Background: an optimization exercise with open tools, aiming at small area. Do not read the settings as production practice.
At most, simulation tests tie the RTL to the original design; equivalence was not proved.
Some runs may be left out. An edit can pass the tests and still lose a function that they never use.
Function not checked in run 2: the RTL went through the layout flow alone.

[flow/config.mk]
export PLATFORM = sky130hd
export DESIGN_NAME = simd_proc
export DESIGN_NICKNAME = simd_proc
export VERILOG_FILES = /design/flow/design.v
export SDC_FILE = /design/flow/constraint.sdc
export NUM_CORES = 4
export LEC_CHECK = 0
export CAP_MARGIN = 20
export CORE_MARGIN = 2
export CORE_UTILIZATION = 55
export PLACE_DENSITY = 0.68
export SLEW_MARGIN = 20
[flow/constraint.sdc]
create_clock -name core_clock -period 12.0 [get_ports {clk}]
set_input_delay 2.4000 -clock core_clock [delete_from_list [all_inputs] [get_ports {clk}]]
set_output_delay 2.4000 -clock core_clock [all_outputs]
set_load 0.01 [all_outputs]
[flow/design.v]
module pe (
    input  logic [31:0] a,
    input  logic [31:0] b,
    output logic [31:0] p
);
  wire [31:0] yb = b;
  wire one1 = yb[0] ^ 1'b0;
  wire two2 = (yb[1] & ~yb[0] & ~1'b0) | (~yb[1] & yb[0] & 1'b0);
  wire negp3 = yb[1] & ~(yb[0] & 1'b0);
  wire x4 = a[0] ^ negp3;
  wire x5 = a[1] ^ negp3;
  wire x6 = a[2] ^ negp3;
  wire x7 = a[3] ^ negp3;
  wire x8 = a[4] ^ negp3;
  wire x9 = a[5] ^ negp3;
  wire x10 = a[6] ^ negp3;
  wire x11 = a[7] ^ negp3;
  wire x12 = a[8] ^ negp3;
  wire x13 = a[9] ^ negp3;
  wire x14 = a[10] ^ negp3;
  wire x15 = a[11] ^ negp3;
  wire x16 = a[12] ^ negp3;
  wire x17 = a[13] ^ negp3;
  wire x18 = a[14] ^ negp3;
  wire x19 = a[15] ^ negp3;
  wire x20 = a[16] ^ negp3;
  wire x21 = a[17] ^ negp3;
  wire x22 = a[18] ^ negp3;
  wire x23 = a[19] ^ negp3;
  wire x24 = a[20] ^ negp3;
  wire x25 = a[21] ^ negp3;
  wire x26 = a[22] ^ negp3;
  wire x27 = a[23] ^ negp3;
  wire x28 = a[24] ^ negp3;
  wire x29 = a[25] ^ negp3;
  wire x30 = a[26] ^ negp3;
  wire x31 = a[27] ^ negp3;
  wire x32 = a[28] ^ negp3;
  wire x33 = a[29] ^ negp3;
  wire x34 = a[30] ^ negp3;
  wire x35 = a[31] ^ negp3;
  wire pp36 = (one1 & x4) | (two2 & negp3);
  wire pp37 = (one1 & x5) | (two2 & x4);
  wire pp38 = (one1 & x6) | (two2 & x5);
  wire pp39 = (one1 & x7) | (two2 & x6);
  wire pp40 = (one1 & x8) | (two2 & x7);
  wire pp41 = (one1 & x9) | (two2 & x8);
  wire pp42 = (one1 & x10) | (two2 & x9);
  wire pp43 = (one1 & x11) | (two2 & x10);
  wire pp44 = (one1 & x12) | (two2 & x11);
  wire pp45 = (one1 & x13) | (two2 & x12);
  wire pp46 = (one1 & x14) | (two2 & x13);
  wire pp47 = (one1 & x15) | (two2 & x14);
  wire pp48 = (one1 & x16) | (two2 & x15);
  wire pp49 = (one1 & x17) | (two2 & x16);
  wire pp50 = (one1 & x18) | (two2 & x17);
  wire pp51 = (one1 & x19) | (two2 & x18);
  wire pp52 = (one1 & x20) | (two2 & x19);
  wire pp53 = (one1 & x21) | (two2 & x20);
  wire pp54 = (one1 & x22) | (two2 & x21);
  wire pp55 = (one1 & x23) | (two2 & x22);
  wire pp56 = (one1 & x24) | (two2 & x23);
  wire pp57 = (one1 & x25) | (two2 & x24);
  wire pp58 = (one1 & x26) | (two2 & x25);
  wire pp59 = (one1 & x27) | (two2 & x26);
  wire pp60 = (one1 & x28) | (two2 & x27);
  wire pp61 = (one1 & x29) | (two2 & x28);
  wire pp62 = (one1 & x30) | (two2 & x29);
  wire pp63 = (one1 & x31) | (two2 & x30);
  wire pp64 = (one1 & x32) | (two2 & x31);
  wire pp65 = (one1 & x33) | (two2 & x32);
  wire pp66 = (one1 & x34) | (two2 & x33);
  wire pp67 = (one1 & x35) | (two2 & x34);
  wire one68 = yb[2] ^ yb[1];
  wire two69 = (yb[3] & ~yb[2] & ~yb[1]) | (~yb[3] & yb[2] & yb[1]);
  wire negp70 = yb[3] & ~(yb[2] & yb[1]);
  wire x71 = a[0] ^ negp70;
  wire x72 = a[1] ^ negp70;
  wire x73 = a[2] ^ negp70;
  wire x74 = a[3] ^ negp70;
  wire x75 = a[4] ^ negp70;
  wire x76 = a[5] ^ negp70;
  wire x77 = a[6] ^ negp70;
  wire x78 = a[7] ^ negp70;
  wire x79 = a[8] ^ negp70;
  wire x80 = a[9] ^ negp70;
  wire x81 = a[10] ^ negp70;
  wire x82 = a[11] ^ negp70;
  wire x83 = a[12] ^ negp70;
  wire x84 = a[13] ^ negp70;
  wire x85 = a[14] ^ negp70;
  wire x86 = a[15] ^ negp70;
  wire x87 = a[16] ^ negp70;
  wire x88 = a[17] ^ negp70;
  wire x89 = a[18] ^ negp70;
  wire x90 = a[19] ^ negp70;
  wire x91 = a[20] ^ negp70;
  wire x92 = a[21] ^ negp70;
  wire x93 = a[22] ^ negp70;
  wire x94 = a[23] ^ negp70;
  wire x95 = a[24] ^ negp70;
  wire x96 = a[25] ^ negp70;
  wire x97 = a[26] ^ negp70;
  wire x98 = a[27] ^ negp70;
  wire x99 = a[28] ^ negp70;
  wire x100 = a[29] ^ negp70;
  wire pp101 = (one68 & x71) | (two69 & negp70);
  wire pp102 = (one68 & x72) | (two69 & x71);
  wire pp103 = (one68 & x73) | (two69 & x72);
  wire pp104 = (one68 & x74) | (two69 & x73);
  wire pp105 = (one68 & x75) | (two69 & x74);
  wire pp106 = (one68 & x76) | (two69 & x75);
  wire pp107 = (one68 & x77) | (two69 & x76);
  wire pp108 = (one68 & x78) | (two69 & x77);
  wire pp109 = (one68 & x79) | (two69 & x78);
  wire pp110 = (one68 & x80) | (two69 & x79);
  wire pp111 = (one68 & x81) | (two69 & x80);
  wire pp112 = (one68 & x82) | (two69 & x81);
  wire pp113 = (one68 & x83) | (two69 & x82);
  wire pp114 = (one68 & x84) | (two69 & x83);
  wire pp115 = (one68 & x85) | (two69 & x84);
  wire pp116 = (one68 & x86) | (two69 & x85);
  wire pp117 = (one68 & x87) | (two69 & x86);
  wire pp118 = (one68 & x88) | (two69 & x87);
  wire pp119 = (one68 & x89) | (two69 & x88);
  wire pp120 = (one68 & x90) | (two69 & x89);
  wire pp121 = (one68 & x91) | (two69 & x90);
  wire pp122 = (one68 & x92) | (two69 & x91);
  wire pp123 = (one68 & x93) | (two69 & x92);
  wire pp124 = (one68 & x94) | (two69 & x93);
  wire pp125 = (one68 & x95) | (two69 & x94);
  wire pp126 = (one68 & x96) | (two69 & x95);
  wire pp127 = (one68 & x97) | (two69 & x96);
  wire pp128 = (one68 & x98) | (two69 & x97);
  wire pp129 = (one68 & x99) | (two69 & x98);
  wire pp130 = (one68 & x100) | (two69 & x99);
  wire one131 = yb[4] ^ yb[3];
  wire two132 = (yb[5] & ~yb[4] & ~yb[3]) | (~yb[5] & yb[4] & yb[3]);
  wire negp133 = yb[5] & ~(yb[4] & yb[3]);
  wire x134 = a[0] ^ negp133;
  wire x135 = a[1] ^ negp133;
  wire x136 = a[2] ^ negp133;
  wire x137 = a[3] ^ negp133;
  wire x138 = a[4] ^ negp133;
  wire x139 = a[5] ^ negp133;
  wire x140 = a[6] ^ negp133;
  wire x141 = a[7] ^ negp133;
  wire x142 = a[8] ^ negp133;
  wire x143 = a[9] ^ negp133;
  wire x144 = a[10] ^ negp133;
  wire x145 = a[11] ^ negp133;
  wire x146 = a[12] ^ negp133;
  wire x147 = a[13] ^ negp133;
  wire x148 = a[14] ^ negp133;
  wire x149 = a[15] ^ negp133;
  wire x150 = a[16] ^ negp133;
  wire x151 = a[17] ^ negp133;
  wire x152 = a[18] ^ negp133;
  wire x153 = a[19] ^ negp133;
  wire x154 = a[20] ^ negp133;
  wire x155 = a[21] ^ negp133;
  wire x156 = a[22] ^ negp133;
  wire x157 = a[23] ^ negp133;
  wire x158 = a[24] ^ negp133;
  wire x159 = a[25] ^ negp133;
  wire x160 = a[26] ^ negp133;
  wire x161 = a[27] ^ negp133;
  wire pp162 = (one131 & x134) | (two132 & negp133);
  wire pp163 = (one131 & x135) | (two132 & x134);
  wire pp164 = (one131 & x136) | (two132 & x135);
  wire pp165 = (one131 & x137) | (two132 & x136);
  wire pp166 = (one131 & x138) | (two132 & x137);
  wire pp167 = (one131 & x139) | (two132 & x138);
  wire pp168 = (one131 & x140) | (two132 & x139);
  wire pp169 = (one131 & x141) | (two132 & x140);
  wire pp170 = (one131 & x142) | (two132 & x141);
  wire pp171 = (one131 & x143) | (two132 & x142);
  wire pp172 = (one131 & x144) | (two132 & x143);
  wire pp173 = (one131 & x145) | (two132 & x144);
  wire pp174 = (one131 & x146) | (two132 & x145);
  wire pp175 = (one131 & x147) | (two132 & x146);
  wire pp176 = (one131 & x148) | (two132 & x147);
  wire pp177 = (one131 & x149) | (two132 & x148);
  wire pp178 = (one131 & x150) | (two132 & x149);
  wire pp179 = (one131 & x151) | (two132 & x150);
  wire pp180 = (one131 & x152) | (two132 & x151);
  wire pp181 = (one131 & x153) | (two132 & x152);
  wire pp182 = (one131 & x154) | (two132 & x153);
  wire pp183 = (one131 & x155) | (two132 & x154);
  wire pp184 = (one131 & x156) | (two132 & x155);
  wire pp185 = (one131 & x157) | (two132 & x156);
  wire pp186 = (one131 & x158) | (two132 & x157);
  wire pp187 = (one131 & x159) | (two132 & x158);
  wire pp188 = (one131 & x160) | (two132 & x159);
  wire pp189 = (one131 & x161) | (two132 & x160);
  wire one190 = yb[6] ^ yb[5];
  wire two191 = (yb[7] & ~yb[6] & ~yb[5]) | (~yb[7] & yb[6] & yb[5]);
  wire negp192 = yb[7] & ~(yb[6] & yb[5]);
  wire x193 = a[0] ^ negp192;
  wire x194 = a[1] ^ negp192;
  wire x195 = a[2] ^ negp192;
  wire x196 = a[3] ^ negp192;
  wire x197 = a[4] ^ negp192;
  wire x198 = a[5] ^ negp192;
  wire x199 = a[6] ^ negp192;
  wire x200 = a[7] ^ negp192;
  wire x201 = a[8] ^ negp192;
  wire x202 = a[9] ^ negp192;
  wire x203 = a[10] ^ negp192;
  wire x204 = a[11] ^ negp192;
  wire x205 = a[12] ^ negp192;
  wire x206 = a[13] ^ negp192;
  wire x207 = a[14] ^ negp192;
  wire x208 = a[15] ^ negp192;
  wire x209 = a[16] ^ negp192;
  wire x210 = a[17] ^ negp192;
  wire x211 = a[18] ^ negp192;
  wire x212 = a[19] ^ negp192;
  wire x213 = a[20] ^ negp192;
  wire x214 = a[21] ^ negp192;
  wire x215 = a[22] ^ negp192;
  wire x216 = a[23] ^ negp192;
  wire x217 = a[24] ^ negp192;
  wire x218 = a[25] ^ negp192;
  wire pp219 = (one190 & x193) | (two191 & negp192);
  wire pp220 = (one190 & x194) | (two191 & x193);
  wire pp221 = (one190 & x195) | (two191 & x194);
  wire pp222 = (one190 & x196) | (two191 & x195);
  wire pp223 = (one190 & x197) | (two191 & x196);
  wire pp224 = (one190 & x198) | (two191 & x197);
  wire pp225 = (one190 & x199) | (two191 & x198);
  wire pp226 = (one190 & x200) | (two191 & x199);
  wire pp227 = (one190 & x201) | (two191 & x200);
  wire pp228 = (one190 & x202) | (two191 & x201);
  wire pp229 = (one190 & x203) | (two191 & x202);
  wire pp230 = (one190 & x204) | (two191 & x203);
  wire pp231 = (one190 & x205) | (two191 & x204);
  wire pp232 = (one190 & x206) | (two191 & x205);
  wire pp233 = (one190 & x207) | (two191 & x206);
  wire pp234 = (one190 & x208) | (two191 & x207);
  wire pp235 = (one190 & x209) | (two191 & x208);
  wire pp236 = (one190 & x210) | (two191 & x209);
  wire pp237 = (one190 & x211) | (two191 & x210);
  wire pp238 = (one190 & x212) | (two191 & x211);
  wire pp239 = (one190 & x213) | (two191 & x212);
  wire pp240 = (one190 & x214) | (two191 & x213);
  wire pp241 = (one190 & x215) | (two191 & x214);
  wire pp242 = (one190 & x216) | (two191 & x215);
  wire pp243 = (one190 & x217) | (two191 & x216);
  wire pp244 = (one190 & x218) | (two191 & x217);
  wire one245 = yb[8] ^ yb[7];
  wire two246 = (yb[9] & ~yb[8] & ~yb[7]) | (~yb[9] & yb[8] & yb[7]);
  wire negp247 = yb[9] & ~(yb[8] & yb[7]);
  wire x248 = a[0] ^ negp247;
  wire x249 = a[1] ^ negp247;
  wire x250 = a[2] ^ negp247;
  wire x251 = a[3] ^ negp247;
  wire x252 = a[4] ^ negp247;
  wire x253 = a[5] ^ negp247;
  wire x254 = a[6] ^ negp247;
  wire x255 = a[7] ^ negp247;
  wire x256 = a[8] ^ negp247;
  wire x257 = a[9] ^ negp247;
  wire x258 = a[10] ^ negp247;
  wire x259 = a[11] ^ negp247;
  wire x260 = a[12] ^ negp247;
  wire x261 = a[13] ^ negp247;
  wire x262 = a[14] ^ negp247;
  wire x263 = a[15] ^ negp247;
  wire x264 = a[16] ^ negp247;
  wire x265 = a[17] ^ negp247;
  wire x266 = a[18] ^ negp247;
  wire x267 = a[19] ^ negp247;
  wire x268 = a[20] ^ negp247;
  wire x269 = a[21] ^ negp247;
  wire x270 = a[22] ^ negp247;
  wire x271 = a[23] ^ negp247;
  wire pp272 = (one245 & x248) | (two246 & negp247);
  wire pp273 = (one245 & x249) | (two246 & x248);
  wire pp274 = (one245 & x250) | (two246 & x249);
  wire pp275 = (one245 & x251) | (two246 & x250);
  wire pp276 = (one245 & x252) | (two246 & x251);
  wire pp277 = (one245 & x253) | (two246 & x252);
  wire pp278 = (one245 & x254) | (two246 & x253);
  wire pp279 = (one245 & x255) | (two246 & x254);
  wire pp280 = (one245 & x256) | (two246 & x255);
  wire pp281 = (one245 & x257) | (two246 & x256);
  wire pp282 = (one245 & x258) | (two246 & x257);
  wire pp283 = (one245 & x259) | (two246 & x258);
  wire pp284 = (one245 & x260) | (two246 & x259);
  wire pp285 = (one245 & x261) | (two246 & x260);
  wire pp286 = (one245 & x262) | (two246 & x261);
  wire pp287 = (one245 & x263) | (two246 & x262);
  wire pp288 = (one245 & x264) | (two246 & x263);
  wire pp289 = (one245 & x265) | (two246 & x264);
  wire pp290 = (one245 & x266) | (two246 & x265);
  wire pp291 = (one245 & x267) | (two246 & x266);
  wire pp292 = (one245 & x268) | (two246 & x267);
  wire pp293 = (one245 & x269) | (two246 & x268);
  wire pp294 = (one245 & x270) | (two246 & x269);
  wire pp295 = (one245 & x271) | (two246 & x270);
  wire one296 = yb[10] ^ yb[9];
  wire two297 = (yb[11] & ~yb[10] & ~yb[9]) | (~yb[11] & yb[10] & yb[9]);
  wire negp298 = yb[11] & ~(yb[10] & yb[9]);
  wire x299 = a[0] ^ negp298;
  wire x300 = a[1] ^ negp298;
  wire x301 = a[2] ^ negp298;
  wire x302 = a[3] ^ negp298;
  wire x303 = a[4] ^ negp298;
  wire x304 = a[5] ^ negp298;
  wire x305 = a[6] ^ negp298;
  wire x306 = a[7] ^ negp298;
  wire x307 = a[8] ^ negp298;
  wire x308 = a[9] ^ negp298;
  wire x309 = a[10] ^ negp298;
  wire x310 = a[11] ^ negp298;
  wire x311 = a[12] ^ negp298;
  wire x312 = a[13] ^ negp298;
  wire x313 = a[14] ^ negp298;
  wire x314 = a[15] ^ negp298;
  wire x315 = a[16] ^ negp298;
  wire x316 = a[17] ^ negp298;
  wire x317 = a[18] ^ negp298;
  wire x318 = a[19] ^ negp298;
  wire x319 = a[20] ^ negp298;
  wire x320 = a[21] ^ negp298;
  wire pp321 = (one296 & x299) | (two297 & negp298);
  wire pp322 = (one296 & x300) | (two297 & x299);
  wire pp323 = (one296 & x301) | (two297 & x300);
  wire pp324 = (one296 & x302) | (two297 & x301);
  wire pp325 = (one296 & x303) | (two297 & x302);
  wire pp326 = (one296 & x304) | (two297 & x303);
  wire pp327 = (one296 & x305) | (two297 & x304);
  wire pp328 = (one296 & x306) | (two297 & x305);
  wire pp329 = (one296 & x307) | (two297 & x306);
  wire pp330 = (one296 & x308) | (two297 & x307);
  wire pp331 = (one296 & x309) | (two297 & x308);
  wire pp332 = (one296 & x310) | (two297 & x309);
  wire pp333 = (one296 & x311) | (two297 & x310);
  wire pp334 = (one296 & x312) | (two297 & x311);
  wire pp335 = (one296 & x313) | (two297 & x312);
  wire pp336 = (one296 & x314) | (two297 & x313);
  wire pp337 = (one296 & x315) | (two297 & x314);
  wire pp338 = (one296 & x316) | (two297 & x315);
  wire pp339 = (one296 & x317) | (two297 & x316);
  wire pp340 = (one296 & x318) | (two297 & x317);
  wire pp341 = (one296 & x319) | (two297 & x318);
  wire pp342 = (one296 & x320) | (two297 & x319);
  wire one343 = yb[12] ^ yb[11];
  wire two344 = (yb[13] & ~yb[12] & ~yb[11]) | (~yb[13] & yb[12] & yb[11]);
  wire negp345 = yb[13] & ~(yb[12] & yb[11]);
  wire x346 = a[0] ^ negp345;
  wire x347 = a[1] ^ negp345;
  wire x348 = a[2] ^ negp345;
  wire x349 = a[3] ^ negp345;
  wire x350 = a[4] ^ negp345;
  wire x351 = a[5] ^ negp345;
  wire x352 = a[6] ^ negp345;
  wire x353 = a[7] ^ negp345;
  wire x354 = a[8] ^ negp345;
  wire x355 = a[9] ^ negp345;
  wire x356 = a[10] ^ negp345;
  wire x357 = a[11] ^ negp345;
  wire x358 = a[12] ^ negp345;
  wire x359 = a[13] ^ negp345;
  wire x360 = a[14] ^ negp345;
  wire x361 = a[15] ^ negp345;
  wire x362 = a[16] ^ negp345;
  wire x363 = a[17] ^ negp345;
  wire x364 = a[18] ^ negp345;
  wire x365 = a[19] ^ negp345;
  wire pp366 = (one343 & x346) | (two344 & negp345);
  wire pp367 = (one343 & x347) | (two344 & x346);
  wire pp368 = (one343 & x348) | (two344 & x347);
  wire pp369 = (one343 & x349) | (two344 & x348);
  wire pp370 = (one343 & x350) | (two344 & x349);
  wire pp371 = (one343 & x351) | (two344 & x350);
  wire pp372 = (one343 & x352) | (two344 & x351);
  wire pp373 = (one343 & x353) | (two344 & x352);
  wire pp374 = (one343 & x354) | (two344 & x353);
  wire pp375 = (one343 & x355) | (two344 & x354);
  wire pp376 = (one343 & x356) | (two344 & x355);
  wire pp377 = (one343 & x357) | (two344 & x356);
  wire pp378 = (one343 & x358) | (two344 & x357);
  wire pp379 = (one343 & x359) | (two344 & x358);
  wire pp380 = (one343 & x360) | (two344 & x359);
  wire pp381 = (one343 & x361) | (two344 & x360);
  wire pp382 = (one343 & x362) | (two344 & x361);
  wire pp383 = (one343 & x363) | (two344 & x362);
  wire pp384 = (one343 & x364) | (two344 & x363);
  wire pp385 = (one343 & x365) | (two344 & x364);
  wire one386 = yb[14] ^ yb[13];
  wire two387 = (yb[15] & ~yb[14] & ~yb[13]) | (~yb[15] & yb[14] & yb[13]);
  wire negp388 = yb[15] & ~(yb[14] & yb[13]);
  wire x389 = a[0] ^ negp388;
  wire x390 = a[1] ^ negp388;
  wire x391 = a[2] ^ negp388;
  wire x392 = a[3] ^ negp388;
  wire x393 = a[4] ^ negp388;
  wire x394 = a[5] ^ negp388;
  wire x395 = a[6] ^ negp388;
  wire x396 = a[7] ^ negp388;
  wire x397 = a[8] ^ negp388;
  wire x398 = a[9] ^ negp388;
  wire x399 = a[10] ^ negp388;
  wire x400 = a[11] ^ negp388;
  wire x401 = a[12] ^ negp388;
  wire x402 = a[13] ^ negp388;
  wire x403 = a[14] ^ negp388;
  wire x404 = a[15] ^ negp388;
  wire x405 = a[16] ^ negp388;
  wire x406 = a[17] ^ negp388;
  wire pp407 = (one386 & x389) | (two387 & negp388);
  wire pp408 = (one386 & x390) | (two387 & x389);
  wire pp409 = (one386 & x391) | (two387 & x390);
  wire pp410 = (one386 & x392) | (two387 & x391);
  wire pp411 = (one386 & x393) | (two387 & x392);
  wire pp412 = (one386 & x394) | (two387 & x393);
  wire pp413 = (one386 & x395) | (two387 & x394);
  wire pp414 = (one386 & x396) | (two387 & x395);
  wire pp415 = (one386 & x397) | (two387 & x396);
  wire pp416 = (one386 & x398) | (two387 & x397);
  wire pp417 = (one386 & x399) | (two387 & x398);
  wire pp418 = (one386 & x400) | (two387 & x399);
  wire pp419 = (one386 & x401) | (two387 & x400);
  wire pp420 = (one386 & x402) | (two387 & x401);
  wire pp421 = (one386 & x403) | (two387 & x402);
  wire pp422 = (one386 & x404) | (two387 & x403);
  wire pp423 = (one386 & x405) | (two387 & x404);
  wire pp424 = (one386 & x406) | (two387 & x405);
  wire one425 = yb[16] ^ yb[15];
  wire two426 = (yb[17] & ~yb[16] & ~yb[15]) | (~yb[17] & yb[16] & yb[15]);
  wire negp427 = yb[17] & ~(yb[16] & yb[15]);
  wire x428 = a[0] ^ negp427;
  wire x429 = a[1] ^ negp427;
  wire x430 = a[2] ^ negp427;
  wire x431 = a[3] ^ negp427;
  wire x432 = a[4] ^ negp427;
  wire x433 = a[5] ^ negp427;
  wire x434 = a[6] ^ negp427;
  wire x435 = a[7] ^ negp427;
  wire x436 = a[8] ^ negp427;
  wire x437 = a[9] ^ negp427;
  wire x438 = a[10] ^ negp427;
  wire x439 = a[11] ^ negp427;
  wire x440 = a[12] ^ negp427;
  wire x441 = a[13] ^ negp427;
  wire x442 = a[14] ^ negp427;
  wire x443 = a[15] ^ negp427;
  wire pp444 = (one425 & x428) | (two426 & negp427);
  wire pp445 = (one425 & x429) | (two426 & x428);
  wire pp446 = (one425 & x430) | (two426 & x429);
  wire pp447 = (one425 & x431) | (two426 & x430);
  wire pp448 = (one425 & x432) | (two426 & x431);
  wire pp449 = (one425 & x433) | (two426 & x432);
  wire pp450 = (one425 & x434) | (two426 & x433);
  wire pp451 = (one425 & x435) | (two426 & x434);
  wire pp452 = (one425 & x436) | (two426 & x435);
  wire pp453 = (one425 & x437) | (two426 & x436);
  wire pp454 = (one425 & x438) | (two426 & x437);
  wire pp455 = (one425 & x439) | (two426 & x438);
  wire pp456 = (one425 & x440) | (two426 & x439);
  wire pp457 = (one425 & x441) | (two426 & x440);
  wire pp458 = (one425 & x442) | (two426 & x441);
  wire pp459 = (one425 & x443) | (two426 & x442);
  wire one460 = yb[18] ^ yb[17];
  wire two461 = (yb[19] & ~yb[18] & ~yb[17]) | (~yb[19] & yb[18] & yb[17]);
  wire negp462 = yb[19] & ~(yb[18] & yb[17]);
  wire x463 = a[0] ^ negp462;
  wire x464 = a[1] ^ negp462;
  wire x465 = a[2] ^ negp462;
  wire x466 = a[3] ^ negp462;
  wire x467 = a[4] ^ negp462;
  wire x468 = a[5] ^ negp462;
  wire x469 = a[6] ^ negp462;
  wire x470 = a[7] ^ negp462;
  wire x471 = a[8] ^ negp462;
  wire x472 = a[9] ^ negp462;
  wire x473 = a[10] ^ negp462;
  wire x474 = a[11] ^ negp462;
  wire x475 = a[12] ^ negp462;
  wire x476 = a[13] ^ negp462;
  wire pp477 = (one460 & x463) | (two461 & negp462);
  wire pp478 = (one460 & x464) | (two461 & x463);
  wire pp479 = (one460 & x465) | (two461 & x464);
  wire pp480 = (one460 & x466) | (two461 & x465);
  wire pp481 = (one460 & x467) | (two461 & x466);
  wire pp482 = (one460 & x468) | (two461 & x467);
  wire pp483 = (one460 & x469) | (two461 & x468);
  wire pp484 = (one460 & x470) | (two461 & x469);
  wire pp485 = (one460 & x471) | (two461 & x470);
  wire pp486 = (one460 & x472) | (two461 & x471);
  wire pp487 = (one460 & x473) | (two461 & x472);
  wire pp488 = (one460 & x474) | (two461 & x473);
  wire pp489 = (one460 & x475) | (two461 & x474);
  wire pp490 = (one460 & x476) | (two461 & x475);
  wire one491 = yb[20] ^ yb[19];
  wire two492 = (yb[21] & ~yb[20] & ~yb[19]) | (~yb[21] & yb[20] & yb[19]);
  wire negp493 = yb[21] & ~(yb[20] & yb[19]);
  wire x494 = a[0] ^ negp493;
  wire x495 = a[1] ^ negp493;
  wire x496 = a[2] ^ negp493;
  wire x497 = a[3] ^ negp493;
  wire x498 = a[4] ^ negp493;
  wire x499 = a[5] ^ negp493;
  wire x500 = a[6] ^ negp493;
  wire x501 = a[7] ^ negp493;
  wire x502 = a[8] ^ negp493;
  wire x503 = a[9] ^ negp493;
  wire x504 = a[10] ^ negp493;
  wire x505 = a[11] ^ negp493;
  wire pp506 = (one491 & x494) | (two492 & negp493);
  wire pp507 = (one491 & x495) | (two492 & x494);
  wire pp508 = (one491 & x496) | (two492 & x495);
  wire pp509 = (one491 & x497) | (two492 & x496);
  wire pp510 = (one491 & x498) | (two492 & x497);
  wire pp511 = (one491 & x499) | (two492 & x498);
  wire pp512 = (one491 & x500) | (two492 & x499);
  wire pp513 = (one491 & x501) | (two492 & x500);
  wire pp514 = (one491 & x502) | (two492 & x501);
  wire pp515 = (one491 & x503) | (two492 & x502);
  wire pp516 = (one491 & x504) | (two492 & x503);
  wire pp517 = (one491 & x505) | (two492 & x504);
  wire one518 = yb[22] ^ yb[21];
  wire two519 = (yb[23] & ~yb[22] & ~yb[21]) | (~yb[23] & yb[22] & yb[21]);
  wire negp520 = yb[23] & ~(yb[22] & yb[21]);
  wire x521 = a[0] ^ negp520;
  wire x522 = a[1] ^ negp520;
  wire x523 = a[2] ^ negp520;
  wire x524 = a[3] ^ negp520;
  wire x525 = a[4] ^ negp520;
  wire x526 = a[5] ^ negp520;
  wire x527 = a[6] ^ negp520;
  wire x528 = a[7] ^ negp520;
  wire x529 = a[8] ^ negp520;
  wire x530 = a[9] ^ negp520;
  wire pp531 = (one518 & x521) | (two519 & negp520);
  wire pp532 = (one518 & x522) | (two519 & x521);
  wire pp533 = (one518 & x523) | (two519 & x522);
  wire pp534 = (one518 & x524) | (two519 & x523);
  wire pp535 = (one518 & x525) | (two519 & x524);
  wire pp536 = (one518 & x526) | (two519 & x525);
  wire pp537 = (one518 & x527) | (two519 & x526);
  wire pp538 = (one518 & x528) | (two519 & x527);
  wire pp539 = (one518 & x529) | (two519 & x528);
  wire pp540 = (one518 & x530) | (two519 & x529);
  wire one541 = yb[24] ^ yb[23];
  wire two542 = (yb[25] & ~yb[24] & ~yb[23]) | (~yb[25] & yb[24] & yb[23]);
  wire negp543 = yb[25] & ~(yb[24] & yb[23]);
  wire x544 = a[0] ^ negp543;
  wire x545 = a[1] ^ negp543;
  wire x546 = a[2] ^ negp543;
  wire x547 = a[3] ^ negp543;
  wire x548 = a[4] ^ negp543;
  wire x549 = a[5] ^ negp543;
  wire x550 = a[6] ^ negp543;
  wire x551 = a[7] ^ negp543;
  wire pp552 = (one541 & x544) | (two542 & negp543);
  wire pp553 = (one541 & x545) | (two542 & x544);
  wire pp554 = (one541 & x546) | (two542 & x545);
  wire pp555 = (one541 & x547) | (two542 & x546);
  wire pp556 = (one541 & x548) | (two542 & x547);
  wire pp557 = (one541 & x549) | (two542 & x548);
  wire pp558 = (one541 & x550) | (two542 & x549);
  wire pp559 = (one541 & x551) | (two542 & x550);
  wire one560 = yb[26] ^ yb[25];
  wire two561 = (yb[27] & ~yb[26] & ~yb[25]) | (~yb[27] & yb[26] & yb[25]);
  wire negp562 = yb[27] & ~(yb[26] & yb[25]);
  wire x563 = a[0] ^ negp562;
  wire x564 = a[1] ^ negp562;
  wire x565 = a[2] ^ negp562;
  wire x566 = a[3] ^ negp562;
  wire x567 = a[4] ^ negp562;
  wire x568 = a[5] ^ negp562;
  wire pp569 = (one560 & x563) | (two561 & negp562);
  wire pp570 = (one560 & x564) | (two561 & x563);
  wire pp571 = (one560 & x565) | (two561 & x564);
  wire pp572 = (one560 & x566) | (two561 & x565);
  wire pp573 = (one560 & x567) | (two561 & x566);
  wire pp574 = (one560 & x568) | (two561 & x567);
  wire one575 = yb[28] ^ yb[27];
  wire two576 = (yb[29] & ~yb[28] & ~yb[27]) | (~yb[29] & yb[28] & yb[27]);
  wire negp577 = yb[29] & ~(yb[28] & yb[27]);
  wire x578 = a[0] ^ negp577;
  wire x579 = a[1] ^ negp577;
  wire x580 = a[2] ^ negp577;
  wire x581 = a[3] ^ negp577;
  wire pp582 = (one575 & x578) | (two576 & negp577);
  wire pp583 = (one575 & x579) | (two576 & x578);
  wire pp584 = (one575 & x580) | (two576 & x579);
  wire pp585 = (one575 & x581) | (two576 & x580);
  wire one586 = yb[30] ^ yb[29];
  wire two587 = (yb[31] & ~yb[30] & ~yb[29]) | (~yb[31] & yb[30] & yb[29]);
  wire negp588 = yb[31] & ~(yb[30] & yb[29]);
  wire x589 = a[0] ^ negp588;
  wire x590 = a[1] ^ negp588;
  wire pp591 = (one586 & x589) | (two587 & negp588);
  wire pp592 = (one586 & x590) | (two587 & x589);
  wire n593 = negp543 ^ pp123;
  wire n594 = negp543 & pp123;
  wire n595 = pp124 ^ pp183;
  wire n596 = pp124 & pp183;
  wire n597 = negp562 ^ pp125 ^ pp184;
  wire n598 = (negp562 & pp125) | (negp562 & pp184) | (pp125 & pp184);
  wire n599 = pp239 ^ pp290;
  wire n600 = pp239 & pp290;
  wire n601 = pp126 ^ pp185 ^ pp240;
  wire n602 = (pp126 & pp185) | (pp126 & pp240) | (pp185 & pp240);
  wire n603 = pp291 ^ pp338;
  wire n604 = pp291 & pp338;
  wire n605 = negp577 ^ pp127 ^ pp186;
  wire n606 = (negp577 & pp127) | (negp577 & pp186) | (pp127 & pp186);
  wire n607 = pp241 ^ pp292 ^ pp339;
  wire n608 = (pp241 & pp292) | (pp241 & pp339) | (pp292 & pp339);
  wire n609 = pp382 ^ pp421;
  wire n610 = pp382 & pp421;
  wire n611 = pp128 ^ pp187 ^ pp242;
  wire n612 = (pp128 & pp187) | (pp128 & pp242) | (pp187 & pp242);
  wire n613 = pp293 ^ pp340 ^ pp383;
  wire n614 = (pp293 & pp340) | (pp293 & pp383) | (pp340 & pp383);
  wire n615 = pp422 ^ pp457;
  wire n616 = pp422 & pp457;
  wire n617 = negp588 ^ pp129 ^ pp188;
  wire n618 = (negp588 & pp129) | (negp588 & pp188) | (pp129 & pp188);
  wire n619 = pp243 ^ pp294 ^ pp341;
  wire n620 = (pp243 & pp294) | (pp243 & pp341) | (pp294 & pp341);
  wire n621 = pp384 ^ pp423 ^ pp458;
  wire n622 = (pp384 & pp423) | (pp384 & pp458) | (pp423 & pp458);
  wire n623 = pp489 ^ pp516;
  wire n624 = pp489 & pp516;
  wire n625 = pp130 ^ pp189 ^ pp244;
  wire n626 = pp295 ^ pp342 ^ pp385;
  wire n627 = pp424 ^ pp459 ^ pp490;
  wire n628 = pp517 ^ pp540;
  wire n629 = negp427 ^ pp115;
  wire n630 = negp427 & pp115;
  wire n631 = pp116 ^ pp175;
  wire n632 = pp116 & pp175;
  wire n633 = negp462 ^ pp117 ^ pp176;
  wire n634 = (negp462 & pp117) | (negp462 & pp176) | (pp117 & pp176);
  wire n635 = pp231 ^ pp282;
  wire n636 = pp231 & pp282;
  wire n637 = pp118 ^ pp177 ^ pp232;
  wire n638 = (pp118 & pp177) | (pp118 & pp232) | (pp177 & pp232);
  wire n639 = pp283 ^ pp330;
  wire n640 = pp283 & pp330;
  wire n641 = negp493 ^ pp119 ^ pp178;
  wire n642 = (negp493 & pp119) | (negp493 & pp178) | (pp119 & pp178);
  wire n643 = pp233 ^ pp284 ^ pp331;
  wire n644 = (pp233 & pp284) | (pp233 & pp331) | (pp284 & pp331);
  wire n645 = pp374 ^ pp413;
  wire n646 = pp374 & pp413;
  wire n647 = pp120 ^ pp179 ^ pp234;
  wire n648 = (pp120 & pp179) | (pp120 & pp234) | (pp179 & pp234);
  wire n649 = pp285 ^ pp332 ^ pp375;
  wire n650 = (pp285 & pp332) | (pp285 & pp375) | (pp332 & pp375);
  wire n651 = pp414 ^ pp449;
  wire n652 = pp414 & pp449;
  wire n653 = negp520 ^ pp121 ^ pp180;
  wire n654 = (negp520 & pp121) | (negp520 & pp180) | (pp121 & pp180);
  wire n655 = pp235 ^ pp286 ^ pp333;
  wire n656 = (pp235 & pp286) | (pp235 & pp333) | (pp286 & pp333);
  wire n657 = pp376 ^ pp415 ^ pp450;
  wire n658 = (pp376 & pp415) | (pp376 & pp450) | (pp415 & pp450);
  wire n659 = pp481 ^ pp508;
  wire n660 = pp481 & pp508;
  wire n661 = pp122 ^ pp181 ^ pp236;
  wire n662 = (pp122 & pp181) | (pp122 & pp236) | (pp181 & pp236);
  wire n663 = pp287 ^ pp334 ^ pp377;
  wire n664 = (pp287 & pp334) | (pp287 & pp377) | (pp334 & pp377);
  wire n665 = pp416 ^ pp451 ^ pp482;
  wire n666 = (pp416 & pp451) | (pp416 & pp482) | (pp451 & pp482);
  wire n667 = pp509 ^ pp532;
  wire n668 = pp509 & pp532;
  wire n669 = pp182 ^ pp237 ^ pp288;
  wire n670 = (pp182 & pp237) | (pp182 & pp288) | (pp237 & pp288);
  wire n671 = pp335 ^ pp378 ^ pp417;
  wire n672 = (pp335 & pp378) | (pp335 & pp417) | (pp378 & pp417);
  wire n673 = pp452 ^ pp483 ^ pp510;
  wire n674 = (pp452 & pp483) | (pp452 & pp510) | (pp483 & pp510);
  wire n675 = pp533 ^ pp552 ^ pp60;
  wire n676 = (pp533 & pp552) | (pp533 & pp60) | (pp552 & pp60);
  wire n677 = pp238 ^ pp289 ^ pp336;
  wire n678 = (pp238 & pp289) | (pp238 & pp336) | (pp289 & pp336);
  wire n679 = pp379 ^ pp418 ^ pp453;
  wire n680 = (pp379 & pp418) | (pp379 & pp453) | (pp418 & pp453);
  wire n681 = pp484 ^ pp511 ^ pp534;
  wire n682 = (pp484 & pp511) | (pp484 & pp534) | (pp511 & pp534);
  wire n683 = pp553 ^ pp61 ^ n594;
  wire n684 = (pp553 & pp61) | (pp553 & n594) | (pp61 & n594);
  wire n685 = pp337 ^ pp380 ^ pp419;
  wire n686 = (pp337 & pp380) | (pp337 & pp419) | (pp380 & pp419);
  wire n687 = pp454 ^ pp485 ^ pp512;
  wire n688 = (pp454 & pp485) | (pp454 & pp512) | (pp485 & pp512);
  wire n689 = pp535 ^ pp554 ^ pp569;
  wire n690 = (pp535 & pp554) | (pp535 & pp569) | (pp554 & pp569);
  wire n691 = pp62 ^ n596 ^ n599;
  wire n692 = (pp62 & n596) | (pp62 & n599) | (n596 & n599);
  wire n693 = pp381 ^ pp420 ^ pp455;
  wire n694 = (pp381 & pp420) | (pp381 & pp455) | (pp420 & pp455);
  wire n695 = pp486 ^ pp513 ^ pp536;
  wire n696 = (pp486 & pp513) | (pp486 & pp536) | (pp513 & pp536);
  wire n697 = pp555 ^ pp570 ^ pp63;
  wire n698 = (pp555 & pp570) | (pp555 & pp63) | (pp570 & pp63);
  wire n699 = n600 ^ n603 ^ n598;
  wire n700 = (n600 & n603) | (n600 & n598) | (n603 & n598);
  wire n701 = pp456 ^ pp487 ^ pp514;
  wire n702 = (pp456 & pp487) | (pp456 & pp514) | (pp487 & pp514);
  wire n703 = pp537 ^ pp556 ^ pp571;
  wire n704 = (pp537 & pp556) | (pp537 & pp571) | (pp556 & pp571);
  wire n705 = pp582 ^ pp64 ^ n604;
  wire n706 = (pp582 & pp64) | (pp582 & n604) | (pp64 & n604);
  wire n707 = n609 ^ n602 ^ n605;
  wire n708 = (n609 & n602) | (n609 & n605) | (n602 & n605);
  wire n709 = pp488 ^ pp515 ^ pp538;
  wire n710 = (pp488 & pp515) | (pp488 & pp538) | (pp515 & pp538);
  wire n711 = pp557 ^ pp572 ^ pp583;
  wire n712 = (pp557 & pp572) | (pp557 & pp583) | (pp572 & pp583);
  wire n713 = pp65 ^ n610 ^ n615;
  wire n714 = (pp65 & n610) | (pp65 & n615) | (n610 & n615);
  wire n715 = n606 ^ n608 ^ n611;
  wire n716 = (n606 & n608) | (n606 & n611) | (n608 & n611);
  wire n717 = pp539 ^ pp558 ^ pp573;
  wire n718 = (pp539 & pp558) | (pp539 & pp573) | (pp558 & pp573);
  wire n719 = pp584 ^ pp591 ^ pp66;
  wire n720 = (pp584 & pp591) | (pp584 & pp66) | (pp591 & pp66);
  wire n721 = n616 ^ n623 ^ n612;
  wire n722 = (n616 & n623) | (n616 & n612) | (n623 & n612);
  wire n723 = n614 ^ n617 ^ n619;
  wire n724 = (n614 & n617) | (n614 & n619) | (n617 & n619);
  wire n725 = pp559 ^ pp574 ^ pp585;
  wire n726 = pp592 ^ pp67 ^ n624;
  wire n727 = n628 ^ n618 ^ n620;
  wire n728 = n622 ^ n625 ^ n626;
  wire n729 = negp298 ^ pp109;
  wire n730 = negp298 & pp109;
  wire n731 = pp110 ^ pp169;
  wire n732 = pp110 & pp169;
  wire n733 = negp345 ^ pp111 ^ pp170;
  wire n734 = (negp345 & pp111) | (negp345 & pp170) | (pp111 & pp170);
  wire n735 = pp225 ^ pp276;
  wire n736 = pp225 & pp276;
  wire n737 = pp112 ^ pp171 ^ pp226;
  wire n738 = (pp112 & pp171) | (pp112 & pp226) | (pp171 & pp226);
  wire n739 = pp277 ^ pp324;
  wire n740 = pp277 & pp324;
  wire n741 = negp388 ^ pp113 ^ pp172;
  wire n742 = (negp388 & pp113) | (negp388 & pp172) | (pp113 & pp172);
  wire n743 = pp227 ^ pp278 ^ pp325;
  wire n744 = (pp227 & pp278) | (pp227 & pp325) | (pp278 & pp325);
  wire n745 = pp368 ^ pp407;
  wire n746 = pp368 & pp407;
  wire n747 = pp114 ^ pp173 ^ pp228;
  wire n748 = (pp114 & pp173) | (pp114 & pp228) | (pp173 & pp228);
  wire n749 = pp279 ^ pp326 ^ pp369;
  wire n750 = (pp279 & pp326) | (pp279 & pp369) | (pp326 & pp369);
  wire n751 = pp408 ^ pp51;
  wire n752 = pp408 & pp51;
  wire n753 = pp174 ^ pp229 ^ pp280;
  wire n754 = (pp174 & pp229) | (pp174 & pp280) | (pp229 & pp280);
  wire n755 = pp327 ^ pp370 ^ pp409;
  wire n756 = (pp327 & pp370) | (pp327 & pp409) | (pp370 & pp409);
  wire n757 = pp444 ^ pp52 ^ n629;
  wire n758 = (pp444 & pp52) | (pp444 & n629) | (pp52 & n629);
  wire n759 = pp230 ^ pp281 ^ pp328;
  wire n760 = (pp230 & pp281) | (pp230 & pp328) | (pp281 & pp328);
  wire n761 = pp371 ^ pp410 ^ pp445;
  wire n762 = (pp371 & pp410) | (pp371 & pp445) | (pp410 & pp445);
  wire n763 = pp53 ^ n630 ^ n631;
  wire n764 = (pp53 & n630) | (pp53 & n631) | (n630 & n631);
  wire n765 = pp329 ^ pp372 ^ pp411;
  wire n766 = (pp329 & pp372) | (pp329 & pp411) | (pp372 & pp411);
  wire n767 = pp446 ^ pp477 ^ pp54;
  wire n768 = (pp446 & pp477) | (pp446 & pp54) | (pp477 & pp54);
  wire n769 = n632 ^ n635 ^ n633;
  wire n770 = (n632 & n635) | (n632 & n633) | (n635 & n633);
  wire n771 = pp373 ^ pp412 ^ pp447;
  wire n772 = (pp373 & pp412) | (pp373 & pp447) | (pp412 & pp447);
  wire n773 = pp478 ^ pp55 ^ n636;
  wire n774 = (pp478 & pp55) | (pp478 & n636) | (pp55 & n636);
  wire n775 = n639 ^ n634 ^ n637;
  wire n776 = (n639 & n634) | (n639 & n637) | (n634 & n637);
  wire n777 = pp448 ^ pp479 ^ pp506;
  wire n778 = (pp448 & pp479) | (pp448 & pp506) | (pp479 & pp506);
  wire n779 = pp56 ^ n640 ^ n645;
  wire n780 = (pp56 & n640) | (pp56 & n645) | (n640 & n645);
  wire n781 = n638 ^ n641 ^ n643;
  wire n782 = (n638 & n641) | (n638 & n643) | (n641 & n643);
  wire n783 = pp480 ^ pp507 ^ pp57;
  wire n784 = (pp480 & pp507) | (pp480 & pp57) | (pp507 & pp57);
  wire n785 = n646 ^ n651 ^ n642;
  wire n786 = (n646 & n651) | (n646 & n642) | (n651 & n642);
  wire n787 = n644 ^ n647 ^ n649;
  wire n788 = (n644 & n647) | (n644 & n649) | (n647 & n649);
  wire n789 = pp531 ^ pp58 ^ n652;
  wire n790 = (pp531 & pp58) | (pp531 & n652) | (pp58 & n652);
  wire n791 = n659 ^ n648 ^ n650;
  wire n792 = (n659 & n648) | (n659 & n650) | (n648 & n650);
  wire n793 = n653 ^ n655 ^ n657;
  wire n794 = (n653 & n655) | (n653 & n657) | (n655 & n657);
  wire n795 = pp59 ^ n660 ^ n667;
  wire n796 = (pp59 & n660) | (pp59 & n667) | (n660 & n667);
  wire n797 = n654 ^ n656 ^ n658;
  wire n798 = (n654 & n656) | (n654 & n658) | (n656 & n658);
  wire n799 = n661 ^ n663 ^ n665;
  wire n800 = (n661 & n663) | (n661 & n665) | (n663 & n665);
  wire n801 = n668 ^ n593 ^ n662;
  wire n802 = (n668 & n593) | (n668 & n662) | (n593 & n662);
  wire n803 = n664 ^ n666 ^ n669;
  wire n804 = (n664 & n666) | (n664 & n669) | (n666 & n669);
  wire n805 = n671 ^ n673 ^ n675;
  wire n806 = (n671 & n673) | (n671 & n675) | (n673 & n675);
  wire n807 = n595 ^ n670 ^ n672;
  wire n808 = (n595 & n670) | (n595 & n672) | (n670 & n672);
  wire n809 = n674 ^ n676 ^ n677;
  wire n810 = (n674 & n676) | (n674 & n677) | (n676 & n677);
  wire n811 = n679 ^ n681 ^ n683;
  wire n812 = (n679 & n681) | (n679 & n683) | (n681 & n683);
  wire n813 = n678 ^ n680 ^ n682;
  wire n814 = (n678 & n680) | (n678 & n682) | (n680 & n682);
  wire n815 = n597 ^ n685 ^ n687;
  wire n816 = (n597 & n685) | (n597 & n687) | (n685 & n687);
  wire n817 = n689 ^ n684 ^ n691;
  wire n818 = (n689 & n684) | (n689 & n691) | (n684 & n691);
  wire n819 = n686 ^ n688 ^ n690;
  wire n820 = (n686 & n688) | (n686 & n690) | (n688 & n690);
  wire n821 = n601 ^ n693 ^ n695;
  wire n822 = (n601 & n693) | (n601 & n695) | (n693 & n695);
  wire n823 = n697 ^ n692 ^ n699;
  wire n824 = (n697 & n692) | (n697 & n699) | (n692 & n699);
  wire n825 = n694 ^ n696 ^ n698;
  wire n826 = (n694 & n696) | (n694 & n698) | (n696 & n698);
  wire n827 = n607 ^ n701 ^ n703;
  wire n828 = (n607 & n701) | (n607 & n703) | (n701 & n703);
  wire n829 = n705 ^ n700 ^ n707;
  wire n830 = (n705 & n700) | (n705 & n707) | (n700 & n707);
  wire n831 = n702 ^ n704 ^ n613;
  wire n832 = (n702 & n704) | (n702 & n613) | (n704 & n613);
  wire n833 = n709 ^ n711 ^ n706;
  wire n834 = (n709 & n711) | (n709 & n706) | (n711 & n706);
  wire n835 = n713 ^ n708 ^ n715;
  wire n836 = (n713 & n708) | (n713 & n715) | (n708 & n715);
  wire n837 = n710 ^ n712 ^ n621;
  wire n838 = (n710 & n712) | (n710 & n621) | (n712 & n621);
  wire n839 = n717 ^ n719 ^ n714;
  wire n840 = (n717 & n719) | (n717 & n714) | (n719 & n714);
  wire n841 = n716 ^ n721 ^ n723;
  wire n842 = (n716 & n721) | (n716 & n723) | (n721 & n723);
  wire n843 = n718 ^ n720 ^ n627;
  wire n844 = n725 ^ n726 ^ n722;
  wire n845 = n724 ^ n727 ^ n728;
  wire n846 = negp192 ^ pp105;
  wire n847 = negp192 & pp105;
  wire n848 = pp106 ^ pp165;
  wire n849 = pp106 & pp165;
  wire n850 = negp247 ^ pp107 ^ pp166;
  wire n851 = (negp247 & pp107) | (negp247 & pp166) | (pp107 & pp166);
  wire n852 = pp221 ^ pp272;
  wire n853 = pp221 & pp272;
  wire n854 = pp108 ^ pp167 ^ pp222;
  wire n855 = (pp108 & pp167) | (pp108 & pp222) | (pp167 & pp222);
  wire n856 = pp273 ^ pp45;
  wire n857 = pp273 & pp45;
  wire n858 = pp168 ^ pp223 ^ pp274;
  wire n859 = (pp168 & pp223) | (pp168 & pp274) | (pp223 & pp274);
  wire n860 = pp321 ^ pp46 ^ n729;
  wire n861 = (pp321 & pp46) | (pp321 & n729) | (pp46 & n729);
  wire n862 = pp224 ^ pp275 ^ pp322;
  wire n863 = (pp224 & pp275) | (pp224 & pp322) | (pp275 & pp322);
  wire n864 = pp47 ^ n730 ^ n731;
  wire n865 = (pp47 & n730) | (pp47 & n731) | (n730 & n731);
  wire n866 = pp323 ^ pp366 ^ pp48;
  wire n867 = (pp323 & pp366) | (pp323 & pp48) | (pp366 & pp48);
  wire n868 = n732 ^ n735 ^ n733;
  wire n869 = (n732 & n735) | (n732 & n733) | (n735 & n733);
  wire n870 = pp367 ^ pp49 ^ n736;
  wire n871 = (pp367 & pp49) | (pp367 & n736) | (pp49 & n736);
  wire n872 = n739 ^ n734 ^ n737;
  wire n873 = (n739 & n734) | (n739 & n737) | (n734 & n737);
  wire n874 = pp50 ^ n740 ^ n745;
  wire n875 = (pp50 & n740) | (pp50 & n745) | (n740 & n745);
  wire n876 = n738 ^ n741 ^ n743;
  wire n877 = (n738 & n741) | (n738 & n743) | (n741 & n743);
  wire n878 = n746 ^ n751 ^ n742;
  wire n879 = (n746 & n751) | (n746 & n742) | (n751 & n742);
  wire n880 = n744 ^ n747 ^ n749;
  wire n881 = (n744 & n747) | (n744 & n749) | (n747 & n749);
  wire n882 = n752 ^ n748 ^ n750;
  wire n883 = (n752 & n748) | (n752 & n750) | (n748 & n750);
  wire n884 = n753 ^ n755 ^ n757;
  wire n885 = (n753 & n755) | (n753 & n757) | (n755 & n757);
  wire n886 = n754 ^ n756 ^ n759;
  wire n887 = (n754 & n756) | (n754 & n759) | (n756 & n759);
  wire n888 = n761 ^ n758 ^ n763;
  wire n889 = (n761 & n758) | (n761 & n763) | (n758 & n763);
  wire n890 = n760 ^ n762 ^ n765;
  wire n891 = (n760 & n762) | (n760 & n765) | (n762 & n765);
  wire n892 = n767 ^ n764 ^ n769;
  wire n893 = (n767 & n764) | (n767 & n769) | (n764 & n769);
  wire n894 = n766 ^ n768 ^ n771;
  wire n895 = (n766 & n768) | (n766 & n771) | (n768 & n771);
  wire n896 = n773 ^ n770 ^ n775;
  wire n897 = (n773 & n770) | (n773 & n775) | (n770 & n775);
  wire n898 = n772 ^ n777 ^ n774;
  wire n899 = (n772 & n777) | (n772 & n774) | (n777 & n774);
  wire n900 = n779 ^ n776 ^ n781;
  wire n901 = (n779 & n776) | (n779 & n781) | (n776 & n781);
  wire n902 = n778 ^ n783 ^ n780;
  wire n903 = (n778 & n783) | (n778 & n780) | (n783 & n780);
  wire n904 = n782 ^ n785 ^ n787;
  wire n905 = (n782 & n785) | (n782 & n787) | (n785 & n787);
  wire n906 = n784 ^ n789 ^ n786;
  wire n907 = (n784 & n789) | (n784 & n786) | (n789 & n786);
  wire n908 = n788 ^ n791 ^ n793;
  wire n909 = (n788 & n791) | (n788 & n793) | (n791 & n793);
  wire n910 = n790 ^ n795 ^ n792;
  wire n911 = (n790 & n795) | (n790 & n792) | (n795 & n792);
  wire n912 = n794 ^ n797 ^ n799;
  wire n913 = (n794 & n797) | (n794 & n799) | (n797 & n799);
  wire n914 = n796 ^ n798 ^ n800;
  wire n915 = (n796 & n798) | (n796 & n800) | (n798 & n800);
  wire n916 = n801 ^ n803 ^ n805;
  wire n917 = (n801 & n803) | (n801 & n805) | (n803 & n805);
  wire n918 = n802 ^ n804 ^ n806;
  wire n919 = (n802 & n804) | (n802 & n806) | (n804 & n806);
  wire n920 = n807 ^ n809 ^ n811;
  wire n921 = (n807 & n809) | (n807 & n811) | (n809 & n811);
  wire n922 = n808 ^ n810 ^ n813;
  wire n923 = (n808 & n810) | (n808 & n813) | (n810 & n813);
  wire n924 = n815 ^ n812 ^ n817;
  wire n925 = (n815 & n812) | (n815 & n817) | (n812 & n817);
  wire n926 = n814 ^ n816 ^ n819;
  wire n927 = (n814 & n816) | (n814 & n819) | (n816 & n819);
  wire n928 = n821 ^ n818 ^ n823;
  wire n929 = (n821 & n818) | (n821 & n823) | (n818 & n823);
  wire n930 = n820 ^ n822 ^ n825;
  wire n931 = (n820 & n822) | (n820 & n825) | (n822 & n825);
  wire n932 = n827 ^ n824 ^ n829;
  wire n933 = (n827 & n824) | (n827 & n829) | (n824 & n829);
  wire n934 = n826 ^ n828 ^ n831;
  wire n935 = (n826 & n828) | (n826 & n831) | (n828 & n831);
  wire n936 = n833 ^ n830 ^ n835;
  wire n937 = (n833 & n830) | (n833 & n835) | (n830 & n835);
  wire n938 = n832 ^ n837 ^ n834;
  wire n939 = (n832 & n837) | (n832 & n834) | (n837 & n834);
  wire n940 = n839 ^ n836 ^ n841;
  wire n941 = (n839 & n836) | (n839 & n841) | (n836 & n841);
  wire n942 = n838 ^ n843 ^ n840;
  wire n943 = n844 ^ n842 ^ n845;
  wire n944 = negp133 ^ pp103;
  wire n945 = negp133 & pp103;
  wire n946 = pp104 ^ pp163;
  wire n947 = pp104 & pp163;
  wire n948 = pp164 ^ pp219 ^ pp42;
  wire n949 = (pp164 & pp219) | (pp164 & pp42) | (pp219 & pp42);
  wire n950 = pp220 ^ pp43 ^ n847;
  wire n951 = (pp220 & pp43) | (pp220 & n847) | (pp43 & n847);
  wire n952 = pp44 ^ n849 ^ n852;
  wire n953 = (pp44 & n849) | (pp44 & n852) | (n849 & n852);
  wire n954 = n853 ^ n856 ^ n851;
  wire n955 = (n853 & n856) | (n853 & n851) | (n856 & n851);
  wire n956 = n857 ^ n855 ^ n858;
  wire n957 = (n857 & n855) | (n857 & n858) | (n855 & n858);
  wire n958 = n859 ^ n862 ^ n861;
  wire n959 = (n859 & n862) | (n859 & n861) | (n862 & n861);
  wire n960 = n863 ^ n866 ^ n865;
  wire n961 = (n863 & n866) | (n863 & n865) | (n866 & n865);
  wire n962 = n867 ^ n870 ^ n869;
  wire n963 = (n867 & n870) | (n867 & n869) | (n870 & n869);
  wire n964 = n871 ^ n874 ^ n873;
  wire n965 = (n871 & n874) | (n871 & n873) | (n874 & n873);
  wire n966 = n875 ^ n877 ^ n878;
  wire n967 = (n875 & n877) | (n875 & n878) | (n877 & n878);
  wire n968 = n879 ^ n881 ^ n882;
  wire n969 = (n879 & n881) | (n879 & n882) | (n881 & n882);
  wire n970 = n883 ^ n886 ^ n885;
  wire n971 = (n883 & n886) | (n883 & n885) | (n886 & n885);
  wire n972 = n887 ^ n890 ^ n889;
  wire n973 = (n887 & n890) | (n887 & n889) | (n890 & n889);
  wire n974 = n891 ^ n894 ^ n893;
  wire n975 = (n891 & n894) | (n891 & n893) | (n894 & n893);
  wire n976 = n895 ^ n898 ^ n897;
  wire n977 = (n895 & n898) | (n895 & n897) | (n898 & n897);
  wire n978 = n899 ^ n902 ^ n901;
  wire n979 = (n899 & n902) | (n899 & n901) | (n902 & n901);
  wire n980 = n903 ^ n906 ^ n905;
  wire n981 = (n903 & n906) | (n903 & n905) | (n906 & n905);
  wire n982 = n907 ^ n910 ^ n909;
  wire n983 = (n907 & n910) | (n907 & n909) | (n910 & n909);
  wire n984 = n911 ^ n913 ^ n914;
  wire n985 = (n911 & n913) | (n911 & n914) | (n913 & n914);
  wire n986 = n915 ^ n917 ^ n918;
  wire n987 = (n915 & n917) | (n915 & n918) | (n917 & n918);
  wire n988 = n919 ^ n922 ^ n921;
  wire n989 = (n919 & n922) | (n919 & n921) | (n922 & n921);
  wire n990 = n923 ^ n926 ^ n925;
  wire n991 = (n923 & n926) | (n923 & n925) | (n926 & n925);
  wire n992 = n927 ^ n930 ^ n929;
  wire n993 = (n927 & n930) | (n927 & n929) | (n930 & n929);
  wire n994 = n931 ^ n934 ^ n933;
  wire n995 = (n931 & n934) | (n931 & n933) | (n934 & n933);
  wire n996 = n935 ^ n938 ^ n937;
  wire n997 = (n935 & n938) | (n935 & n937) | (n938 & n937);
  wire n998 = n939 ^ n942 ^ n941;
  wire n999 = negp70 ^ pp101;
  wire n1000 = negp70 & pp101;
  wire n1001 = pp102 ^ pp39;
  wire n1002 = pp102 & pp39;
  wire n1003 = pp162 ^ pp40 ^ n944;
  wire n1004 = (pp162 & pp40) | (pp162 & n944) | (pp40 & n944);
  wire n1005 = pp41 ^ n945 ^ n946;
  wire n1006 = (pp41 & n945) | (pp41 & n946) | (n945 & n946);
  wire n1007 = n947 ^ n846 ^ n948;
  wire n1008 = (n947 & n846) | (n947 & n948) | (n846 & n948);
  wire n1009 = n848 ^ n949 ^ n950;
  wire n1010 = (n848 & n949) | (n848 & n950) | (n949 & n950);
  wire n1011 = n850 ^ n951 ^ n952;
  wire n1012 = (n850 & n951) | (n850 & n952) | (n951 & n952);
  wire n1013 = n854 ^ n953 ^ n954;
  wire n1014 = (n854 & n953) | (n854 & n954) | (n953 & n954);
  wire n1015 = n860 ^ n955 ^ n956;
  wire n1016 = (n860 & n955) | (n860 & n956) | (n955 & n956);
  wire n1017 = n864 ^ n957 ^ n958;
  wire n1018 = (n864 & n957) | (n864 & n958) | (n957 & n958);
  wire n1019 = n868 ^ n959 ^ n960;
  wire n1020 = (n868 & n959) | (n868 & n960) | (n959 & n960);
  wire n1021 = n872 ^ n961 ^ n962;
  wire n1022 = (n872 & n961) | (n872 & n962) | (n961 & n962);
  wire n1023 = n876 ^ n963 ^ n964;
  wire n1024 = (n876 & n963) | (n876 & n964) | (n963 & n964);
  wire n1025 = n880 ^ n965 ^ n966;
  wire n1026 = (n880 & n965) | (n880 & n966) | (n965 & n966);
  wire n1027 = n884 ^ n967 ^ n968;
  wire n1028 = (n884 & n967) | (n884 & n968) | (n967 & n968);
  wire n1029 = n888 ^ n969 ^ n970;
  wire n1030 = (n888 & n969) | (n888 & n970) | (n969 & n970);
  wire n1031 = n892 ^ n971 ^ n972;
  wire n1032 = (n892 & n971) | (n892 & n972) | (n971 & n972);
  wire n1033 = n896 ^ n973 ^ n974;
  wire n1034 = (n896 & n973) | (n896 & n974) | (n973 & n974);
  wire n1035 = n900 ^ n975 ^ n976;
  wire n1036 = (n900 & n975) | (n900 & n976) | (n975 & n976);
  wire n1037 = n904 ^ n977 ^ n978;
  wire n1038 = (n904 & n977) | (n904 & n978) | (n977 & n978);
  wire n1039 = n908 ^ n979 ^ n980;
  wire n1040 = (n908 & n979) | (n908 & n980) | (n979 & n980);
  wire n1041 = n912 ^ n981 ^ n982;
  wire n1042 = (n912 & n981) | (n912 & n982) | (n981 & n982);
  wire n1043 = n916 ^ n983 ^ n984;
  wire n1044 = (n916 & n983) | (n916 & n984) | (n983 & n984);
  wire n1045 = n920 ^ n985 ^ n986;
  wire n1046 = (n920 & n985) | (n920 & n986) | (n985 & n986);
  wire n1047 = n924 ^ n987 ^ n988;
  wire n1048 = (n924 & n987) | (n924 & n988) | (n987 & n988);
  wire n1049 = n928 ^ n989 ^ n990;
  wire n1050 = (n928 & n989) | (n928 & n990) | (n989 & n990);
  wire n1051 = n932 ^ n991 ^ n992;
  wire n1052 = (n932 & n991) | (n932 & n992) | (n991 & n992);
  wire n1053 = n936 ^ n993 ^ n994;
  wire n1054 = (n936 & n993) | (n936 & n994) | (n993 & n994);
  wire n1055 = n940 ^ n995 ^ n996;
  wire n1056 = (n940 & n995) | (n940 & n996) | (n995 & n996);
  wire n1057 = n943 ^ n997 ^ n998;
  wire [31:0] r0 = {n1056, n1054, n1052, n1050, n1048, n1046, n1044, n1042, n1040, n1038, n1036, n1034, n1032, n1030, n1028, n1026, n1024, n1022, n1020, n1018, n1016, n1014, n1012, n1010, n1008, n1006, n1004, n1002, n1000, pp38, pp37, negp3};
  wire [31:0] r1 = {n1057, n1055, n1053, n1051, n1049, n1047, n1045, n1043, n1041, n1039, n1037, n1035, n1033, n1031, n1029, n1027, n1025, n1023, n1021, n1019, n1017, n1015, n1013, n1011, n1009, n1007, n1005, n1003, n1001, n999, 1'b0, pp36};
  wire [31:0] pg_p = r0 ^ r1;
  wire [31:0] pg_g = r0 & r1;
  wire pfg1 = pg_g[1] | (pg_p[1] & pg_g[0]);
  wire pfp1 = pg_p[1] & pg_p[0];
  wire pfg2 = pg_g[3] | (pg_p[3] & pg_g[2]);
  wire pfp2 = pg_p[3] & pg_p[2];
  wire pfg3 = pg_g[5] | (pg_p[5] & pg_g[4]);
  wire pfp3 = pg_p[5] & pg_p[4];
  wire pfg4 = pg_g[7] | (pg_p[7] & pg_g[6]);
  wire pfp4 = pg_p[7] & pg_p[6];
  wire pfg5 = pg_g[9] | (pg_p[9] & pg_g[8]);
  wire pfp5 = pg_p[9] & pg_p[8];
  wire pfg6 = pg_g[11] | (pg_p[11] & pg_g[10]);
  wire pfp6 = pg_p[11] & pg_p[10];
  wire pfg7 = pg_g[13] | (pg_p[13] & pg_g[12]);
  wire pfp7 = pg_p[13] & pg_p[12];
  wire pfg8 = pg_g[15] | (pg_p[15] & pg_g[14]);
  wire pfp8 = pg_p[15] & pg_p[14];
  wire pfg9 = pg_g[17] | (pg_p[17] & pg_g[16]);
  wire pfp9 = pg_p[17] & pg_p[16];
  wire pfg10 = pg_g[19] | (pg_p[19] & pg_g[18]);
  wire pfp10 = pg_p[19] & pg_p[18];
  wire pfg11 = pg_g[21] | (pg_p[21] & pg_g[20]);
  wire pfp11 = pg_p[21] & pg_p[20];
  wire pfg12 = pg_g[23] | (pg_p[23] & pg_g[22]);
  wire pfp12 = pg_p[23] & pg_p[22];
  wire pfg13 = pg_g[25] | (pg_p[25] & pg_g[24]);
  wire pfp13 = pg_p[25] & pg_p[24];
  wire pfg14 = pg_g[27] | (pg_p[27] & pg_g[26]);
  wire pfp14 = pg_p[27] & pg_p[26];
  wire pfg15 = pg_g[29] | (pg_p[29] & pg_g[28]);
  wire pfp15 = pg_p[29] & pg_p[28];
  wire pfg16 = pfg2 | (pfp2 & pfg1);
  wire pfp16 = pfp2 & pfp1;
  wire pfg17 = pfg4 | (pfp4 & pfg3);
  wire pfp17 = pfp4 & pfp3;
  wire pfg18 = pfg6 | (pfp6 & pfg5);
  wire pfp18 = pfp6 & pfp5;
  wire pfg19 = pfg8 | (pfp8 & pfg7);
  wire pfp19 = pfp8 & pfp7;
  wire pfg20 = pfg10 | (pfp10 & pfg9);
  wire pfp20 = pfp10 & pfp9;
  wire pfg21 = pfg12 | (pfp12 & pfg11);
  wire pfp21 = pfp12 & pfp11;
  wire pfg22 = pfg14 | (pfp14 & pfg13);
  wire pfp22 = pfp14 & pfp13;
  wire pfg23 = pfg17 | (pfp17 & pfg16);
  wire pfp23 = pfp17 & pfp16;
  wire pfg24 = pfg19 | (pfp19 & pfg18);
  wire pfp24 = pfp19 & pfp18;
  wire pfg25 = pfg21 | (pfp21 & pfg20);
  wire pfp25 = pfp21 & pfp20;
  wire pfg26 = pfg24 | (pfp24 & pfg23);
  wire pfp26 = pfp24 & pfp23;
  wire pfg27 = pfg25 | (pfp25 & pfg26);
  wire pfp27 = pfp25 & pfp26;
  wire pfg28 = pfg18 | (pfp18 & pfg23);
  wire pfp28 = pfp18 & pfp23;
  wire pfg29 = pfg20 | (pfp20 & pfg26);
  wire pfp29 = pfp20 & pfp26;
  wire pfg30 = pfg22 | (pfp22 & pfg27);
  wire pfp30 = pfp22 & pfp27;
  wire pfg31 = pfg3 | (pfp3 & pfg16);
  wire pfp31 = pfp3 & pfp16;
  wire pfg32 = pfg5 | (pfp5 & pfg23);
  wire pfp32 = pfp5 & pfp23;
  wire pfg33 = pfg7 | (pfp7 & pfg28);
  wire pfp33 = pfp7 & pfp28;
  wire pfg34 = pfg9 | (pfp9 & pfg26);
  wire pfp34 = pfp9 & pfp26;
  wire pfg35 = pfg11 | (pfp11 & pfg29);
  wire pfp35 = pfp11 & pfp29;
  wire pfg36 = pfg13 | (pfp13 & pfg27);
  wire pfp36 = pfp13 & pfp27;
  wire pfg37 = pfg15 | (pfp15 & pfg30);
  wire pfp37 = pfp15 & pfp30;
  wire pfg38 = pg_g[2] | (pg_p[2] & pfg1);
  wire pfp38 = pg_p[2] & pfp1;
  wire pfg39 = pg_g[4] | (pg_p[4] & pfg16);
  wire pfp39 = pg_p[4] & pfp16;
  wire pfg40 = pg_g[6] | (pg_p[6] & pfg31);
  wire pfp40 = pg_p[6] & pfp31;
  wire pfg41 = pg_g[8] | (pg_p[8] & pfg23);
  wire pfp41 = pg_p[8] & pfp23;
  wire pfg42 = pg_g[10] | (pg_p[10] & pfg32);
  wire pfp42 = pg_p[10] & pfp32;
  wire pfg43 = pg_g[12] | (pg_p[12] & pfg28);
  wire pfp43 = pg_p[12] & pfp28;
  wire pfg44 = pg_g[14] | (pg_p[14] & pfg33);
  wire pfp44 = pg_p[14] & pfp33;
  wire pfg45 = pg_g[16] | (pg_p[16] & pfg26);
  wire pfp45 = pg_p[16] & pfp26;
  wire pfg46 = pg_g[18] | (pg_p[18] & pfg34);
  wire pfp46 = pg_p[18] & pfp34;
  wire pfg47 = pg_g[20] | (pg_p[20] & pfg29);
  wire pfp47 = pg_p[20] & pfp29;
  wire pfg48 = pg_g[22] | (pg_p[22] & pfg35);
  wire pfp48 = pg_p[22] & pfp35;
  wire pfg49 = pg_g[24] | (pg_p[24] & pfg27);
  wire pfp49 = pg_p[24] & pfp27;
  wire pfg50 = pg_g[26] | (pg_p[26] & pfg36);
  wire pfp50 = pg_p[26] & pfp36;
  wire pfg51 = pg_g[28] | (pg_p[28] & pfg30);
  wire pfp51 = pg_p[28] & pfp30;
  wire pfg52 = pg_g[30] | (pg_p[30] & pfg37);
  wire pfp52 = pg_p[30] & pfp37;
  assign p[0] = pg_p[0];
  assign p[1] = pg_p[1] ^ pg_g[0];
  assign p[2] = pg_p[2] ^ pfg1;
  assign p[3] = pg_p[3] ^ pfg38;
  assign p[4] = pg_p[4] ^ pfg16;
  assign p[5] = pg_p[5] ^ pfg39;
  assign p[6] = pg_p[6] ^ pfg31;
  assign p[7] = pg_p[7] ^ pfg40;
  assign p[8] = pg_p[8] ^ pfg23;
  assign p[9] = pg_p[9] ^ pfg41;
  assign p[10] = pg_p[10] ^ pfg32;
  assign p[11] = pg_p[11] ^ pfg42;
  assign p[12] = pg_p[12] ^ pfg28;
  assign p[13] = pg_p[13] ^ pfg43;
  assign p[14] = pg_p[14] ^ pfg33;
  assign p[15] = pg_p[15] ^ pfg44;
  assign p[16] = pg_p[16] ^ pfg26;
  assign p[17] = pg_p[17] ^ pfg45;
  assign p[18] = pg_p[18] ^ pfg34;
  assign p[19] = pg_p[19] ^ pfg46;
  assign p[20] = pg_p[20] ^ pfg29;
  assign p[21] = pg_p[21] ^ pfg47;
  assign p[22] = pg_p[22] ^ pfg35;
  assign p[23] = pg_p[23] ^ pfg48;
  assign p[24] = pg_p[24] ^ pfg27;
  assign p[25] = pg_p[25] ^ pfg49;
  assign p[26] = pg_p[26] ^ pfg36;
  assign p[27] = pg_p[27] ^ pfg50;
  assign p[28] = pg_p[28] ^ pfg30;
  assign p[29] = pg_p[29] ^ pfg51;
  assign p[30] = pg_p[30] ^ pfg37;
  assign p[31] = pg_p[31] ^ pfg52;
endmodule
module addsub (
    input  logic [31:0] a,
    input  logic [31:0] b,
    input  logic sub,
    output logic [31:0] p
);
  wire [31:0] bx = b ^ {32{sub}};
  wire [31:0] hp = a ^ bx;
  wire [31:0] hg = a & bx;
  wire g0c = hg[0] | (hp[0] & sub);
  wire cg1 = hg[1] | (hp[1] & g0c);
  wire cp1 = hp[1] & hp[0];
  wire cg2 = hg[3] | (hp[3] & hg[2]);
  wire cp2 = hp[3] & hp[2];
  wire cg3 = hg[5] | (hp[5] & hg[4]);
  wire cp3 = hp[5] & hp[4];
  wire cg4 = hg[7] | (hp[7] & hg[6]);
  wire cp4 = hp[7] & hp[6];
  wire cg5 = hg[9] | (hp[9] & hg[8]);
  wire cp5 = hp[9] & hp[8];
  wire cg6 = hg[11] | (hp[11] & hg[10]);
  wire cp6 = hp[11] & hp[10];
  wire cg7 = hg[13] | (hp[13] & hg[12]);
  wire cp7 = hp[13] & hp[12];
  wire cg8 = hg[15] | (hp[15] & hg[14]);
  wire cp8 = hp[15] & hp[14];
  wire cg9 = hg[17] | (hp[17] & hg[16]);
  wire cp9 = hp[17] & hp[16];
  wire cg10 = hg[19] | (hp[19] & hg[18]);
  wire cp10 = hp[19] & hp[18];
  wire cg11 = hg[21] | (hp[21] & hg[20]);
  wire cp11 = hp[21] & hp[20];
  wire cg12 = hg[23] | (hp[23] & hg[22]);
  wire cp12 = hp[23] & hp[22];
  wire cg13 = hg[25] | (hp[25] & hg[24]);
  wire cp13 = hp[25] & hp[24];
  wire cg14 = hg[27] | (hp[27] & hg[26]);
  wire cp14 = hp[27] & hp[26];
  wire cg15 = hg[29] | (hp[29] & hg[28]);
  wire cp15 = hp[29] & hp[28];
  wire cg16 = cg2 | (cp2 & cg1);
  wire cp16 = cp2 & cp1;
  wire cg17 = cg4 | (cp4 & cg3);
  wire cp17 = cp4 & cp3;
  wire cg18 = cg6 | (cp6 & cg5);
  wire cp18 = cp6 & cp5;
  wire cg19 = cg8 | (cp8 & cg7);
  wire cp19 = cp8 & cp7;
  wire cg20 = cg10 | (cp10 & cg9);
  wire cp20 = cp10 & cp9;
  wire cg21 = cg12 | (cp12 & cg11);
  wire cp21 = cp12 & cp11;
  wire cg22 = cg14 | (cp14 & cg13);
  wire cp22 = cp14 & cp13;
  wire cg23 = cg17 | (cp17 & cg16);
  wire cp23 = cp17 & cp16;
  wire cg24 = cg19 | (cp19 & cg18);
  wire cp24 = cp19 & cp18;
  wire cg25 = cg21 | (cp21 & cg20);
  wire cp25 = cp21 & cp20;
  wire cg26 = cg24 | (cp24 & cg23);
  wire cp26 = cp24 & cp23;
  wire cg27 = cg25 | (cp25 & cg26);
  wire cp27 = cp25 & cp26;
  wire cg28 = cg18 | (cp18 & cg23);
  wire cp28 = cp18 & cp23;
  wire cg29 = cg20 | (cp20 & cg26);
  wire cp29 = cp20 & cp26;
  wire cg30 = cg22 | (cp22 & cg27);
  wire cp30 = cp22 & cp27;
  wire cg31 = cg3 | (cp3 & cg16);
  wire cp31 = cp3 & cp16;
  wire cg32 = cg5 | (cp5 & cg23);
  wire cp32 = cp5 & cp23;
  wire cg33 = cg7 | (cp7 & cg28);
  wire cp33 = cp7 & cp28;
  wire cg34 = cg9 | (cp9 & cg26);
  wire cp34 = cp9 & cp26;
  wire cg35 = cg11 | (cp11 & cg29);
  wire cp35 = cp11 & cp29;
  wire cg36 = cg13 | (cp13 & cg27);
  wire cp36 = cp13 & cp27;
  wire cg37 = cg15 | (cp15 & cg30);
  wire cp37 = cp15 & cp30;
  wire cg38 = hg[2] | (hp[2] & cg1);
  wire cp38 = hp[2] & cp1;
  wire cg39 = hg[4] | (hp[4] & cg16);
  wire cp39 = hp[4] & cp16;
  wire cg40 = hg[6] | (hp[6] & cg31);
  wire cp40 = hp[6] & cp31;
  wire cg41 = hg[8] | (hp[8] & cg23);
  wire cp41 = hp[8] & cp23;
  wire cg42 = hg[10] | (hp[10] & cg32);
  wire cp42 = hp[10] & cp32;
  wire cg43 = hg[12] | (hp[12] & cg28);
  wire cp43 = hp[12] & cp28;
  wire cg44 = hg[14] | (hp[14] & cg33);
  wire cp44 = hp[14] & cp33;
  wire cg45 = hg[16] | (hp[16] & cg26);
  wire cp45 = hp[16] & cp26;
  wire cg46 = hg[18] | (hp[18] & cg34);
  wire cp46 = hp[18] & cp34;
  wire cg47 = hg[20] | (hp[20] & cg29);
  wire cp47 = hp[20] & cp29;
  wire cg48 = hg[22] | (hp[22] & cg35);
  wire cp48 = hp[22] & cp35;
  wire cg49 = hg[24] | (hp[24] & cg27);
  wire cp49 = hp[24] & cp27;
  wire cg50 = hg[26] | (hp[26] & cg36);
  wire cp50 = hp[26] & cp36;
  wire cg51 = hg[28] | (hp[28] & cg30);
  wire cp51 = hp[28] & cp30;
  wire cg52 = hg[30] | (hp[30] & cg37);
  wire cp52 = hp[30] & cp37;
  assign p[0] = hp[0] ^ sub;
  assign p[1] = hp[1] ^ g0c;
  assign p[2] = hp[2] ^ cg1;
  assign p[3] = hp[3] ^ cg38;
  assign p[4] = hp[4] ^ cg16;
  assign p[5] = hp[5] ^ cg39;
  assign p[6] = hp[6] ^ cg31;
  assign p[7] = hp[7] ^ cg40;
  assign p[8] = hp[8] ^ cg23;
  assign p[9] = hp[9] ^ cg41;
  assign p[10] = hp[10] ^ cg32;
  assign p[11] = hp[11] ^ cg42;
  assign p[12] = hp[12] ^ cg28;
  assign p[13] = hp[13] ^ cg43;
  assign p[14] = hp[14] ^ cg33;
  assign p[15] = hp[15] ^ cg44;
  assign p[16] = hp[16] ^ cg26;
  assign p[17] = hp[17] ^ cg45;
  assign p[18] = hp[18] ^ cg34;
  assign p[19] = hp[19] ^ cg46;
  assign p[20] = hp[20] ^ cg29;
  assign p[21] = hp[21] ^ cg47;
  assign p[22] = hp[22] ^ cg35;
  assign p[23] = hp[23] ^ cg48;
  assign p[24] = hp[24] ^ cg27;
  assign p[25] = hp[25] ^ cg49;
  assign p[26] = hp[26] ^ cg36;
  assign p[27] = hp[27] ^ cg50;
  assign p[28] = hp[28] ^ cg30;
  assign p[29] = hp[29] ^ cg51;
  assign p[30] = hp[30] ^ cg37;
  assign p[31] = hp[31] ^ cg52;
endmodule
module summation_tree (
    input  logic [511:0] q,
    input  logic [31:0] acc,
    output logic [31:0] p
);
  wire n1 = acc[0] ^ q[0] ^ q[128];
  wire n2 = (acc[0] & q[0]) | (acc[0] & q[128]) | (q[0] & q[128]);
  wire n3 = q[160] ^ q[192] ^ q[224];
  wire n4 = (q[160] & q[192]) | (q[160] & q[224]) | (q[192] & q[224]);
  wire n5 = acc[1] ^ q[129] ^ q[161];
  wire n6 = (acc[1] & q[129]) | (acc[1] & q[161]) | (q[129] & q[161]);
  wire n7 = q[193] ^ q[1] ^ q[225];
  wire n8 = (q[193] & q[1]) | (q[193] & q[225]) | (q[1] & q[225]);
  wire n9 = q[257] ^ q[289] ^ q[321];
  wire n10 = (q[257] & q[289]) | (q[257] & q[321]) | (q[289] & q[321]);
  wire n11 = acc[2] ^ q[130] ^ q[162];
  wire n12 = (acc[2] & q[130]) | (acc[2] & q[162]) | (q[130] & q[162]);
  wire n13 = q[194] ^ q[226] ^ q[258];
  wire n14 = (q[194] & q[226]) | (q[194] & q[258]) | (q[226] & q[258]);
  wire n15 = q[290] ^ q[2] ^ q[322];
  wire n16 = (q[290] & q[2]) | (q[290] & q[322]) | (q[2] & q[322]);
  wire n17 = q[34] ^ q[354];
  wire n18 = q[34] & q[354];
  wire n19 = acc[3] ^ q[131] ^ q[163];
  wire n20 = (acc[3] & q[131]) | (acc[3] & q[163]) | (q[131] & q[163]);
  wire n21 = q[195] ^ q[227] ^ q[259];
  wire n22 = (q[195] & q[227]) | (q[195] & q[259]) | (q[227] & q[259]);
  wire n23 = q[291] ^ q[323] ^ q[355];
  wire n24 = (q[291] & q[323]) | (q[291] & q[355]) | (q[323] & q[355]);
  wire n25 = q[35] ^ q[387] ^ q[3];
  wire n26 = (q[35] & q[387]) | (q[35] & q[3]) | (q[387] & q[3]);
  wire n27 = acc[4] ^ q[100] ^ q[132];
  wire n28 = (acc[4] & q[100]) | (acc[4] & q[132]) | (q[100] & q[132]);
  wire n29 = q[164] ^ q[196] ^ q[228];
  wire n30 = (q[164] & q[196]) | (q[164] & q[228]) | (q[196] & q[228]);
  wire n31 = q[260] ^ q[292] ^ q[324];
  wire n32 = (q[260] & q[292]) | (q[260] & q[324]) | (q[292] & q[324]);
  wire n33 = q[356] ^ q[36] ^ q[388];
  wire n34 = (q[356] & q[36]) | (q[356] & q[388]) | (q[36] & q[388]);
  wire n35 = acc[5] ^ q[101] ^ q[133];
  wire n36 = (acc[5] & q[101]) | (acc[5] & q[133]) | (q[101] & q[133]);
  wire n37 = q[165] ^ q[197] ^ q[229];
  wire n38 = (q[165] & q[197]) | (q[165] & q[229]) | (q[197] & q[229]);
  wire n39 = q[261] ^ q[293] ^ q[325];
  wire n40 = (q[261] & q[293]) | (q[261] & q[325]) | (q[293] & q[325]);
  wire n41 = q[357] ^ q[37] ^ q[389];
  wire n42 = (q[357] & q[37]) | (q[357] & q[389]) | (q[37] & q[389]);
  wire n43 = acc[6] ^ q[102] ^ q[134];
  wire n44 = (acc[6] & q[102]) | (acc[6] & q[134]) | (q[102] & q[134]);
  wire n45 = q[166] ^ q[198] ^ q[230];
  wire n46 = (q[166] & q[198]) | (q[166] & q[230]) | (q[198] & q[230]);
  wire n47 = q[262] ^ q[294] ^ q[326];
  wire n48 = (q[262] & q[294]) | (q[262] & q[326]) | (q[294] & q[326]);
  wire n49 = q[358] ^ q[38] ^ q[390];
  wire n50 = (q[358] & q[38]) | (q[358] & q[390]) | (q[38] & q[390]);
  wire n51 = acc[7] ^ q[103] ^ q[135];
  wire n52 = (acc[7] & q[103]) | (acc[7] & q[135]) | (q[103] & q[135]);
  wire n53 = q[167] ^ q[199] ^ q[231];
  wire n54 = (q[167] & q[199]) | (q[167] & q[231]) | (q[199] & q[231]);
  wire n55 = q[263] ^ q[295] ^ q[327];
  wire n56 = (q[263] & q[295]) | (q[263] & q[327]) | (q[295] & q[327]);
  wire n57 = q[359] ^ q[391] ^ q[39];
  wire n58 = (q[359] & q[391]) | (q[359] & q[39]) | (q[391] & q[39]);
  wire n59 = acc[8] ^ q[104] ^ q[136];
  wire n60 = (acc[8] & q[104]) | (acc[8] & q[136]) | (q[104] & q[136]);
  wire n61 = q[168] ^ q[200] ^ q[232];
  wire n62 = (q[168] & q[200]) | (q[168] & q[232]) | (q[200] & q[232]);
  wire n63 = q[264] ^ q[296] ^ q[328];
  wire n64 = (q[264] & q[296]) | (q[264] & q[328]) | (q[296] & q[328]);
  wire n65 = q[360] ^ q[392] ^ q[40];
  wire n66 = (q[360] & q[392]) | (q[360] & q[40]) | (q[392] & q[40]);
  wire n67 = acc[9] ^ q[105] ^ q[137];
  wire n68 = (acc[9] & q[105]) | (acc[9] & q[137]) | (q[105] & q[137]);
  wire n69 = q[169] ^ q[201] ^ q[233];
  wire n70 = (q[169] & q[201]) | (q[169] & q[233]) | (q[201] & q[233]);
  wire n71 = q[265] ^ q[297] ^ q[329];
  wire n72 = (q[265] & q[297]) | (q[265] & q[329]) | (q[297] & q[329]);
  wire n73 = q[361] ^ q[393] ^ q[41];
  wire n74 = (q[361] & q[393]) | (q[361] & q[41]) | (q[393] & q[41]);
  wire n75 = acc[10] ^ q[106] ^ q[10];
  wire n76 = (acc[10] & q[106]) | (acc[10] & q[10]) | (q[106] & q[10]);
  wire n77 = q[138] ^ q[170] ^ q[202];
  wire n78 = (q[138] & q[170]) | (q[138] & q[202]) | (q[170] & q[202]);
  wire n79 = q[234] ^ q[266] ^ q[298];
  wire n80 = (q[234] & q[266]) | (q[234] & q[298]) | (q[266] & q[298]);
  wire n81 = q[330] ^ q[362] ^ q[394];
  wire n82 = (q[330] & q[362]) | (q[330] & q[394]) | (q[362] & q[394]);
  wire n83 = acc[11] ^ q[107] ^ q[11];
  wire n84 = (acc[11] & q[107]) | (acc[11] & q[11]) | (q[107] & q[11]);
  wire n85 = q[139] ^ q[171] ^ q[203];
  wire n86 = (q[139] & q[171]) | (q[139] & q[203]) | (q[171] & q[203]);
  wire n87 = q[235] ^ q[267] ^ q[299];
  wire n88 = (q[235] & q[267]) | (q[235] & q[299]) | (q[267] & q[299]);
  wire n89 = q[331] ^ q[363] ^ q[395];
  wire n90 = (q[331] & q[363]) | (q[331] & q[395]) | (q[363] & q[395]);
  wire n91 = acc[12] ^ q[108] ^ q[12];
  wire n92 = (acc[12] & q[108]) | (acc[12] & q[12]) | (q[108] & q[12]);
  wire n93 = q[140] ^ q[172] ^ q[204];
  wire n94 = (q[140] & q[172]) | (q[140] & q[204]) | (q[172] & q[204]);
  wire n95 = q[236] ^ q[268] ^ q[300];
  wire n96 = (q[236] & q[268]) | (q[236] & q[300]) | (q[268] & q[300]);
  wire n97 = q[332] ^ q[364] ^ q[396];
  wire n98 = (q[332] & q[364]) | (q[332] & q[396]) | (q[364] & q[396]);
  wire n99 = acc[13] ^ q[109] ^ q[13];
  wire n100 = (acc[13] & q[109]) | (acc[13] & q[13]) | (q[109] & q[13]);
  wire n101 = q[141] ^ q[173] ^ q[205];
  wire n102 = (q[141] & q[173]) | (q[141] & q[205]) | (q[173] & q[205]);
  wire n103 = q[237] ^ q[269] ^ q[301];
  wire n104 = (q[237] & q[269]) | (q[237] & q[301]) | (q[269] & q[301]);
  wire n105 = q[333] ^ q[365] ^ q[397];
  wire n106 = (q[333] & q[365]) | (q[333] & q[397]) | (q[365] & q[397]);
  wire n107 = acc[14] ^ q[110] ^ q[142];
  wire n108 = (acc[14] & q[110]) | (acc[14] & q[142]) | (q[110] & q[142]);
  wire n109 = q[14] ^ q[174] ^ q[206];
  wire n110 = (q[14] & q[174]) | (q[14] & q[206]) | (q[174] & q[206]);
  wire n111 = q[238] ^ q[270] ^ q[302];
  wire n112 = (q[238] & q[270]) | (q[238] & q[302]) | (q[270] & q[302]);
  wire n113 = q[334] ^ q[366] ^ q[398];
  wire n114 = (q[334] & q[366]) | (q[334] & q[398]) | (q[366] & q[398]);
  wire n115 = acc[15] ^ q[111] ^ q[143];
  wire n116 = (acc[15] & q[111]) | (acc[15] & q[143]) | (q[111] & q[143]);
  wire n117 = q[15] ^ q[175] ^ q[207];
  wire n118 = (q[15] & q[175]) | (q[15] & q[207]) | (q[175] & q[207]);
  wire n119 = q[239] ^ q[271] ^ q[303];
  wire n120 = (q[239] & q[271]) | (q[239] & q[303]) | (q[271] & q[303]);
  wire n121 = q[335] ^ q[367] ^ q[399];
  wire n122 = (q[335] & q[367]) | (q[335] & q[399]) | (q[367] & q[399]);
  wire n123 = acc[16] ^ q[112] ^ q[144];
  wire n124 = (acc[16] & q[112]) | (acc[16] & q[144]) | (q[112] & q[144]);
  wire n125 = q[16] ^ q[176] ^ q[208];
  wire n126 = (q[16] & q[176]) | (q[16] & q[208]) | (q[176] & q[208]);
  wire n127 = q[240] ^ q[272] ^ q[304];
  wire n128 = (q[240] & q[272]) | (q[240] & q[304]) | (q[272] & q[304]);
  wire n129 = q[336] ^ q[368] ^ q[400];
  wire n130 = (q[336] & q[368]) | (q[336] & q[400]) | (q[368] & q[400]);
  wire n131 = acc[17] ^ q[113] ^ q[145];
  wire n132 = (acc[17] & q[113]) | (acc[17] & q[145]) | (q[113] & q[145]);
  wire n133 = q[177] ^ q[17] ^ q[209];
  wire n134 = (q[177] & q[17]) | (q[177] & q[209]) | (q[17] & q[209]);
  wire n135 = q[241] ^ q[273] ^ q[305];
  wire n136 = (q[241] & q[273]) | (q[241] & q[305]) | (q[273] & q[305]);
  wire n137 = q[337] ^ q[369] ^ q[401];
  wire n138 = (q[337] & q[369]) | (q[337] & q[401]) | (q[369] & q[401]);
  wire n139 = acc[18] ^ q[114] ^ q[146];
  wire n140 = (acc[18] & q[114]) | (acc[18] & q[146]) | (q[114] & q[146]);
  wire n141 = q[178] ^ q[18] ^ q[210];
  wire n142 = (q[178] & q[18]) | (q[178] & q[210]) | (q[18] & q[210]);
  wire n143 = q[242] ^ q[274] ^ q[306];
  wire n144 = (q[242] & q[274]) | (q[242] & q[306]) | (q[274] & q[306]);
  wire n145 = q[338] ^ q[370] ^ q[402];
  wire n146 = (q[338] & q[370]) | (q[338] & q[402]) | (q[370] & q[402]);
  wire n147 = acc[19] ^ q[115] ^ q[147];
  wire n148 = (acc[19] & q[115]) | (acc[19] & q[147]) | (q[115] & q[147]);
  wire n149 = q[179] ^ q[19] ^ q[211];
  wire n150 = (q[179] & q[19]) | (q[179] & q[211]) | (q[19] & q[211]);
  wire n151 = q[243] ^ q[275] ^ q[307];
  wire n152 = (q[243] & q[275]) | (q[243] & q[307]) | (q[275] & q[307]);
  wire n153 = q[339] ^ q[371] ^ q[403];
  wire n154 = (q[339] & q[371]) | (q[339] & q[403]) | (q[371] & q[403]);
  wire n155 = acc[20] ^ q[116] ^ q[148];
  wire n156 = (acc[20] & q[116]) | (acc[20] & q[148]) | (q[116] & q[148]);
  wire n157 = q[180] ^ q[20] ^ q[212];
  wire n158 = (q[180] & q[20]) | (q[180] & q[212]) | (q[20] & q[212]);
  wire n159 = q[244] ^ q[276] ^ q[308];
  wire n160 = (q[244] & q[276]) | (q[244] & q[308]) | (q[276] & q[308]);
  wire n161 = q[340] ^ q[372] ^ q[404];
  wire n162 = (q[340] & q[372]) | (q[340] & q[404]) | (q[372] & q[404]);
  wire n163 = acc[21] ^ q[117] ^ q[149];
  wire n164 = (acc[21] & q[117]) | (acc[21] & q[149]) | (q[117] & q[149]);
  wire n165 = q[181] ^ q[213] ^ q[21];
  wire n166 = (q[181] & q[213]) | (q[181] & q[21]) | (q[213] & q[21]);
  wire n167 = q[245] ^ q[277] ^ q[309];
  wire n168 = (q[245] & q[277]) | (q[245] & q[309]) | (q[277] & q[309]);
  wire n169 = q[341] ^ q[373] ^ q[405];
  wire n170 = (q[341] & q[373]) | (q[341] & q[405]) | (q[373] & q[405]);
  wire n171 = acc[22] ^ q[118] ^ q[150];
  wire n172 = (acc[22] & q[118]) | (acc[22] & q[150]) | (q[118] & q[150]);
  wire n173 = q[182] ^ q[214] ^ q[22];
  wire n174 = (q[182] & q[214]) | (q[182] & q[22]) | (q[214] & q[22]);
  wire n175 = q[246] ^ q[278] ^ q[310];
  wire n176 = (q[246] & q[278]) | (q[246] & q[310]) | (q[278] & q[310]);
  wire n177 = q[342] ^ q[374] ^ q[406];
  wire n178 = (q[342] & q[374]) | (q[342] & q[406]) | (q[374] & q[406]);
  wire n179 = acc[23] ^ q[119] ^ q[151];
  wire n180 = (acc[23] & q[119]) | (acc[23] & q[151]) | (q[119] & q[151]);
  wire n181 = q[183] ^ q[215] ^ q[23];
  wire n182 = (q[183] & q[215]) | (q[183] & q[23]) | (q[215] & q[23]);
  wire n183 = q[247] ^ q[279] ^ q[311];
  wire n184 = (q[247] & q[279]) | (q[247] & q[311]) | (q[279] & q[311]);
  wire n185 = q[343] ^ q[375] ^ q[407];
  wire n186 = (q[343] & q[375]) | (q[343] & q[407]) | (q[375] & q[407]);
  wire n187 = acc[24] ^ q[120] ^ q[152];
  wire n188 = (acc[24] & q[120]) | (acc[24] & q[152]) | (q[120] & q[152]);
  wire n189 = q[184] ^ q[216] ^ q[248];
  wire n190 = (q[184] & q[216]) | (q[184] & q[248]) | (q[216] & q[248]);
  wire n191 = q[24] ^ q[280] ^ q[312];
  wire n192 = (q[24] & q[280]) | (q[24] & q[312]) | (q[280] & q[312]);
  wire n193 = q[344] ^ q[376] ^ q[408];
  wire n194 = (q[344] & q[376]) | (q[344] & q[408]) | (q[376] & q[408]);
  wire n195 = acc[25] ^ q[121] ^ q[153];
  wire n196 = (acc[25] & q[121]) | (acc[25] & q[153]) | (q[121] & q[153]);
  wire n197 = q[185] ^ q[217] ^ q[249];
  wire n198 = (q[185] & q[217]) | (q[185] & q[249]) | (q[217] & q[249]);
  wire n199 = q[25] ^ q[281] ^ q[313];
  wire n200 = (q[25] & q[281]) | (q[25] & q[313]) | (q[281] & q[313]);
  wire n201 = q[345] ^ q[377] ^ q[409];
  wire n202 = (q[345] & q[377]) | (q[345] & q[409]) | (q[377] & q[409]);
  wire n203 = acc[26] ^ q[122] ^ q[154];
  wire n204 = (acc[26] & q[122]) | (acc[26] & q[154]) | (q[122] & q[154]);
  wire n205 = q[186] ^ q[218] ^ q[250];
  wire n206 = (q[186] & q[218]) | (q[186] & q[250]) | (q[218] & q[250]);
  wire n207 = q[26] ^ q[282] ^ q[314];
  wire n208 = (q[26] & q[282]) | (q[26] & q[314]) | (q[282] & q[314]);
  wire n209 = q[346] ^ q[378] ^ q[410];
  wire n210 = (q[346] & q[378]) | (q[346] & q[410]) | (q[378] & q[410]);
  wire n211 = acc[27] ^ q[123] ^ q[155];
  wire n212 = (acc[27] & q[123]) | (acc[27] & q[155]) | (q[123] & q[155]);
  wire n213 = q[187] ^ q[219] ^ q[251];
  wire n214 = (q[187] & q[219]) | (q[187] & q[251]) | (q[219] & q[251]);
  wire n215 = q[27] ^ q[283] ^ q[315];
  wire n216 = (q[27] & q[283]) | (q[27] & q[315]) | (q[283] & q[315]);
  wire n217 = q[347] ^ q[379] ^ q[411];
  wire n218 = (q[347] & q[379]) | (q[347] & q[411]) | (q[379] & q[411]);
  wire n219 = acc[28] ^ q[124] ^ q[156];
  wire n220 = (acc[28] & q[124]) | (acc[28] & q[156]) | (q[124] & q[156]);
  wire n221 = q[188] ^ q[220] ^ q[252];
  wire n222 = (q[188] & q[220]) | (q[188] & q[252]) | (q[220] & q[252]);
  wire n223 = q[284] ^ q[28] ^ q[316];
  wire n224 = (q[284] & q[28]) | (q[284] & q[316]) | (q[28] & q[316]);
  wire n225 = q[348] ^ q[380] ^ q[412];
  wire n226 = (q[348] & q[380]) | (q[348] & q[412]) | (q[380] & q[412]);
  wire n227 = acc[29] ^ q[125] ^ q[157];
  wire n228 = (acc[29] & q[125]) | (acc[29] & q[157]) | (q[125] & q[157]);
  wire n229 = q[189] ^ q[221] ^ q[253];
  wire n230 = (q[189] & q[221]) | (q[189] & q[253]) | (q[221] & q[253]);
  wire n231 = q[285] ^ q[29] ^ q[317];
  wire n232 = (q[285] & q[29]) | (q[285] & q[317]) | (q[29] & q[317]);
  wire n233 = q[349] ^ q[381] ^ q[413];
  wire n234 = (q[349] & q[381]) | (q[349] & q[413]) | (q[381] & q[413]);
  wire n235 = acc[30] ^ q[126] ^ q[158];
  wire n236 = (acc[30] & q[126]) | (acc[30] & q[158]) | (q[126] & q[158]);
  wire n237 = q[190] ^ q[222] ^ q[254];
  wire n238 = (q[190] & q[222]) | (q[190] & q[254]) | (q[222] & q[254]);
  wire n239 = q[286] ^ q[30] ^ q[318];
  wire n240 = (q[286] & q[30]) | (q[286] & q[318]) | (q[30] & q[318]);
  wire n241 = q[350] ^ q[382] ^ q[414];
  wire n242 = (q[350] & q[382]) | (q[350] & q[414]) | (q[382] & q[414]);
  wire n243 = acc[31] ^ q[127] ^ q[159];
  wire n244 = q[191] ^ q[223] ^ q[255];
  wire n245 = q[287] ^ q[319] ^ q[31];
  wire n246 = q[351] ^ q[383] ^ q[415];
  wire n247 = q[256] ^ q[288] ^ q[320];
  wire n248 = (q[256] & q[288]) | (q[256] & q[320]) | (q[288] & q[320]);
  wire n249 = q[32] ^ q[352] ^ q[384];
  wire n250 = (q[32] & q[352]) | (q[32] & q[384]) | (q[352] & q[384]);
  wire n251 = q[33] ^ q[353] ^ q[385];
  wire n252 = (q[33] & q[353]) | (q[33] & q[385]) | (q[353] & q[385]);
  wire n253 = q[417] ^ q[449] ^ q[481];
  wire n254 = (q[417] & q[449]) | (q[417] & q[481]) | (q[449] & q[481]);
  wire n255 = q[65] ^ q[97] ^ n2;
  wire n256 = (q[65] & q[97]) | (q[65] & n2) | (q[97] & n2);
  wire n257 = q[386] ^ q[418] ^ q[450];
  wire n258 = (q[386] & q[418]) | (q[386] & q[450]) | (q[418] & q[450]);
  wire n259 = q[482] ^ q[66] ^ q[98];
  wire n260 = (q[482] & q[66]) | (q[482] & q[98]) | (q[66] & q[98]);
  wire n261 = n17 ^ n10 ^ n6;
  wire n262 = (n17 & n10) | (n17 & n6) | (n10 & n6);
  wire n263 = n8 ^ n11;
  wire n264 = n8 & n11;
  wire n265 = q[419] ^ q[451] ^ q[483];
  wire n266 = (q[419] & q[451]) | (q[419] & q[483]) | (q[451] & q[483]);
  wire n267 = q[67] ^ q[99] ^ n18;
  wire n268 = (q[67] & q[99]) | (q[67] & n18) | (q[99] & n18);
  wire n269 = n12 ^ n14 ^ n16;
  wire n270 = (n12 & n14) | (n12 & n16) | (n14 & n16);
  wire n271 = n19 ^ n21 ^ n23;
  wire n272 = (n19 & n21) | (n19 & n23) | (n21 & n23);
  wire n273 = q[420] ^ q[452] ^ q[484];
  wire n274 = (q[420] & q[452]) | (q[420] & q[484]) | (q[452] & q[484]);
  wire n275 = q[4] ^ q[68] ^ n20;
  wire n276 = (q[4] & q[68]) | (q[4] & n20) | (q[68] & n20);
  wire n277 = n22 ^ n24 ^ n26;
  wire n278 = (n22 & n24) | (n22 & n26) | (n24 & n26);
  wire n279 = n27 ^ n29 ^ n31;
  wire n280 = (n27 & n29) | (n27 & n31) | (n29 & n31);
  wire n281 = q[421] ^ q[453] ^ q[485];
  wire n282 = (q[421] & q[453]) | (q[421] & q[485]) | (q[453] & q[485]);
  wire n283 = q[5] ^ q[69] ^ n28;
  wire n284 = (q[5] & q[69]) | (q[5] & n28) | (q[69] & n28);
  wire n285 = n30 ^ n32 ^ n34;
  wire n286 = (n30 & n32) | (n30 & n34) | (n32 & n34);
  wire n287 = n35 ^ n37 ^ n39;
  wire n288 = (n35 & n37) | (n35 & n39) | (n37 & n39);
  wire n289 = q[422] ^ q[454] ^ q[486];
  wire n290 = (q[422] & q[454]) | (q[422] & q[486]) | (q[454] & q[486]);
  wire n291 = q[6] ^ q[70] ^ n36;
  wire n292 = (q[6] & q[70]) | (q[6] & n36) | (q[70] & n36);
  wire n293 = n38 ^ n40 ^ n42;
  wire n294 = (n38 & n40) | (n38 & n42) | (n40 & n42);
  wire n295 = n43 ^ n45 ^ n47;
  wire n296 = (n43 & n45) | (n43 & n47) | (n45 & n47);
  wire n297 = q[423] ^ q[455] ^ q[487];
  wire n298 = (q[423] & q[455]) | (q[423] & q[487]) | (q[455] & q[487]);
  wire n299 = q[71] ^ q[7] ^ n44;
  wire n300 = (q[71] & q[7]) | (q[71] & n44) | (q[7] & n44);
  wire n301 = n46 ^ n48 ^ n50;
  wire n302 = (n46 & n48) | (n46 & n50) | (n48 & n50);
  wire n303 = n51 ^ n53 ^ n55;
  wire n304 = (n51 & n53) | (n51 & n55) | (n53 & n55);
  wire n305 = q[424] ^ q[456] ^ q[488];
  wire n306 = (q[424] & q[456]) | (q[424] & q[488]) | (q[456] & q[488]);
  wire n307 = q[72] ^ q[8] ^ n52;
  wire n308 = (q[72] & q[8]) | (q[72] & n52) | (q[8] & n52);
  wire n309 = n54 ^ n56 ^ n58;
  wire n310 = (n54 & n56) | (n54 & n58) | (n56 & n58);
  wire n311 = n59 ^ n61 ^ n63;
  wire n312 = (n59 & n61) | (n59 & n63) | (n61 & n63);
  wire n313 = q[425] ^ q[457] ^ q[489];
  wire n314 = (q[425] & q[457]) | (q[425] & q[489]) | (q[457] & q[489]);
  wire n315 = q[73] ^ q[9] ^ n60;
  wire n316 = (q[73] & q[9]) | (q[73] & n60) | (q[9] & n60);
  wire n317 = n62 ^ n64 ^ n66;
  wire n318 = (n62 & n64) | (n62 & n66) | (n64 & n66);
  wire n319 = n67 ^ n69 ^ n71;
  wire n320 = (n67 & n69) | (n67 & n71) | (n69 & n71);
  wire n321 = q[426] ^ q[42] ^ q[458];
  wire n322 = (q[426] & q[42]) | (q[426] & q[458]) | (q[42] & q[458]);
  wire n323 = q[490] ^ q[74] ^ n68;
  wire n324 = (q[490] & q[74]) | (q[490] & n68) | (q[74] & n68);
  wire n325 = n70 ^ n72 ^ n74;
  wire n326 = (n70 & n72) | (n70 & n74) | (n72 & n74);
  wire n327 = n75 ^ n77 ^ n79;
  wire n328 = (n75 & n77) | (n75 & n79) | (n77 & n79);
  wire n329 = q[427] ^ q[43] ^ q[459];
  wire n330 = (q[427] & q[43]) | (q[427] & q[459]) | (q[43] & q[459]);
  wire n331 = q[491] ^ q[75] ^ n76;
  wire n332 = (q[491] & q[75]) | (q[491] & n76) | (q[75] & n76);
  wire n333 = n78 ^ n80 ^ n82;
  wire n334 = (n78 & n80) | (n78 & n82) | (n80 & n82);
  wire n335 = n83 ^ n85 ^ n87;
  wire n336 = (n83 & n85) | (n83 & n87) | (n85 & n87);
  wire n337 = q[428] ^ q[44] ^ q[460];
  wire n338 = (q[428] & q[44]) | (q[428] & q[460]) | (q[44] & q[460]);
  wire n339 = q[492] ^ q[76] ^ n84;
  wire n340 = (q[492] & q[76]) | (q[492] & n84) | (q[76] & n84);
  wire n341 = n86 ^ n88 ^ n90;
  wire n342 = (n86 & n88) | (n86 & n90) | (n88 & n90);
  wire n343 = n91 ^ n93 ^ n95;
  wire n344 = (n91 & n93) | (n91 & n95) | (n93 & n95);
  wire n345 = q[429] ^ q[45] ^ q[461];
  wire n346 = (q[429] & q[45]) | (q[429] & q[461]) | (q[45] & q[461]);
  wire n347 = q[493] ^ q[77] ^ n92;
  wire n348 = (q[493] & q[77]) | (q[493] & n92) | (q[77] & n92);
  wire n349 = n94 ^ n96 ^ n98;
  wire n350 = (n94 & n96) | (n94 & n98) | (n96 & n98);
  wire n351 = n101 ^ n103 ^ n105;
  wire n352 = (n101 & n103) | (n101 & n105) | (n103 & n105);
  wire n353 = q[430] ^ q[462] ^ q[46];
  wire n354 = (q[430] & q[462]) | (q[430] & q[46]) | (q[462] & q[46]);
  wire n355 = q[494] ^ q[78] ^ n100;
  wire n356 = (q[494] & q[78]) | (q[494] & n100) | (q[78] & n100);
  wire n357 = n102 ^ n104 ^ n106;
  wire n358 = (n102 & n104) | (n102 & n106) | (n104 & n106);
  wire n359 = n107 ^ n109 ^ n111;
  wire n360 = (n107 & n109) | (n107 & n111) | (n109 & n111);
  wire n361 = q[431] ^ q[463] ^ q[47];
  wire n362 = (q[431] & q[463]) | (q[431] & q[47]) | (q[463] & q[47]);
  wire n363 = q[495] ^ q[79] ^ n108;
  wire n364 = (q[495] & q[79]) | (q[495] & n108) | (q[79] & n108);
  wire n365 = n110 ^ n112 ^ n114;
  wire n366 = (n110 & n112) | (n110 & n114) | (n112 & n114);
  wire n367 = n115 ^ n117 ^ n119;
  wire n368 = (n115 & n117) | (n115 & n119) | (n117 & n119);
  wire n369 = q[432] ^ q[464] ^ q[48];
  wire n370 = (q[432] & q[464]) | (q[432] & q[48]) | (q[464] & q[48]);
  wire n371 = q[496] ^ q[80] ^ n116;
  wire n372 = (q[496] & q[80]) | (q[496] & n116) | (q[80] & n116);
  wire n373 = n118 ^ n120 ^ n122;
  wire n374 = (n118 & n120) | (n118 & n122) | (n120 & n122);
  wire n375 = n123 ^ n125 ^ n127;
  wire n376 = (n123 & n125) | (n123 & n127) | (n125 & n127);
  wire n377 = q[433] ^ q[465] ^ q[497];
  wire n378 = (q[433] & q[465]) | (q[433] & q[497]) | (q[465] & q[497]);
  wire n379 = q[49] ^ q[81] ^ n124;
  wire n380 = (q[49] & q[81]) | (q[49] & n124) | (q[81] & n124);
  wire n381 = n126 ^ n128 ^ n130;
  wire n382 = (n126 & n128) | (n126 & n130) | (n128 & n130);
  wire n383 = n131 ^ n133 ^ n135;
  wire n384 = (n131 & n133) | (n131 & n135) | (n133 & n135);
  wire n385 = q[434] ^ q[466] ^ q[498];
  wire n386 = (q[434] & q[466]) | (q[434] & q[498]) | (q[466] & q[498]);
  wire n387 = q[50] ^ q[82] ^ n132;
  wire n388 = (q[50] & q[82]) | (q[50] & n132) | (q[82] & n132);
  wire n389 = n134 ^ n136 ^ n138;
  wire n390 = (n134 & n136) | (n134 & n138) | (n136 & n138);
  wire n391 = n139 ^ n141 ^ n143;
  wire n392 = (n139 & n141) | (n139 & n143) | (n141 & n143);
  wire n393 = q[435] ^ q[467] ^ q[499];
  wire n394 = (q[435] & q[467]) | (q[435] & q[499]) | (q[467] & q[499]);
  wire n395 = q[51] ^ q[83] ^ n140;
  wire n396 = (q[51] & q[83]) | (q[51] & n140) | (q[83] & n140);
  wire n397 = n142 ^ n144 ^ n146;
  wire n398 = (n142 & n144) | (n142 & n146) | (n144 & n146);
  wire n399 = n147 ^ n149 ^ n151;
  wire n400 = (n147 & n149) | (n147 & n151) | (n149 & n151);
  wire n401 = q[436] ^ q[468] ^ q[500];
  wire n402 = (q[436] & q[468]) | (q[436] & q[500]) | (q[468] & q[500]);
  wire n403 = q[52] ^ q[84] ^ n148;
  wire n404 = (q[52] & q[84]) | (q[52] & n148) | (q[84] & n148);
  wire n405 = n150 ^ n152 ^ n154;
  wire n406 = (n150 & n152) | (n150 & n154) | (n152 & n154);
  wire n407 = n155 ^ n157 ^ n159;
  wire n408 = (n155 & n157) | (n155 & n159) | (n157 & n159);
  wire n409 = q[437] ^ q[469] ^ q[501];
  wire n410 = (q[437] & q[469]) | (q[437] & q[501]) | (q[469] & q[501]);
  wire n411 = q[53] ^ q[85] ^ n156;
  wire n412 = (q[53] & q[85]) | (q[53] & n156) | (q[85] & n156);
  wire n413 = n158 ^ n160 ^ n162;
  wire n414 = (n158 & n160) | (n158 & n162) | (n160 & n162);
  wire n415 = n163 ^ n165 ^ n167;
  wire n416 = (n163 & n165) | (n163 & n167) | (n165 & n167);
  wire n417 = q[438] ^ q[470] ^ q[502];
  wire n418 = (q[438] & q[470]) | (q[438] & q[502]) | (q[470] & q[502]);
  wire n419 = q[54] ^ q[86] ^ n164;
  wire n420 = (q[54] & q[86]) | (q[54] & n164) | (q[86] & n164);
  wire n421 = n166 ^ n168 ^ n170;
  wire n422 = (n166 & n168) | (n166 & n170) | (n168 & n170);
  wire n423 = n171 ^ n173 ^ n175;
  wire n424 = (n171 & n173) | (n171 & n175) | (n173 & n175);
  wire n425 = q[439] ^ q[471] ^ q[503];
  wire n426 = (q[439] & q[471]) | (q[439] & q[503]) | (q[471] & q[503]);
  wire n427 = q[55] ^ q[87] ^ n172;
  wire n428 = (q[55] & q[87]) | (q[55] & n172) | (q[87] & n172);
  wire n429 = n174 ^ n176 ^ n178;
  wire n430 = (n174 & n176) | (n174 & n178) | (n176 & n178);
  wire n431 = n179 ^ n181 ^ n183;
  wire n432 = (n179 & n181) | (n179 & n183) | (n181 & n183);
  wire n433 = q[440] ^ q[472] ^ q[504];
  wire n434 = (q[440] & q[472]) | (q[440] & q[504]) | (q[472] & q[504]);
  wire n435 = q[56] ^ q[88] ^ n180;
  wire n436 = (q[56] & q[88]) | (q[56] & n180) | (q[88] & n180);
  wire n437 = n182 ^ n184 ^ n186;
  wire n438 = (n182 & n184) | (n182 & n186) | (n184 & n186);
  wire n439 = n187 ^ n189 ^ n191;
  wire n440 = (n187 & n189) | (n187 & n191) | (n189 & n191);
  wire n441 = q[441] ^ q[473] ^ q[505];
  wire n442 = (q[441] & q[473]) | (q[441] & q[505]) | (q[473] & q[505]);
  wire n443 = q[57] ^ q[89] ^ n188;
  wire n444 = (q[57] & q[89]) | (q[57] & n188) | (q[89] & n188);
  wire n445 = n190 ^ n192 ^ n194;
  wire n446 = (n190 & n192) | (n190 & n194) | (n192 & n194);
  wire n447 = n195 ^ n197 ^ n199;
  wire n448 = (n195 & n197) | (n195 & n199) | (n197 & n199);
  wire n449 = q[442] ^ q[474] ^ q[506];
  wire n450 = (q[442] & q[474]) | (q[442] & q[506]) | (q[474] & q[506]);
  wire n451 = q[58] ^ q[90] ^ n196;
  wire n452 = (q[58] & q[90]) | (q[58] & n196) | (q[90] & n196);
  wire n453 = n198 ^ n200 ^ n202;
  wire n454 = (n198 & n200) | (n198 & n202) | (n200 & n202);
  wire n455 = n203 ^ n205 ^ n207;
  wire n456 = (n203 & n205) | (n203 & n207) | (n205 & n207);
  wire n457 = q[443] ^ q[475] ^ q[507];
  wire n458 = (q[443] & q[475]) | (q[443] & q[507]) | (q[475] & q[507]);
  wire n459 = q[59] ^ q[91] ^ n204;
  wire n460 = (q[59] & q[91]) | (q[59] & n204) | (q[91] & n204);
  wire n461 = n206 ^ n208 ^ n210;
  wire n462 = (n206 & n208) | (n206 & n210) | (n208 & n210);
  wire n463 = n211 ^ n213 ^ n215;
  wire n464 = (n211 & n213) | (n211 & n215) | (n213 & n215);
  wire n465 = q[444] ^ q[476] ^ q[508];
  wire n466 = (q[444] & q[476]) | (q[444] & q[508]) | (q[476] & q[508]);
  wire n467 = q[60] ^ q[92] ^ n212;
  wire n468 = (q[60] & q[92]) | (q[60] & n212) | (q[92] & n212);
  wire n469 = n214 ^ n216 ^ n218;
  wire n470 = (n214 & n216) | (n214 & n218) | (n216 & n218);
  wire n471 = n219 ^ n221 ^ n223;
  wire n472 = (n219 & n221) | (n219 & n223) | (n221 & n223);
  wire n473 = q[445] ^ q[477] ^ q[509];
  wire n474 = (q[445] & q[477]) | (q[445] & q[509]) | (q[477] & q[509]);
  wire n475 = q[61] ^ q[93] ^ n220;
  wire n476 = (q[61] & q[93]) | (q[61] & n220) | (q[93] & n220);
  wire n477 = n222 ^ n224 ^ n226;
  wire n478 = (n222 & n224) | (n222 & n226) | (n224 & n226);
  wire n479 = n227 ^ n229 ^ n231;
  wire n480 = (n227 & n229) | (n227 & n231) | (n229 & n231);
  wire n481 = q[446] ^ q[478] ^ q[510];
  wire n482 = (q[446] & q[478]) | (q[446] & q[510]) | (q[478] & q[510]);
  wire n483 = q[62] ^ q[94] ^ n228;
  wire n484 = (q[62] & q[94]) | (q[62] & n228) | (q[94] & n228);
  wire n485 = n230 ^ n232 ^ n234;
  wire n486 = (n230 & n232) | (n230 & n234) | (n232 & n234);
  wire n487 = n235 ^ n237 ^ n239;
  wire n488 = (n235 & n237) | (n235 & n239) | (n237 & n239);
  wire n489 = q[447] ^ q[479] ^ q[511];
  wire n490 = q[63] ^ q[95] ^ n236;
  wire n491 = n238 ^ n240 ^ n242;
  wire n492 = n243 ^ n244 ^ n245;
  wire n493 = q[416] ^ q[448] ^ q[480];
  wire n494 = (q[416] & q[448]) | (q[416] & q[480]) | (q[448] & q[480]);
  wire n495 = q[64] ^ q[96];
  wire n496 = q[64] & q[96];
  wire n497 = n248 ^ n250 ^ n4;
  wire n498 = (n248 & n250) | (n248 & n4) | (n250 & n4);
  wire n499 = n251 ^ n253 ^ n5;
  wire n500 = (n251 & n253) | (n251 & n5) | (n253 & n5);
  wire n501 = n7 ^ n9;
  wire n502 = n7 & n9;
  wire n503 = n252 ^ n254 ^ n13;
  wire n504 = (n252 & n254) | (n252 & n13) | (n254 & n13);
  wire n505 = n15 ^ n257 ^ n259;
  wire n506 = (n15 & n257) | (n15 & n259) | (n257 & n259);
  wire n507 = n256 ^ n263 ^ n261;
  wire n508 = (n256 & n263) | (n256 & n261) | (n263 & n261);
  wire n509 = n258 ^ n260 ^ n25;
  wire n510 = (n258 & n260) | (n258 & n25) | (n260 & n25);
  wire n511 = n265 ^ n264 ^ n267;
  wire n512 = (n265 & n264) | (n265 & n267) | (n264 & n267);
  wire n513 = n262 ^ n269 ^ n271;
  wire n514 = (n262 & n269) | (n262 & n271) | (n269 & n271);
  wire n515 = n266 ^ n273 ^ n33;
  wire n516 = (n266 & n273) | (n266 & n33) | (n273 & n33);
  wire n517 = n268 ^ n270 ^ n272;
  wire n518 = (n268 & n270) | (n268 & n272) | (n270 & n272);
  wire n519 = n275 ^ n277 ^ n279;
  wire n520 = (n275 & n277) | (n275 & n279) | (n277 & n279);
  wire n521 = n274 ^ n281 ^ n41;
  wire n522 = (n274 & n281) | (n274 & n41) | (n281 & n41);
  wire n523 = n276 ^ n278 ^ n280;
  wire n524 = (n276 & n278) | (n276 & n280) | (n278 & n280);
  wire n525 = n283 ^ n285 ^ n287;
  wire n526 = (n283 & n285) | (n283 & n287) | (n285 & n287);
  wire n527 = n282 ^ n289 ^ n49;
  wire n528 = (n282 & n289) | (n282 & n49) | (n289 & n49);
  wire n529 = n284 ^ n286 ^ n288;
  wire n530 = (n284 & n286) | (n284 & n288) | (n286 & n288);
  wire n531 = n291 ^ n293 ^ n295;
  wire n532 = (n291 & n293) | (n291 & n295) | (n293 & n295);
  wire n533 = n290 ^ n297 ^ n57;
  wire n534 = (n290 & n297) | (n290 & n57) | (n297 & n57);
  wire n535 = n292 ^ n294 ^ n296;
  wire n536 = (n292 & n294) | (n292 & n296) | (n294 & n296);
  wire n537 = n299 ^ n301 ^ n303;
  wire n538 = (n299 & n301) | (n299 & n303) | (n301 & n303);
  wire n539 = n298 ^ n305 ^ n65;
  wire n540 = (n298 & n305) | (n298 & n65) | (n305 & n65);
  wire n541 = n300 ^ n302 ^ n304;
  wire n542 = (n300 & n302) | (n300 & n304) | (n302 & n304);
  wire n543 = n307 ^ n309 ^ n311;
  wire n544 = (n307 & n309) | (n307 & n311) | (n309 & n311);
  wire n545 = n306 ^ n313 ^ n73;
  wire n546 = (n306 & n313) | (n306 & n73) | (n313 & n73);
  wire n547 = n308 ^ n310 ^ n312;
  wire n548 = (n308 & n310) | (n308 & n312) | (n310 & n312);
  wire n549 = n315 ^ n317 ^ n319;
  wire n550 = (n315 & n317) | (n315 & n319) | (n317 & n319);
  wire n551 = n314 ^ n321 ^ n81;
  wire n552 = (n314 & n321) | (n314 & n81) | (n321 & n81);
  wire n553 = n316 ^ n318 ^ n320;
  wire n554 = (n316 & n318) | (n316 & n320) | (n318 & n320);
  wire n555 = n323 ^ n325 ^ n327;
  wire n556 = (n323 & n325) | (n323 & n327) | (n325 & n327);
  wire n557 = n322 ^ n329 ^ n89;
  wire n558 = (n322 & n329) | (n322 & n89) | (n329 & n89);
  wire n559 = n324 ^ n326 ^ n328;
  wire n560 = (n324 & n326) | (n324 & n328) | (n326 & n328);
  wire n561 = n331 ^ n333 ^ n335;
  wire n562 = (n331 & n333) | (n331 & n335) | (n333 & n335);
  wire n563 = n330 ^ n337 ^ n97;
  wire n564 = (n330 & n337) | (n330 & n97) | (n337 & n97);
  wire n565 = n332 ^ n334 ^ n336;
  wire n566 = (n332 & n334) | (n332 & n336) | (n334 & n336);
  wire n567 = n339 ^ n341 ^ n343;
  wire n568 = (n339 & n341) | (n339 & n343) | (n341 & n343);
  wire n569 = n338 ^ n345 ^ n99;
  wire n570 = (n338 & n345) | (n338 & n99) | (n345 & n99);
  wire n571 = n340 ^ n342 ^ n344;
  wire n572 = (n340 & n342) | (n340 & n344) | (n342 & n344);
  wire n573 = n347 ^ n349 ^ n351;
  wire n574 = (n347 & n349) | (n347 & n351) | (n349 & n351);
  wire n575 = n346 ^ n113 ^ n353;
  wire n576 = (n346 & n113) | (n346 & n353) | (n113 & n353);
  wire n577 = n348 ^ n350 ^ n352;
  wire n578 = (n348 & n350) | (n348 & n352) | (n350 & n352);
  wire n579 = n355 ^ n357 ^ n359;
  wire n580 = (n355 & n357) | (n355 & n359) | (n357 & n359);
  wire n581 = n354 ^ n121 ^ n361;
  wire n582 = (n354 & n121) | (n354 & n361) | (n121 & n361);
  wire n583 = n356 ^ n358 ^ n360;
  wire n584 = (n356 & n358) | (n356 & n360) | (n358 & n360);
  wire n585 = n363 ^ n365 ^ n367;
  wire n586 = (n363 & n365) | (n363 & n367) | (n365 & n367);
  wire n587 = n362 ^ n129 ^ n369;
  wire n588 = (n362 & n129) | (n362 & n369) | (n129 & n369);
  wire n589 = n364 ^ n366 ^ n368;
  wire n590 = (n364 & n366) | (n364 & n368) | (n366 & n368);
  wire n591 = n371 ^ n373 ^ n375;
  wire n592 = (n371 & n373) | (n371 & n375) | (n373 & n375);
  wire n593 = n370 ^ n137 ^ n377;
  wire n594 = (n370 & n137) | (n370 & n377) | (n137 & n377);
  wire n595 = n372 ^ n374 ^ n376;
  wire n596 = (n372 & n374) | (n372 & n376) | (n374 & n376);
  wire n597 = n379 ^ n381 ^ n383;
  wire n598 = (n379 & n381) | (n379 & n383) | (n381 & n383);
  wire n599 = n378 ^ n145 ^ n385;
  wire n600 = (n378 & n145) | (n378 & n385) | (n145 & n385);
  wire n601 = n380 ^ n382 ^ n384;
  wire n602 = (n380 & n382) | (n380 & n384) | (n382 & n384);
  wire n603 = n387 ^ n389 ^ n391;
  wire n604 = (n387 & n389) | (n387 & n391) | (n389 & n391);
  wire n605 = n386 ^ n153 ^ n393;
  wire n606 = (n386 & n153) | (n386 & n393) | (n153 & n393);
  wire n607 = n388 ^ n390 ^ n392;
  wire n608 = (n388 & n390) | (n388 & n392) | (n390 & n392);
  wire n609 = n395 ^ n397 ^ n399;
  wire n610 = (n395 & n397) | (n395 & n399) | (n397 & n399);
  wire n611 = n394 ^ n161 ^ n401;
  wire n612 = (n394 & n161) | (n394 & n401) | (n161 & n401);
  wire n613 = n396 ^ n398 ^ n400;
  wire n614 = (n396 & n398) | (n396 & n400) | (n398 & n400);
  wire n615 = n403 ^ n405 ^ n407;
  wire n616 = (n403 & n405) | (n403 & n407) | (n405 & n407);
  wire n617 = n402 ^ n169 ^ n409;
  wire n618 = (n402 & n169) | (n402 & n409) | (n169 & n409);
  wire n619 = n404 ^ n406 ^ n408;
  wire n620 = (n404 & n406) | (n404 & n408) | (n406 & n408);
  wire n621 = n411 ^ n413 ^ n415;
  wire n622 = (n411 & n413) | (n411 & n415) | (n413 & n415);
  wire n623 = n410 ^ n177 ^ n417;
  wire n624 = (n410 & n177) | (n410 & n417) | (n177 & n417);
  wire n625 = n412 ^ n414 ^ n416;
  wire n626 = (n412 & n414) | (n412 & n416) | (n414 & n416);
  wire n627 = n419 ^ n421 ^ n423;
  wire n628 = (n419 & n421) | (n419 & n423) | (n421 & n423);
  wire n629 = n418 ^ n185 ^ n425;
  wire n630 = (n418 & n185) | (n418 & n425) | (n185 & n425);
  wire n631 = n420 ^ n422 ^ n424;
  wire n632 = (n420 & n422) | (n420 & n424) | (n422 & n424);
  wire n633 = n427 ^ n429 ^ n431;
  wire n634 = (n427 & n429) | (n427 & n431) | (n429 & n431);
  wire n635 = n426 ^ n193 ^ n433;
  wire n636 = (n426 & n193) | (n426 & n433) | (n193 & n433);
  wire n637 = n428 ^ n430 ^ n432;
  wire n638 = (n428 & n430) | (n428 & n432) | (n430 & n432);
  wire n639 = n435 ^ n437 ^ n439;
  wire n640 = (n435 & n437) | (n435 & n439) | (n437 & n439);
  wire n641 = n434 ^ n201 ^ n441;
  wire n642 = (n434 & n201) | (n434 & n441) | (n201 & n441);
  wire n643 = n436 ^ n438 ^ n440;
  wire n644 = (n436 & n438) | (n436 & n440) | (n438 & n440);
  wire n645 = n443 ^ n445 ^ n447;
  wire n646 = (n443 & n445) | (n443 & n447) | (n445 & n447);
  wire n647 = n442 ^ n209 ^ n449;
  wire n648 = (n442 & n209) | (n442 & n449) | (n209 & n449);
  wire n649 = n444 ^ n446 ^ n448;
  wire n650 = (n444 & n446) | (n444 & n448) | (n446 & n448);
  wire n651 = n451 ^ n453 ^ n455;
  wire n652 = (n451 & n453) | (n451 & n455) | (n453 & n455);
  wire n653 = n450 ^ n217 ^ n457;
  wire n654 = (n450 & n217) | (n450 & n457) | (n217 & n457);
  wire n655 = n452 ^ n454 ^ n456;
  wire n656 = (n452 & n454) | (n452 & n456) | (n454 & n456);
  wire n657 = n459 ^ n461 ^ n463;
  wire n658 = (n459 & n461) | (n459 & n463) | (n461 & n463);
  wire n659 = n458 ^ n225 ^ n465;
  wire n660 = (n458 & n225) | (n458 & n465) | (n225 & n465);
  wire n661 = n460 ^ n462 ^ n464;
  wire n662 = (n460 & n462) | (n460 & n464) | (n462 & n464);
  wire n663 = n467 ^ n469 ^ n471;
  wire n664 = (n467 & n469) | (n467 & n471) | (n469 & n471);
  wire n665 = n466 ^ n233 ^ n473;
  wire n666 = (n466 & n233) | (n466 & n473) | (n233 & n473);
  wire n667 = n468 ^ n470 ^ n472;
  wire n668 = (n468 & n470) | (n468 & n472) | (n470 & n472);
  wire n669 = n475 ^ n477 ^ n479;
  wire n670 = (n475 & n477) | (n475 & n479) | (n477 & n479);
  wire n671 = n474 ^ n241 ^ n481;
  wire n672 = (n474 & n241) | (n474 & n481) | (n241 & n481);
  wire n673 = n476 ^ n478 ^ n480;
  wire n674 = (n476 & n478) | (n476 & n480) | (n478 & n480);
  wire n675 = n483 ^ n485 ^ n487;
  wire n676 = (n483 & n485) | (n483 & n487) | (n485 & n487);
  wire n677 = n482 ^ n246 ^ n489;
  wire n678 = n484 ^ n486 ^ n488;
  wire n679 = n490 ^ n491 ^ n492;
  wire n680 = n495 ^ n1 ^ n247;
  wire n681 = (n495 & n1) | (n495 & n247) | (n1 & n247);
  wire n682 = n496 ^ n494 ^ n501;
  wire n683 = (n496 & n494) | (n496 & n501) | (n494 & n501);
  wire n684 = n255 ^ n497;
  wire n685 = n255 & n497;
  wire n686 = n502 ^ n498 ^ n500;
  wire n687 = (n502 & n498) | (n502 & n500) | (n498 & n500);
  wire n688 = n503 ^ n505 ^ n507;
  wire n689 = (n503 & n505) | (n503 & n507) | (n505 & n507);
  wire n690 = n504 ^ n506 ^ n509;
  wire n691 = (n504 & n506) | (n504 & n509) | (n506 & n509);
  wire n692 = n511 ^ n508 ^ n513;
  wire n693 = (n511 & n508) | (n511 & n513) | (n508 & n513);
  wire n694 = n510 ^ n515 ^ n512;
  wire n695 = (n510 & n515) | (n510 & n512) | (n515 & n512);
  wire n696 = n514 ^ n517 ^ n519;
  wire n697 = (n514 & n517) | (n514 & n519) | (n517 & n519);
  wire n698 = n516 ^ n521 ^ n518;
  wire n699 = (n516 & n521) | (n516 & n518) | (n521 & n518);
  wire n700 = n520 ^ n523 ^ n525;
  wire n701 = (n520 & n523) | (n520 & n525) | (n523 & n525);
  wire n702 = n522 ^ n527 ^ n524;
  wire n703 = (n522 & n527) | (n522 & n524) | (n527 & n524);
  wire n704 = n526 ^ n529 ^ n531;
  wire n705 = (n526 & n529) | (n526 & n531) | (n529 & n531);
  wire n706 = n528 ^ n533 ^ n530;
  wire n707 = (n528 & n533) | (n528 & n530) | (n533 & n530);
  wire n708 = n532 ^ n535 ^ n537;
  wire n709 = (n532 & n535) | (n532 & n537) | (n535 & n537);
  wire n710 = n534 ^ n539 ^ n536;
  wire n711 = (n534 & n539) | (n534 & n536) | (n539 & n536);
  wire n712 = n538 ^ n541 ^ n543;
  wire n713 = (n538 & n541) | (n538 & n543) | (n541 & n543);
  wire n714 = n540 ^ n545 ^ n542;
  wire n715 = (n540 & n545) | (n540 & n542) | (n545 & n542);
  wire n716 = n544 ^ n547 ^ n549;
  wire n717 = (n544 & n547) | (n544 & n549) | (n547 & n549);
  wire n718 = n546 ^ n551 ^ n548;
  wire n719 = (n546 & n551) | (n546 & n548) | (n551 & n548);
  wire n720 = n550 ^ n553 ^ n555;
  wire n721 = (n550 & n553) | (n550 & n555) | (n553 & n555);
  wire n722 = n552 ^ n557 ^ n554;
  wire n723 = (n552 & n557) | (n552 & n554) | (n557 & n554);
  wire n724 = n556 ^ n559 ^ n561;
  wire n725 = (n556 & n559) | (n556 & n561) | (n559 & n561);
  wire n726 = n558 ^ n563 ^ n560;
  wire n727 = (n558 & n563) | (n558 & n560) | (n563 & n560);
  wire n728 = n562 ^ n565 ^ n567;
  wire n729 = (n562 & n565) | (n562 & n567) | (n565 & n567);
  wire n730 = n564 ^ n569 ^ n566;
  wire n731 = (n564 & n569) | (n564 & n566) | (n569 & n566);
  wire n732 = n568 ^ n571 ^ n573;
  wire n733 = (n568 & n571) | (n568 & n573) | (n571 & n573);
  wire n734 = n570 ^ n575 ^ n572;
  wire n735 = (n570 & n575) | (n570 & n572) | (n575 & n572);
  wire n736 = n574 ^ n577 ^ n579;
  wire n737 = (n574 & n577) | (n574 & n579) | (n577 & n579);
  wire n738 = n576 ^ n581 ^ n578;
  wire n739 = (n576 & n581) | (n576 & n578) | (n581 & n578);
  wire n740 = n580 ^ n583 ^ n585;
  wire n741 = (n580 & n583) | (n580 & n585) | (n583 & n585);
  wire n742 = n582 ^ n587 ^ n584;
  wire n743 = (n582 & n587) | (n582 & n584) | (n587 & n584);
  wire n744 = n586 ^ n589 ^ n591;
  wire n745 = (n586 & n589) | (n586 & n591) | (n589 & n591);
  wire n746 = n588 ^ n593 ^ n590;
  wire n747 = (n588 & n593) | (n588 & n590) | (n593 & n590);
  wire n748 = n592 ^ n595 ^ n597;
  wire n749 = (n592 & n595) | (n592 & n597) | (n595 & n597);
  wire n750 = n594 ^ n599 ^ n596;
  wire n751 = (n594 & n599) | (n594 & n596) | (n599 & n596);
  wire n752 = n598 ^ n601 ^ n603;
  wire n753 = (n598 & n601) | (n598 & n603) | (n601 & n603);
  wire n754 = n600 ^ n605 ^ n602;
  wire n755 = (n600 & n605) | (n600 & n602) | (n605 & n602);
  wire n756 = n604 ^ n607 ^ n609;
  wire n757 = (n604 & n607) | (n604 & n609) | (n607 & n609);
  wire n758 = n606 ^ n611 ^ n608;
  wire n759 = (n606 & n611) | (n606 & n608) | (n611 & n608);
  wire n760 = n610 ^ n613 ^ n615;
  wire n761 = (n610 & n613) | (n610 & n615) | (n613 & n615);
  wire n762 = n612 ^ n617 ^ n614;
  wire n763 = (n612 & n617) | (n612 & n614) | (n617 & n614);
  wire n764 = n616 ^ n619 ^ n621;
  wire n765 = (n616 & n619) | (n616 & n621) | (n619 & n621);
  wire n766 = n618 ^ n623 ^ n620;
  wire n767 = (n618 & n623) | (n618 & n620) | (n623 & n620);
  wire n768 = n622 ^ n625 ^ n627;
  wire n769 = (n622 & n625) | (n622 & n627) | (n625 & n627);
  wire n770 = n624 ^ n629 ^ n626;
  wire n771 = (n624 & n629) | (n624 & n626) | (n629 & n626);
  wire n772 = n628 ^ n631 ^ n633;
  wire n773 = (n628 & n631) | (n628 & n633) | (n631 & n633);
  wire n774 = n630 ^ n635 ^ n632;
  wire n775 = (n630 & n635) | (n630 & n632) | (n635 & n632);
  wire n776 = n634 ^ n637 ^ n639;
  wire n777 = (n634 & n637) | (n634 & n639) | (n637 & n639);
  wire n778 = n636 ^ n641 ^ n638;
  wire n779 = (n636 & n641) | (n636 & n638) | (n641 & n638);
  wire n780 = n640 ^ n643 ^ n645;
  wire n781 = (n640 & n643) | (n640 & n645) | (n643 & n645);
  wire n782 = n642 ^ n647 ^ n644;
  wire n783 = (n642 & n647) | (n642 & n644) | (n647 & n644);
  wire n784 = n646 ^ n649 ^ n651;
  wire n785 = (n646 & n649) | (n646 & n651) | (n649 & n651);
  wire n786 = n648 ^ n653 ^ n650;
  wire n787 = (n648 & n653) | (n648 & n650) | (n653 & n650);
  wire n788 = n652 ^ n655 ^ n657;
  wire n789 = (n652 & n655) | (n652 & n657) | (n655 & n657);
  wire n790 = n654 ^ n659 ^ n656;
  wire n791 = (n654 & n659) | (n654 & n656) | (n659 & n656);
  wire n792 = n658 ^ n661 ^ n663;
  wire n793 = (n658 & n661) | (n658 & n663) | (n661 & n663);
  wire n794 = n660 ^ n665 ^ n662;
  wire n795 = (n660 & n665) | (n660 & n662) | (n665 & n662);
  wire n796 = n664 ^ n667 ^ n669;
  wire n797 = (n664 & n667) | (n664 & n669) | (n667 & n669);
  wire n798 = n666 ^ n671 ^ n668;
  wire n799 = (n666 & n671) | (n666 & n668) | (n671 & n668);
  wire n800 = n670 ^ n673 ^ n675;
  wire n801 = (n670 & n673) | (n670 & n675) | (n673 & n675);
  wire n802 = n672 ^ n677 ^ n674;
  wire n803 = n676 ^ n678 ^ n679;
  wire n804 = n249 ^ n3;
  wire n805 = n249 & n3;
  wire n806 = n681 ^ n499 ^ n684;
  wire n807 = (n681 & n499) | (n681 & n684) | (n499 & n684);
  wire n808 = n685 ^ n683 ^ n686;
  wire n809 = (n685 & n683) | (n685 & n686) | (n683 & n686);
  wire n810 = n687 ^ n690 ^ n689;
  wire n811 = (n687 & n690) | (n687 & n689) | (n690 & n689);
  wire n812 = n691 ^ n694 ^ n693;
  wire n813 = (n691 & n694) | (n691 & n693) | (n694 & n693);
  wire n814 = n695 ^ n698 ^ n697;
  wire n815 = (n695 & n698) | (n695 & n697) | (n698 & n697);
  wire n816 = n699 ^ n702 ^ n701;
  wire n817 = (n699 & n702) | (n699 & n701) | (n702 & n701);
  wire n818 = n703 ^ n706 ^ n705;
  wire n819 = (n703 & n706) | (n703 & n705) | (n706 & n705);
  wire n820 = n707 ^ n710 ^ n709;
  wire n821 = (n707 & n710) | (n707 & n709) | (n710 & n709);
  wire n822 = n711 ^ n714 ^ n713;
  wire n823 = (n711 & n714) | (n711 & n713) | (n714 & n713);
  wire n824 = n715 ^ n718 ^ n717;
  wire n825 = (n715 & n718) | (n715 & n717) | (n718 & n717);
  wire n826 = n719 ^ n722 ^ n721;
  wire n827 = (n719 & n722) | (n719 & n721) | (n722 & n721);
  wire n828 = n723 ^ n726 ^ n725;
  wire n829 = (n723 & n726) | (n723 & n725) | (n726 & n725);
  wire n830 = n727 ^ n730 ^ n729;
  wire n831 = (n727 & n730) | (n727 & n729) | (n730 & n729);
  wire n832 = n731 ^ n734 ^ n733;
  wire n833 = (n731 & n734) | (n731 & n733) | (n734 & n733);
  wire n834 = n735 ^ n738 ^ n737;
  wire n835 = (n735 & n738) | (n735 & n737) | (n738 & n737);
  wire n836 = n739 ^ n742 ^ n741;
  wire n837 = (n739 & n742) | (n739 & n741) | (n742 & n741);
  wire n838 = n743 ^ n746 ^ n745;
  wire n839 = (n743 & n746) | (n743 & n745) | (n746 & n745);
  wire n840 = n747 ^ n750 ^ n749;
  wire n841 = (n747 & n750) | (n747 & n749) | (n750 & n749);
  wire n842 = n751 ^ n754 ^ n753;
  wire n843 = (n751 & n754) | (n751 & n753) | (n754 & n753);
  wire n844 = n755 ^ n758 ^ n757;
  wire n845 = (n755 & n758) | (n755 & n757) | (n758 & n757);
  wire n846 = n759 ^ n762 ^ n761;
  wire n847 = (n759 & n762) | (n759 & n761) | (n762 & n761);
  wire n848 = n763 ^ n766 ^ n765;
  wire n849 = (n763 & n766) | (n763 & n765) | (n766 & n765);
  wire n850 = n767 ^ n770 ^ n769;
  wire n851 = (n767 & n770) | (n767 & n769) | (n770 & n769);
  wire n852 = n771 ^ n774 ^ n773;
  wire n853 = (n771 & n774) | (n771 & n773) | (n774 & n773);
  wire n854 = n775 ^ n778 ^ n777;
  wire n855 = (n775 & n778) | (n775 & n777) | (n778 & n777);
  wire n856 = n779 ^ n782 ^ n781;
  wire n857 = (n779 & n782) | (n779 & n781) | (n782 & n781);
  wire n858 = n783 ^ n786 ^ n785;
  wire n859 = (n783 & n786) | (n783 & n785) | (n786 & n785);
  wire n860 = n787 ^ n790 ^ n789;
  wire n861 = (n787 & n790) | (n787 & n789) | (n790 & n789);
  wire n862 = n791 ^ n794 ^ n793;
  wire n863 = (n791 & n794) | (n791 & n793) | (n794 & n793);
  wire n864 = n795 ^ n798 ^ n797;
  wire n865 = (n795 & n798) | (n795 & n797) | (n798 & n797);
  wire n866 = n799 ^ n802 ^ n801;
  wire n867 = n493 ^ n804;
  wire n868 = n493 & n804;
  wire n869 = n805 ^ n682 ^ n806;
  wire n870 = (n805 & n682) | (n805 & n806) | (n682 & n806);
  wire n871 = n807 ^ n688 ^ n808;
  wire n872 = (n807 & n688) | (n807 & n808) | (n688 & n808);
  wire n873 = n809 ^ n692 ^ n810;
  wire n874 = (n809 & n692) | (n809 & n810) | (n692 & n810);
  wire n875 = n696 ^ n811 ^ n812;
  wire n876 = (n696 & n811) | (n696 & n812) | (n811 & n812);
  wire n877 = n700 ^ n813 ^ n814;
  wire n878 = (n700 & n813) | (n700 & n814) | (n813 & n814);
  wire n879 = n704 ^ n815 ^ n816;
  wire n880 = (n704 & n815) | (n704 & n816) | (n815 & n816);
  wire n881 = n708 ^ n817 ^ n818;
  wire n882 = (n708 & n817) | (n708 & n818) | (n817 & n818);
  wire n883 = n712 ^ n819 ^ n820;
  wire n884 = (n712 & n819) | (n712 & n820) | (n819 & n820);
  wire n885 = n716 ^ n821 ^ n822;
  wire n886 = (n716 & n821) | (n716 & n822) | (n821 & n822);
  wire n887 = n720 ^ n823 ^ n824;
  wire n888 = (n720 & n823) | (n720 & n824) | (n823 & n824);
  wire n889 = n724 ^ n825 ^ n826;
  wire n890 = (n724 & n825) | (n724 & n826) | (n825 & n826);
  wire n891 = n728 ^ n827 ^ n828;
  wire n892 = (n728 & n827) | (n728 & n828) | (n827 & n828);
  wire n893 = n732 ^ n829 ^ n830;
  wire n894 = (n732 & n829) | (n732 & n830) | (n829 & n830);
  wire n895 = n736 ^ n831 ^ n832;
  wire n896 = (n736 & n831) | (n736 & n832) | (n831 & n832);
  wire n897 = n740 ^ n833 ^ n834;
  wire n898 = (n740 & n833) | (n740 & n834) | (n833 & n834);
  wire n899 = n744 ^ n835 ^ n836;
  wire n900 = (n744 & n835) | (n744 & n836) | (n835 & n836);
  wire n901 = n748 ^ n837 ^ n838;
  wire n902 = (n748 & n837) | (n748 & n838) | (n837 & n838);
  wire n903 = n752 ^ n839 ^ n840;
  wire n904 = (n752 & n839) | (n752 & n840) | (n839 & n840);
  wire n905 = n756 ^ n841 ^ n842;
  wire n906 = (n756 & n841) | (n756 & n842) | (n841 & n842);
  wire n907 = n760 ^ n843 ^ n844;
  wire n908 = (n760 & n843) | (n760 & n844) | (n843 & n844);
  wire n909 = n764 ^ n845 ^ n846;
  wire n910 = (n764 & n845) | (n764 & n846) | (n845 & n846);
  wire n911 = n768 ^ n847 ^ n848;
  wire n912 = (n768 & n847) | (n768 & n848) | (n847 & n848);
  wire n913 = n772 ^ n849 ^ n850;
  wire n914 = (n772 & n849) | (n772 & n850) | (n849 & n850);
  wire n915 = n776 ^ n851 ^ n852;
  wire n916 = (n776 & n851) | (n776 & n852) | (n851 & n852);
  wire n917 = n780 ^ n853 ^ n854;
  wire n918 = (n780 & n853) | (n780 & n854) | (n853 & n854);
  wire n919 = n784 ^ n855 ^ n856;
  wire n920 = (n784 & n855) | (n784 & n856) | (n855 & n856);
  wire n921 = n788 ^ n857 ^ n858;
  wire n922 = (n788 & n857) | (n788 & n858) | (n857 & n858);
  wire n923 = n792 ^ n859 ^ n860;
  wire n924 = (n792 & n859) | (n792 & n860) | (n859 & n860);
  wire n925 = n796 ^ n861 ^ n862;
  wire n926 = (n796 & n861) | (n796 & n862) | (n861 & n862);
  wire n927 = n800 ^ n863 ^ n864;
  wire n928 = (n800 & n863) | (n800 & n864) | (n863 & n864);
  wire n929 = n803 ^ n865 ^ n866;
  wire [31:0] r0 = {n928, n926, n924, n922, n920, n918, n916, n914, n912, n910, n908, n906, n904, n902, n900, n898, n896, n894, n892, n890, n888, n886, n884, n882, n880, n878, n876, n874, n872, n870, n868, n680};
  wire [31:0] r1 = {n929, n927, n925, n923, n921, n919, n917, n915, n913, n911, n909, n907, n905, n903, n901, n899, n897, n895, n893, n891, n889, n887, n885, n883, n881, n879, n877, n875, n873, n871, n869, n867};
  wire [31:0] pg_p = r0 ^ r1;
  wire [31:0] pg_g = r0 & r1;
  wire pfg1 = pg_g[1] | (pg_p[1] & pg_g[0]);
  wire pfp1 = pg_p[1] & pg_p[0];
  wire pfg2 = pg_g[3] | (pg_p[3] & pg_g[2]);
  wire pfp2 = pg_p[3] & pg_p[2];
  wire pfg3 = pg_g[5] | (pg_p[5] & pg_g[4]);
  wire pfp3 = pg_p[5] & pg_p[4];
  wire pfg4 = pg_g[7] | (pg_p[7] & pg_g[6]);
  wire pfp4 = pg_p[7] & pg_p[6];
  wire pfg5 = pg_g[9] | (pg_p[9] & pg_g[8]);
  wire pfp5 = pg_p[9] & pg_p[8];
  wire pfg6 = pg_g[11] | (pg_p[11] & pg_g[10]);
  wire pfp6 = pg_p[11] & pg_p[10];
  wire pfg7 = pg_g[13] | (pg_p[13] & pg_g[12]);
  wire pfp7 = pg_p[13] & pg_p[12];
  wire pfg8 = pg_g[15] | (pg_p[15] & pg_g[14]);
  wire pfp8 = pg_p[15] & pg_p[14];
  wire pfg9 = pg_g[17] | (pg_p[17] & pg_g[16]);
  wire pfp9 = pg_p[17] & pg_p[16];
  wire pfg10 = pg_g[19] | (pg_p[19] & pg_g[18]);
  wire pfp10 = pg_p[19] & pg_p[18];
  wire pfg11 = pg_g[21] | (pg_p[21] & pg_g[20]);
  wire pfp11 = pg_p[21] & pg_p[20];
  wire pfg12 = pg_g[23] | (pg_p[23] & pg_g[22]);
  wire pfp12 = pg_p[23] & pg_p[22];
  wire pfg13 = pg_g[25] | (pg_p[25] & pg_g[24]);
  wire pfp13 = pg_p[25] & pg_p[24];
  wire pfg14 = pg_g[27] | (pg_p[27] & pg_g[26]);
  wire pfp14 = pg_p[27] & pg_p[26];
  wire pfg15 = pg_g[29] | (pg_p[29] & pg_g[28]);
  wire pfp15 = pg_p[29] & pg_p[28];
  wire pfg16 = pfg2 | (pfp2 & pfg1);
  wire pfp16 = pfp2 & pfp1;
  wire pfg17 = pfg4 | (pfp4 & pfg3);
  wire pfp17 = pfp4 & pfp3;
  wire pfg18 = pfg6 | (pfp6 & pfg5);
  wire pfp18 = pfp6 & pfp5;
  wire pfg19 = pfg8 | (pfp8 & pfg7);
  wire pfp19 = pfp8 & pfp7;
  wire pfg20 = pfg10 | (pfp10 & pfg9);
  wire pfp20 = pfp10 & pfp9;
  wire pfg21 = pfg12 | (pfp12 & pfg11);
  wire pfp21 = pfp12 & pfp11;
  wire pfg22 = pfg14 | (pfp14 & pfg13);
  wire pfp22 = pfp14 & pfp13;
  wire pfg23 = pfg17 | (pfp17 & pfg16);
  wire pfp23 = pfp17 & pfp16;
  wire pfg24 = pfg19 | (pfp19 & pfg18);
  wire pfp24 = pfp19 & pfp18;
  wire pfg25 = pfg21 | (pfp21 & pfg20);
  wire pfp25 = pfp21 & pfp20;
  wire pfg26 = pfg24 | (pfp24 & pfg23);
  wire pfp26 = pfp24 & pfp23;
  wire pfg27 = pfg25 | (pfp25 & pfg26);
  wire pfp27 = pfp25 & pfp26;
  wire pfg28 = pfg18 | (pfp18 & pfg23);
  wire pfp28 = pfp18 & pfp23;
  wire pfg29 = pfg20 | (pfp20 & pfg26);
  wire pfp29 = pfp20 & pfp26;
  wire pfg30 = pfg22 | (pfp22 & pfg27);
  wire pfp30 = pfp22 & pfp27;
  wire pfg31 = pfg3 | (pfp3 & pfg16);
  wire pfp31 = pfp3 & pfp16;
  wire pfg32 = pfg5 | (pfp5 & pfg23);
  wire pfp32 = pfp5 & pfp23;
  wire pfg33 = pfg7 | (pfp7 & pfg28);
  wire pfp33 = pfp7 & pfp28;
  wire pfg34 = pfg9 | (pfp9 & pfg26);
  wire pfp34 = pfp9 & pfp26;
  wire pfg35 = pfg11 | (pfp11 & pfg29);
  wire pfp35 = pfp11 & pfp29;
  wire pfg36 = pfg13 | (pfp13 & pfg27);
  wire pfp36 = pfp13 & pfp27;
  wire pfg37 = pfg15 | (pfp15 & pfg30);
  wire pfp37 = pfp15 & pfp30;
  wire pfg38 = pg_g[2] | (pg_p[2] & pfg1);
  wire pfp38 = pg_p[2] & pfp1;
  wire pfg39 = pg_g[4] | (pg_p[4] & pfg16);
  wire pfp39 = pg_p[4] & pfp16;
  wire pfg40 = pg_g[6] | (pg_p[6] & pfg31);
  wire pfp40 = pg_p[6] & pfp31;
  wire pfg41 = pg_g[8] | (pg_p[8] & pfg23);
  wire pfp41 = pg_p[8] & pfp23;
  wire pfg42 = pg_g[10] | (pg_p[10] & pfg32);
  wire pfp42 = pg_p[10] & pfp32;
  wire pfg43 = pg_g[12] | (pg_p[12] & pfg28);
  wire pfp43 = pg_p[12] & pfp28;
  wire pfg44 = pg_g[14] | (pg_p[14] & pfg33);
  wire pfp44 = pg_p[14] & pfp33;
  wire pfg45 = pg_g[16] | (pg_p[16] & pfg26);
  wire pfp45 = pg_p[16] & pfp26;
  wire pfg46 = pg_g[18] | (pg_p[18] & pfg34);
  wire pfp46 = pg_p[18] & pfp34;
  wire pfg47 = pg_g[20] | (pg_p[20] & pfg29);
  wire pfp47 = pg_p[20] & pfp29;
  wire pfg48 = pg_g[22] | (pg_p[22] & pfg35);
  wire pfp48 = pg_p[22] & pfp35;
  wire pfg49 = pg_g[24] | (pg_p[24] & pfg27);
  wire pfp49 = pg_p[24] & pfp27;
  wire pfg50 = pg_g[26] | (pg_p[26] & pfg36);
  wire pfp50 = pg_p[26] & pfp36;
  wire pfg51 = pg_g[28] | (pg_p[28] & pfg30);
  wire pfp51 = pg_p[28] & pfp30;
  wire pfg52 = pg_g[30] | (pg_p[30] & pfg37);
  wire pfp52 = pg_p[30] & pfp37;
  assign p[0] = pg_p[0];
  assign p[1] = pg_p[1] ^ pg_g[0];
  assign p[2] = pg_p[2] ^ pfg1;
  assign p[3] = pg_p[3] ^ pfg38;
  assign p[4] = pg_p[4] ^ pfg16;
  assign p[5] = pg_p[5] ^ pfg39;
  assign p[6] = pg_p[6] ^ pfg31;
  assign p[7] = pg_p[7] ^ pfg40;
  assign p[8] = pg_p[8] ^ pfg23;
  assign p[9] = pg_p[9] ^ pfg41;
  assign p[10] = pg_p[10] ^ pfg32;
  assign p[11] = pg_p[11] ^ pfg42;
  assign p[12] = pg_p[12] ^ pfg28;
  assign p[13] = pg_p[13] ^ pfg43;
  assign p[14] = pg_p[14] ^ pfg33;
  assign p[15] = pg_p[15] ^ pfg44;
  assign p[16] = pg_p[16] ^ pfg26;
  assign p[17] = pg_p[17] ^ pfg45;
  assign p[18] = pg_p[18] ^ pfg34;
  assign p[19] = pg_p[19] ^ pfg46;
  assign p[20] = pg_p[20] ^ pfg29;
  assign p[21] = pg_p[21] ^ pfg47;
  assign p[22] = pg_p[22] ^ pfg35;
  assign p[23] = pg_p[23] ^ pfg48;
  assign p[24] = pg_p[24] ^ pfg27;
  assign p[25] = pg_p[25] ^ pfg49;
  assign p[26] = pg_p[26] ^ pfg36;
  assign p[27] = pg_p[27] ^ pfg50;
  assign p[28] = pg_p[28] ^ pfg30;
  assign p[29] = pg_p[29] ^ pfg51;
  assign p[30] = pg_p[30] ^ pfg37;
  assign p[31] = pg_p[31] ^ pfg52;
endmodule
module simd_proc (
    input  logic         clk,
    input  logic         rstn,
    input  logic         start,
    output logic         stop,
    output logic [10:0]  instr_addr,
    input  logic [15:0]  instr_dout,
    output logic         instr_en,
    output logic [3:0]   mat_a_addr,
    input  logic [511:0] mat_a_dout,
    output logic         mat_a_en,
    output logic [3:0]   mat_b_addr,
    input  logic [511:0] mat_b_dout,
    output logic         mat_b_en,
    output logic [3:0]   mat_res_addr,
    output logic [511:0] mat_res_din,
    output logic         mat_res_en
);
localparam logic [3:0] LOAD_A = 4'd1, LOAD_B = 4'd2, ADD = 4'd3, SUB = 4'd4,
                       MUL = 4'd5, DOT = 4'd6, BRES1 = 4'd7, BRES2 = 4'd8,
                       STORE = 4'd9, STOP = 4'd10;
wire [3:0] iop = instr_dout[3:0];
wire       clear = !rstn || start;
logic [10:0] pc;
logic        running;
always_ff @(posedge clk) begin
    if (!rstn) begin
        pc <= '0;
        running <= 1'b0;
    end else if (running) begin
        if (iop == STOP) begin
            pc <= '0;
            running <= 1'b0;
        end else begin
            pc <= pc + 11'd1;
        end
    end else if (start) begin
        pc <= '0;
        running <= 1'b1;
    end
end
assign instr_addr = pc;
assign instr_en   = 1'b1;
assign mat_a_en   = (iop == LOAD_A);
assign mat_a_addr = instr_dout[7:4];
assign mat_b_en   = (iop == LOAD_B);
assign mat_b_addr = instr_dout[7:4];
logic op_mul, op_add, op_sub, op_br1, op_br2, op_st, op_sp;
always_ff @(posedge clk) begin
    if (clear) begin
        {op_mul, op_add, op_sub, op_br1, op_br2, op_st, op_sp} <= '0;
    end else begin
        op_mul <= (iop == MUL) || (iop == DOT);
        op_add <= (iop == ADD);
        op_sub <= (iop == SUB);
        op_br1 <= (iop == BRES1);
        op_br2 <= (iop == BRES2);
        op_st  <= (iop == STORE);
        op_sp  <= (iop == STOP);
    end
end
logic [3:0] waddr;
always_ff @(posedge clk) begin
    if (iop == STORE) waddr <= instr_dout[7:4];
end
logic d0_br1, d0_br2, d0_st, d0_sp;
logic d1_br1, d1_br2, d1_st, d1_sp;
logic d2_br1, d2_br2, d2_st, d2_sp;
logic d3_br2, d3_st, d3_sp;
always_ff @(posedge clk) begin
    if (clear) begin
        {d0_br1, d0_br2, d0_st, d0_sp} <= '0;
        {d1_br1, d1_br2, d1_st, d1_sp} <= '0;
        {d2_br1, d2_br2, d2_st, d2_sp} <= '0;
        {d3_br2, d3_st, d3_sp} <= '0;
    end else begin
        {d0_br1, d0_br2, d0_st, d0_sp} <= {op_br1, op_br2, op_st, op_sp};
        {d1_br1, d1_br2, d1_st, d1_sp} <= {d0_br1, d0_br2, d0_st, d0_sp};
        {d2_br1, d2_br2, d2_st, d2_sp} <= {d1_br1, d1_br2, d1_st, d1_sp};
        {d3_br2, d3_st, d3_sp} <= {d2_br2, d2_st, d2_sp};
    end
end
logic cd1, cd2, cd3;
always_ff @(posedge clk) begin
    cd1 <= clear;
    cd2 <= cd1;
    cd3 <= cd2;
end
assign stop       = d3_sp;
assign mat_res_en = d3_st;
assign mat_res_addr = waddr;
logic [511:0] pe_out;
logic [255:0] mlo;
logic [255:0] mres;
genvar i;
generate
    for (i = 0; i < 8; i++) begin : g_mul
        pe u_mul (
            .a(op_mul ? mat_a_dout[32*(i+8) +: 32] : mat_a_dout[32*i +: 32]),
            .b(op_mul ? mat_b_dout[32*(i+8) +: 32] : mat_b_dout[32*i +: 32]),
            .p(mres[32*i +: 32])
        );
    end
    for (i = 0; i < 16; i++) begin : g_lane
        logic [31:0] as_out, m_out;
        addsub u_as (
            .a  (mat_a_dout[32*i +: 32]),
            .b  (mat_b_dout[32*i +: 32]),
            .sub(op_sub),
            .p  (as_out)
        );
        if (i < 8) begin : g_lo
            assign m_out = mlo[32*i +: 32];
        end else begin : g_hi
            assign m_out = mres[32*(i-8) +: 32];
        end
        assign pe_out[32*i +: 32] = ({32{op_mul}} & m_out) | ({32{op_add || op_sub}} & as_out);
    end
endgenerate
always_ff @(posedge clk) begin
    if (!op_mul) mlo <= mres;
end
logic [511:0] q;
always_ff @(posedge clk) q <= pe_out;
logic [31:0] acc, acc_sum, acc_d1, acc_d2, acc_d3;
summation_tree u_sum (
    .q  (q),
    .acc(d0_br2 ? 32'd0 : acc),
    .p  (acc_sum)
);
always_ff @(posedge clk) begin
    acc <= (clear || cd1) ? 32'd0 : acc_sum;
    acc_d1 <= acc;
    acc_d2 <= acc_d1;
    acc_d3 <= acc_d2;
end
logic [511:0] prow;
always_ff @(posedge clk) begin
    if ((op_br1 && !d0_st) || cd2) prow <= q;
end
logic [511:0] res;
always_ff @(posedge clk) begin
    if ((d2_br1 && !d3_st) || cd3) res <= prow;
    else if (d3_br2) res <= {acc_d3, res[511:32]};
end
assign mat_res_din = res;
endmodule
[flow/run.sh]
#!/bin/bash
# synth_recipe.tcl (not shown) runs the flow's synth.tcl, then flattens the netlist and writes it again
# the make line also repeats each setting of config.mk as NAME=value (left out here)
make -C /OpenROAD-flow-scripts/flow DESIGN_CONFIG=/design/flow/config.mk WORK_HOME=/design/flow/orfs CLKGATE_MAP_FILE= SYNTH_SCRIPT=/design/flow/synth_recipe.tcl finish
Run 1, wires at chosen ports, followed through buffers:
Scale: 1 px per um.
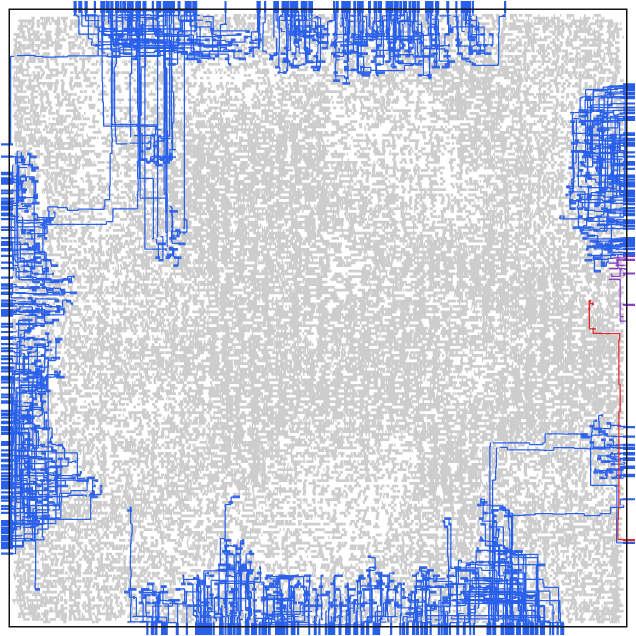
Key: blue = mat_a_dout [direction input, edge 159 bottom, 147 top, 127 left, 79 right, end cells 1018, wire 41.1 mm]; purple = mat_a_addr [direction output, edge right, end cells 0, wire 172 um]; red = start [direction input, edge right, end cells 3, wire 289 um]

Run 1, track usage over the die:
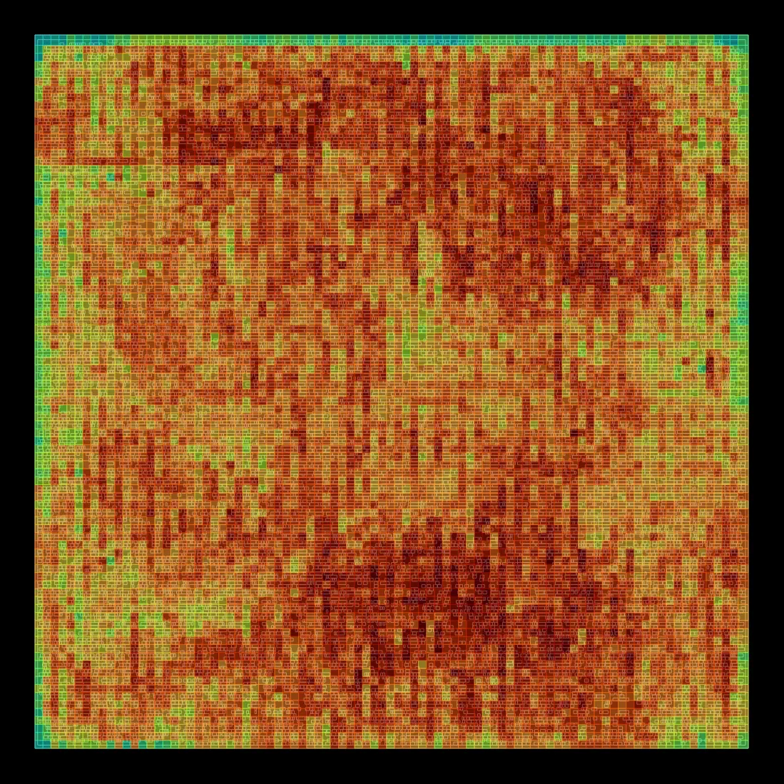
global route hottest layer: met2
met2 Use GR: 0.670
Total GRT Usage: 0.458
Final Util: 0.636
met1 Track Usage GR: 0.557

Run 1, pin map:
Pins as bars across the die edge, other pins in gray.
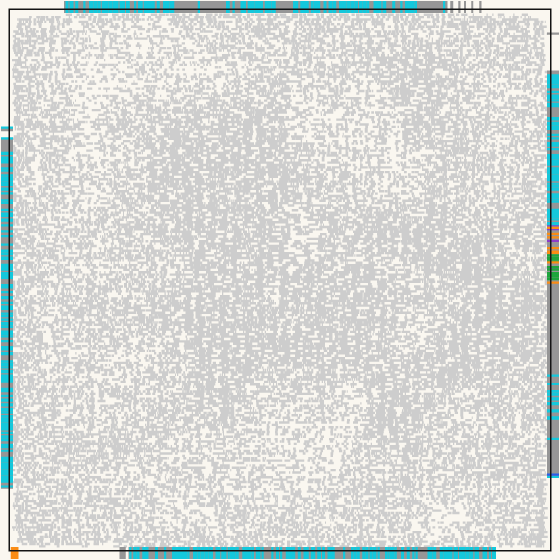
Key: blue = start [pins 1, direction input, edge right]; purple = mat_a_addr [pins 4, direction output, edge right]; cyan = mat_a_dout [pins 512, direction input, edge 159 bottom, 147 top, 127 left, 79 right]; green = instr_addr [pins 11, direction output, edge right]; orange = instr_dout [pins 16, direction input, edge 8 right, 8 bottom]

==> results by group, run 1 <==
Floorplan
  • Core Region: 372000 sq um
  • # IOs: 1583
  • DIE HEIGHT: 616 um
  • Row Count: 224
  • Area of the die: 380000 sq um

CTS
  • Hold_buf cts: 0
  • Clock Sinks: 1961
  • CTS tree: built
  • Clock Tree Buf Depth: 4

Synth
  • Post-synthesis compound-gate area fraction: 0.135
  • Yosys cell types: 79
  • Mean Syn Cell Area: 10.8 sq um
  • Post-synth top area share: 0.234
  • Most common cell in the netlist: inv_1
  • Synth area leaders: fa_1 (23%), edfxtp_1 (19%), xnor2_1 (10%)

Placed design
  • Port Buf Inserts: 1573
  • Placed instance count: 25300

Routing
  • Vias: 159000
  • Drt wl/cell: 34.0 um
  • Met2 wire len: 373000 um
  • Initial drt markers: 18000
  • DRC: 0
  • Vias per cell: 6.14

Worst setup path
  • Levels on crit path: 32
  • Max incr delay on CP: 0.56 ns
  • Cell mode on critical path: xnor2_1
  • Top Family by Delay on Critical Path: adder cells
  • R2R depth: 32
  • Crit end category: register
  • Maximum fanout along the worst path: 13
  • Worst setup path end: q[351]

STA
  • Slew margin rel.: 0.127
  • WHS: 0.279 ns
  • Final hold violation count: 0
  • RSZ-0062 raised after global routing: false
  • Tcrit/Tclk final: 0.894
  • Clock skew: 0.0662 ns

Finish
  • Most frequent cells in the layout: inv_1 (2952), xnor2_1 (2444), fa_1 (2410)
  • Nonclk buf count: 2254
  • Seq area share: 0.220
  • Largest registers: prow (512), q (512), res (512)
  • Most common cell after layout, fill and taps aside: inv_1
  • Share of layout cells above drive strength 1: 0.0956
  • Layout fillers: 30700
  • Design area: 237000 sq um

Status
  • Outcome: no timing/DRC/antenna violations

Min path
  • Hold Path Class: reg -> reg

Global route
  • Number of global-route vias before repair: 157000
  • GRT Residual Overflow: 0
  • First-pass GRT wire length: 1210000 um
--- run 2 (changed files replaced; the others as in run 1) ---
==> flow/design.v <==
module pe (
    input logic clk,
    input logic [31:0] a,
    input logic [31:0] b,
    input logic [3:0] opcode,
    output logic [31:0] out
);
typedef enum logic [3:0] {NOP, LOAD_A, LOAD_B, ADD, SUB, MUL, DOT, BUFFER_RES_1, BUFFER_RES_2,STORE, STOP} OPCODE; 
always_comb begin
    unique0 case(opcode)
        NOP: out = 0;
        LOAD_A: out = 0;
        LOAD_B: out = 0;
        ADD: out = a + b;
        SUB: out = a - b;
        MUL: out = a * b;
        DOT: out = a * b;
        BUFFER_RES_1: out = 0;
        BUFFER_RES_2: out = 0;
        STORE: out = 0;
        STOP: out = 0;
        default: out = 0;
    endcase
end
endmodule
module addsub (
    input logic clk,rst,
    input logic [31:0] a,
    input logic [31:0] b,
    output logic [31:0] out
);
reg [31:0] result_reg;
always_ff @(posedge clk) begin
    if(rst) begin
        result_reg <= 0;
    end else begin
        result_reg <= a + b;
    end
end
assign out = result_reg;
endmodule
module summation_tree #(
    parameter PE_ELEMENTS = 4,  
    parameter DATA_LEN = 32    
)(
    input  logic [PE_ELEMENTS-1:0][DATA_LEN-1:0] pe_out,
    input  logic                clk,
    input  logic                rstn,
    output logic [DATA_LEN-1:0] sum_out
);
    localparam NUM_STAGES = $clog2(PE_ELEMENTS);  
    logic [NUM_STAGES-1:0][PE_ELEMENTS-1:0][DATA_LEN-1:0] sumstage;
    genvar i, j;
    generate
        for (i = 0; i < PE_ELEMENTS; i++) begin : init_stage
            assign sumstage[0][i] = pe_out[i];
        end
    endgenerate
    generate
        for (i = 1; i < NUM_STAGES; i++) begin : summation_stages
            localparam VAR = PE_ELEMENTS >> i;  
            for (j = 0; j < VAR; j++) begin : adders
                addsub adder (
                    .clk(clk),
                    .rst(!rstn),
                    .a(sumstage[i-1][2*j]),
                    .b(sumstage[i-1][2*j+1]),
                    .out(sumstage[i][j])
                );
            end
        end
    endgenerate
    addsub lastadder (
                    .clk(clk),
                    .rst(!rstn),
                    .a(sumstage[NUM_STAGES-1][0]),
                    .b(sumstage[NUM_STAGES-1][1]),
                    .out(sum_out)
    );
endmodule
module execute_stage#(
    parameter PE_ELEMENTS = 4,
    parameter  DATA_LEN = 32,
    localparam OPCODE_LEN = 4
)(
    input logic rstn, clk,
    input logic [OPCODE_LEN-1:0] opcode,
    input logic [PE_ELEMENTS-1:0][DATA_LEN-1:0]data_a,
    input logic [PE_ELEMENTS-1:0][DATA_LEN-1:0]data_b,
    output logic [PE_ELEMENTS-1:0][DATA_LEN-1:0] result_stage_1,
    output logic result_stage_1_valid,
    output logic [DATA_LEN-1:0] result_stage_2,
    output logic result_stage_2_valid,
    output logic store_result,
    output logic stop
);
localparam NUM_STAGES = $clog2(PE_ELEMENTS);  
typedef enum logic [OPCODE_LEN-1:0] {NOP, LOAD_A, LOAD_B, ADD, SUB, MUL, DOT, BUFFER_RES_1, BUFFER_RES_2,STORE, STOP} OPCODE; 
logic [(PE_ELEMENTS-1):0][DATA_LEN-1:0] pe_stage_1_output_buffer[NUM_STAGES]; 
logic [OPCODE_LEN-1:0] opcode_buffer[NUM_STAGES];
logic [PE_ELEMENTS-1:0][DATA_LEN-1:0] pe_out;
logic [DATA_LEN-1:0] sum_out;
logic [DATA_LEN-1:0] acc_output;
logic [DATA_LEN-1:0] acc_output_hold;
genvar i;
generate
    for (i = 0; i < PE_ELEMENTS; i++) begin : pe_inst
        pe pe_instance (
            .clk(clk),
            .a(data_a[i]),
            .b(data_b[i]),
            .opcode(opcode),
            .out(pe_out[i])
        );
    end
endgenerate
summation_tree #(
    .PE_ELEMENTS(PE_ELEMENTS),  
    .DATA_LEN(DATA_LEN)    
) sum_tree (
    .pe_out(pe_out),
    .clk(clk),
    .rstn(rstn),
    .sum_out(sum_out)
);
addsub adder4(
    .clk(clk),
    .rst(!rstn),
    .a(sum_out),
    .b(acc_output),
    .out(acc_output_hold)
);
always @(posedge clk) begin
    if (!rstn) begin
        for (int i = 0; i < NUM_STAGES; i++) begin
            for (int j = 0; j < PE_ELEMENTS; j++) begin
                pe_stage_1_output_buffer[i][j] <= '0;
            end
        end
    end else begin
        for (int j = 0; j < PE_ELEMENTS; j++) begin
            pe_stage_1_output_buffer[0][j] <= pe_out[j];
        end
        for (int i = 1; i < NUM_STAGES; i++) begin
            for (int j = 0; j < PE_ELEMENTS; j++) begin
                pe_stage_1_output_buffer[i][j] <= pe_stage_1_output_buffer[i-1][j];
            end
        end
    end
end
always@(posedge clk) begin
    if (!rstn) begin
        for (int i = 0; i < NUM_STAGES; i++) begin
            opcode_buffer[i] <= '0;
        end
    end else begin
        opcode_buffer[0] <= opcode;  
        for (int i = 1; i < NUM_STAGES; i++) begin
            opcode_buffer[i] <= opcode_buffer[i-1];
        end
    end
end
assign result_stage_1 = pe_stage_1_output_buffer[NUM_STAGES-1];
assign result_stage_2 = acc_output_hold;
assign result_stage_1_valid = opcode_buffer[NUM_STAGES-2] == BUFFER_RES_1;
assign result_stage_2_valid = opcode_buffer[NUM_STAGES-1] == BUFFER_RES_2;
assign store_result = opcode_buffer[NUM_STAGES-1] == STORE;
assign stop = opcode_buffer[NUM_STAGES-1] == STOP;
always_comb begin
    acc_output = (opcode_buffer[NUM_STAGES-1] == BUFFER_RES_2) ? 0 : acc_output_hold;
end
endmodule
module mem_stage#(
    parameter PE_ELEMENTS = 4,
    parameter DMEM_DEPTH = 1024,
    parameter DATA_LEN = 32,
    localparam DRAM_ADDR_WIDTH  = $clog2(DMEM_DEPTH/PE_ELEMENTS)
)(
    input logic rstn, clk,
    input logic [PE_ELEMENTS-1:0][DATA_LEN-1:0] result_stage_1,
    input logic result_stage_1_valid,
    input logic [DATA_LEN-1:0] result_stage_2,
    input logic result_stage_2_valid,
    input store_result,
    input logic [DRAM_ADDR_WIDTH-1:0]write_addr,
    output logic [DRAM_ADDR_WIDTH-1:0] mat_res_addr,
    output logic [PE_ELEMENTS-1:0][DATA_LEN-1:0] mat_res_din,
    output logic mat_res_en
);
logic [PE_ELEMENTS-1:0][DATA_LEN-1:0] result;
always_ff@(posedge clk) begin
    if (!rstn) begin
        result <= 0;
    end
    else if (result_stage_1_valid && !store_result)
        result <= result_stage_1;
    else if (result_stage_2_valid && !store_result) begin
        result[PE_ELEMENTS-1] <= result_stage_2;
        for (int i=1; i<PE_ELEMENTS; i++) begin
            result[i-1] <= result[i];
        end
    end
end
assign mat_res_addr = write_addr;
assign mat_res_din = result;
assign mat_res_en = store_result;
endmodule
module decode_stage#(
    parameter PE_ELEMENTS = 4,
    parameter DMEM_DEPTH = 1024,
    parameter DATA_LEN = 32,
    localparam DMEM_ADDR_WIDTH  = $clog2(DMEM_DEPTH/PE_ELEMENTS)
)(
    input logic rstn, clk,
    input logic [11:0] imem_read_data,
    output logic [3:0] opcode,
    output logic [PE_ELEMENTS-1:0][DATA_LEN-1:0]data_a,
    output logic [PE_ELEMENTS-1:0][DATA_LEN-1:0]data_b,
    output logic [DMEM_ADDR_WIDTH-1:0]write_addr,
    output logic [(DMEM_ADDR_WIDTH-1):0] mat_a_addr,
    input logic [PE_ELEMENTS-1:0][DATA_LEN-1:0] mat_a_dout,
    output logic mat_a_en,
    output logic [(DMEM_ADDR_WIDTH-1):0] mat_b_addr,
    input logic [PE_ELEMENTS-1:0][DATA_LEN-1:0] mat_b_dout,
    output logic mat_b_en
);
localparam OPCODE_LEN = 4;
typedef enum logic [OPCODE_LEN-1:0] {NOP, LOAD_A, LOAD_B, ADD, SUB, MUL, DOT, BUFFER_RES_1, BUFFER_RES_2,STORE, STOP} OPCODE; 
logic rena, renb,write_addr_buf_en ;
logic [OPCODE_LEN-1:0] opcode_buffer;
logic [DMEM_ADDR_WIDTH-1:0] write_addr_buffer;
always_comb begin
    unique0 case (imem_read_data[OPCODE_LEN-1:0])
        STOP: begin
            rena = 0;
            renb = 0;
            write_addr_buf_en = 0; 
        end
        LOAD_A: begin
            rena = 1;
            renb = 0;
            write_addr_buf_en = 0; 
        end
        LOAD_B: begin
            rena = 0;
            renb = 1;
            write_addr_buf_en = 0; 
        end
        ADD: begin
            rena = 0;
            renb = 0;
            write_addr_buf_en = 0; 
        end
        SUB: begin
            rena = 0;
            renb = 0;
            write_addr_buf_en = 0;  
        end
        MUL: begin
            rena = 0;
            renb = 0;
            write_addr_buf_en = 0; 
        end
        DOT: begin
            rena = 0;
            renb = 0;
            write_addr_buf_en = 0;  
        end
        BUFFER_RES_1: begin
            rena = 0;
            renb = 0;
            write_addr_buf_en = 0;  
        end
        BUFFER_RES_2: begin
            rena = 0;
            renb = 0;
            write_addr_buf_en = 0; 
        end
        STORE: begin
            rena = 0;
            renb = 0;
            write_addr_buf_en = 1;  
        end
        default: begin
            rena = 0;
            renb = 0;
            write_addr_buf_en = 0;  
        end
    endcase
end
always_ff@(posedge clk) begin
    if (!rstn) begin
        write_addr_buffer <= 0;
    end else if (write_addr_buf_en == 1) begin
        write_addr_buffer <= imem_read_data[11:OPCODE_LEN];
    end
end
always_ff@(posedge clk) begin
    if (!rstn) begin
        opcode_buffer <= 0;
    end else begin 
        opcode_buffer <= imem_read_data[OPCODE_LEN-1:0];
    end
end
assign mat_a_en = rena;
assign mat_a_addr = imem_read_data[11:4];
assign data_a = mat_a_dout;
assign mat_b_en = renb;
assign mat_b_addr = imem_read_data[11:4];
assign data_b = mat_b_dout;
assign opcode = opcode_buffer;
assign write_addr = write_addr_buffer;
endmodule
module fetch_stage#(
    parameter  IMEM_DEPTH = 2048,
    localparam PC_LEN  = $clog2(2*IMEM_DEPTH)
)(
    input logic rstn, clk, start,
    output logic [11:0] imem_read_data,
    output logic [(PC_LEN-1):0] instr_addr,
    input logic [15:0] instr_dout,
    output logic instr_en
);
localparam ILEN = 12;  
localparam OPCODE_LEN = 4;
logic [PC_LEN-1:0] pc;
logic start_buffer;
assign imem_read_data = instr_dout[11:0];
assign instr_en = 1'b1;
always_ff@(posedge clk) begin
    if (!rstn) begin
        pc <= 0;
        start_buffer <= 0;
    end
    else begin
        if (start_buffer == 1) begin
            if (imem_read_data[OPCODE_LEN-1:0] != 4'b1010)
                pc <= pc + 1;
            else begin
                start_buffer <= 0;
                pc <= 0;
            end
        end
        else begin
            if (start == 1) begin
                pc <= 0;
                start_buffer <= 1;
            end
        end 
    end 
end
assign instr_addr = pc;
endmodule
module proc #(
    parameter PE_ELEMENTS = 4,
    parameter DMEM_DEPTH = 1024,
    parameter IMEM_DEPTH = 2048,
    parameter DATA_LEN = 32   
)(
    input logic rstn, clk, start,
    output logic stop,
    output logic [($clog2(2*IMEM_DEPTH)-1):0] instr_addr,
    input logic [15:0] instr_dout,
    output logic instr_en,
    output logic [($clog2(DMEM_DEPTH/PE_ELEMENTS)-1):0] mat_a_addr,
    input logic [PE_ELEMENTS-1:0][DATA_LEN-1:0] mat_a_dout,
    output logic mat_a_en,
    output logic [($clog2(DMEM_DEPTH/PE_ELEMENTS)-1):0] mat_b_addr,
    input logic [PE_ELEMENTS-1:0][DATA_LEN-1:0] mat_b_dout,
    output logic mat_b_en,
    output logic [($clog2(DMEM_DEPTH/PE_ELEMENTS)-1):0] mat_res_addr,
    output logic [PE_ELEMENTS-1:0][DATA_LEN-1:0] mat_res_din,
    output logic mat_res_en 
);
localparam OPCODE_LEN = 4;
localparam PC_LEN  = $clog2(2*IMEM_DEPTH);
logic [11:0] imem_read_data;
logic [OPCODE_LEN-1:0] opcode;
logic [PE_ELEMENTS-1:0][DATA_LEN-1:0]data_a;
logic [PE_ELEMENTS-1:0][DATA_LEN-1:0]data_b;
logic [($clog2(DMEM_DEPTH/PE_ELEMENTS)-1):0]write_addr;
logic [PE_ELEMENTS-1:0][DATA_LEN-1:0] result_stage_1;
logic result_stage_1_valid;
logic [DATA_LEN-1:0] result_stage_2;
logic result_stage_2_valid;
logic store_result;
fetch_stage #(
    .IMEM_DEPTH(IMEM_DEPTH)
) fetch (
    .rstn(rstn),
    .clk(clk),
    .start(start),
    .imem_read_data(imem_read_data),
    .instr_addr(instr_addr),
    .instr_dout(instr_dout),
    .instr_en(instr_en)
);
decode_stage #(
    .PE_ELEMENTS(PE_ELEMENTS),
    .DMEM_DEPTH(DMEM_DEPTH),
    .DATA_LEN(DATA_LEN)
)decode(
    .rstn(rstn & !start),
    .clk(clk),
    .imem_read_data(imem_read_data),
    .opcode(opcode),
    .data_a(data_a),
    .data_b(data_b),
    .write_addr(write_addr),
    .mat_a_addr(mat_a_addr),
    .mat_a_dout(mat_a_dout),
    .mat_a_en(mat_a_en),
    .mat_b_addr(mat_b_addr),
    .mat_b_dout(mat_b_dout),
    .mat_b_en(mat_b_en)
);
execute_stage#(
    .PE_ELEMENTS(PE_ELEMENTS),
    .DATA_LEN(DATA_LEN)
) execute(
    .rstn(rstn & !start),
    .clk(clk),
    .opcode(opcode),
    .data_a(data_a),
    .data_b(data_b),
    .result_stage_1(result_stage_1),
    .result_stage_1_valid(result_stage_1_valid),
    .result_stage_2(result_stage_2),
    .result_stage_2_valid(result_stage_2_valid),
    .store_result(store_result),
    .stop(stop)  
);
mem_stage #(
    .PE_ELEMENTS(PE_ELEMENTS),
    .DMEM_DEPTH(DMEM_DEPTH),
    .DATA_LEN(DATA_LEN)
)mem(
    .rstn(rstn & !start),
    .clk(clk),
    .result_stage_1(result_stage_1),
    .result_stage_1_valid(result_stage_1_valid),
    .result_stage_2(result_stage_2),
    .result_stage_2_valid(result_stage_2_valid),
    .store_result(store_result),
    .write_addr(write_addr),
    .mat_res_addr(mat_res_addr),
    .mat_res_din(mat_res_din),
    .mat_res_en(mat_res_en)
);
endmodule
module simd_proc (
    input  logic         clk,
    input  logic         rstn,
    input  logic         start,
    output logic         stop,
    output logic [10:0]  instr_addr,
    input  logic [15:0]  instr_dout,
    output logic         instr_en,
    output logic [3:0]   mat_a_addr,
    input  logic [511:0] mat_a_dout,
    output logic         mat_a_en,
    output logic [3:0]   mat_b_addr,
    input  logic [511:0] mat_b_dout,
    output logic         mat_b_en,
    output logic [3:0]   mat_res_addr,
    output logic [511:0] mat_res_din,
    output logic         mat_res_en
);
proc #(
    .PE_ELEMENTS(16),
    .DMEM_DEPTH(256),
    .IMEM_DEPTH(1024),
    .DATA_LEN(32)
) processor (
    .rstn(rstn),
    .clk(clk),
    .start(start),
    .stop(stop),
    .instr_addr(instr_addr),
    .instr_dout(instr_dout),
    .instr_en(instr_en),
    .mat_a_addr(mat_a_addr),
    .mat_a_dout(mat_a_dout),
    .mat_a_en(mat_a_en),
    .mat_b_addr(mat_b_addr),
    .mat_b_dout(mat_b_dout),
    .mat_b_en(mat_b_en),
    .mat_res_addr(mat_res_addr),
    .mat_res_din(mat_res_din),
    .mat_res_en(mat_res_en)
);
endmodule
==> flow/config.mk <==
export PLATFORM = sky130hd
export DESIGN_NAME = simd_proc
export DESIGN_NICKNAME = simd_proc
export VERILOG_FILES = /design/flow/design.v
export SDC_FILE = /design/flow/constraint.sdc
export NUM_CORES = 4
export LEC_CHECK = 0
export CAP_MARGIN = 20
export CORE_MARGIN = 2
export CORE_UTILIZATION = 40
export PLACE_DENSITY = 0.6
export SLEW_MARGIN = 20
Run 2, track usage over the die:
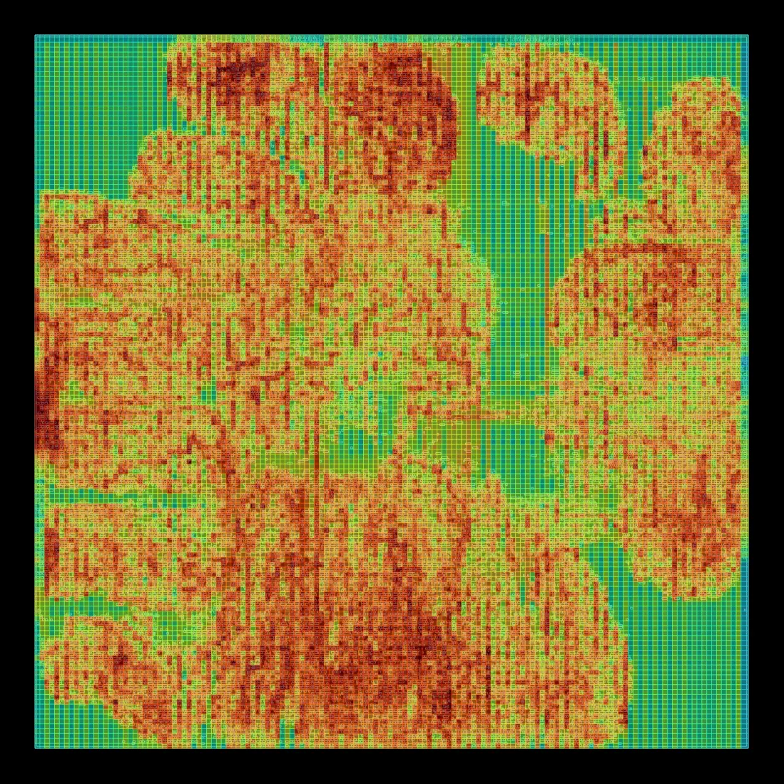
met1 Track Usage GR: 0.369
met2 Use GR: 0.480
Final Util: 0.455

Run 2, pin map:
Scale: 0.5 px per um. Pins as bars across the die edge, other pins in gray.
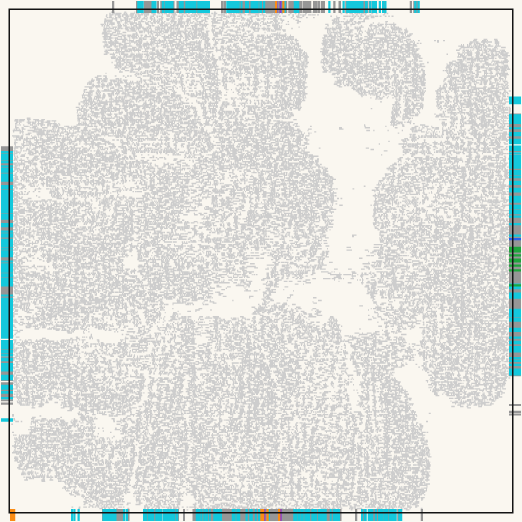
Key: blue = start [pins 1, direction input, edge right]; purple = mat_a_addr [pins 4, direction output, edge 2 bottom, 2 top]; green = instr_addr [pins 11, direction output, edge right]; cyan = mat_a_dout [pins 512, direction input, edge 148 bottom, 145 left, 118 top, 101 right]; orange = instr_dout [pins 16, direction input, edge 14 bottom, 2 top]
All pins by edge: 496 bottom, 382 right, 356 left, 349 top.

Run 2, routed metal per tile:
25 x 25 tiles, from black (low) to pale yellow (high), scaled to the fullest tile. Values are wire area over tile area, all layers added.
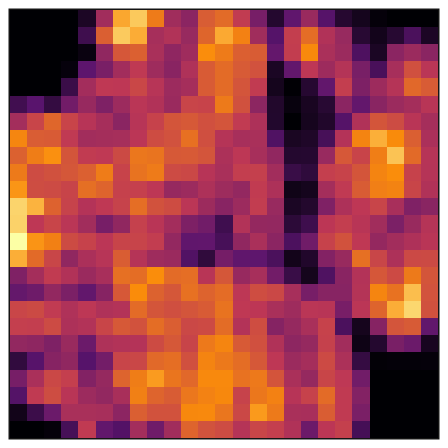
43% of the tiles are over half the peak. The fullest tile reaches 0.61. The mean over all tiles is 0.26.

==> results by group, run 2 <==
Global route
  • Total GRT Usage: 0.304 (-0.154)
  • Number of global-route vias before repair: 335000 (+110%)
  • Global route hottest layer: met2
  • First-pass GRT wire length: 2260000 um (+87%)
  • GRT Residual Overflow: 0 (unchanged)

Synth
  • Most common cell in the netlist: and2_1
  • Yosys cell types: 108 (+37%)
  • Post-synth top area share: 0.328 (+0.0943)
  • Synth area leaders: fa_1 (33%), dfxtp_1 (16%), and2_1 (11%)

STA
  • Clock skew: 0.0905 ns (+0.0243 ns)
  • Final hold violation count: 0 (unchanged)
  • RSZ-0062 raised after global routing: false
  • Tcrit/Tclk final: 0.936 (+0.0414)
  • Final min period: 11.23 ns
  • Slew margin rel.: 0.103 (-0.0240)
  • WHS: 0.366 ns (+0.0864 ns)

Worst setup path
  • Maximum fanout along the worst path: 33 (+20)
  • R2R depth: 29 (-9.4%)
  • Crit end category: register
  • Max incr delay on CP: 0.88 ns (+0.32 ns)
  • Levels on crit path: 36 (+13%)
  • Cell mode on critical path: fa_1

Routing
  • Final ANT Viol Nets: 0
  • Metal3 WL: 123000 um
  • DRC: 0 (unchanged)
  • Drt wl/cell: 25.8 um (-24%)
  • Initial drt markers: 24100 (+34%)
  • First drt pass iteration count: 6
  • Vias per cell: 5.30 (-14%)
  • Vias: 319000 (+100%)
  • Met2 wire len: 690000 um (+85%)

Finish
  • Antenna cells: 151
  • Data buffer area share: 0.0762
  • Design area: 454000 sq um (+92%)
  • Seq area share: 0.137 (-0.0830)
  • Nonclk buf count: 3680 (+63%)
  • Share of layout cells above drive strength 1: 0.0604 (-0.0352)
  • Most frequent cells in the layout: and2_1 (6751), inv_1 (6707), fa_1 (6560)
  • Layout fillers: 96500 (+210%)
  • Most common cell after layout, fill and taps aside: and2_1

Placed design
  • Placed instance count: 59400 (+130%)
  • Port Buf Inserts: 1573 (unchanged)

CTS
  • Clock Sinks: 3108 (+58%)
  • Clock Tree Buf Depth: 4 (unchanged)
  • Clock Pin Slew Worst Setup and Hold Paths: 0.06 ns
  • Hold_buf cts: 0 (unchanged)
  • CTS tree: built

Min path
  • Hold Path Class: reg -> reg

Floorplan
  • # IOs: 1583 (unchanged)
  • Core Region: 997000 sq um (+170%)
  • DIE HEIGHT: 1000 um (+63%)
  • Area of the die: 1010000 sq um (+170%)

Status
  • Outcome: no timing/DRC/antenna violations
--- run 3: outline of the changes from run 2 ---
flow/design.v: 492 -> 2602 lines; modules unchanged: 0
  pe: edited, 25 -> 1204 lines
  addsub: edited, 16 -> 147 lines
  summation_tree: edited, 39 -> 707 lines
  sum_lo: new, 382 lines
  simd_proc: edited, 42 -> 162 lines
  removed: execute_stage, mem_stage, decode_stage, fetch_stage, proc
==> module simd_proc as of run 3 <==
module simd_proc (
    input  logic         clk,
    input  logic         rstn,
    input  logic         start,
    output logic         stop,
    output logic [10:0]  instr_addr,
    input  logic [15:0]  instr_dout,
    output logic         instr_en,
    output logic [3:0]   mat_a_addr,
    input  logic [511:0] mat_a_dout,
    output logic         mat_a_en,
    output logic [3:0]   mat_b_addr,
    input  logic [511:0] mat_b_dout,
    output logic         mat_b_en,
    output logic [3:0]   mat_res_addr,
    output logic [511:0] mat_res_din,
    output logic         mat_res_en
);
localparam logic [3:0] LOAD_A = 4'd1, LOAD_B = 4'd2, ADD = 4'd3, SUB = 4'd4,
                       MUL = 4'd5, DOT = 4'd6, BRES1 = 4'd7, BRES2 = 4'd8,
                       STORE = 4'd9, STOP = 4'd10;
wire [3:0] iop = instr_dout[3:0];
wire       clear = !rstn || start;
logic [10:0] pc;
logic        running;
always_ff @(posedge clk) begin
    if (!rstn) begin
        pc <= '0;
        running <= 1'b0;
    end else if (running) begin
        if (iop == STOP) begin
            pc <= '0;
            running <= 1'b0;
        end else begin
            pc <= pc + 11'd1;
        end
    end else if (start) begin
        pc <= '0;
        running <= 1'b1;
    end
end
assign instr_addr = pc;
assign instr_en   = 1'b1;
assign mat_a_en   = (iop == LOAD_A);
assign mat_a_addr = instr_dout[7:4];
assign mat_b_en   = (iop == LOAD_B);
assign mat_b_addr = instr_dout[7:4];
logic op_mul, op_add, op_sub, op_br1, op_br2, op_st, op_sp;
always_ff @(posedge clk) begin
    if (clear) begin
        {op_mul, op_add, op_sub, op_br1, op_br2, op_st, op_sp} <= '0;
    end else begin
        op_mul <= (iop == MUL) || (iop == DOT);
        op_add <= (iop == ADD);
        op_sub <= (iop == SUB);
        op_br1 <= (iop == BRES1);
        op_br2 <= (iop == BRES2);
        op_st  <= (iop == STORE);
        op_sp  <= (iop == STOP);
    end
end
logic [3:0] waddr;
always_ff @(posedge clk) begin
    if (iop == STORE) waddr <= instr_dout[7:4];
end
logic d0_br1, d0_br2, d0_st, d0_sp;
logic d1_br1, d1_br2, d1_st, d1_sp;
logic d2_br1, d2_br2, d2_st, d2_sp;
logic d3_br2, d3_st, d3_sp;
always_ff @(posedge clk) begin
    if (clear) begin
        {d0_br1, d0_br2, d0_st, d0_sp} <= '0;
        {d1_br1, d1_br2, d1_st, d1_sp} <= '0;
        {d2_br1, d2_br2, d2_st, d2_sp} <= '0;
        {d3_br2, d3_st, d3_sp} <= '0;
    end else begin
        {d0_br1, d0_br2, d0_st, d0_sp} <= {op_br1, op_br2, op_st, op_sp};
        {d1_br1, d1_br2, d1_st, d1_sp} <= {d0_br1, d0_br2, d0_st, d0_sp};
        {d2_br1, d2_br2, d2_st, d2_sp} <= {d1_br1, d1_br2, d1_st, d1_sp};
        {d3_br2, d3_st, d3_sp} <= {d2_br2, d2_st, d2_sp};
    end
end
logic cd1, cd2, cd3;
always_ff @(posedge clk) begin
    cd1 <= clear;
    cd2 <= cd1;
    cd3 <= cd2;
end
assign stop       = d3_sp;
assign mat_res_en = d3_st;
assign mat_res_addr = waddr;
wire i_mul = !clear && ((iop == MUL) || (iop == DOT));
wire i_as  = !clear && ((iop == ADD) || (iop == SUB));
wire i_sub = (iop == SUB);
wire i_br1 = !clear && (iop == BRES1);
wire op_as = op_add || op_sub;
wire op_ar = op_mul || op_as;
logic [255:0] mlo, mres, as_lo, pe_hi;
genvar i;
generate
    for (i = 0; i < 8; i++) begin : g_lane
        logic [31:0] as_hi;
        pe u_mul (
            .a(op_mul ? mat_a_dout[32*(i+8) +: 32] : mat_a_dout[32*i +: 32]),
            .b(op_mul ? mat_b_dout[32*(i+8) +: 32] : mat_b_dout[32*i +: 32]),
            .p(mres[32*i +: 32])
        );
        addsub u_as_lo (
            .a  (mat_a_dout[32*i +: 32]),
            .b  (mat_b_dout[32*i +: 32]),
            .sub(i_sub),
            .p  (as_lo[32*i +: 32])
        );
        addsub u_as_hi (
            .a  (mat_a_dout[32*(i+8) +: 32]),
            .b  (mat_b_dout[32*(i+8) +: 32]),
            .sub(op_sub),
            .p  (as_hi)
        );
        assign pe_hi[32*i +: 32] = ({32{op_mul}} & mres[32*i +: 32]) | ({32{op_as}} & as_hi);
    end
endgenerate
always_ff @(posedge clk) begin
    if (!(i_mul && op_mul) && !(i_br1 && op_ar))
        mlo <= ({256{i_mul}} & mres) | ({256{i_as}} & as_lo);
end
logic [255:0] q;
always_ff @(posedge clk) q <= pe_hi;
logic [31:0] lo_s, lo_c, lo_sr, lo_cr;
sum_lo u_sum_lo (
    .q(mlo),
    .s(lo_s),
    .c(lo_c)
);
always_ff @(posedge clk) begin
    lo_sr <= op_ar ? lo_s : 32'd0;
    lo_cr <= op_ar ? lo_c : 32'd0;
end
logic [31:0] acc, acc_sum, acc_d1, acc_d2, acc_d3;
summation_tree u_sum (
    .q  (q),
    .acc({d0_br2 ? 32'd0 : acc, lo_sr, lo_cr}),
    .p  (acc_sum)
);
always_ff @(posedge clk) begin
    acc <= (clear || cd1) ? 32'd0 : acc_sum;
    acc_d1 <= acc;
    acc_d2 <= acc_d1;
    acc_d3 <= acc_d2;
end
logic [511:0] prow;
always_ff @(posedge clk) begin
    if ((op_br1 && !d0_st) || cd1) prow[255:0]   <= mlo;
    if ((op_br1 && !d0_st) || cd2) prow[511:256] <= q;
end
logic [511:0] res;
always_ff @(posedge clk) begin
    if ((d2_br1 && !d3_st) || cd3) res <= prow;
    else if (d3_br2) res <= {acc_d3, res[511:32]};
end
assign mat_res_din = res;
endmodule
==> module addsub as of run 3 <==
module addsub (
    input  logic [31:0] a,
    input  logic [31:0] b,
    input  logic sub,
    output logic [31:0] p
);
  wire [31:0] bx = b ^ {32{sub}};
  wire [31:0] hp = a ^ bx;
  wire [31:0] hg = a & bx;
  wire g0c = hg[0] | (hp[0] & sub);
  wire cg1 = hg[1] | (hp[1] & g0c);
  wire cp1 = hp[1] & hp[0];
  wire cg2 = hg[3] | (hp[3] & hg[2]);
  wire cp2 = hp[3] & hp[2];
  wire cg3 = hg[5] | (hp[5] & hg[4]);
  wire cp3 = hp[5] & hp[4];
  wire cg4 = hg[7] | (hp[7] & hg[6]);
  wire cp4 = hp[7] & hp[6];
  wire cg5 = hg[9] | (hp[9] & hg[8]);
  wire cp5 = hp[9] & hp[8];
  wire cg6 = hg[11] | (hp[11] & hg[10]);
  wire cp6 = hp[11] & hp[10];
  wire cg7 = hg[13] | (hp[13] & hg[12]);
  wire cp7 = hp[13] & hp[12];
  wire cg8 = hg[15] | (hp[15] & hg[14]);
  wire cp8 = hp[15] & hp[14];
  wire cg9 = hg[17] | (hp[17] & hg[16]);
  wire cp9 = hp[17] & hp[16];
  wire cg10 = hg[19] | (hp[19] & hg[18]);
  wire cp10 = hp[19] & hp[18];
  wire cg11 = hg[21] | (hp[21] & hg[20]);
  wire cp11 = hp[21] & hp[20];
  wire cg12 = hg[23] | (hp[23] & hg[22]);
  wire cp12 = hp[23] & hp[22];
  wire cg13 = hg[25] | (hp[25] & hg[24]);
  wire cp13 = hp[25] & hp[24];
  wire cg14 = hg[27] | (hp[27] & hg[26]);
  wire cp14 = hp[27] & hp[26];
  wire cg15 = hg[29] | (hp[29] & hg[28]);
  wire cp15 = hp[29] & hp[28];
  wire cg16 = cg2 | (cp2 & cg1);
  wire cp16 = cp2 & cp1;
  wire cg17 = cg4 | (cp4 & cg3);
  wire cp17 = cp4 & cp3;
  wire cg18 = cg6 | (cp6 & cg5);
  wire cp18 = cp6 & cp5;
  wire cg19 = cg8 | (cp8 & cg7);
  wire cp19 = cp8 & cp7;
  wire cg20 = cg10 | (cp10 & cg9);
  wire cp20 = cp10 & cp9;
  wire cg21 = cg12 | (cp12 & cg11);
  wire cp21 = cp12 & cp11;
  wire cg22 = cg14 | (cp14 & cg13);
  wire cp22 = cp14 & cp13;
  wire cg23 = cg17 | (cp17 & cg16);
  wire cp23 = cp17 & cp16;
  wire cg24 = cg19 | (cp19 & cg18);
  wire cp24 = cp19 & cp18;
  wire cg25 = cg21 | (cp21 & cg20);
  wire cp25 = cp21 & cp20;
  wire cg26 = cg24 | (cp24 & cg23);
  wire cp26 = cp24 & cp23;
  wire cg27 = cg25 | (cp25 & cg26);
  wire cp27 = cp25 & cp26;
  wire cg28 = cg18 | (cp18 & cg23);
  wire cp28 = cp18 & cp23;
  wire cg29 = cg20 | (cp20 & cg26);
  wire cp29 = cp20 & cp26;
  wire cg30 = cg22 | (cp22 & cg27);
  wire cp30 = cp22 & cp27;
  wire cg31 = cg3 | (cp3 & cg16);
  wire cp31 = cp3 & cp16;
  wire cg32 = cg5 | (cp5 & cg23);
  wire cp32 = cp5 & cp23;
  wire cg33 = cg7 | (cp7 & cg28);
  wire cp33 = cp7 & cp28;
  wire cg34 = cg9 | (cp9 & cg26);
  wire cp34 = cp9 & cp26;
  wire cg35 = cg11 | (cp11 & cg29);
  wire cp35 = cp11 & cp29;
  wire cg36 = cg13 | (cp13 & cg27);
  wire cp36 = cp13 & cp27;
  wire cg37 = cg15 | (cp15 & cg30);
  wire cp37 = cp15 & cp30;
  wire cg38 = hg[2] | (hp[2] & cg1);
  wire cp38 = hp[2] & cp1;
  wire cg39 = hg[4] | (hp[4] & cg16);
  wire cp39 = hp[4] & cp16;
  wire cg40 = hg[6] | (hp[6] & cg31);
  wire cp40 = hp[6] & cp31;
  wire cg41 = hg[8] | (hp[8] & cg23);
  wire cp41 = hp[8] & cp23;
  wire cg42 = hg[10] | (hp[10] & cg32);
  wire cp42 = hp[10] & cp32;
  wire cg43 = hg[12] | (hp[12] & cg28);
  wire cp43 = hp[12] & cp28;
  wire cg44 = hg[14] | (hp[14] & cg33);
  wire cp44 = hp[14] & cp33;
  wire cg45 = hg[16] | (hp[16] & cg26);
  wire cp45 = hp[16] & cp26;
  wire cg46 = hg[18] | (hp[18] & cg34);
  wire cp46 = hp[18] & cp34;
  wire cg47 = hg[20] | (hp[20] & cg29);
  wire cp47 = hp[20] & cp29;
  wire cg48 = hg[22] | (hp[22] & cg35);
  wire cp48 = hp[22] & cp35;
  wire cg49 = hg[24] | (hp[24] & cg27);
  wire cp49 = hp[24] & cp27;
  wire cg50 = hg[26] | (hp[26] & cg36);
  wire cp50 = hp[26] & cp36;
  wire cg51 = hg[28] | (hp[28] & cg30);
  wire cp51 = hp[28] & cp30;
  wire cg52 = hg[30] | (hp[30] & cg37);
  wire cp52 = hp[30] & cp37;
  assign p[0] = hp[0] ^ sub;
  assign p[1] = hp[1] ^ g0c;
  assign p[2] = hp[2] ^ cg1;
  assign p[3] = hp[3] ^ cg38;
  assign p[4] = hp[4] ^ cg16;
  assign p[5] = hp[5] ^ cg39;
  assign p[6] = hp[6] ^ cg31;
  assign p[7] = hp[7] ^ cg40;
  assign p[8] = hp[8] ^ cg23;
  assign p[9] = hp[9] ^ cg41;
  assign p[10] = hp[10] ^ cg32;
  assign p[11] = hp[11] ^ cg42;
  assign p[12] = hp[12] ^ cg28;
  assign p[13] = hp[13] ^ cg43;
  assign p[14] = hp[14] ^ cg33;
  assign p[15] = hp[15] ^ cg44;
  assign p[16] = hp[16] ^ cg26;
  assign p[17] = hp[17] ^ cg45;
  assign p[18] = hp[18] ^ cg34;
  assign p[19] = hp[19] ^ cg46;
  assign p[20] = hp[20] ^ cg29;
  assign p[21] = hp[21] ^ cg47;
  assign p[22] = hp[22] ^ cg35;
  assign p[23] = hp[23] ^ cg48;
  assign p[24] = hp[24] ^ cg27;
  assign p[25] = hp[25] ^ cg49;
  assign p[26] = hp[26] ^ cg36;
  assign p[27] = hp[27] ^ cg50;
  assign p[28] = hp[28] ^ cg30;
  assign p[29] = hp[29] ^ cg51;
  assign p[30] = hp[30] ^ cg37;
  assign p[31] = hp[31] ^ cg52;
endmodule
==> flow/flow/run.sh (new file) <==
#!/bin/bash
# Own flow: the standard layout (standard.sh: the standard ORFS synthesis
# and layout), with two changes:
#  1. After the standard synthesis, flow/invopt.py removes inverters around
#     full-adder cells: a full adder is self-dual, so an adder whose inputs
#     and outputs are all inverted is the same adder without the inverters.
#     Only combinational cells change; every register keeps its name and cell.
#  2. The buffer global placement puts on every input and output port is the
#     platform's buf_1 instead of the clkdlybuf4s50_1 that buffer_ports picks
#     when given no cell.
# Each tool's output goes to a log of its own here: synth.log (synthesis),
# invopt.log, standard.log (the rest of ORFS); each ORFS step also keeps its
# own log under orfs/logs/.
set -euo pipefail
cd "$(dirname "$0")/.."
R=orfs/results/sky130hd/simd_proc/base
bash standard.sh synth > synth.log 2>&1
cp "$R/1_2_yosys.v" "$R/1_2_yosys.standard.v"
python3 flow/invopt.py "$R/1_2_yosys.standard.v" "$R/1_2_yosys.v" > invopt.log 2>&1
rm -f "$R/1_synth.odb" "$R/1_synth.sdc"
export BUFFER_PORTS_ARGS="-buffer_cell sky130_fd_sc_hd__buf_1"
bash standard.sh > standard.log 2>&1
==> flow/flow/invopt.py (new file) <==
#!/usr/bin/env python3
"""Remove inverters around full adders in a Yosys gate netlist (sky130hd).

A full adder is self-dual: FA(~a, ~b, ~c) = (~sum, ~cout).  Yosys' extract_fa
often leaves full adders with all inputs and outputs inverted; the inverters
between two adder cells cannot be absorbed by ABC.  This script rewrites the
netlist: every chain of inverters is collapsed onto its source net, each full
adder may be "flipped" (its inputs and outputs taken in the other polarity),
the flips are chosen greedily to minimise the number of source nets that need
an inverted copy, and one inverter is made for each such net.  Flip-flops,
ports and every other cell are left as they are.

usage: invopt.py IN.v OUT.v
"""
import re, sys, collections

OUT_PINS = {'X', 'Y', 'Q', 'Q_N', 'SUM', 'COUT', 'HI', 'LO'}

def main(inp, outp):
    txt = open(inp).read()
    m = re.search(r'^\s*sky130_fd_sc_hd__\w+\s', txt, re.M)
    head = txt[:m.start()]
    body = txt[m.start():]
    end = body.rindex('endmodule')
    tail = body[end:]
    body = body[:end]
    cell_re = re.compile(r'\s*(sky130_fd_sc_hd__\w+)\s+(\S+)\s*\((.*?)\);', re.S)
    cells = []
    pos = 0
    for cm in cell_re.finditer(body):
        assert body[pos:cm.start()].strip() == '', body[pos:cm.start()][:200]
        pos = cm.end()
        pins = [(p, n.strip()) for p, n in re.findall(r'\.(\w+)\(([^()]*)\)', cm.group(3))]
        cells.append([cm.group(1), cm.group(2), pins])
    assert body[pos:].strip() == ''
    # ports
    outports = set()
    for d, rng, names in re.findall(r'^\s*(input|output)\s+(\[[^\]]*\])?\s*([^;]+);', head, re.M):
        for nm in names.split(','):
            nm = nm.strip()
            if rng:
                hi, lo = map(int, rng[1:-1].split(':'))
                bits = [f'{nm}[{i}]' for i in range(min(hi, lo), max(hi, lo) + 1)]
            else:
                bits = [nm]
            if d == 'output':
                outports.update(bits)
    driver = {}
    loads = collections.defaultdict(list)
    for ci, (typ, name, pins) in enumerate(cells):
        for pi, (p, n) in enumerate(pins):
            if p in OUT_PINS:
                driver[n] = (ci, pi)
            else:
                loads[n].append((ci, pi))
    is_inv = [('__inv_' in c[0]) for c in cells]
    is_fa = [c[0].startswith('sky130_fd_sc_hd__fa_') for c in cells]
    def inv_in(ci):
        return dict(cells[ci][2])['A']
    def inv_out(ci):
        return dict(cells[ci][2])['Y']
    # base of every net: follow inverters upward
    base = {}
    def get_base(n):
        if n in base:
            return base[n]
        chain = []
        cur, par = n, 0
        while cur in driver and is_inv[driver[cur][0]]:
            chain.append(cur)
            cur = inv_in(driver[cur][0]); par ^= 1
        base[n] = (cur, par)
        return base[n]
    allnets = set(driver) | set(loads)
    for n in allnets:
        get_base(n)
    # trees: base net -> member nets; a tree with an output port, or whose
    # inverters' outputs are ports, is left untouched
    tree = collections.defaultdict(list)
    for n, (b, p) in base.items():
        tree[b].append(n)
    frozen = set()
    for b, members in tree.items():
        if any(x in outports for x in members):
            frozen.add(b)
    # consumers of each managed base: (cell, pin index, parity)
    cons = collections.defaultdict(list)
    for n, lst in loads.items():
        b, p = base[n]
        if b in frozen:
            continue
        for (ci, pi) in lst:
            if is_inv[ci]:
                continue
            cons[b].append((ci, pi, p))
    managed = set(cons.keys())
    # FA flippable if none of its nets is in a frozen tree
    flip = [0] * len(cells)
    fa_ok = []
    for ci in range(len(cells)):
        if not is_fa[ci]:
            continue
        ok = all(base[n][0] not in frozen for p, n in cells[ci][2])
        fa_ok.append(ci) if ok else None
    def drv_flip(b):
        d = driver.get(b)
        return flip[d[0]] if d is not None and is_fa[d[0]] else 0
    def need_count(b):
        df = drv_flip(b)
        return sum(1 for (ci, pi, p) in cons[b] if (p ^ flip[ci] ^ df) if True) if cons[b] else 0
    cnt = {b: need_count(b) for b in managed}
    def fa_bases(ci):
        ins, outs = [], []
        for p, n in cells[ci][2]:
            (outs if p in OUT_PINS else ins).append(base[n][0])
        return ins, outs
    def cost_of(bs):
        return sum(1 for b in set(bs) if b in managed and cnt[b] > 0)
    before = sum(1 for b in managed if cnt[b] > 0)
    orig_inv = sum(is_inv)
    import random
    def greedy(order):
        passes = 0
        improved = True
        while improved and passes < 30:
            improved = False; passes += 1
            for ci in order:
                ins, outs = fa_bases(ci)
                aff = set(ins) | set(outs)
                c0 = cost_of(aff)
                old = {b: cnt[b] for b in aff if b in managed}
                flip[ci] ^= 1
                for b in aff:
                    if b in managed:
                        cnt[b] = need_count(b)
                c1 = cost_of(aff)
                if c1 < c0:
                    improved = improved or c1 < c0
                else:
                    flip[ci] ^= 1
                    for b, v in old.items():
                        cnt[b] = v
        return passes
    rng = random.Random(1)
    passes = greedy(fa_ok)
    best = (sum(1 for b in managed if cnt[b] > 0), list(flip))
    for trial in range(0):
        order = list(fa_ok); rng.shuffle(order)
        passes += greedy(order)
        cur = sum(1 for b in managed if cnt[b] > 0)
        if cur < best[0]:
            best = (cur, list(flip))
    flip[:] = best[1]
    for b in managed:
        cnt[b] = need_count(b)
    after = sum(1 for b in managed if cnt[b] > 0)
    # rewrite
    new_inv = {}
    inv_type = {}
    for ci in range(len(cells)):
        if is_inv[ci]:
            b = base[inv_out(ci)][0]
            t = cells[ci][0]
            if b not in inv_type or t > inv_type[b]:
                inv_type[b] = t
    newwires = []
    k = 0
    for b in managed:
        if cnt[b] > 0:
            k += 1
            nn = f'_invopt_{k}_'
            new_inv[b] = nn
            newwires.append(nn)
    for b in managed:
        df = drv_flip(b)
        for (ci, pi, p) in cons[b]:
            need = p ^ flip[ci] ^ df
            pin = cells[ci][2][pi][0]
            cells[ci][2][pi] = (pin, new_inv[b] if need else b)
    out_cells = []
    for ci, c in enumerate(cells):
        if is_inv[ci] and base[inv_out(ci)][0] in managed:
            continue  # replaced
        if is_inv[ci] and base[inv_out(ci)][0] not in frozen and base[inv_out(ci)][0] not in managed:
            # inverter tree with no consumers left (only inverters): drop
            if not any(x in outports for x in tree[base[inv_out(ci)][0]]):
                continue
        out_cells.append(c)
    for b, nn in new_inv.items():
        out_cells.append([inv_type.get(b, 'sky130_fd_sc_hd__inv_1'), f'_invopt_i{nn[8:]}', [('A', b), ('Y', nn)]])
    lines = [head.rstrip('\n')]
    for nn in newwires:
        lines.append(f'  wire {nn};')
    for typ, name, pins in out_cells:
        lines.append(f'  {typ} {name} (' if not name.startswith('\\') else f'  {typ} {name}  (')
        lines.append(',\n'.join(f'    .{p}({n} )' if n.startswith('\\') else f'    .{p}({n})' for p, n in pins))
        lines.append('  );')
    lines.append(tail)
    open(outp, 'w').write('\n'.join(lines))
    nflip = sum(flip)
    new_count = sum(1 for c in out_cells if '__inv_' in c[0])
    print(f'invopt: {orig_inv} inverters -> {new_count}; {nflip} of {len(fa_ok)} full adders flipped; '
          f'inverted nets {before} -> {after}; {passes} passes')

if __name__ == '__main__':
    main(sys.argv[1], sys.argv[2])
==> flow/standard.sh (new file) <==
#!/bin/bash
# synth_recipe.tcl (not shown) runs the flow's synth.tcl, then flattens the netlist and writes it again
# the make line also repeats each setting of config.mk as NAME=value (left out here)
make -C /OpenROAD-flow-scripts/flow DESIGN_CONFIG=/design/flow/config.mk WORK_HOME=/design/flow/orfs CLKGATE_MAP_FILE= SYNTH_SCRIPT=/design/flow/synth_recipe.tcl "${@:-finish}"
--- a/flow/config.mk
+++ b/flow/config.mk
@@ -8,5 +8,5 @@
 export CAP_MARGIN = 20
 export CORE_MARGIN = 2
-export CORE_UTILIZATION = 40
-export PLACE_DENSITY = 0.6
+export CORE_UTILIZATION = 55
+export PLACE_DENSITY = 0.68
 export SLEW_MARGIN = 20
removed: flow/run.sh
Run 3, track usage over the die:
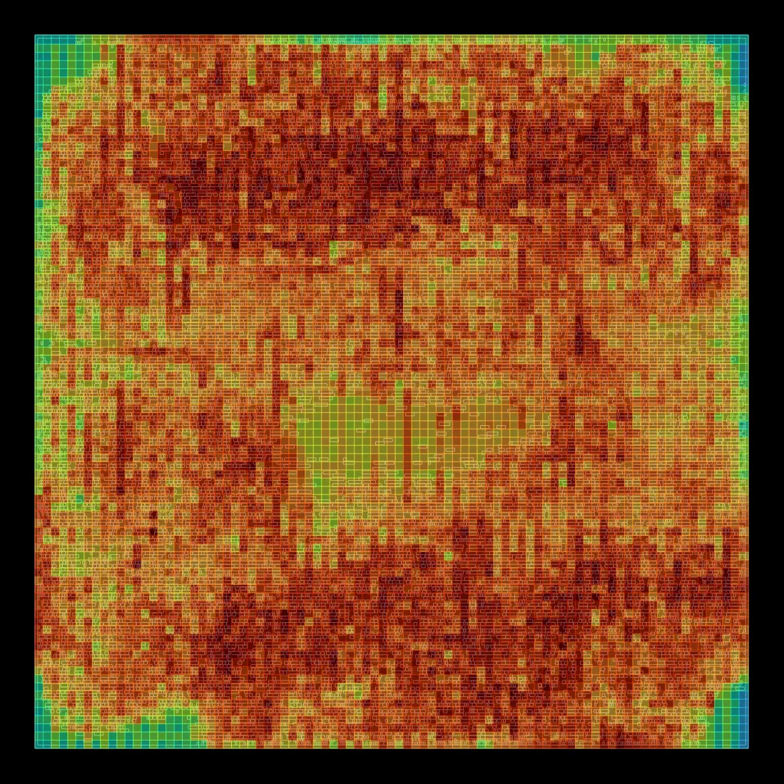
Final Util: 0.608
M3 GR Usage: 0.163
drt wl/cell: 37.0 um
Total GRT Usage: 0.478

Run 3, pin map:
Pins as bars across the die edge, other pins in gray.
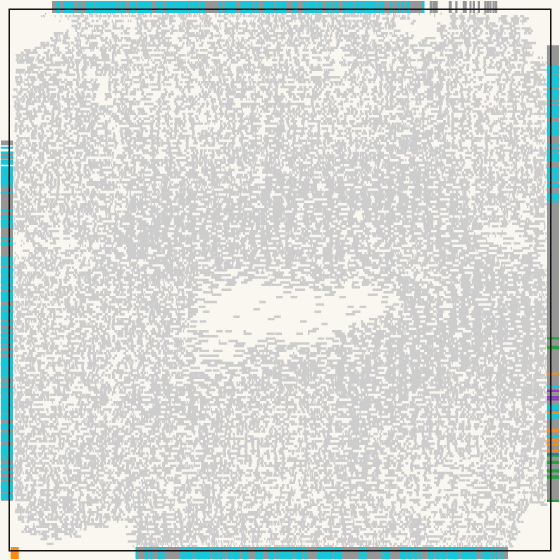
Key: cyan = mat_a_dout [pins 512, direction input, edge 173 top, 141 bottom, 132 left, 66 right]; blue = start [pins 1, direction input, edge right]; purple = mat_a_addr [pins 4, direction output, edge right]; orange = instr_dout [pins 16, direction input, edge 8 right, 8 bottom]; green = instr_addr [pins 11, direction output, edge right]
All pins by edge: 467 top, 457 bottom, 373 right, 286 left.

Run 3, wires at chosen ports, followed through buffers:
Scale: 1 px per um.
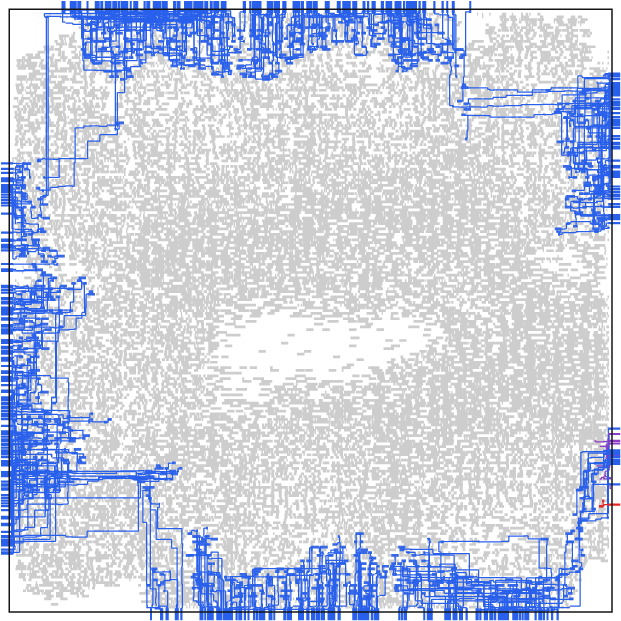
Key: red = start [direction input, edge right, end cells 3, wire 19.1 um]; purple = mat_a_addr [direction output, edge right, end cells 0, wire 235 um]; blue = mat_a_dout [direction input, edge 173 top, 141 bottom, 132 left, 66 right, end cells 1020, wire 38.1 mm]

==> results by group, run 3 <==
Global route
  • Met2 Use GR: 0.681 (+0.201)
  • Met1 Track Usage GR: 0.572 (+0.202)
  • GRT Residual Overflow: 0 (unchanged)
  • First-pass GRT wire length: 1200000 um (-47%)
  • Number of global-route vias before repair: 150000 (-55%)
  • Global route hottest layer: met2

Worst setup path
  • Crit end category: register
  • Crit Path Class: in -> reg
  • Critical Path Start Type: primary input
  • Top Family by Delay on Critical Path: adder cells
  • Cell mode on critical path: xnor2_1
  • Levels on crit path: 33 (-8.3%)
  • R2R depth: 33 (+14%)
  • Worst setup path end: mlo[31]
  • Maximum fanout along the worst path: 11 (-67%)
  • Max incr delay on CP: 0.59 ns (-0.29 ns)

Routing
  • Vias per cell: 6.49 (+23%)
  • Final WL: 875000 um
  • First drt pass iteration count: 6 (unchanged)
  • Initial drt markers: 19800 (-18%)
  • Vias: 153000 (-52%)
  • Metal3 WL: 113000 um (-8.2%)
  • Final ANT Viol Nets: 0 (unchanged)
  • DRC: 0 (unchanged)

Finish
  • Share of layout cells above drive strength 1: 0.106 (+0.0453)
  • Layout Cells excl Fill: 23600
  • Antenna cells: 128 (-15%)
  • Nonclk buf count: 2223 (-40%)
  • Most common cell after layout, fill and taps aside: xnor2_1
  • Data buffer area share: 0.0511 (-0.0251)
  • Layout fillers: 29900 (-69%)
  • Most frequent cells in the layout: xnor2_1 (2662), fa_1 (2410), buf_1 (1573)
  • Design area: 216000 sq um (-52%)
  • Seq area share: 0.223 (+0.0864)

CTS
  • Post_cts resized: 0
  • Clock Sinks: 1769 (-43%)
  • Hold_buf cts: 0 (unchanged)
  • CTS buffer count: 193
  • Clock Pin Slew Worst Setup and Hold Paths: 0.06 ns (about the same)
  • Clock Latency Late Sink: 0.89 ns
  • Clock Tree Buf Depth: 4 (unchanged)
  • CTS tree: built

STA
  • Clock skew: 0.0903 ns (-0.000151 ns)
  • Tcrit/Tclk final: 0.895 (-0.0407)
  • Final min period: 10.74 ns (-0.488 ns)
  • RSZ-0062 raised after global routing: false
  • Final hold violation count: 0 (unchanged)
  • Slew margin rel.: 0.0927 (-0.0101)
  • WHS: 0.305 ns (-0.0604 ns)

Min path
  • Hold Path Class: reg -> reg

Floorplan
  • DIE HEIGHT: 601 um (-40%)
  • # IOs: 1583 (unchanged)
  • Core Region: 355000 sq um (-64%)
  • Initial cell density of the core: 0.552

Status
  • Outcome: no timing/DRC/antenna violations

Synth
  • Post-Synthesis Cells: 17200
--- run 4 (diff from run 3) ---
==> flow/flow/run.sh (replaced) <==
#!/bin/bash
# Own flow: the standard layout (standard.sh: the standard ORFS synthesis
# and layout), with three changes:
#  1. After the standard synthesis, flow/invopt.py removes inverters around
#     full-adder cells: a full adder is self-dual, so an adder whose inputs
#     and outputs are all inverted is the same adder without the inverters.
#  2. flow/remap.sh then maps the combinational cells again with ABC for area
#     (flow/abc_area.script: amap, then ABC's timing-driven buffering and
#     sizing).  Flip-flops, full/half adders and the tie cell stay as they
#     are, with the same instance names, so every register keeps its name and
#     its cell.
#  3. The buffer global placement puts on every input and output port is the
#     platform's buf_1 instead of the clkdlybuf4s50_1 that buffer_ports picks
#     when given no cell.
# Each tool's output goes to a log of its own here: synth.log (synthesis),
# invopt.log, remap.log (Yosys/ABC), checknet.log, standard.log (the rest of
# ORFS); each
# ORFS step also keeps its own log under orfs/logs/.
set -euo pipefail
cd "$(dirname "$0")/.."
R=orfs/results/sky130hd/simd_proc/base
bash standard.sh synth > synth.log 2>&1
cp "$R/1_2_yosys.v" "$R/1_2_yosys.standard.v"
python3 flow/invopt.py "$R/1_2_yosys.standard.v" "$R/1_2_yosys.invopt.v" > invopt.log 2>&1 \
  || cp "$R/1_2_yosys.standard.v" "$R/1_2_yosys.invopt.v"
# use the re-mapped netlist only if it keeps every flip-flop as it was
if bash flow/remap.sh "$R/1_2_yosys.invopt.v" "$R/1_2_yosys.remap.v" "$PWD/remap.log" "$PWD/flow/abc_area.script" \
    && python3 flow/checknet.py "$R/1_2_yosys.standard.v" "$R/1_2_yosys.remap.v" > checknet.log 2>&1; then
  cp "$R/1_2_yosys.remap.v" "$R/1_2_yosys.v"
else
  echo "remap not used" >> checknet.log
  cp "$R/1_2_yosys.invopt.v" "$R/1_2_yosys.v"
fi
rm -f "$R/1_synth.odb" "$R/1_synth.sdc"
export BUFFER_PORTS_ARGS="-buffer_cell sky130_fd_sc_hd__buf_1"
bash standard.sh > standard.log 2>&1
==> flow/flow/abc_area.script (new file) <==
strash
dch
amap
topo
stime -c
buffer -c
upsize -c
dnsize -c
==> flow/flow/checknet.py (new file) <==
#!/usr/bin/env python3
"""Check that netlist B keeps netlist A's flip-flops (same instance names and
cell types) and holds only platform cells.  Exit 1 if not.
usage: checknet.py A.v B.v"""
import re, sys
def cells(path):
    txt = open(path).read()
    if re.search(r'^\s*\\?\$', txt, re.M):
        return None
    return re.findall(r'^[ \t]*([A-Za-z_\\][^ \t(]*)[ \t]+([^ \t(]+)[ \t]*\([ \t]*$', txt, re.M)
a, b = cells(sys.argv[1]), cells(sys.argv[2])
if a is None or b is None:
    sys.exit('generic cells left')
ffa = sorted((n, t) for t, n in a if 'df' in t)
ffb = sorted((n, t) for t, n in b if 'df' in t)
bad = [t for t, n in b if t not in ('module',) and not t.startswith('sky130_fd_sc_hd__') and t not in ('input', 'output', 'wire', 'assign')]
if ffa != ffb:
    sys.exit(f'flip-flops differ: {len(ffa)} vs {len(ffb)}')
if bad:
    sys.exit(f'unexpected cells: {sorted(set(bad))[:5]}')
print(f'ok: {len(ffb)} flip-flops kept, {len(b)} cells')
==> flow/flow/remap.sh (new file) <==
#!/bin/bash
# Re-map the combinational cells of a gate netlist for area (ABC amap), keeping
# every flip-flop, full/half-adder and tie cell as it is (same instance names).
# usage: remap.sh IN.v OUT.v LOG SCRIPT
set -euo pipefail
IN=$1; OUT=$2; LOG=$3; SCRIPT=$4
LIB=${FLOW_HOME:-/OpenROAD-flow-scripts/flow}/platforms/sky130hd/lib/sky130_fd_sc_hd__tt_025C_1v80.lib
YOSYS=$(command -v yosys || echo ${FLOW_HOME:-/OpenROAD-flow-scripts/flow}/../tools/install/yosys/bin/yosys)
YS=$(mktemp --suffix=.ys -p "$(dirname "$OUT")")
cat > "$YS" <<EOT
read_liberty -ignore_miss_func $LIB
setattr -mod -set keep_hierarchy 1 sky130_fd_sc_hd__fa_1 sky130_fd_sc_hd__ha_1 sky130_fd_sc_hd__dfxtp_1 sky130_fd_sc_hd__edfxtp_1 sky130_fd_sc_hd__conb_1
read_verilog $IN
hierarchy -top simd_proc
flatten
opt_clean -purge simd_proc
abc -script $SCRIPT -liberty $LIB -dont_use sky130_fd_sc_hd__probe_p_8 -dont_use sky130_fd_sc_hd__probec_p_8 -dont_use sky130_fd_sc_hd__lpflow_bleeder_1 -dont_use sky130_fd_sc_hd__lpflow_clkbufkapwr_1 -dont_use sky130_fd_sc_hd__lpflow_clkbufkapwr_16 -dont_use sky130_fd_sc_hd__lpflow_clkbufkapwr_2 -dont_use sky130_fd_sc_hd__lpflow_clkbufkapwr_4 -dont_use sky130_fd_sc_hd__lpflow_clkbufkapwr_8 -dont_use sky130_fd_sc_hd__lpflow_clkinvkapwr_1 -dont_use sky130_fd_sc_hd__lpflow_clkinvkapwr_16 -dont_use sky130_fd_sc_hd__lpflow_clkinvkapwr_2 -dont_use sky130_fd_sc_hd__lpflow_clkinvkapwr_4 -dont_use sky130_fd_sc_hd__lpflow_clkinvkapwr_8 -dont_use sky130_fd_sc_hd__lpflow_decapkapwr_12 -dont_use sky130_fd_sc_hd__lpflow_decapkapwr_3 -dont_use sky130_fd_sc_hd__lpflow_decapkapwr_4 -dont_use sky130_fd_sc_hd__lpflow_decapkapwr_6 -dont_use sky130_fd_sc_hd__lpflow_decapkapwr_8 -dont_use sky130_fd_sc_hd__lpflow_inputiso0n_1 -dont_use sky130_fd_sc_hd__lpflow_inputiso0p_1 -dont_use sky130_fd_sc_hd__lpflow_inputiso1n_1 -dont_use sky130_fd_sc_hd__lpflow_inputiso1p_1 -dont_use sky130_fd_sc_hd__lpflow_inputisolatch_1 -dont_use sky130_fd_sc_hd__lpflow_isobufsrc_1 -dont_use sky130_fd_sc_hd__lpflow_isobufsrc_16 -dont_use sky130_fd_sc_hd__lpflow_isobufsrc_2 -dont_use sky130_fd_sc_hd__lpflow_isobufsrc_4 -dont_use sky130_fd_sc_hd__lpflow_isobufsrc_8 -dont_use sky130_fd_sc_hd__lpflow_isobufsrckapwr_16 -dont_use sky130_fd_sc_hd__lpflow_lsbuf_lh_hl_isowell_tap_1 -dont_use sky130_fd_sc_hd__lpflow_lsbuf_lh_hl_isowell_tap_2 -dont_use sky130_fd_sc_hd__lpflow_lsbuf_lh_hl_isowell_tap_4 -dont_use sky130_fd_sc_hd__lpflow_lsbuf_lh_isowell_4 -dont_use sky130_fd_sc_hd__lpflow_lsbuf_lh_isowell_tap_1 -dont_use sky130_fd_sc_hd__lpflow_lsbuf_lh_isowell_tap_2 -dont_use sky130_fd_sc_hd__lpflow_lsbuf_lh_isowell_tap_4  -D 12000 simd_proc
opt_clean -purge simd_proc
setundef -zero simd_proc
splitnets simd_proc
opt_clean -purge simd_proc
hilomap -singleton -hicell sky130_fd_sc_hd__conb_1 HI -locell sky130_fd_sc_hd__conb_1 LO simd_proc
insbuf -buf sky130_fd_sc_hd__buf_1 A X simd_proc
select -module simd_proc
write_verilog -selected -noattr -nohex -nodec $OUT
select -clear
tee -o $OUT.stat stat -liberty $LIB simd_proc
EOT
"$YOSYS" -q -l "$LOG" "$YS" > /dev/null
rm -f "$YS"
--- a/flow/config.mk
+++ b/flow/config.mk
@@ -7,3 +7,3 @@
 export LEC_CHECK = 0
-export CAP_MARGIN = 20
+export CAP_MARGIN = 30
 export CORE_MARGIN = 2
@@ -11,2 +11,2 @@
 export PLACE_DENSITY = 0.68
-export SLEW_MARGIN = 20
+export SLEW_MARGIN = 30
Run 4, track usage over the die:
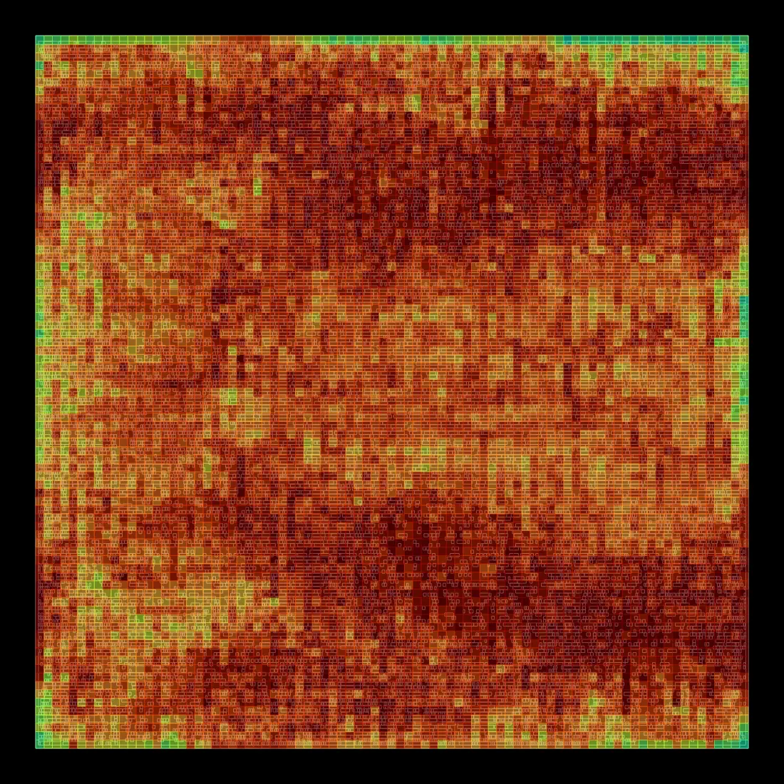
Total GRT Usage: 0.577
met1 Track Usage GR: 0.642
drt wl/cell: 40.5 um
M3 GR Usage: 0.320

Run 4, routed metal per tile:
Scale: 0.5 px per um. 29 x 29 tiles, from black (low) to pale yellow (high), scaled to the fullest tile. Values are wire area over tile area, all layers added.
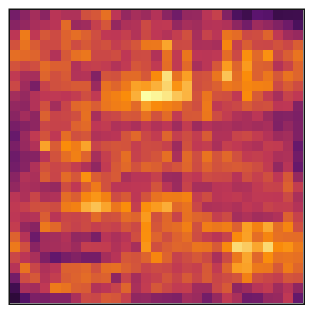
Vias: 184000
final WL: 1020000 um

Run 4, pin map:
Pins as bars across the die edge, other pins in gray.
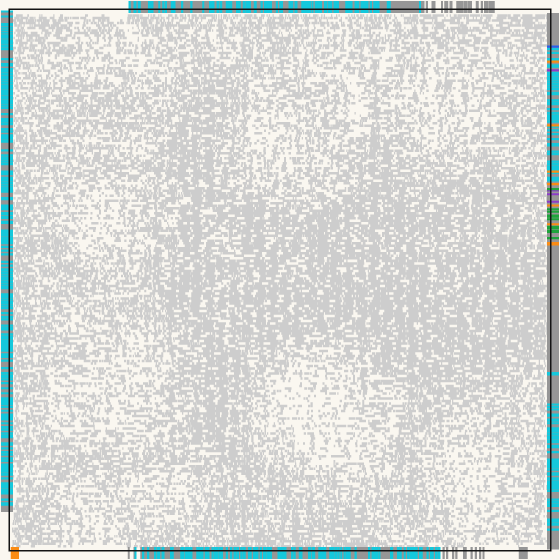
Port Buf Inserts: 1573
DIE HEIGHT: 587 um

==> results by group, run 4 <==
STA
  • Final min period: 11.67 ns (+0.930 ns)
  • RSZ-0062 raised after global routing: false
  • WHS: 0.241 ns (-0.0641 ns)
  • Slew Viols, Final: 0
  • Tcrit/Tclk final: 0.972 (+0.0775)
  • Final setup violation count: 0
  • Final hold violation count: 0 (unchanged)
  • Slew margin rel.: 0.157 (+0.0646)
  • Clock skew: 0.102 ns (+0.0121 ns)

Finish
  • Final Util: 0.618 (+0.00976)
  • Layout Cells excl Fill: 25100 (+6.2%)
  • Most frequent cells in the layout: o22ai_1 (3901), fa_1 (2405), inv_1 (1839)
  • Seq area share: 0.232 (+0.00820)
  • Clkbuf count: 232
  • Most common cell after layout, fill and taps aside: o22ai_1
  • Number of sequential cells: 1769
  • Nonclk buf count: 2728 (+23%)
  • Design area: 209000 sq um (-3.5%)
  • Largest registers: prow (512), res (512)
  • Antenna cells: 163 (+27%)
  • Data buffer area share: 0.0728 (+0.0217)
  • Share of layout cells above drive strength 1: 0.0969 (-0.00883)
  • Register area: 48300 sq um
  • Layout fillers: 28900 (-3.4%)

Worst setup path
  • Critical Path Start Type: register
  • Crit path launch: op_mul
  • Maximum fanout along the worst path: 146 (+135)
  • Top Family by Delay on Critical Path: compound AO/OA/AOI/OAI gates
  • Required time of the worst setup path: 12.58 ns
  • R2R depth: 42 (+27%)
  • Worst setup path end: mlo[223]
  • Capturing point of the worst reg2reg path: mlo[223]
  • Crit Path Class: reg -> reg
  • Crit end category: register
  • Max incr delay on CP: 0.88 ns (+0.29 ns)
  • Levels on crit path: 42 (+27%)
  • Cell mode on critical path: nor2_1

Global route
  • Met2 Use GR: 0.760 (+0.0797)
  • GRT Residual Overflow: 0 (unchanged)
  • Global route hottest layer: met2
  • Number of global-route vias before repair: 172000 (+15%)
  • First-pass GRT wire length: 1380000 um (+15%)

Routing
  • Metal3 WL: 181000 um (+60%)
  • Met2 wire len: 383000 um
  • First drt pass iteration count: 16 (+10)
  • Initial drt markers: 31000 (+56%)
  • Met1 WL: 317000 um
  • Vias per cell: 7.35 (+13%)
  • DRC: 0 (unchanged)
  • Final ANT Viol Nets: 0 (unchanged)

CTS
  • Clock Latency Late Sink: 0.91 ns (+0.02 ns)
  • Clock Pin Slew Worst Setup and Hold Paths: 0.07 ns (about the same)
  • Post_cts resized: 0 (unchanged)
  • Clock Tree Buf Depth: 4 (unchanged)
  • Clock Sinks: 1769 (unchanged)
  • CTS tree: built
  • H-Tree Depth: 4
  • Post-CTS Setup Inserts: 0
  • CTS buffer count: 177 (-8.3%)
  • Hold_buf cts: 0 (unchanged)

Placed design
  • Post-Place Setup Slack: -0.0384 ns
  • Placed wire-length estimate: 823000 um

Status
  • Outcome: no timing/DRC/antenna violations

Floorplan
  • Initial cell density of the core: 0.554 (+0.00177)
  • Core Region: 337000 sq um (-5.1%)
  • Area of the die: 344000 sq um
  • Die Span X: 587 um
  • Tapcell Cnt: 4515
  • # IOs: 1583 (unchanged)

Min path
  • Hold Path Class: reg -> reg
  • Hold depth: 0

Synth
  • Post-Synthesis Cells: 19100 (+11%)

Run
  • Max-cap violation count: 0

-- port drivers added, routing unchanged --
How much do the figures lean on ideal ports? The routed layouts below were timed once more, with nothing changed but the port constraints.
Step 1 (the two cells are an assumption about what drives the block):
set clk [get_ports {clk}]
set_driving_cell -lib_cell sky130_fd_sc_hd__clkbuf_16 $clk
set_driving_cell -lib_cell sky130_fd_sc_hd__buf_2 [delete_from_list [all_inputs] $clk]
Step 2 adds t to the input delays and takes it off the output delays; t is the mean of the earliest and latest rising clock arrival at the registers after step 1. Input paths then give back, and output paths get back, about the clock's delay inside the block.
Three values: no drivers, after step 1, after step 2; two values: the first two.
| run | shift t [ns] | setup WS [ns] | worst hold slack (ns) | worst setup path at the end | clock arrival spread, ns |
|---|---|---|---|---|---|
| run 1 | 1.014 | 1.271 / 1.294 / 0.281 | 0.279 / 0.279 / 0.279 | input to register | 0.071 / 0.071 |
| run 2 | 1.060 | 0.774 / 0.740 / -0.320 | 0.366 / 0.366 / 0.366 | input to register | 0.110 / 0.111 |
| run 3 | 0.939 | 1.262 / 1.333 / 0.394 | 0.305 / 0.305 / 0.305 | input to register | 0.096 / 0.096 |
| run 4 | 0.964 | 0.332 / 0.332 / -0.417 | 0.241 / 0.241 / 0.241 | input to register | 0.106 / 0.105 |
Met with ideal ports but missed after step 2: setup timing in run 2 and run 4. For run 2, which loses most, drivers alone change the setup slack by -0.034 ns; drivers and shift together by -1.094 ns.
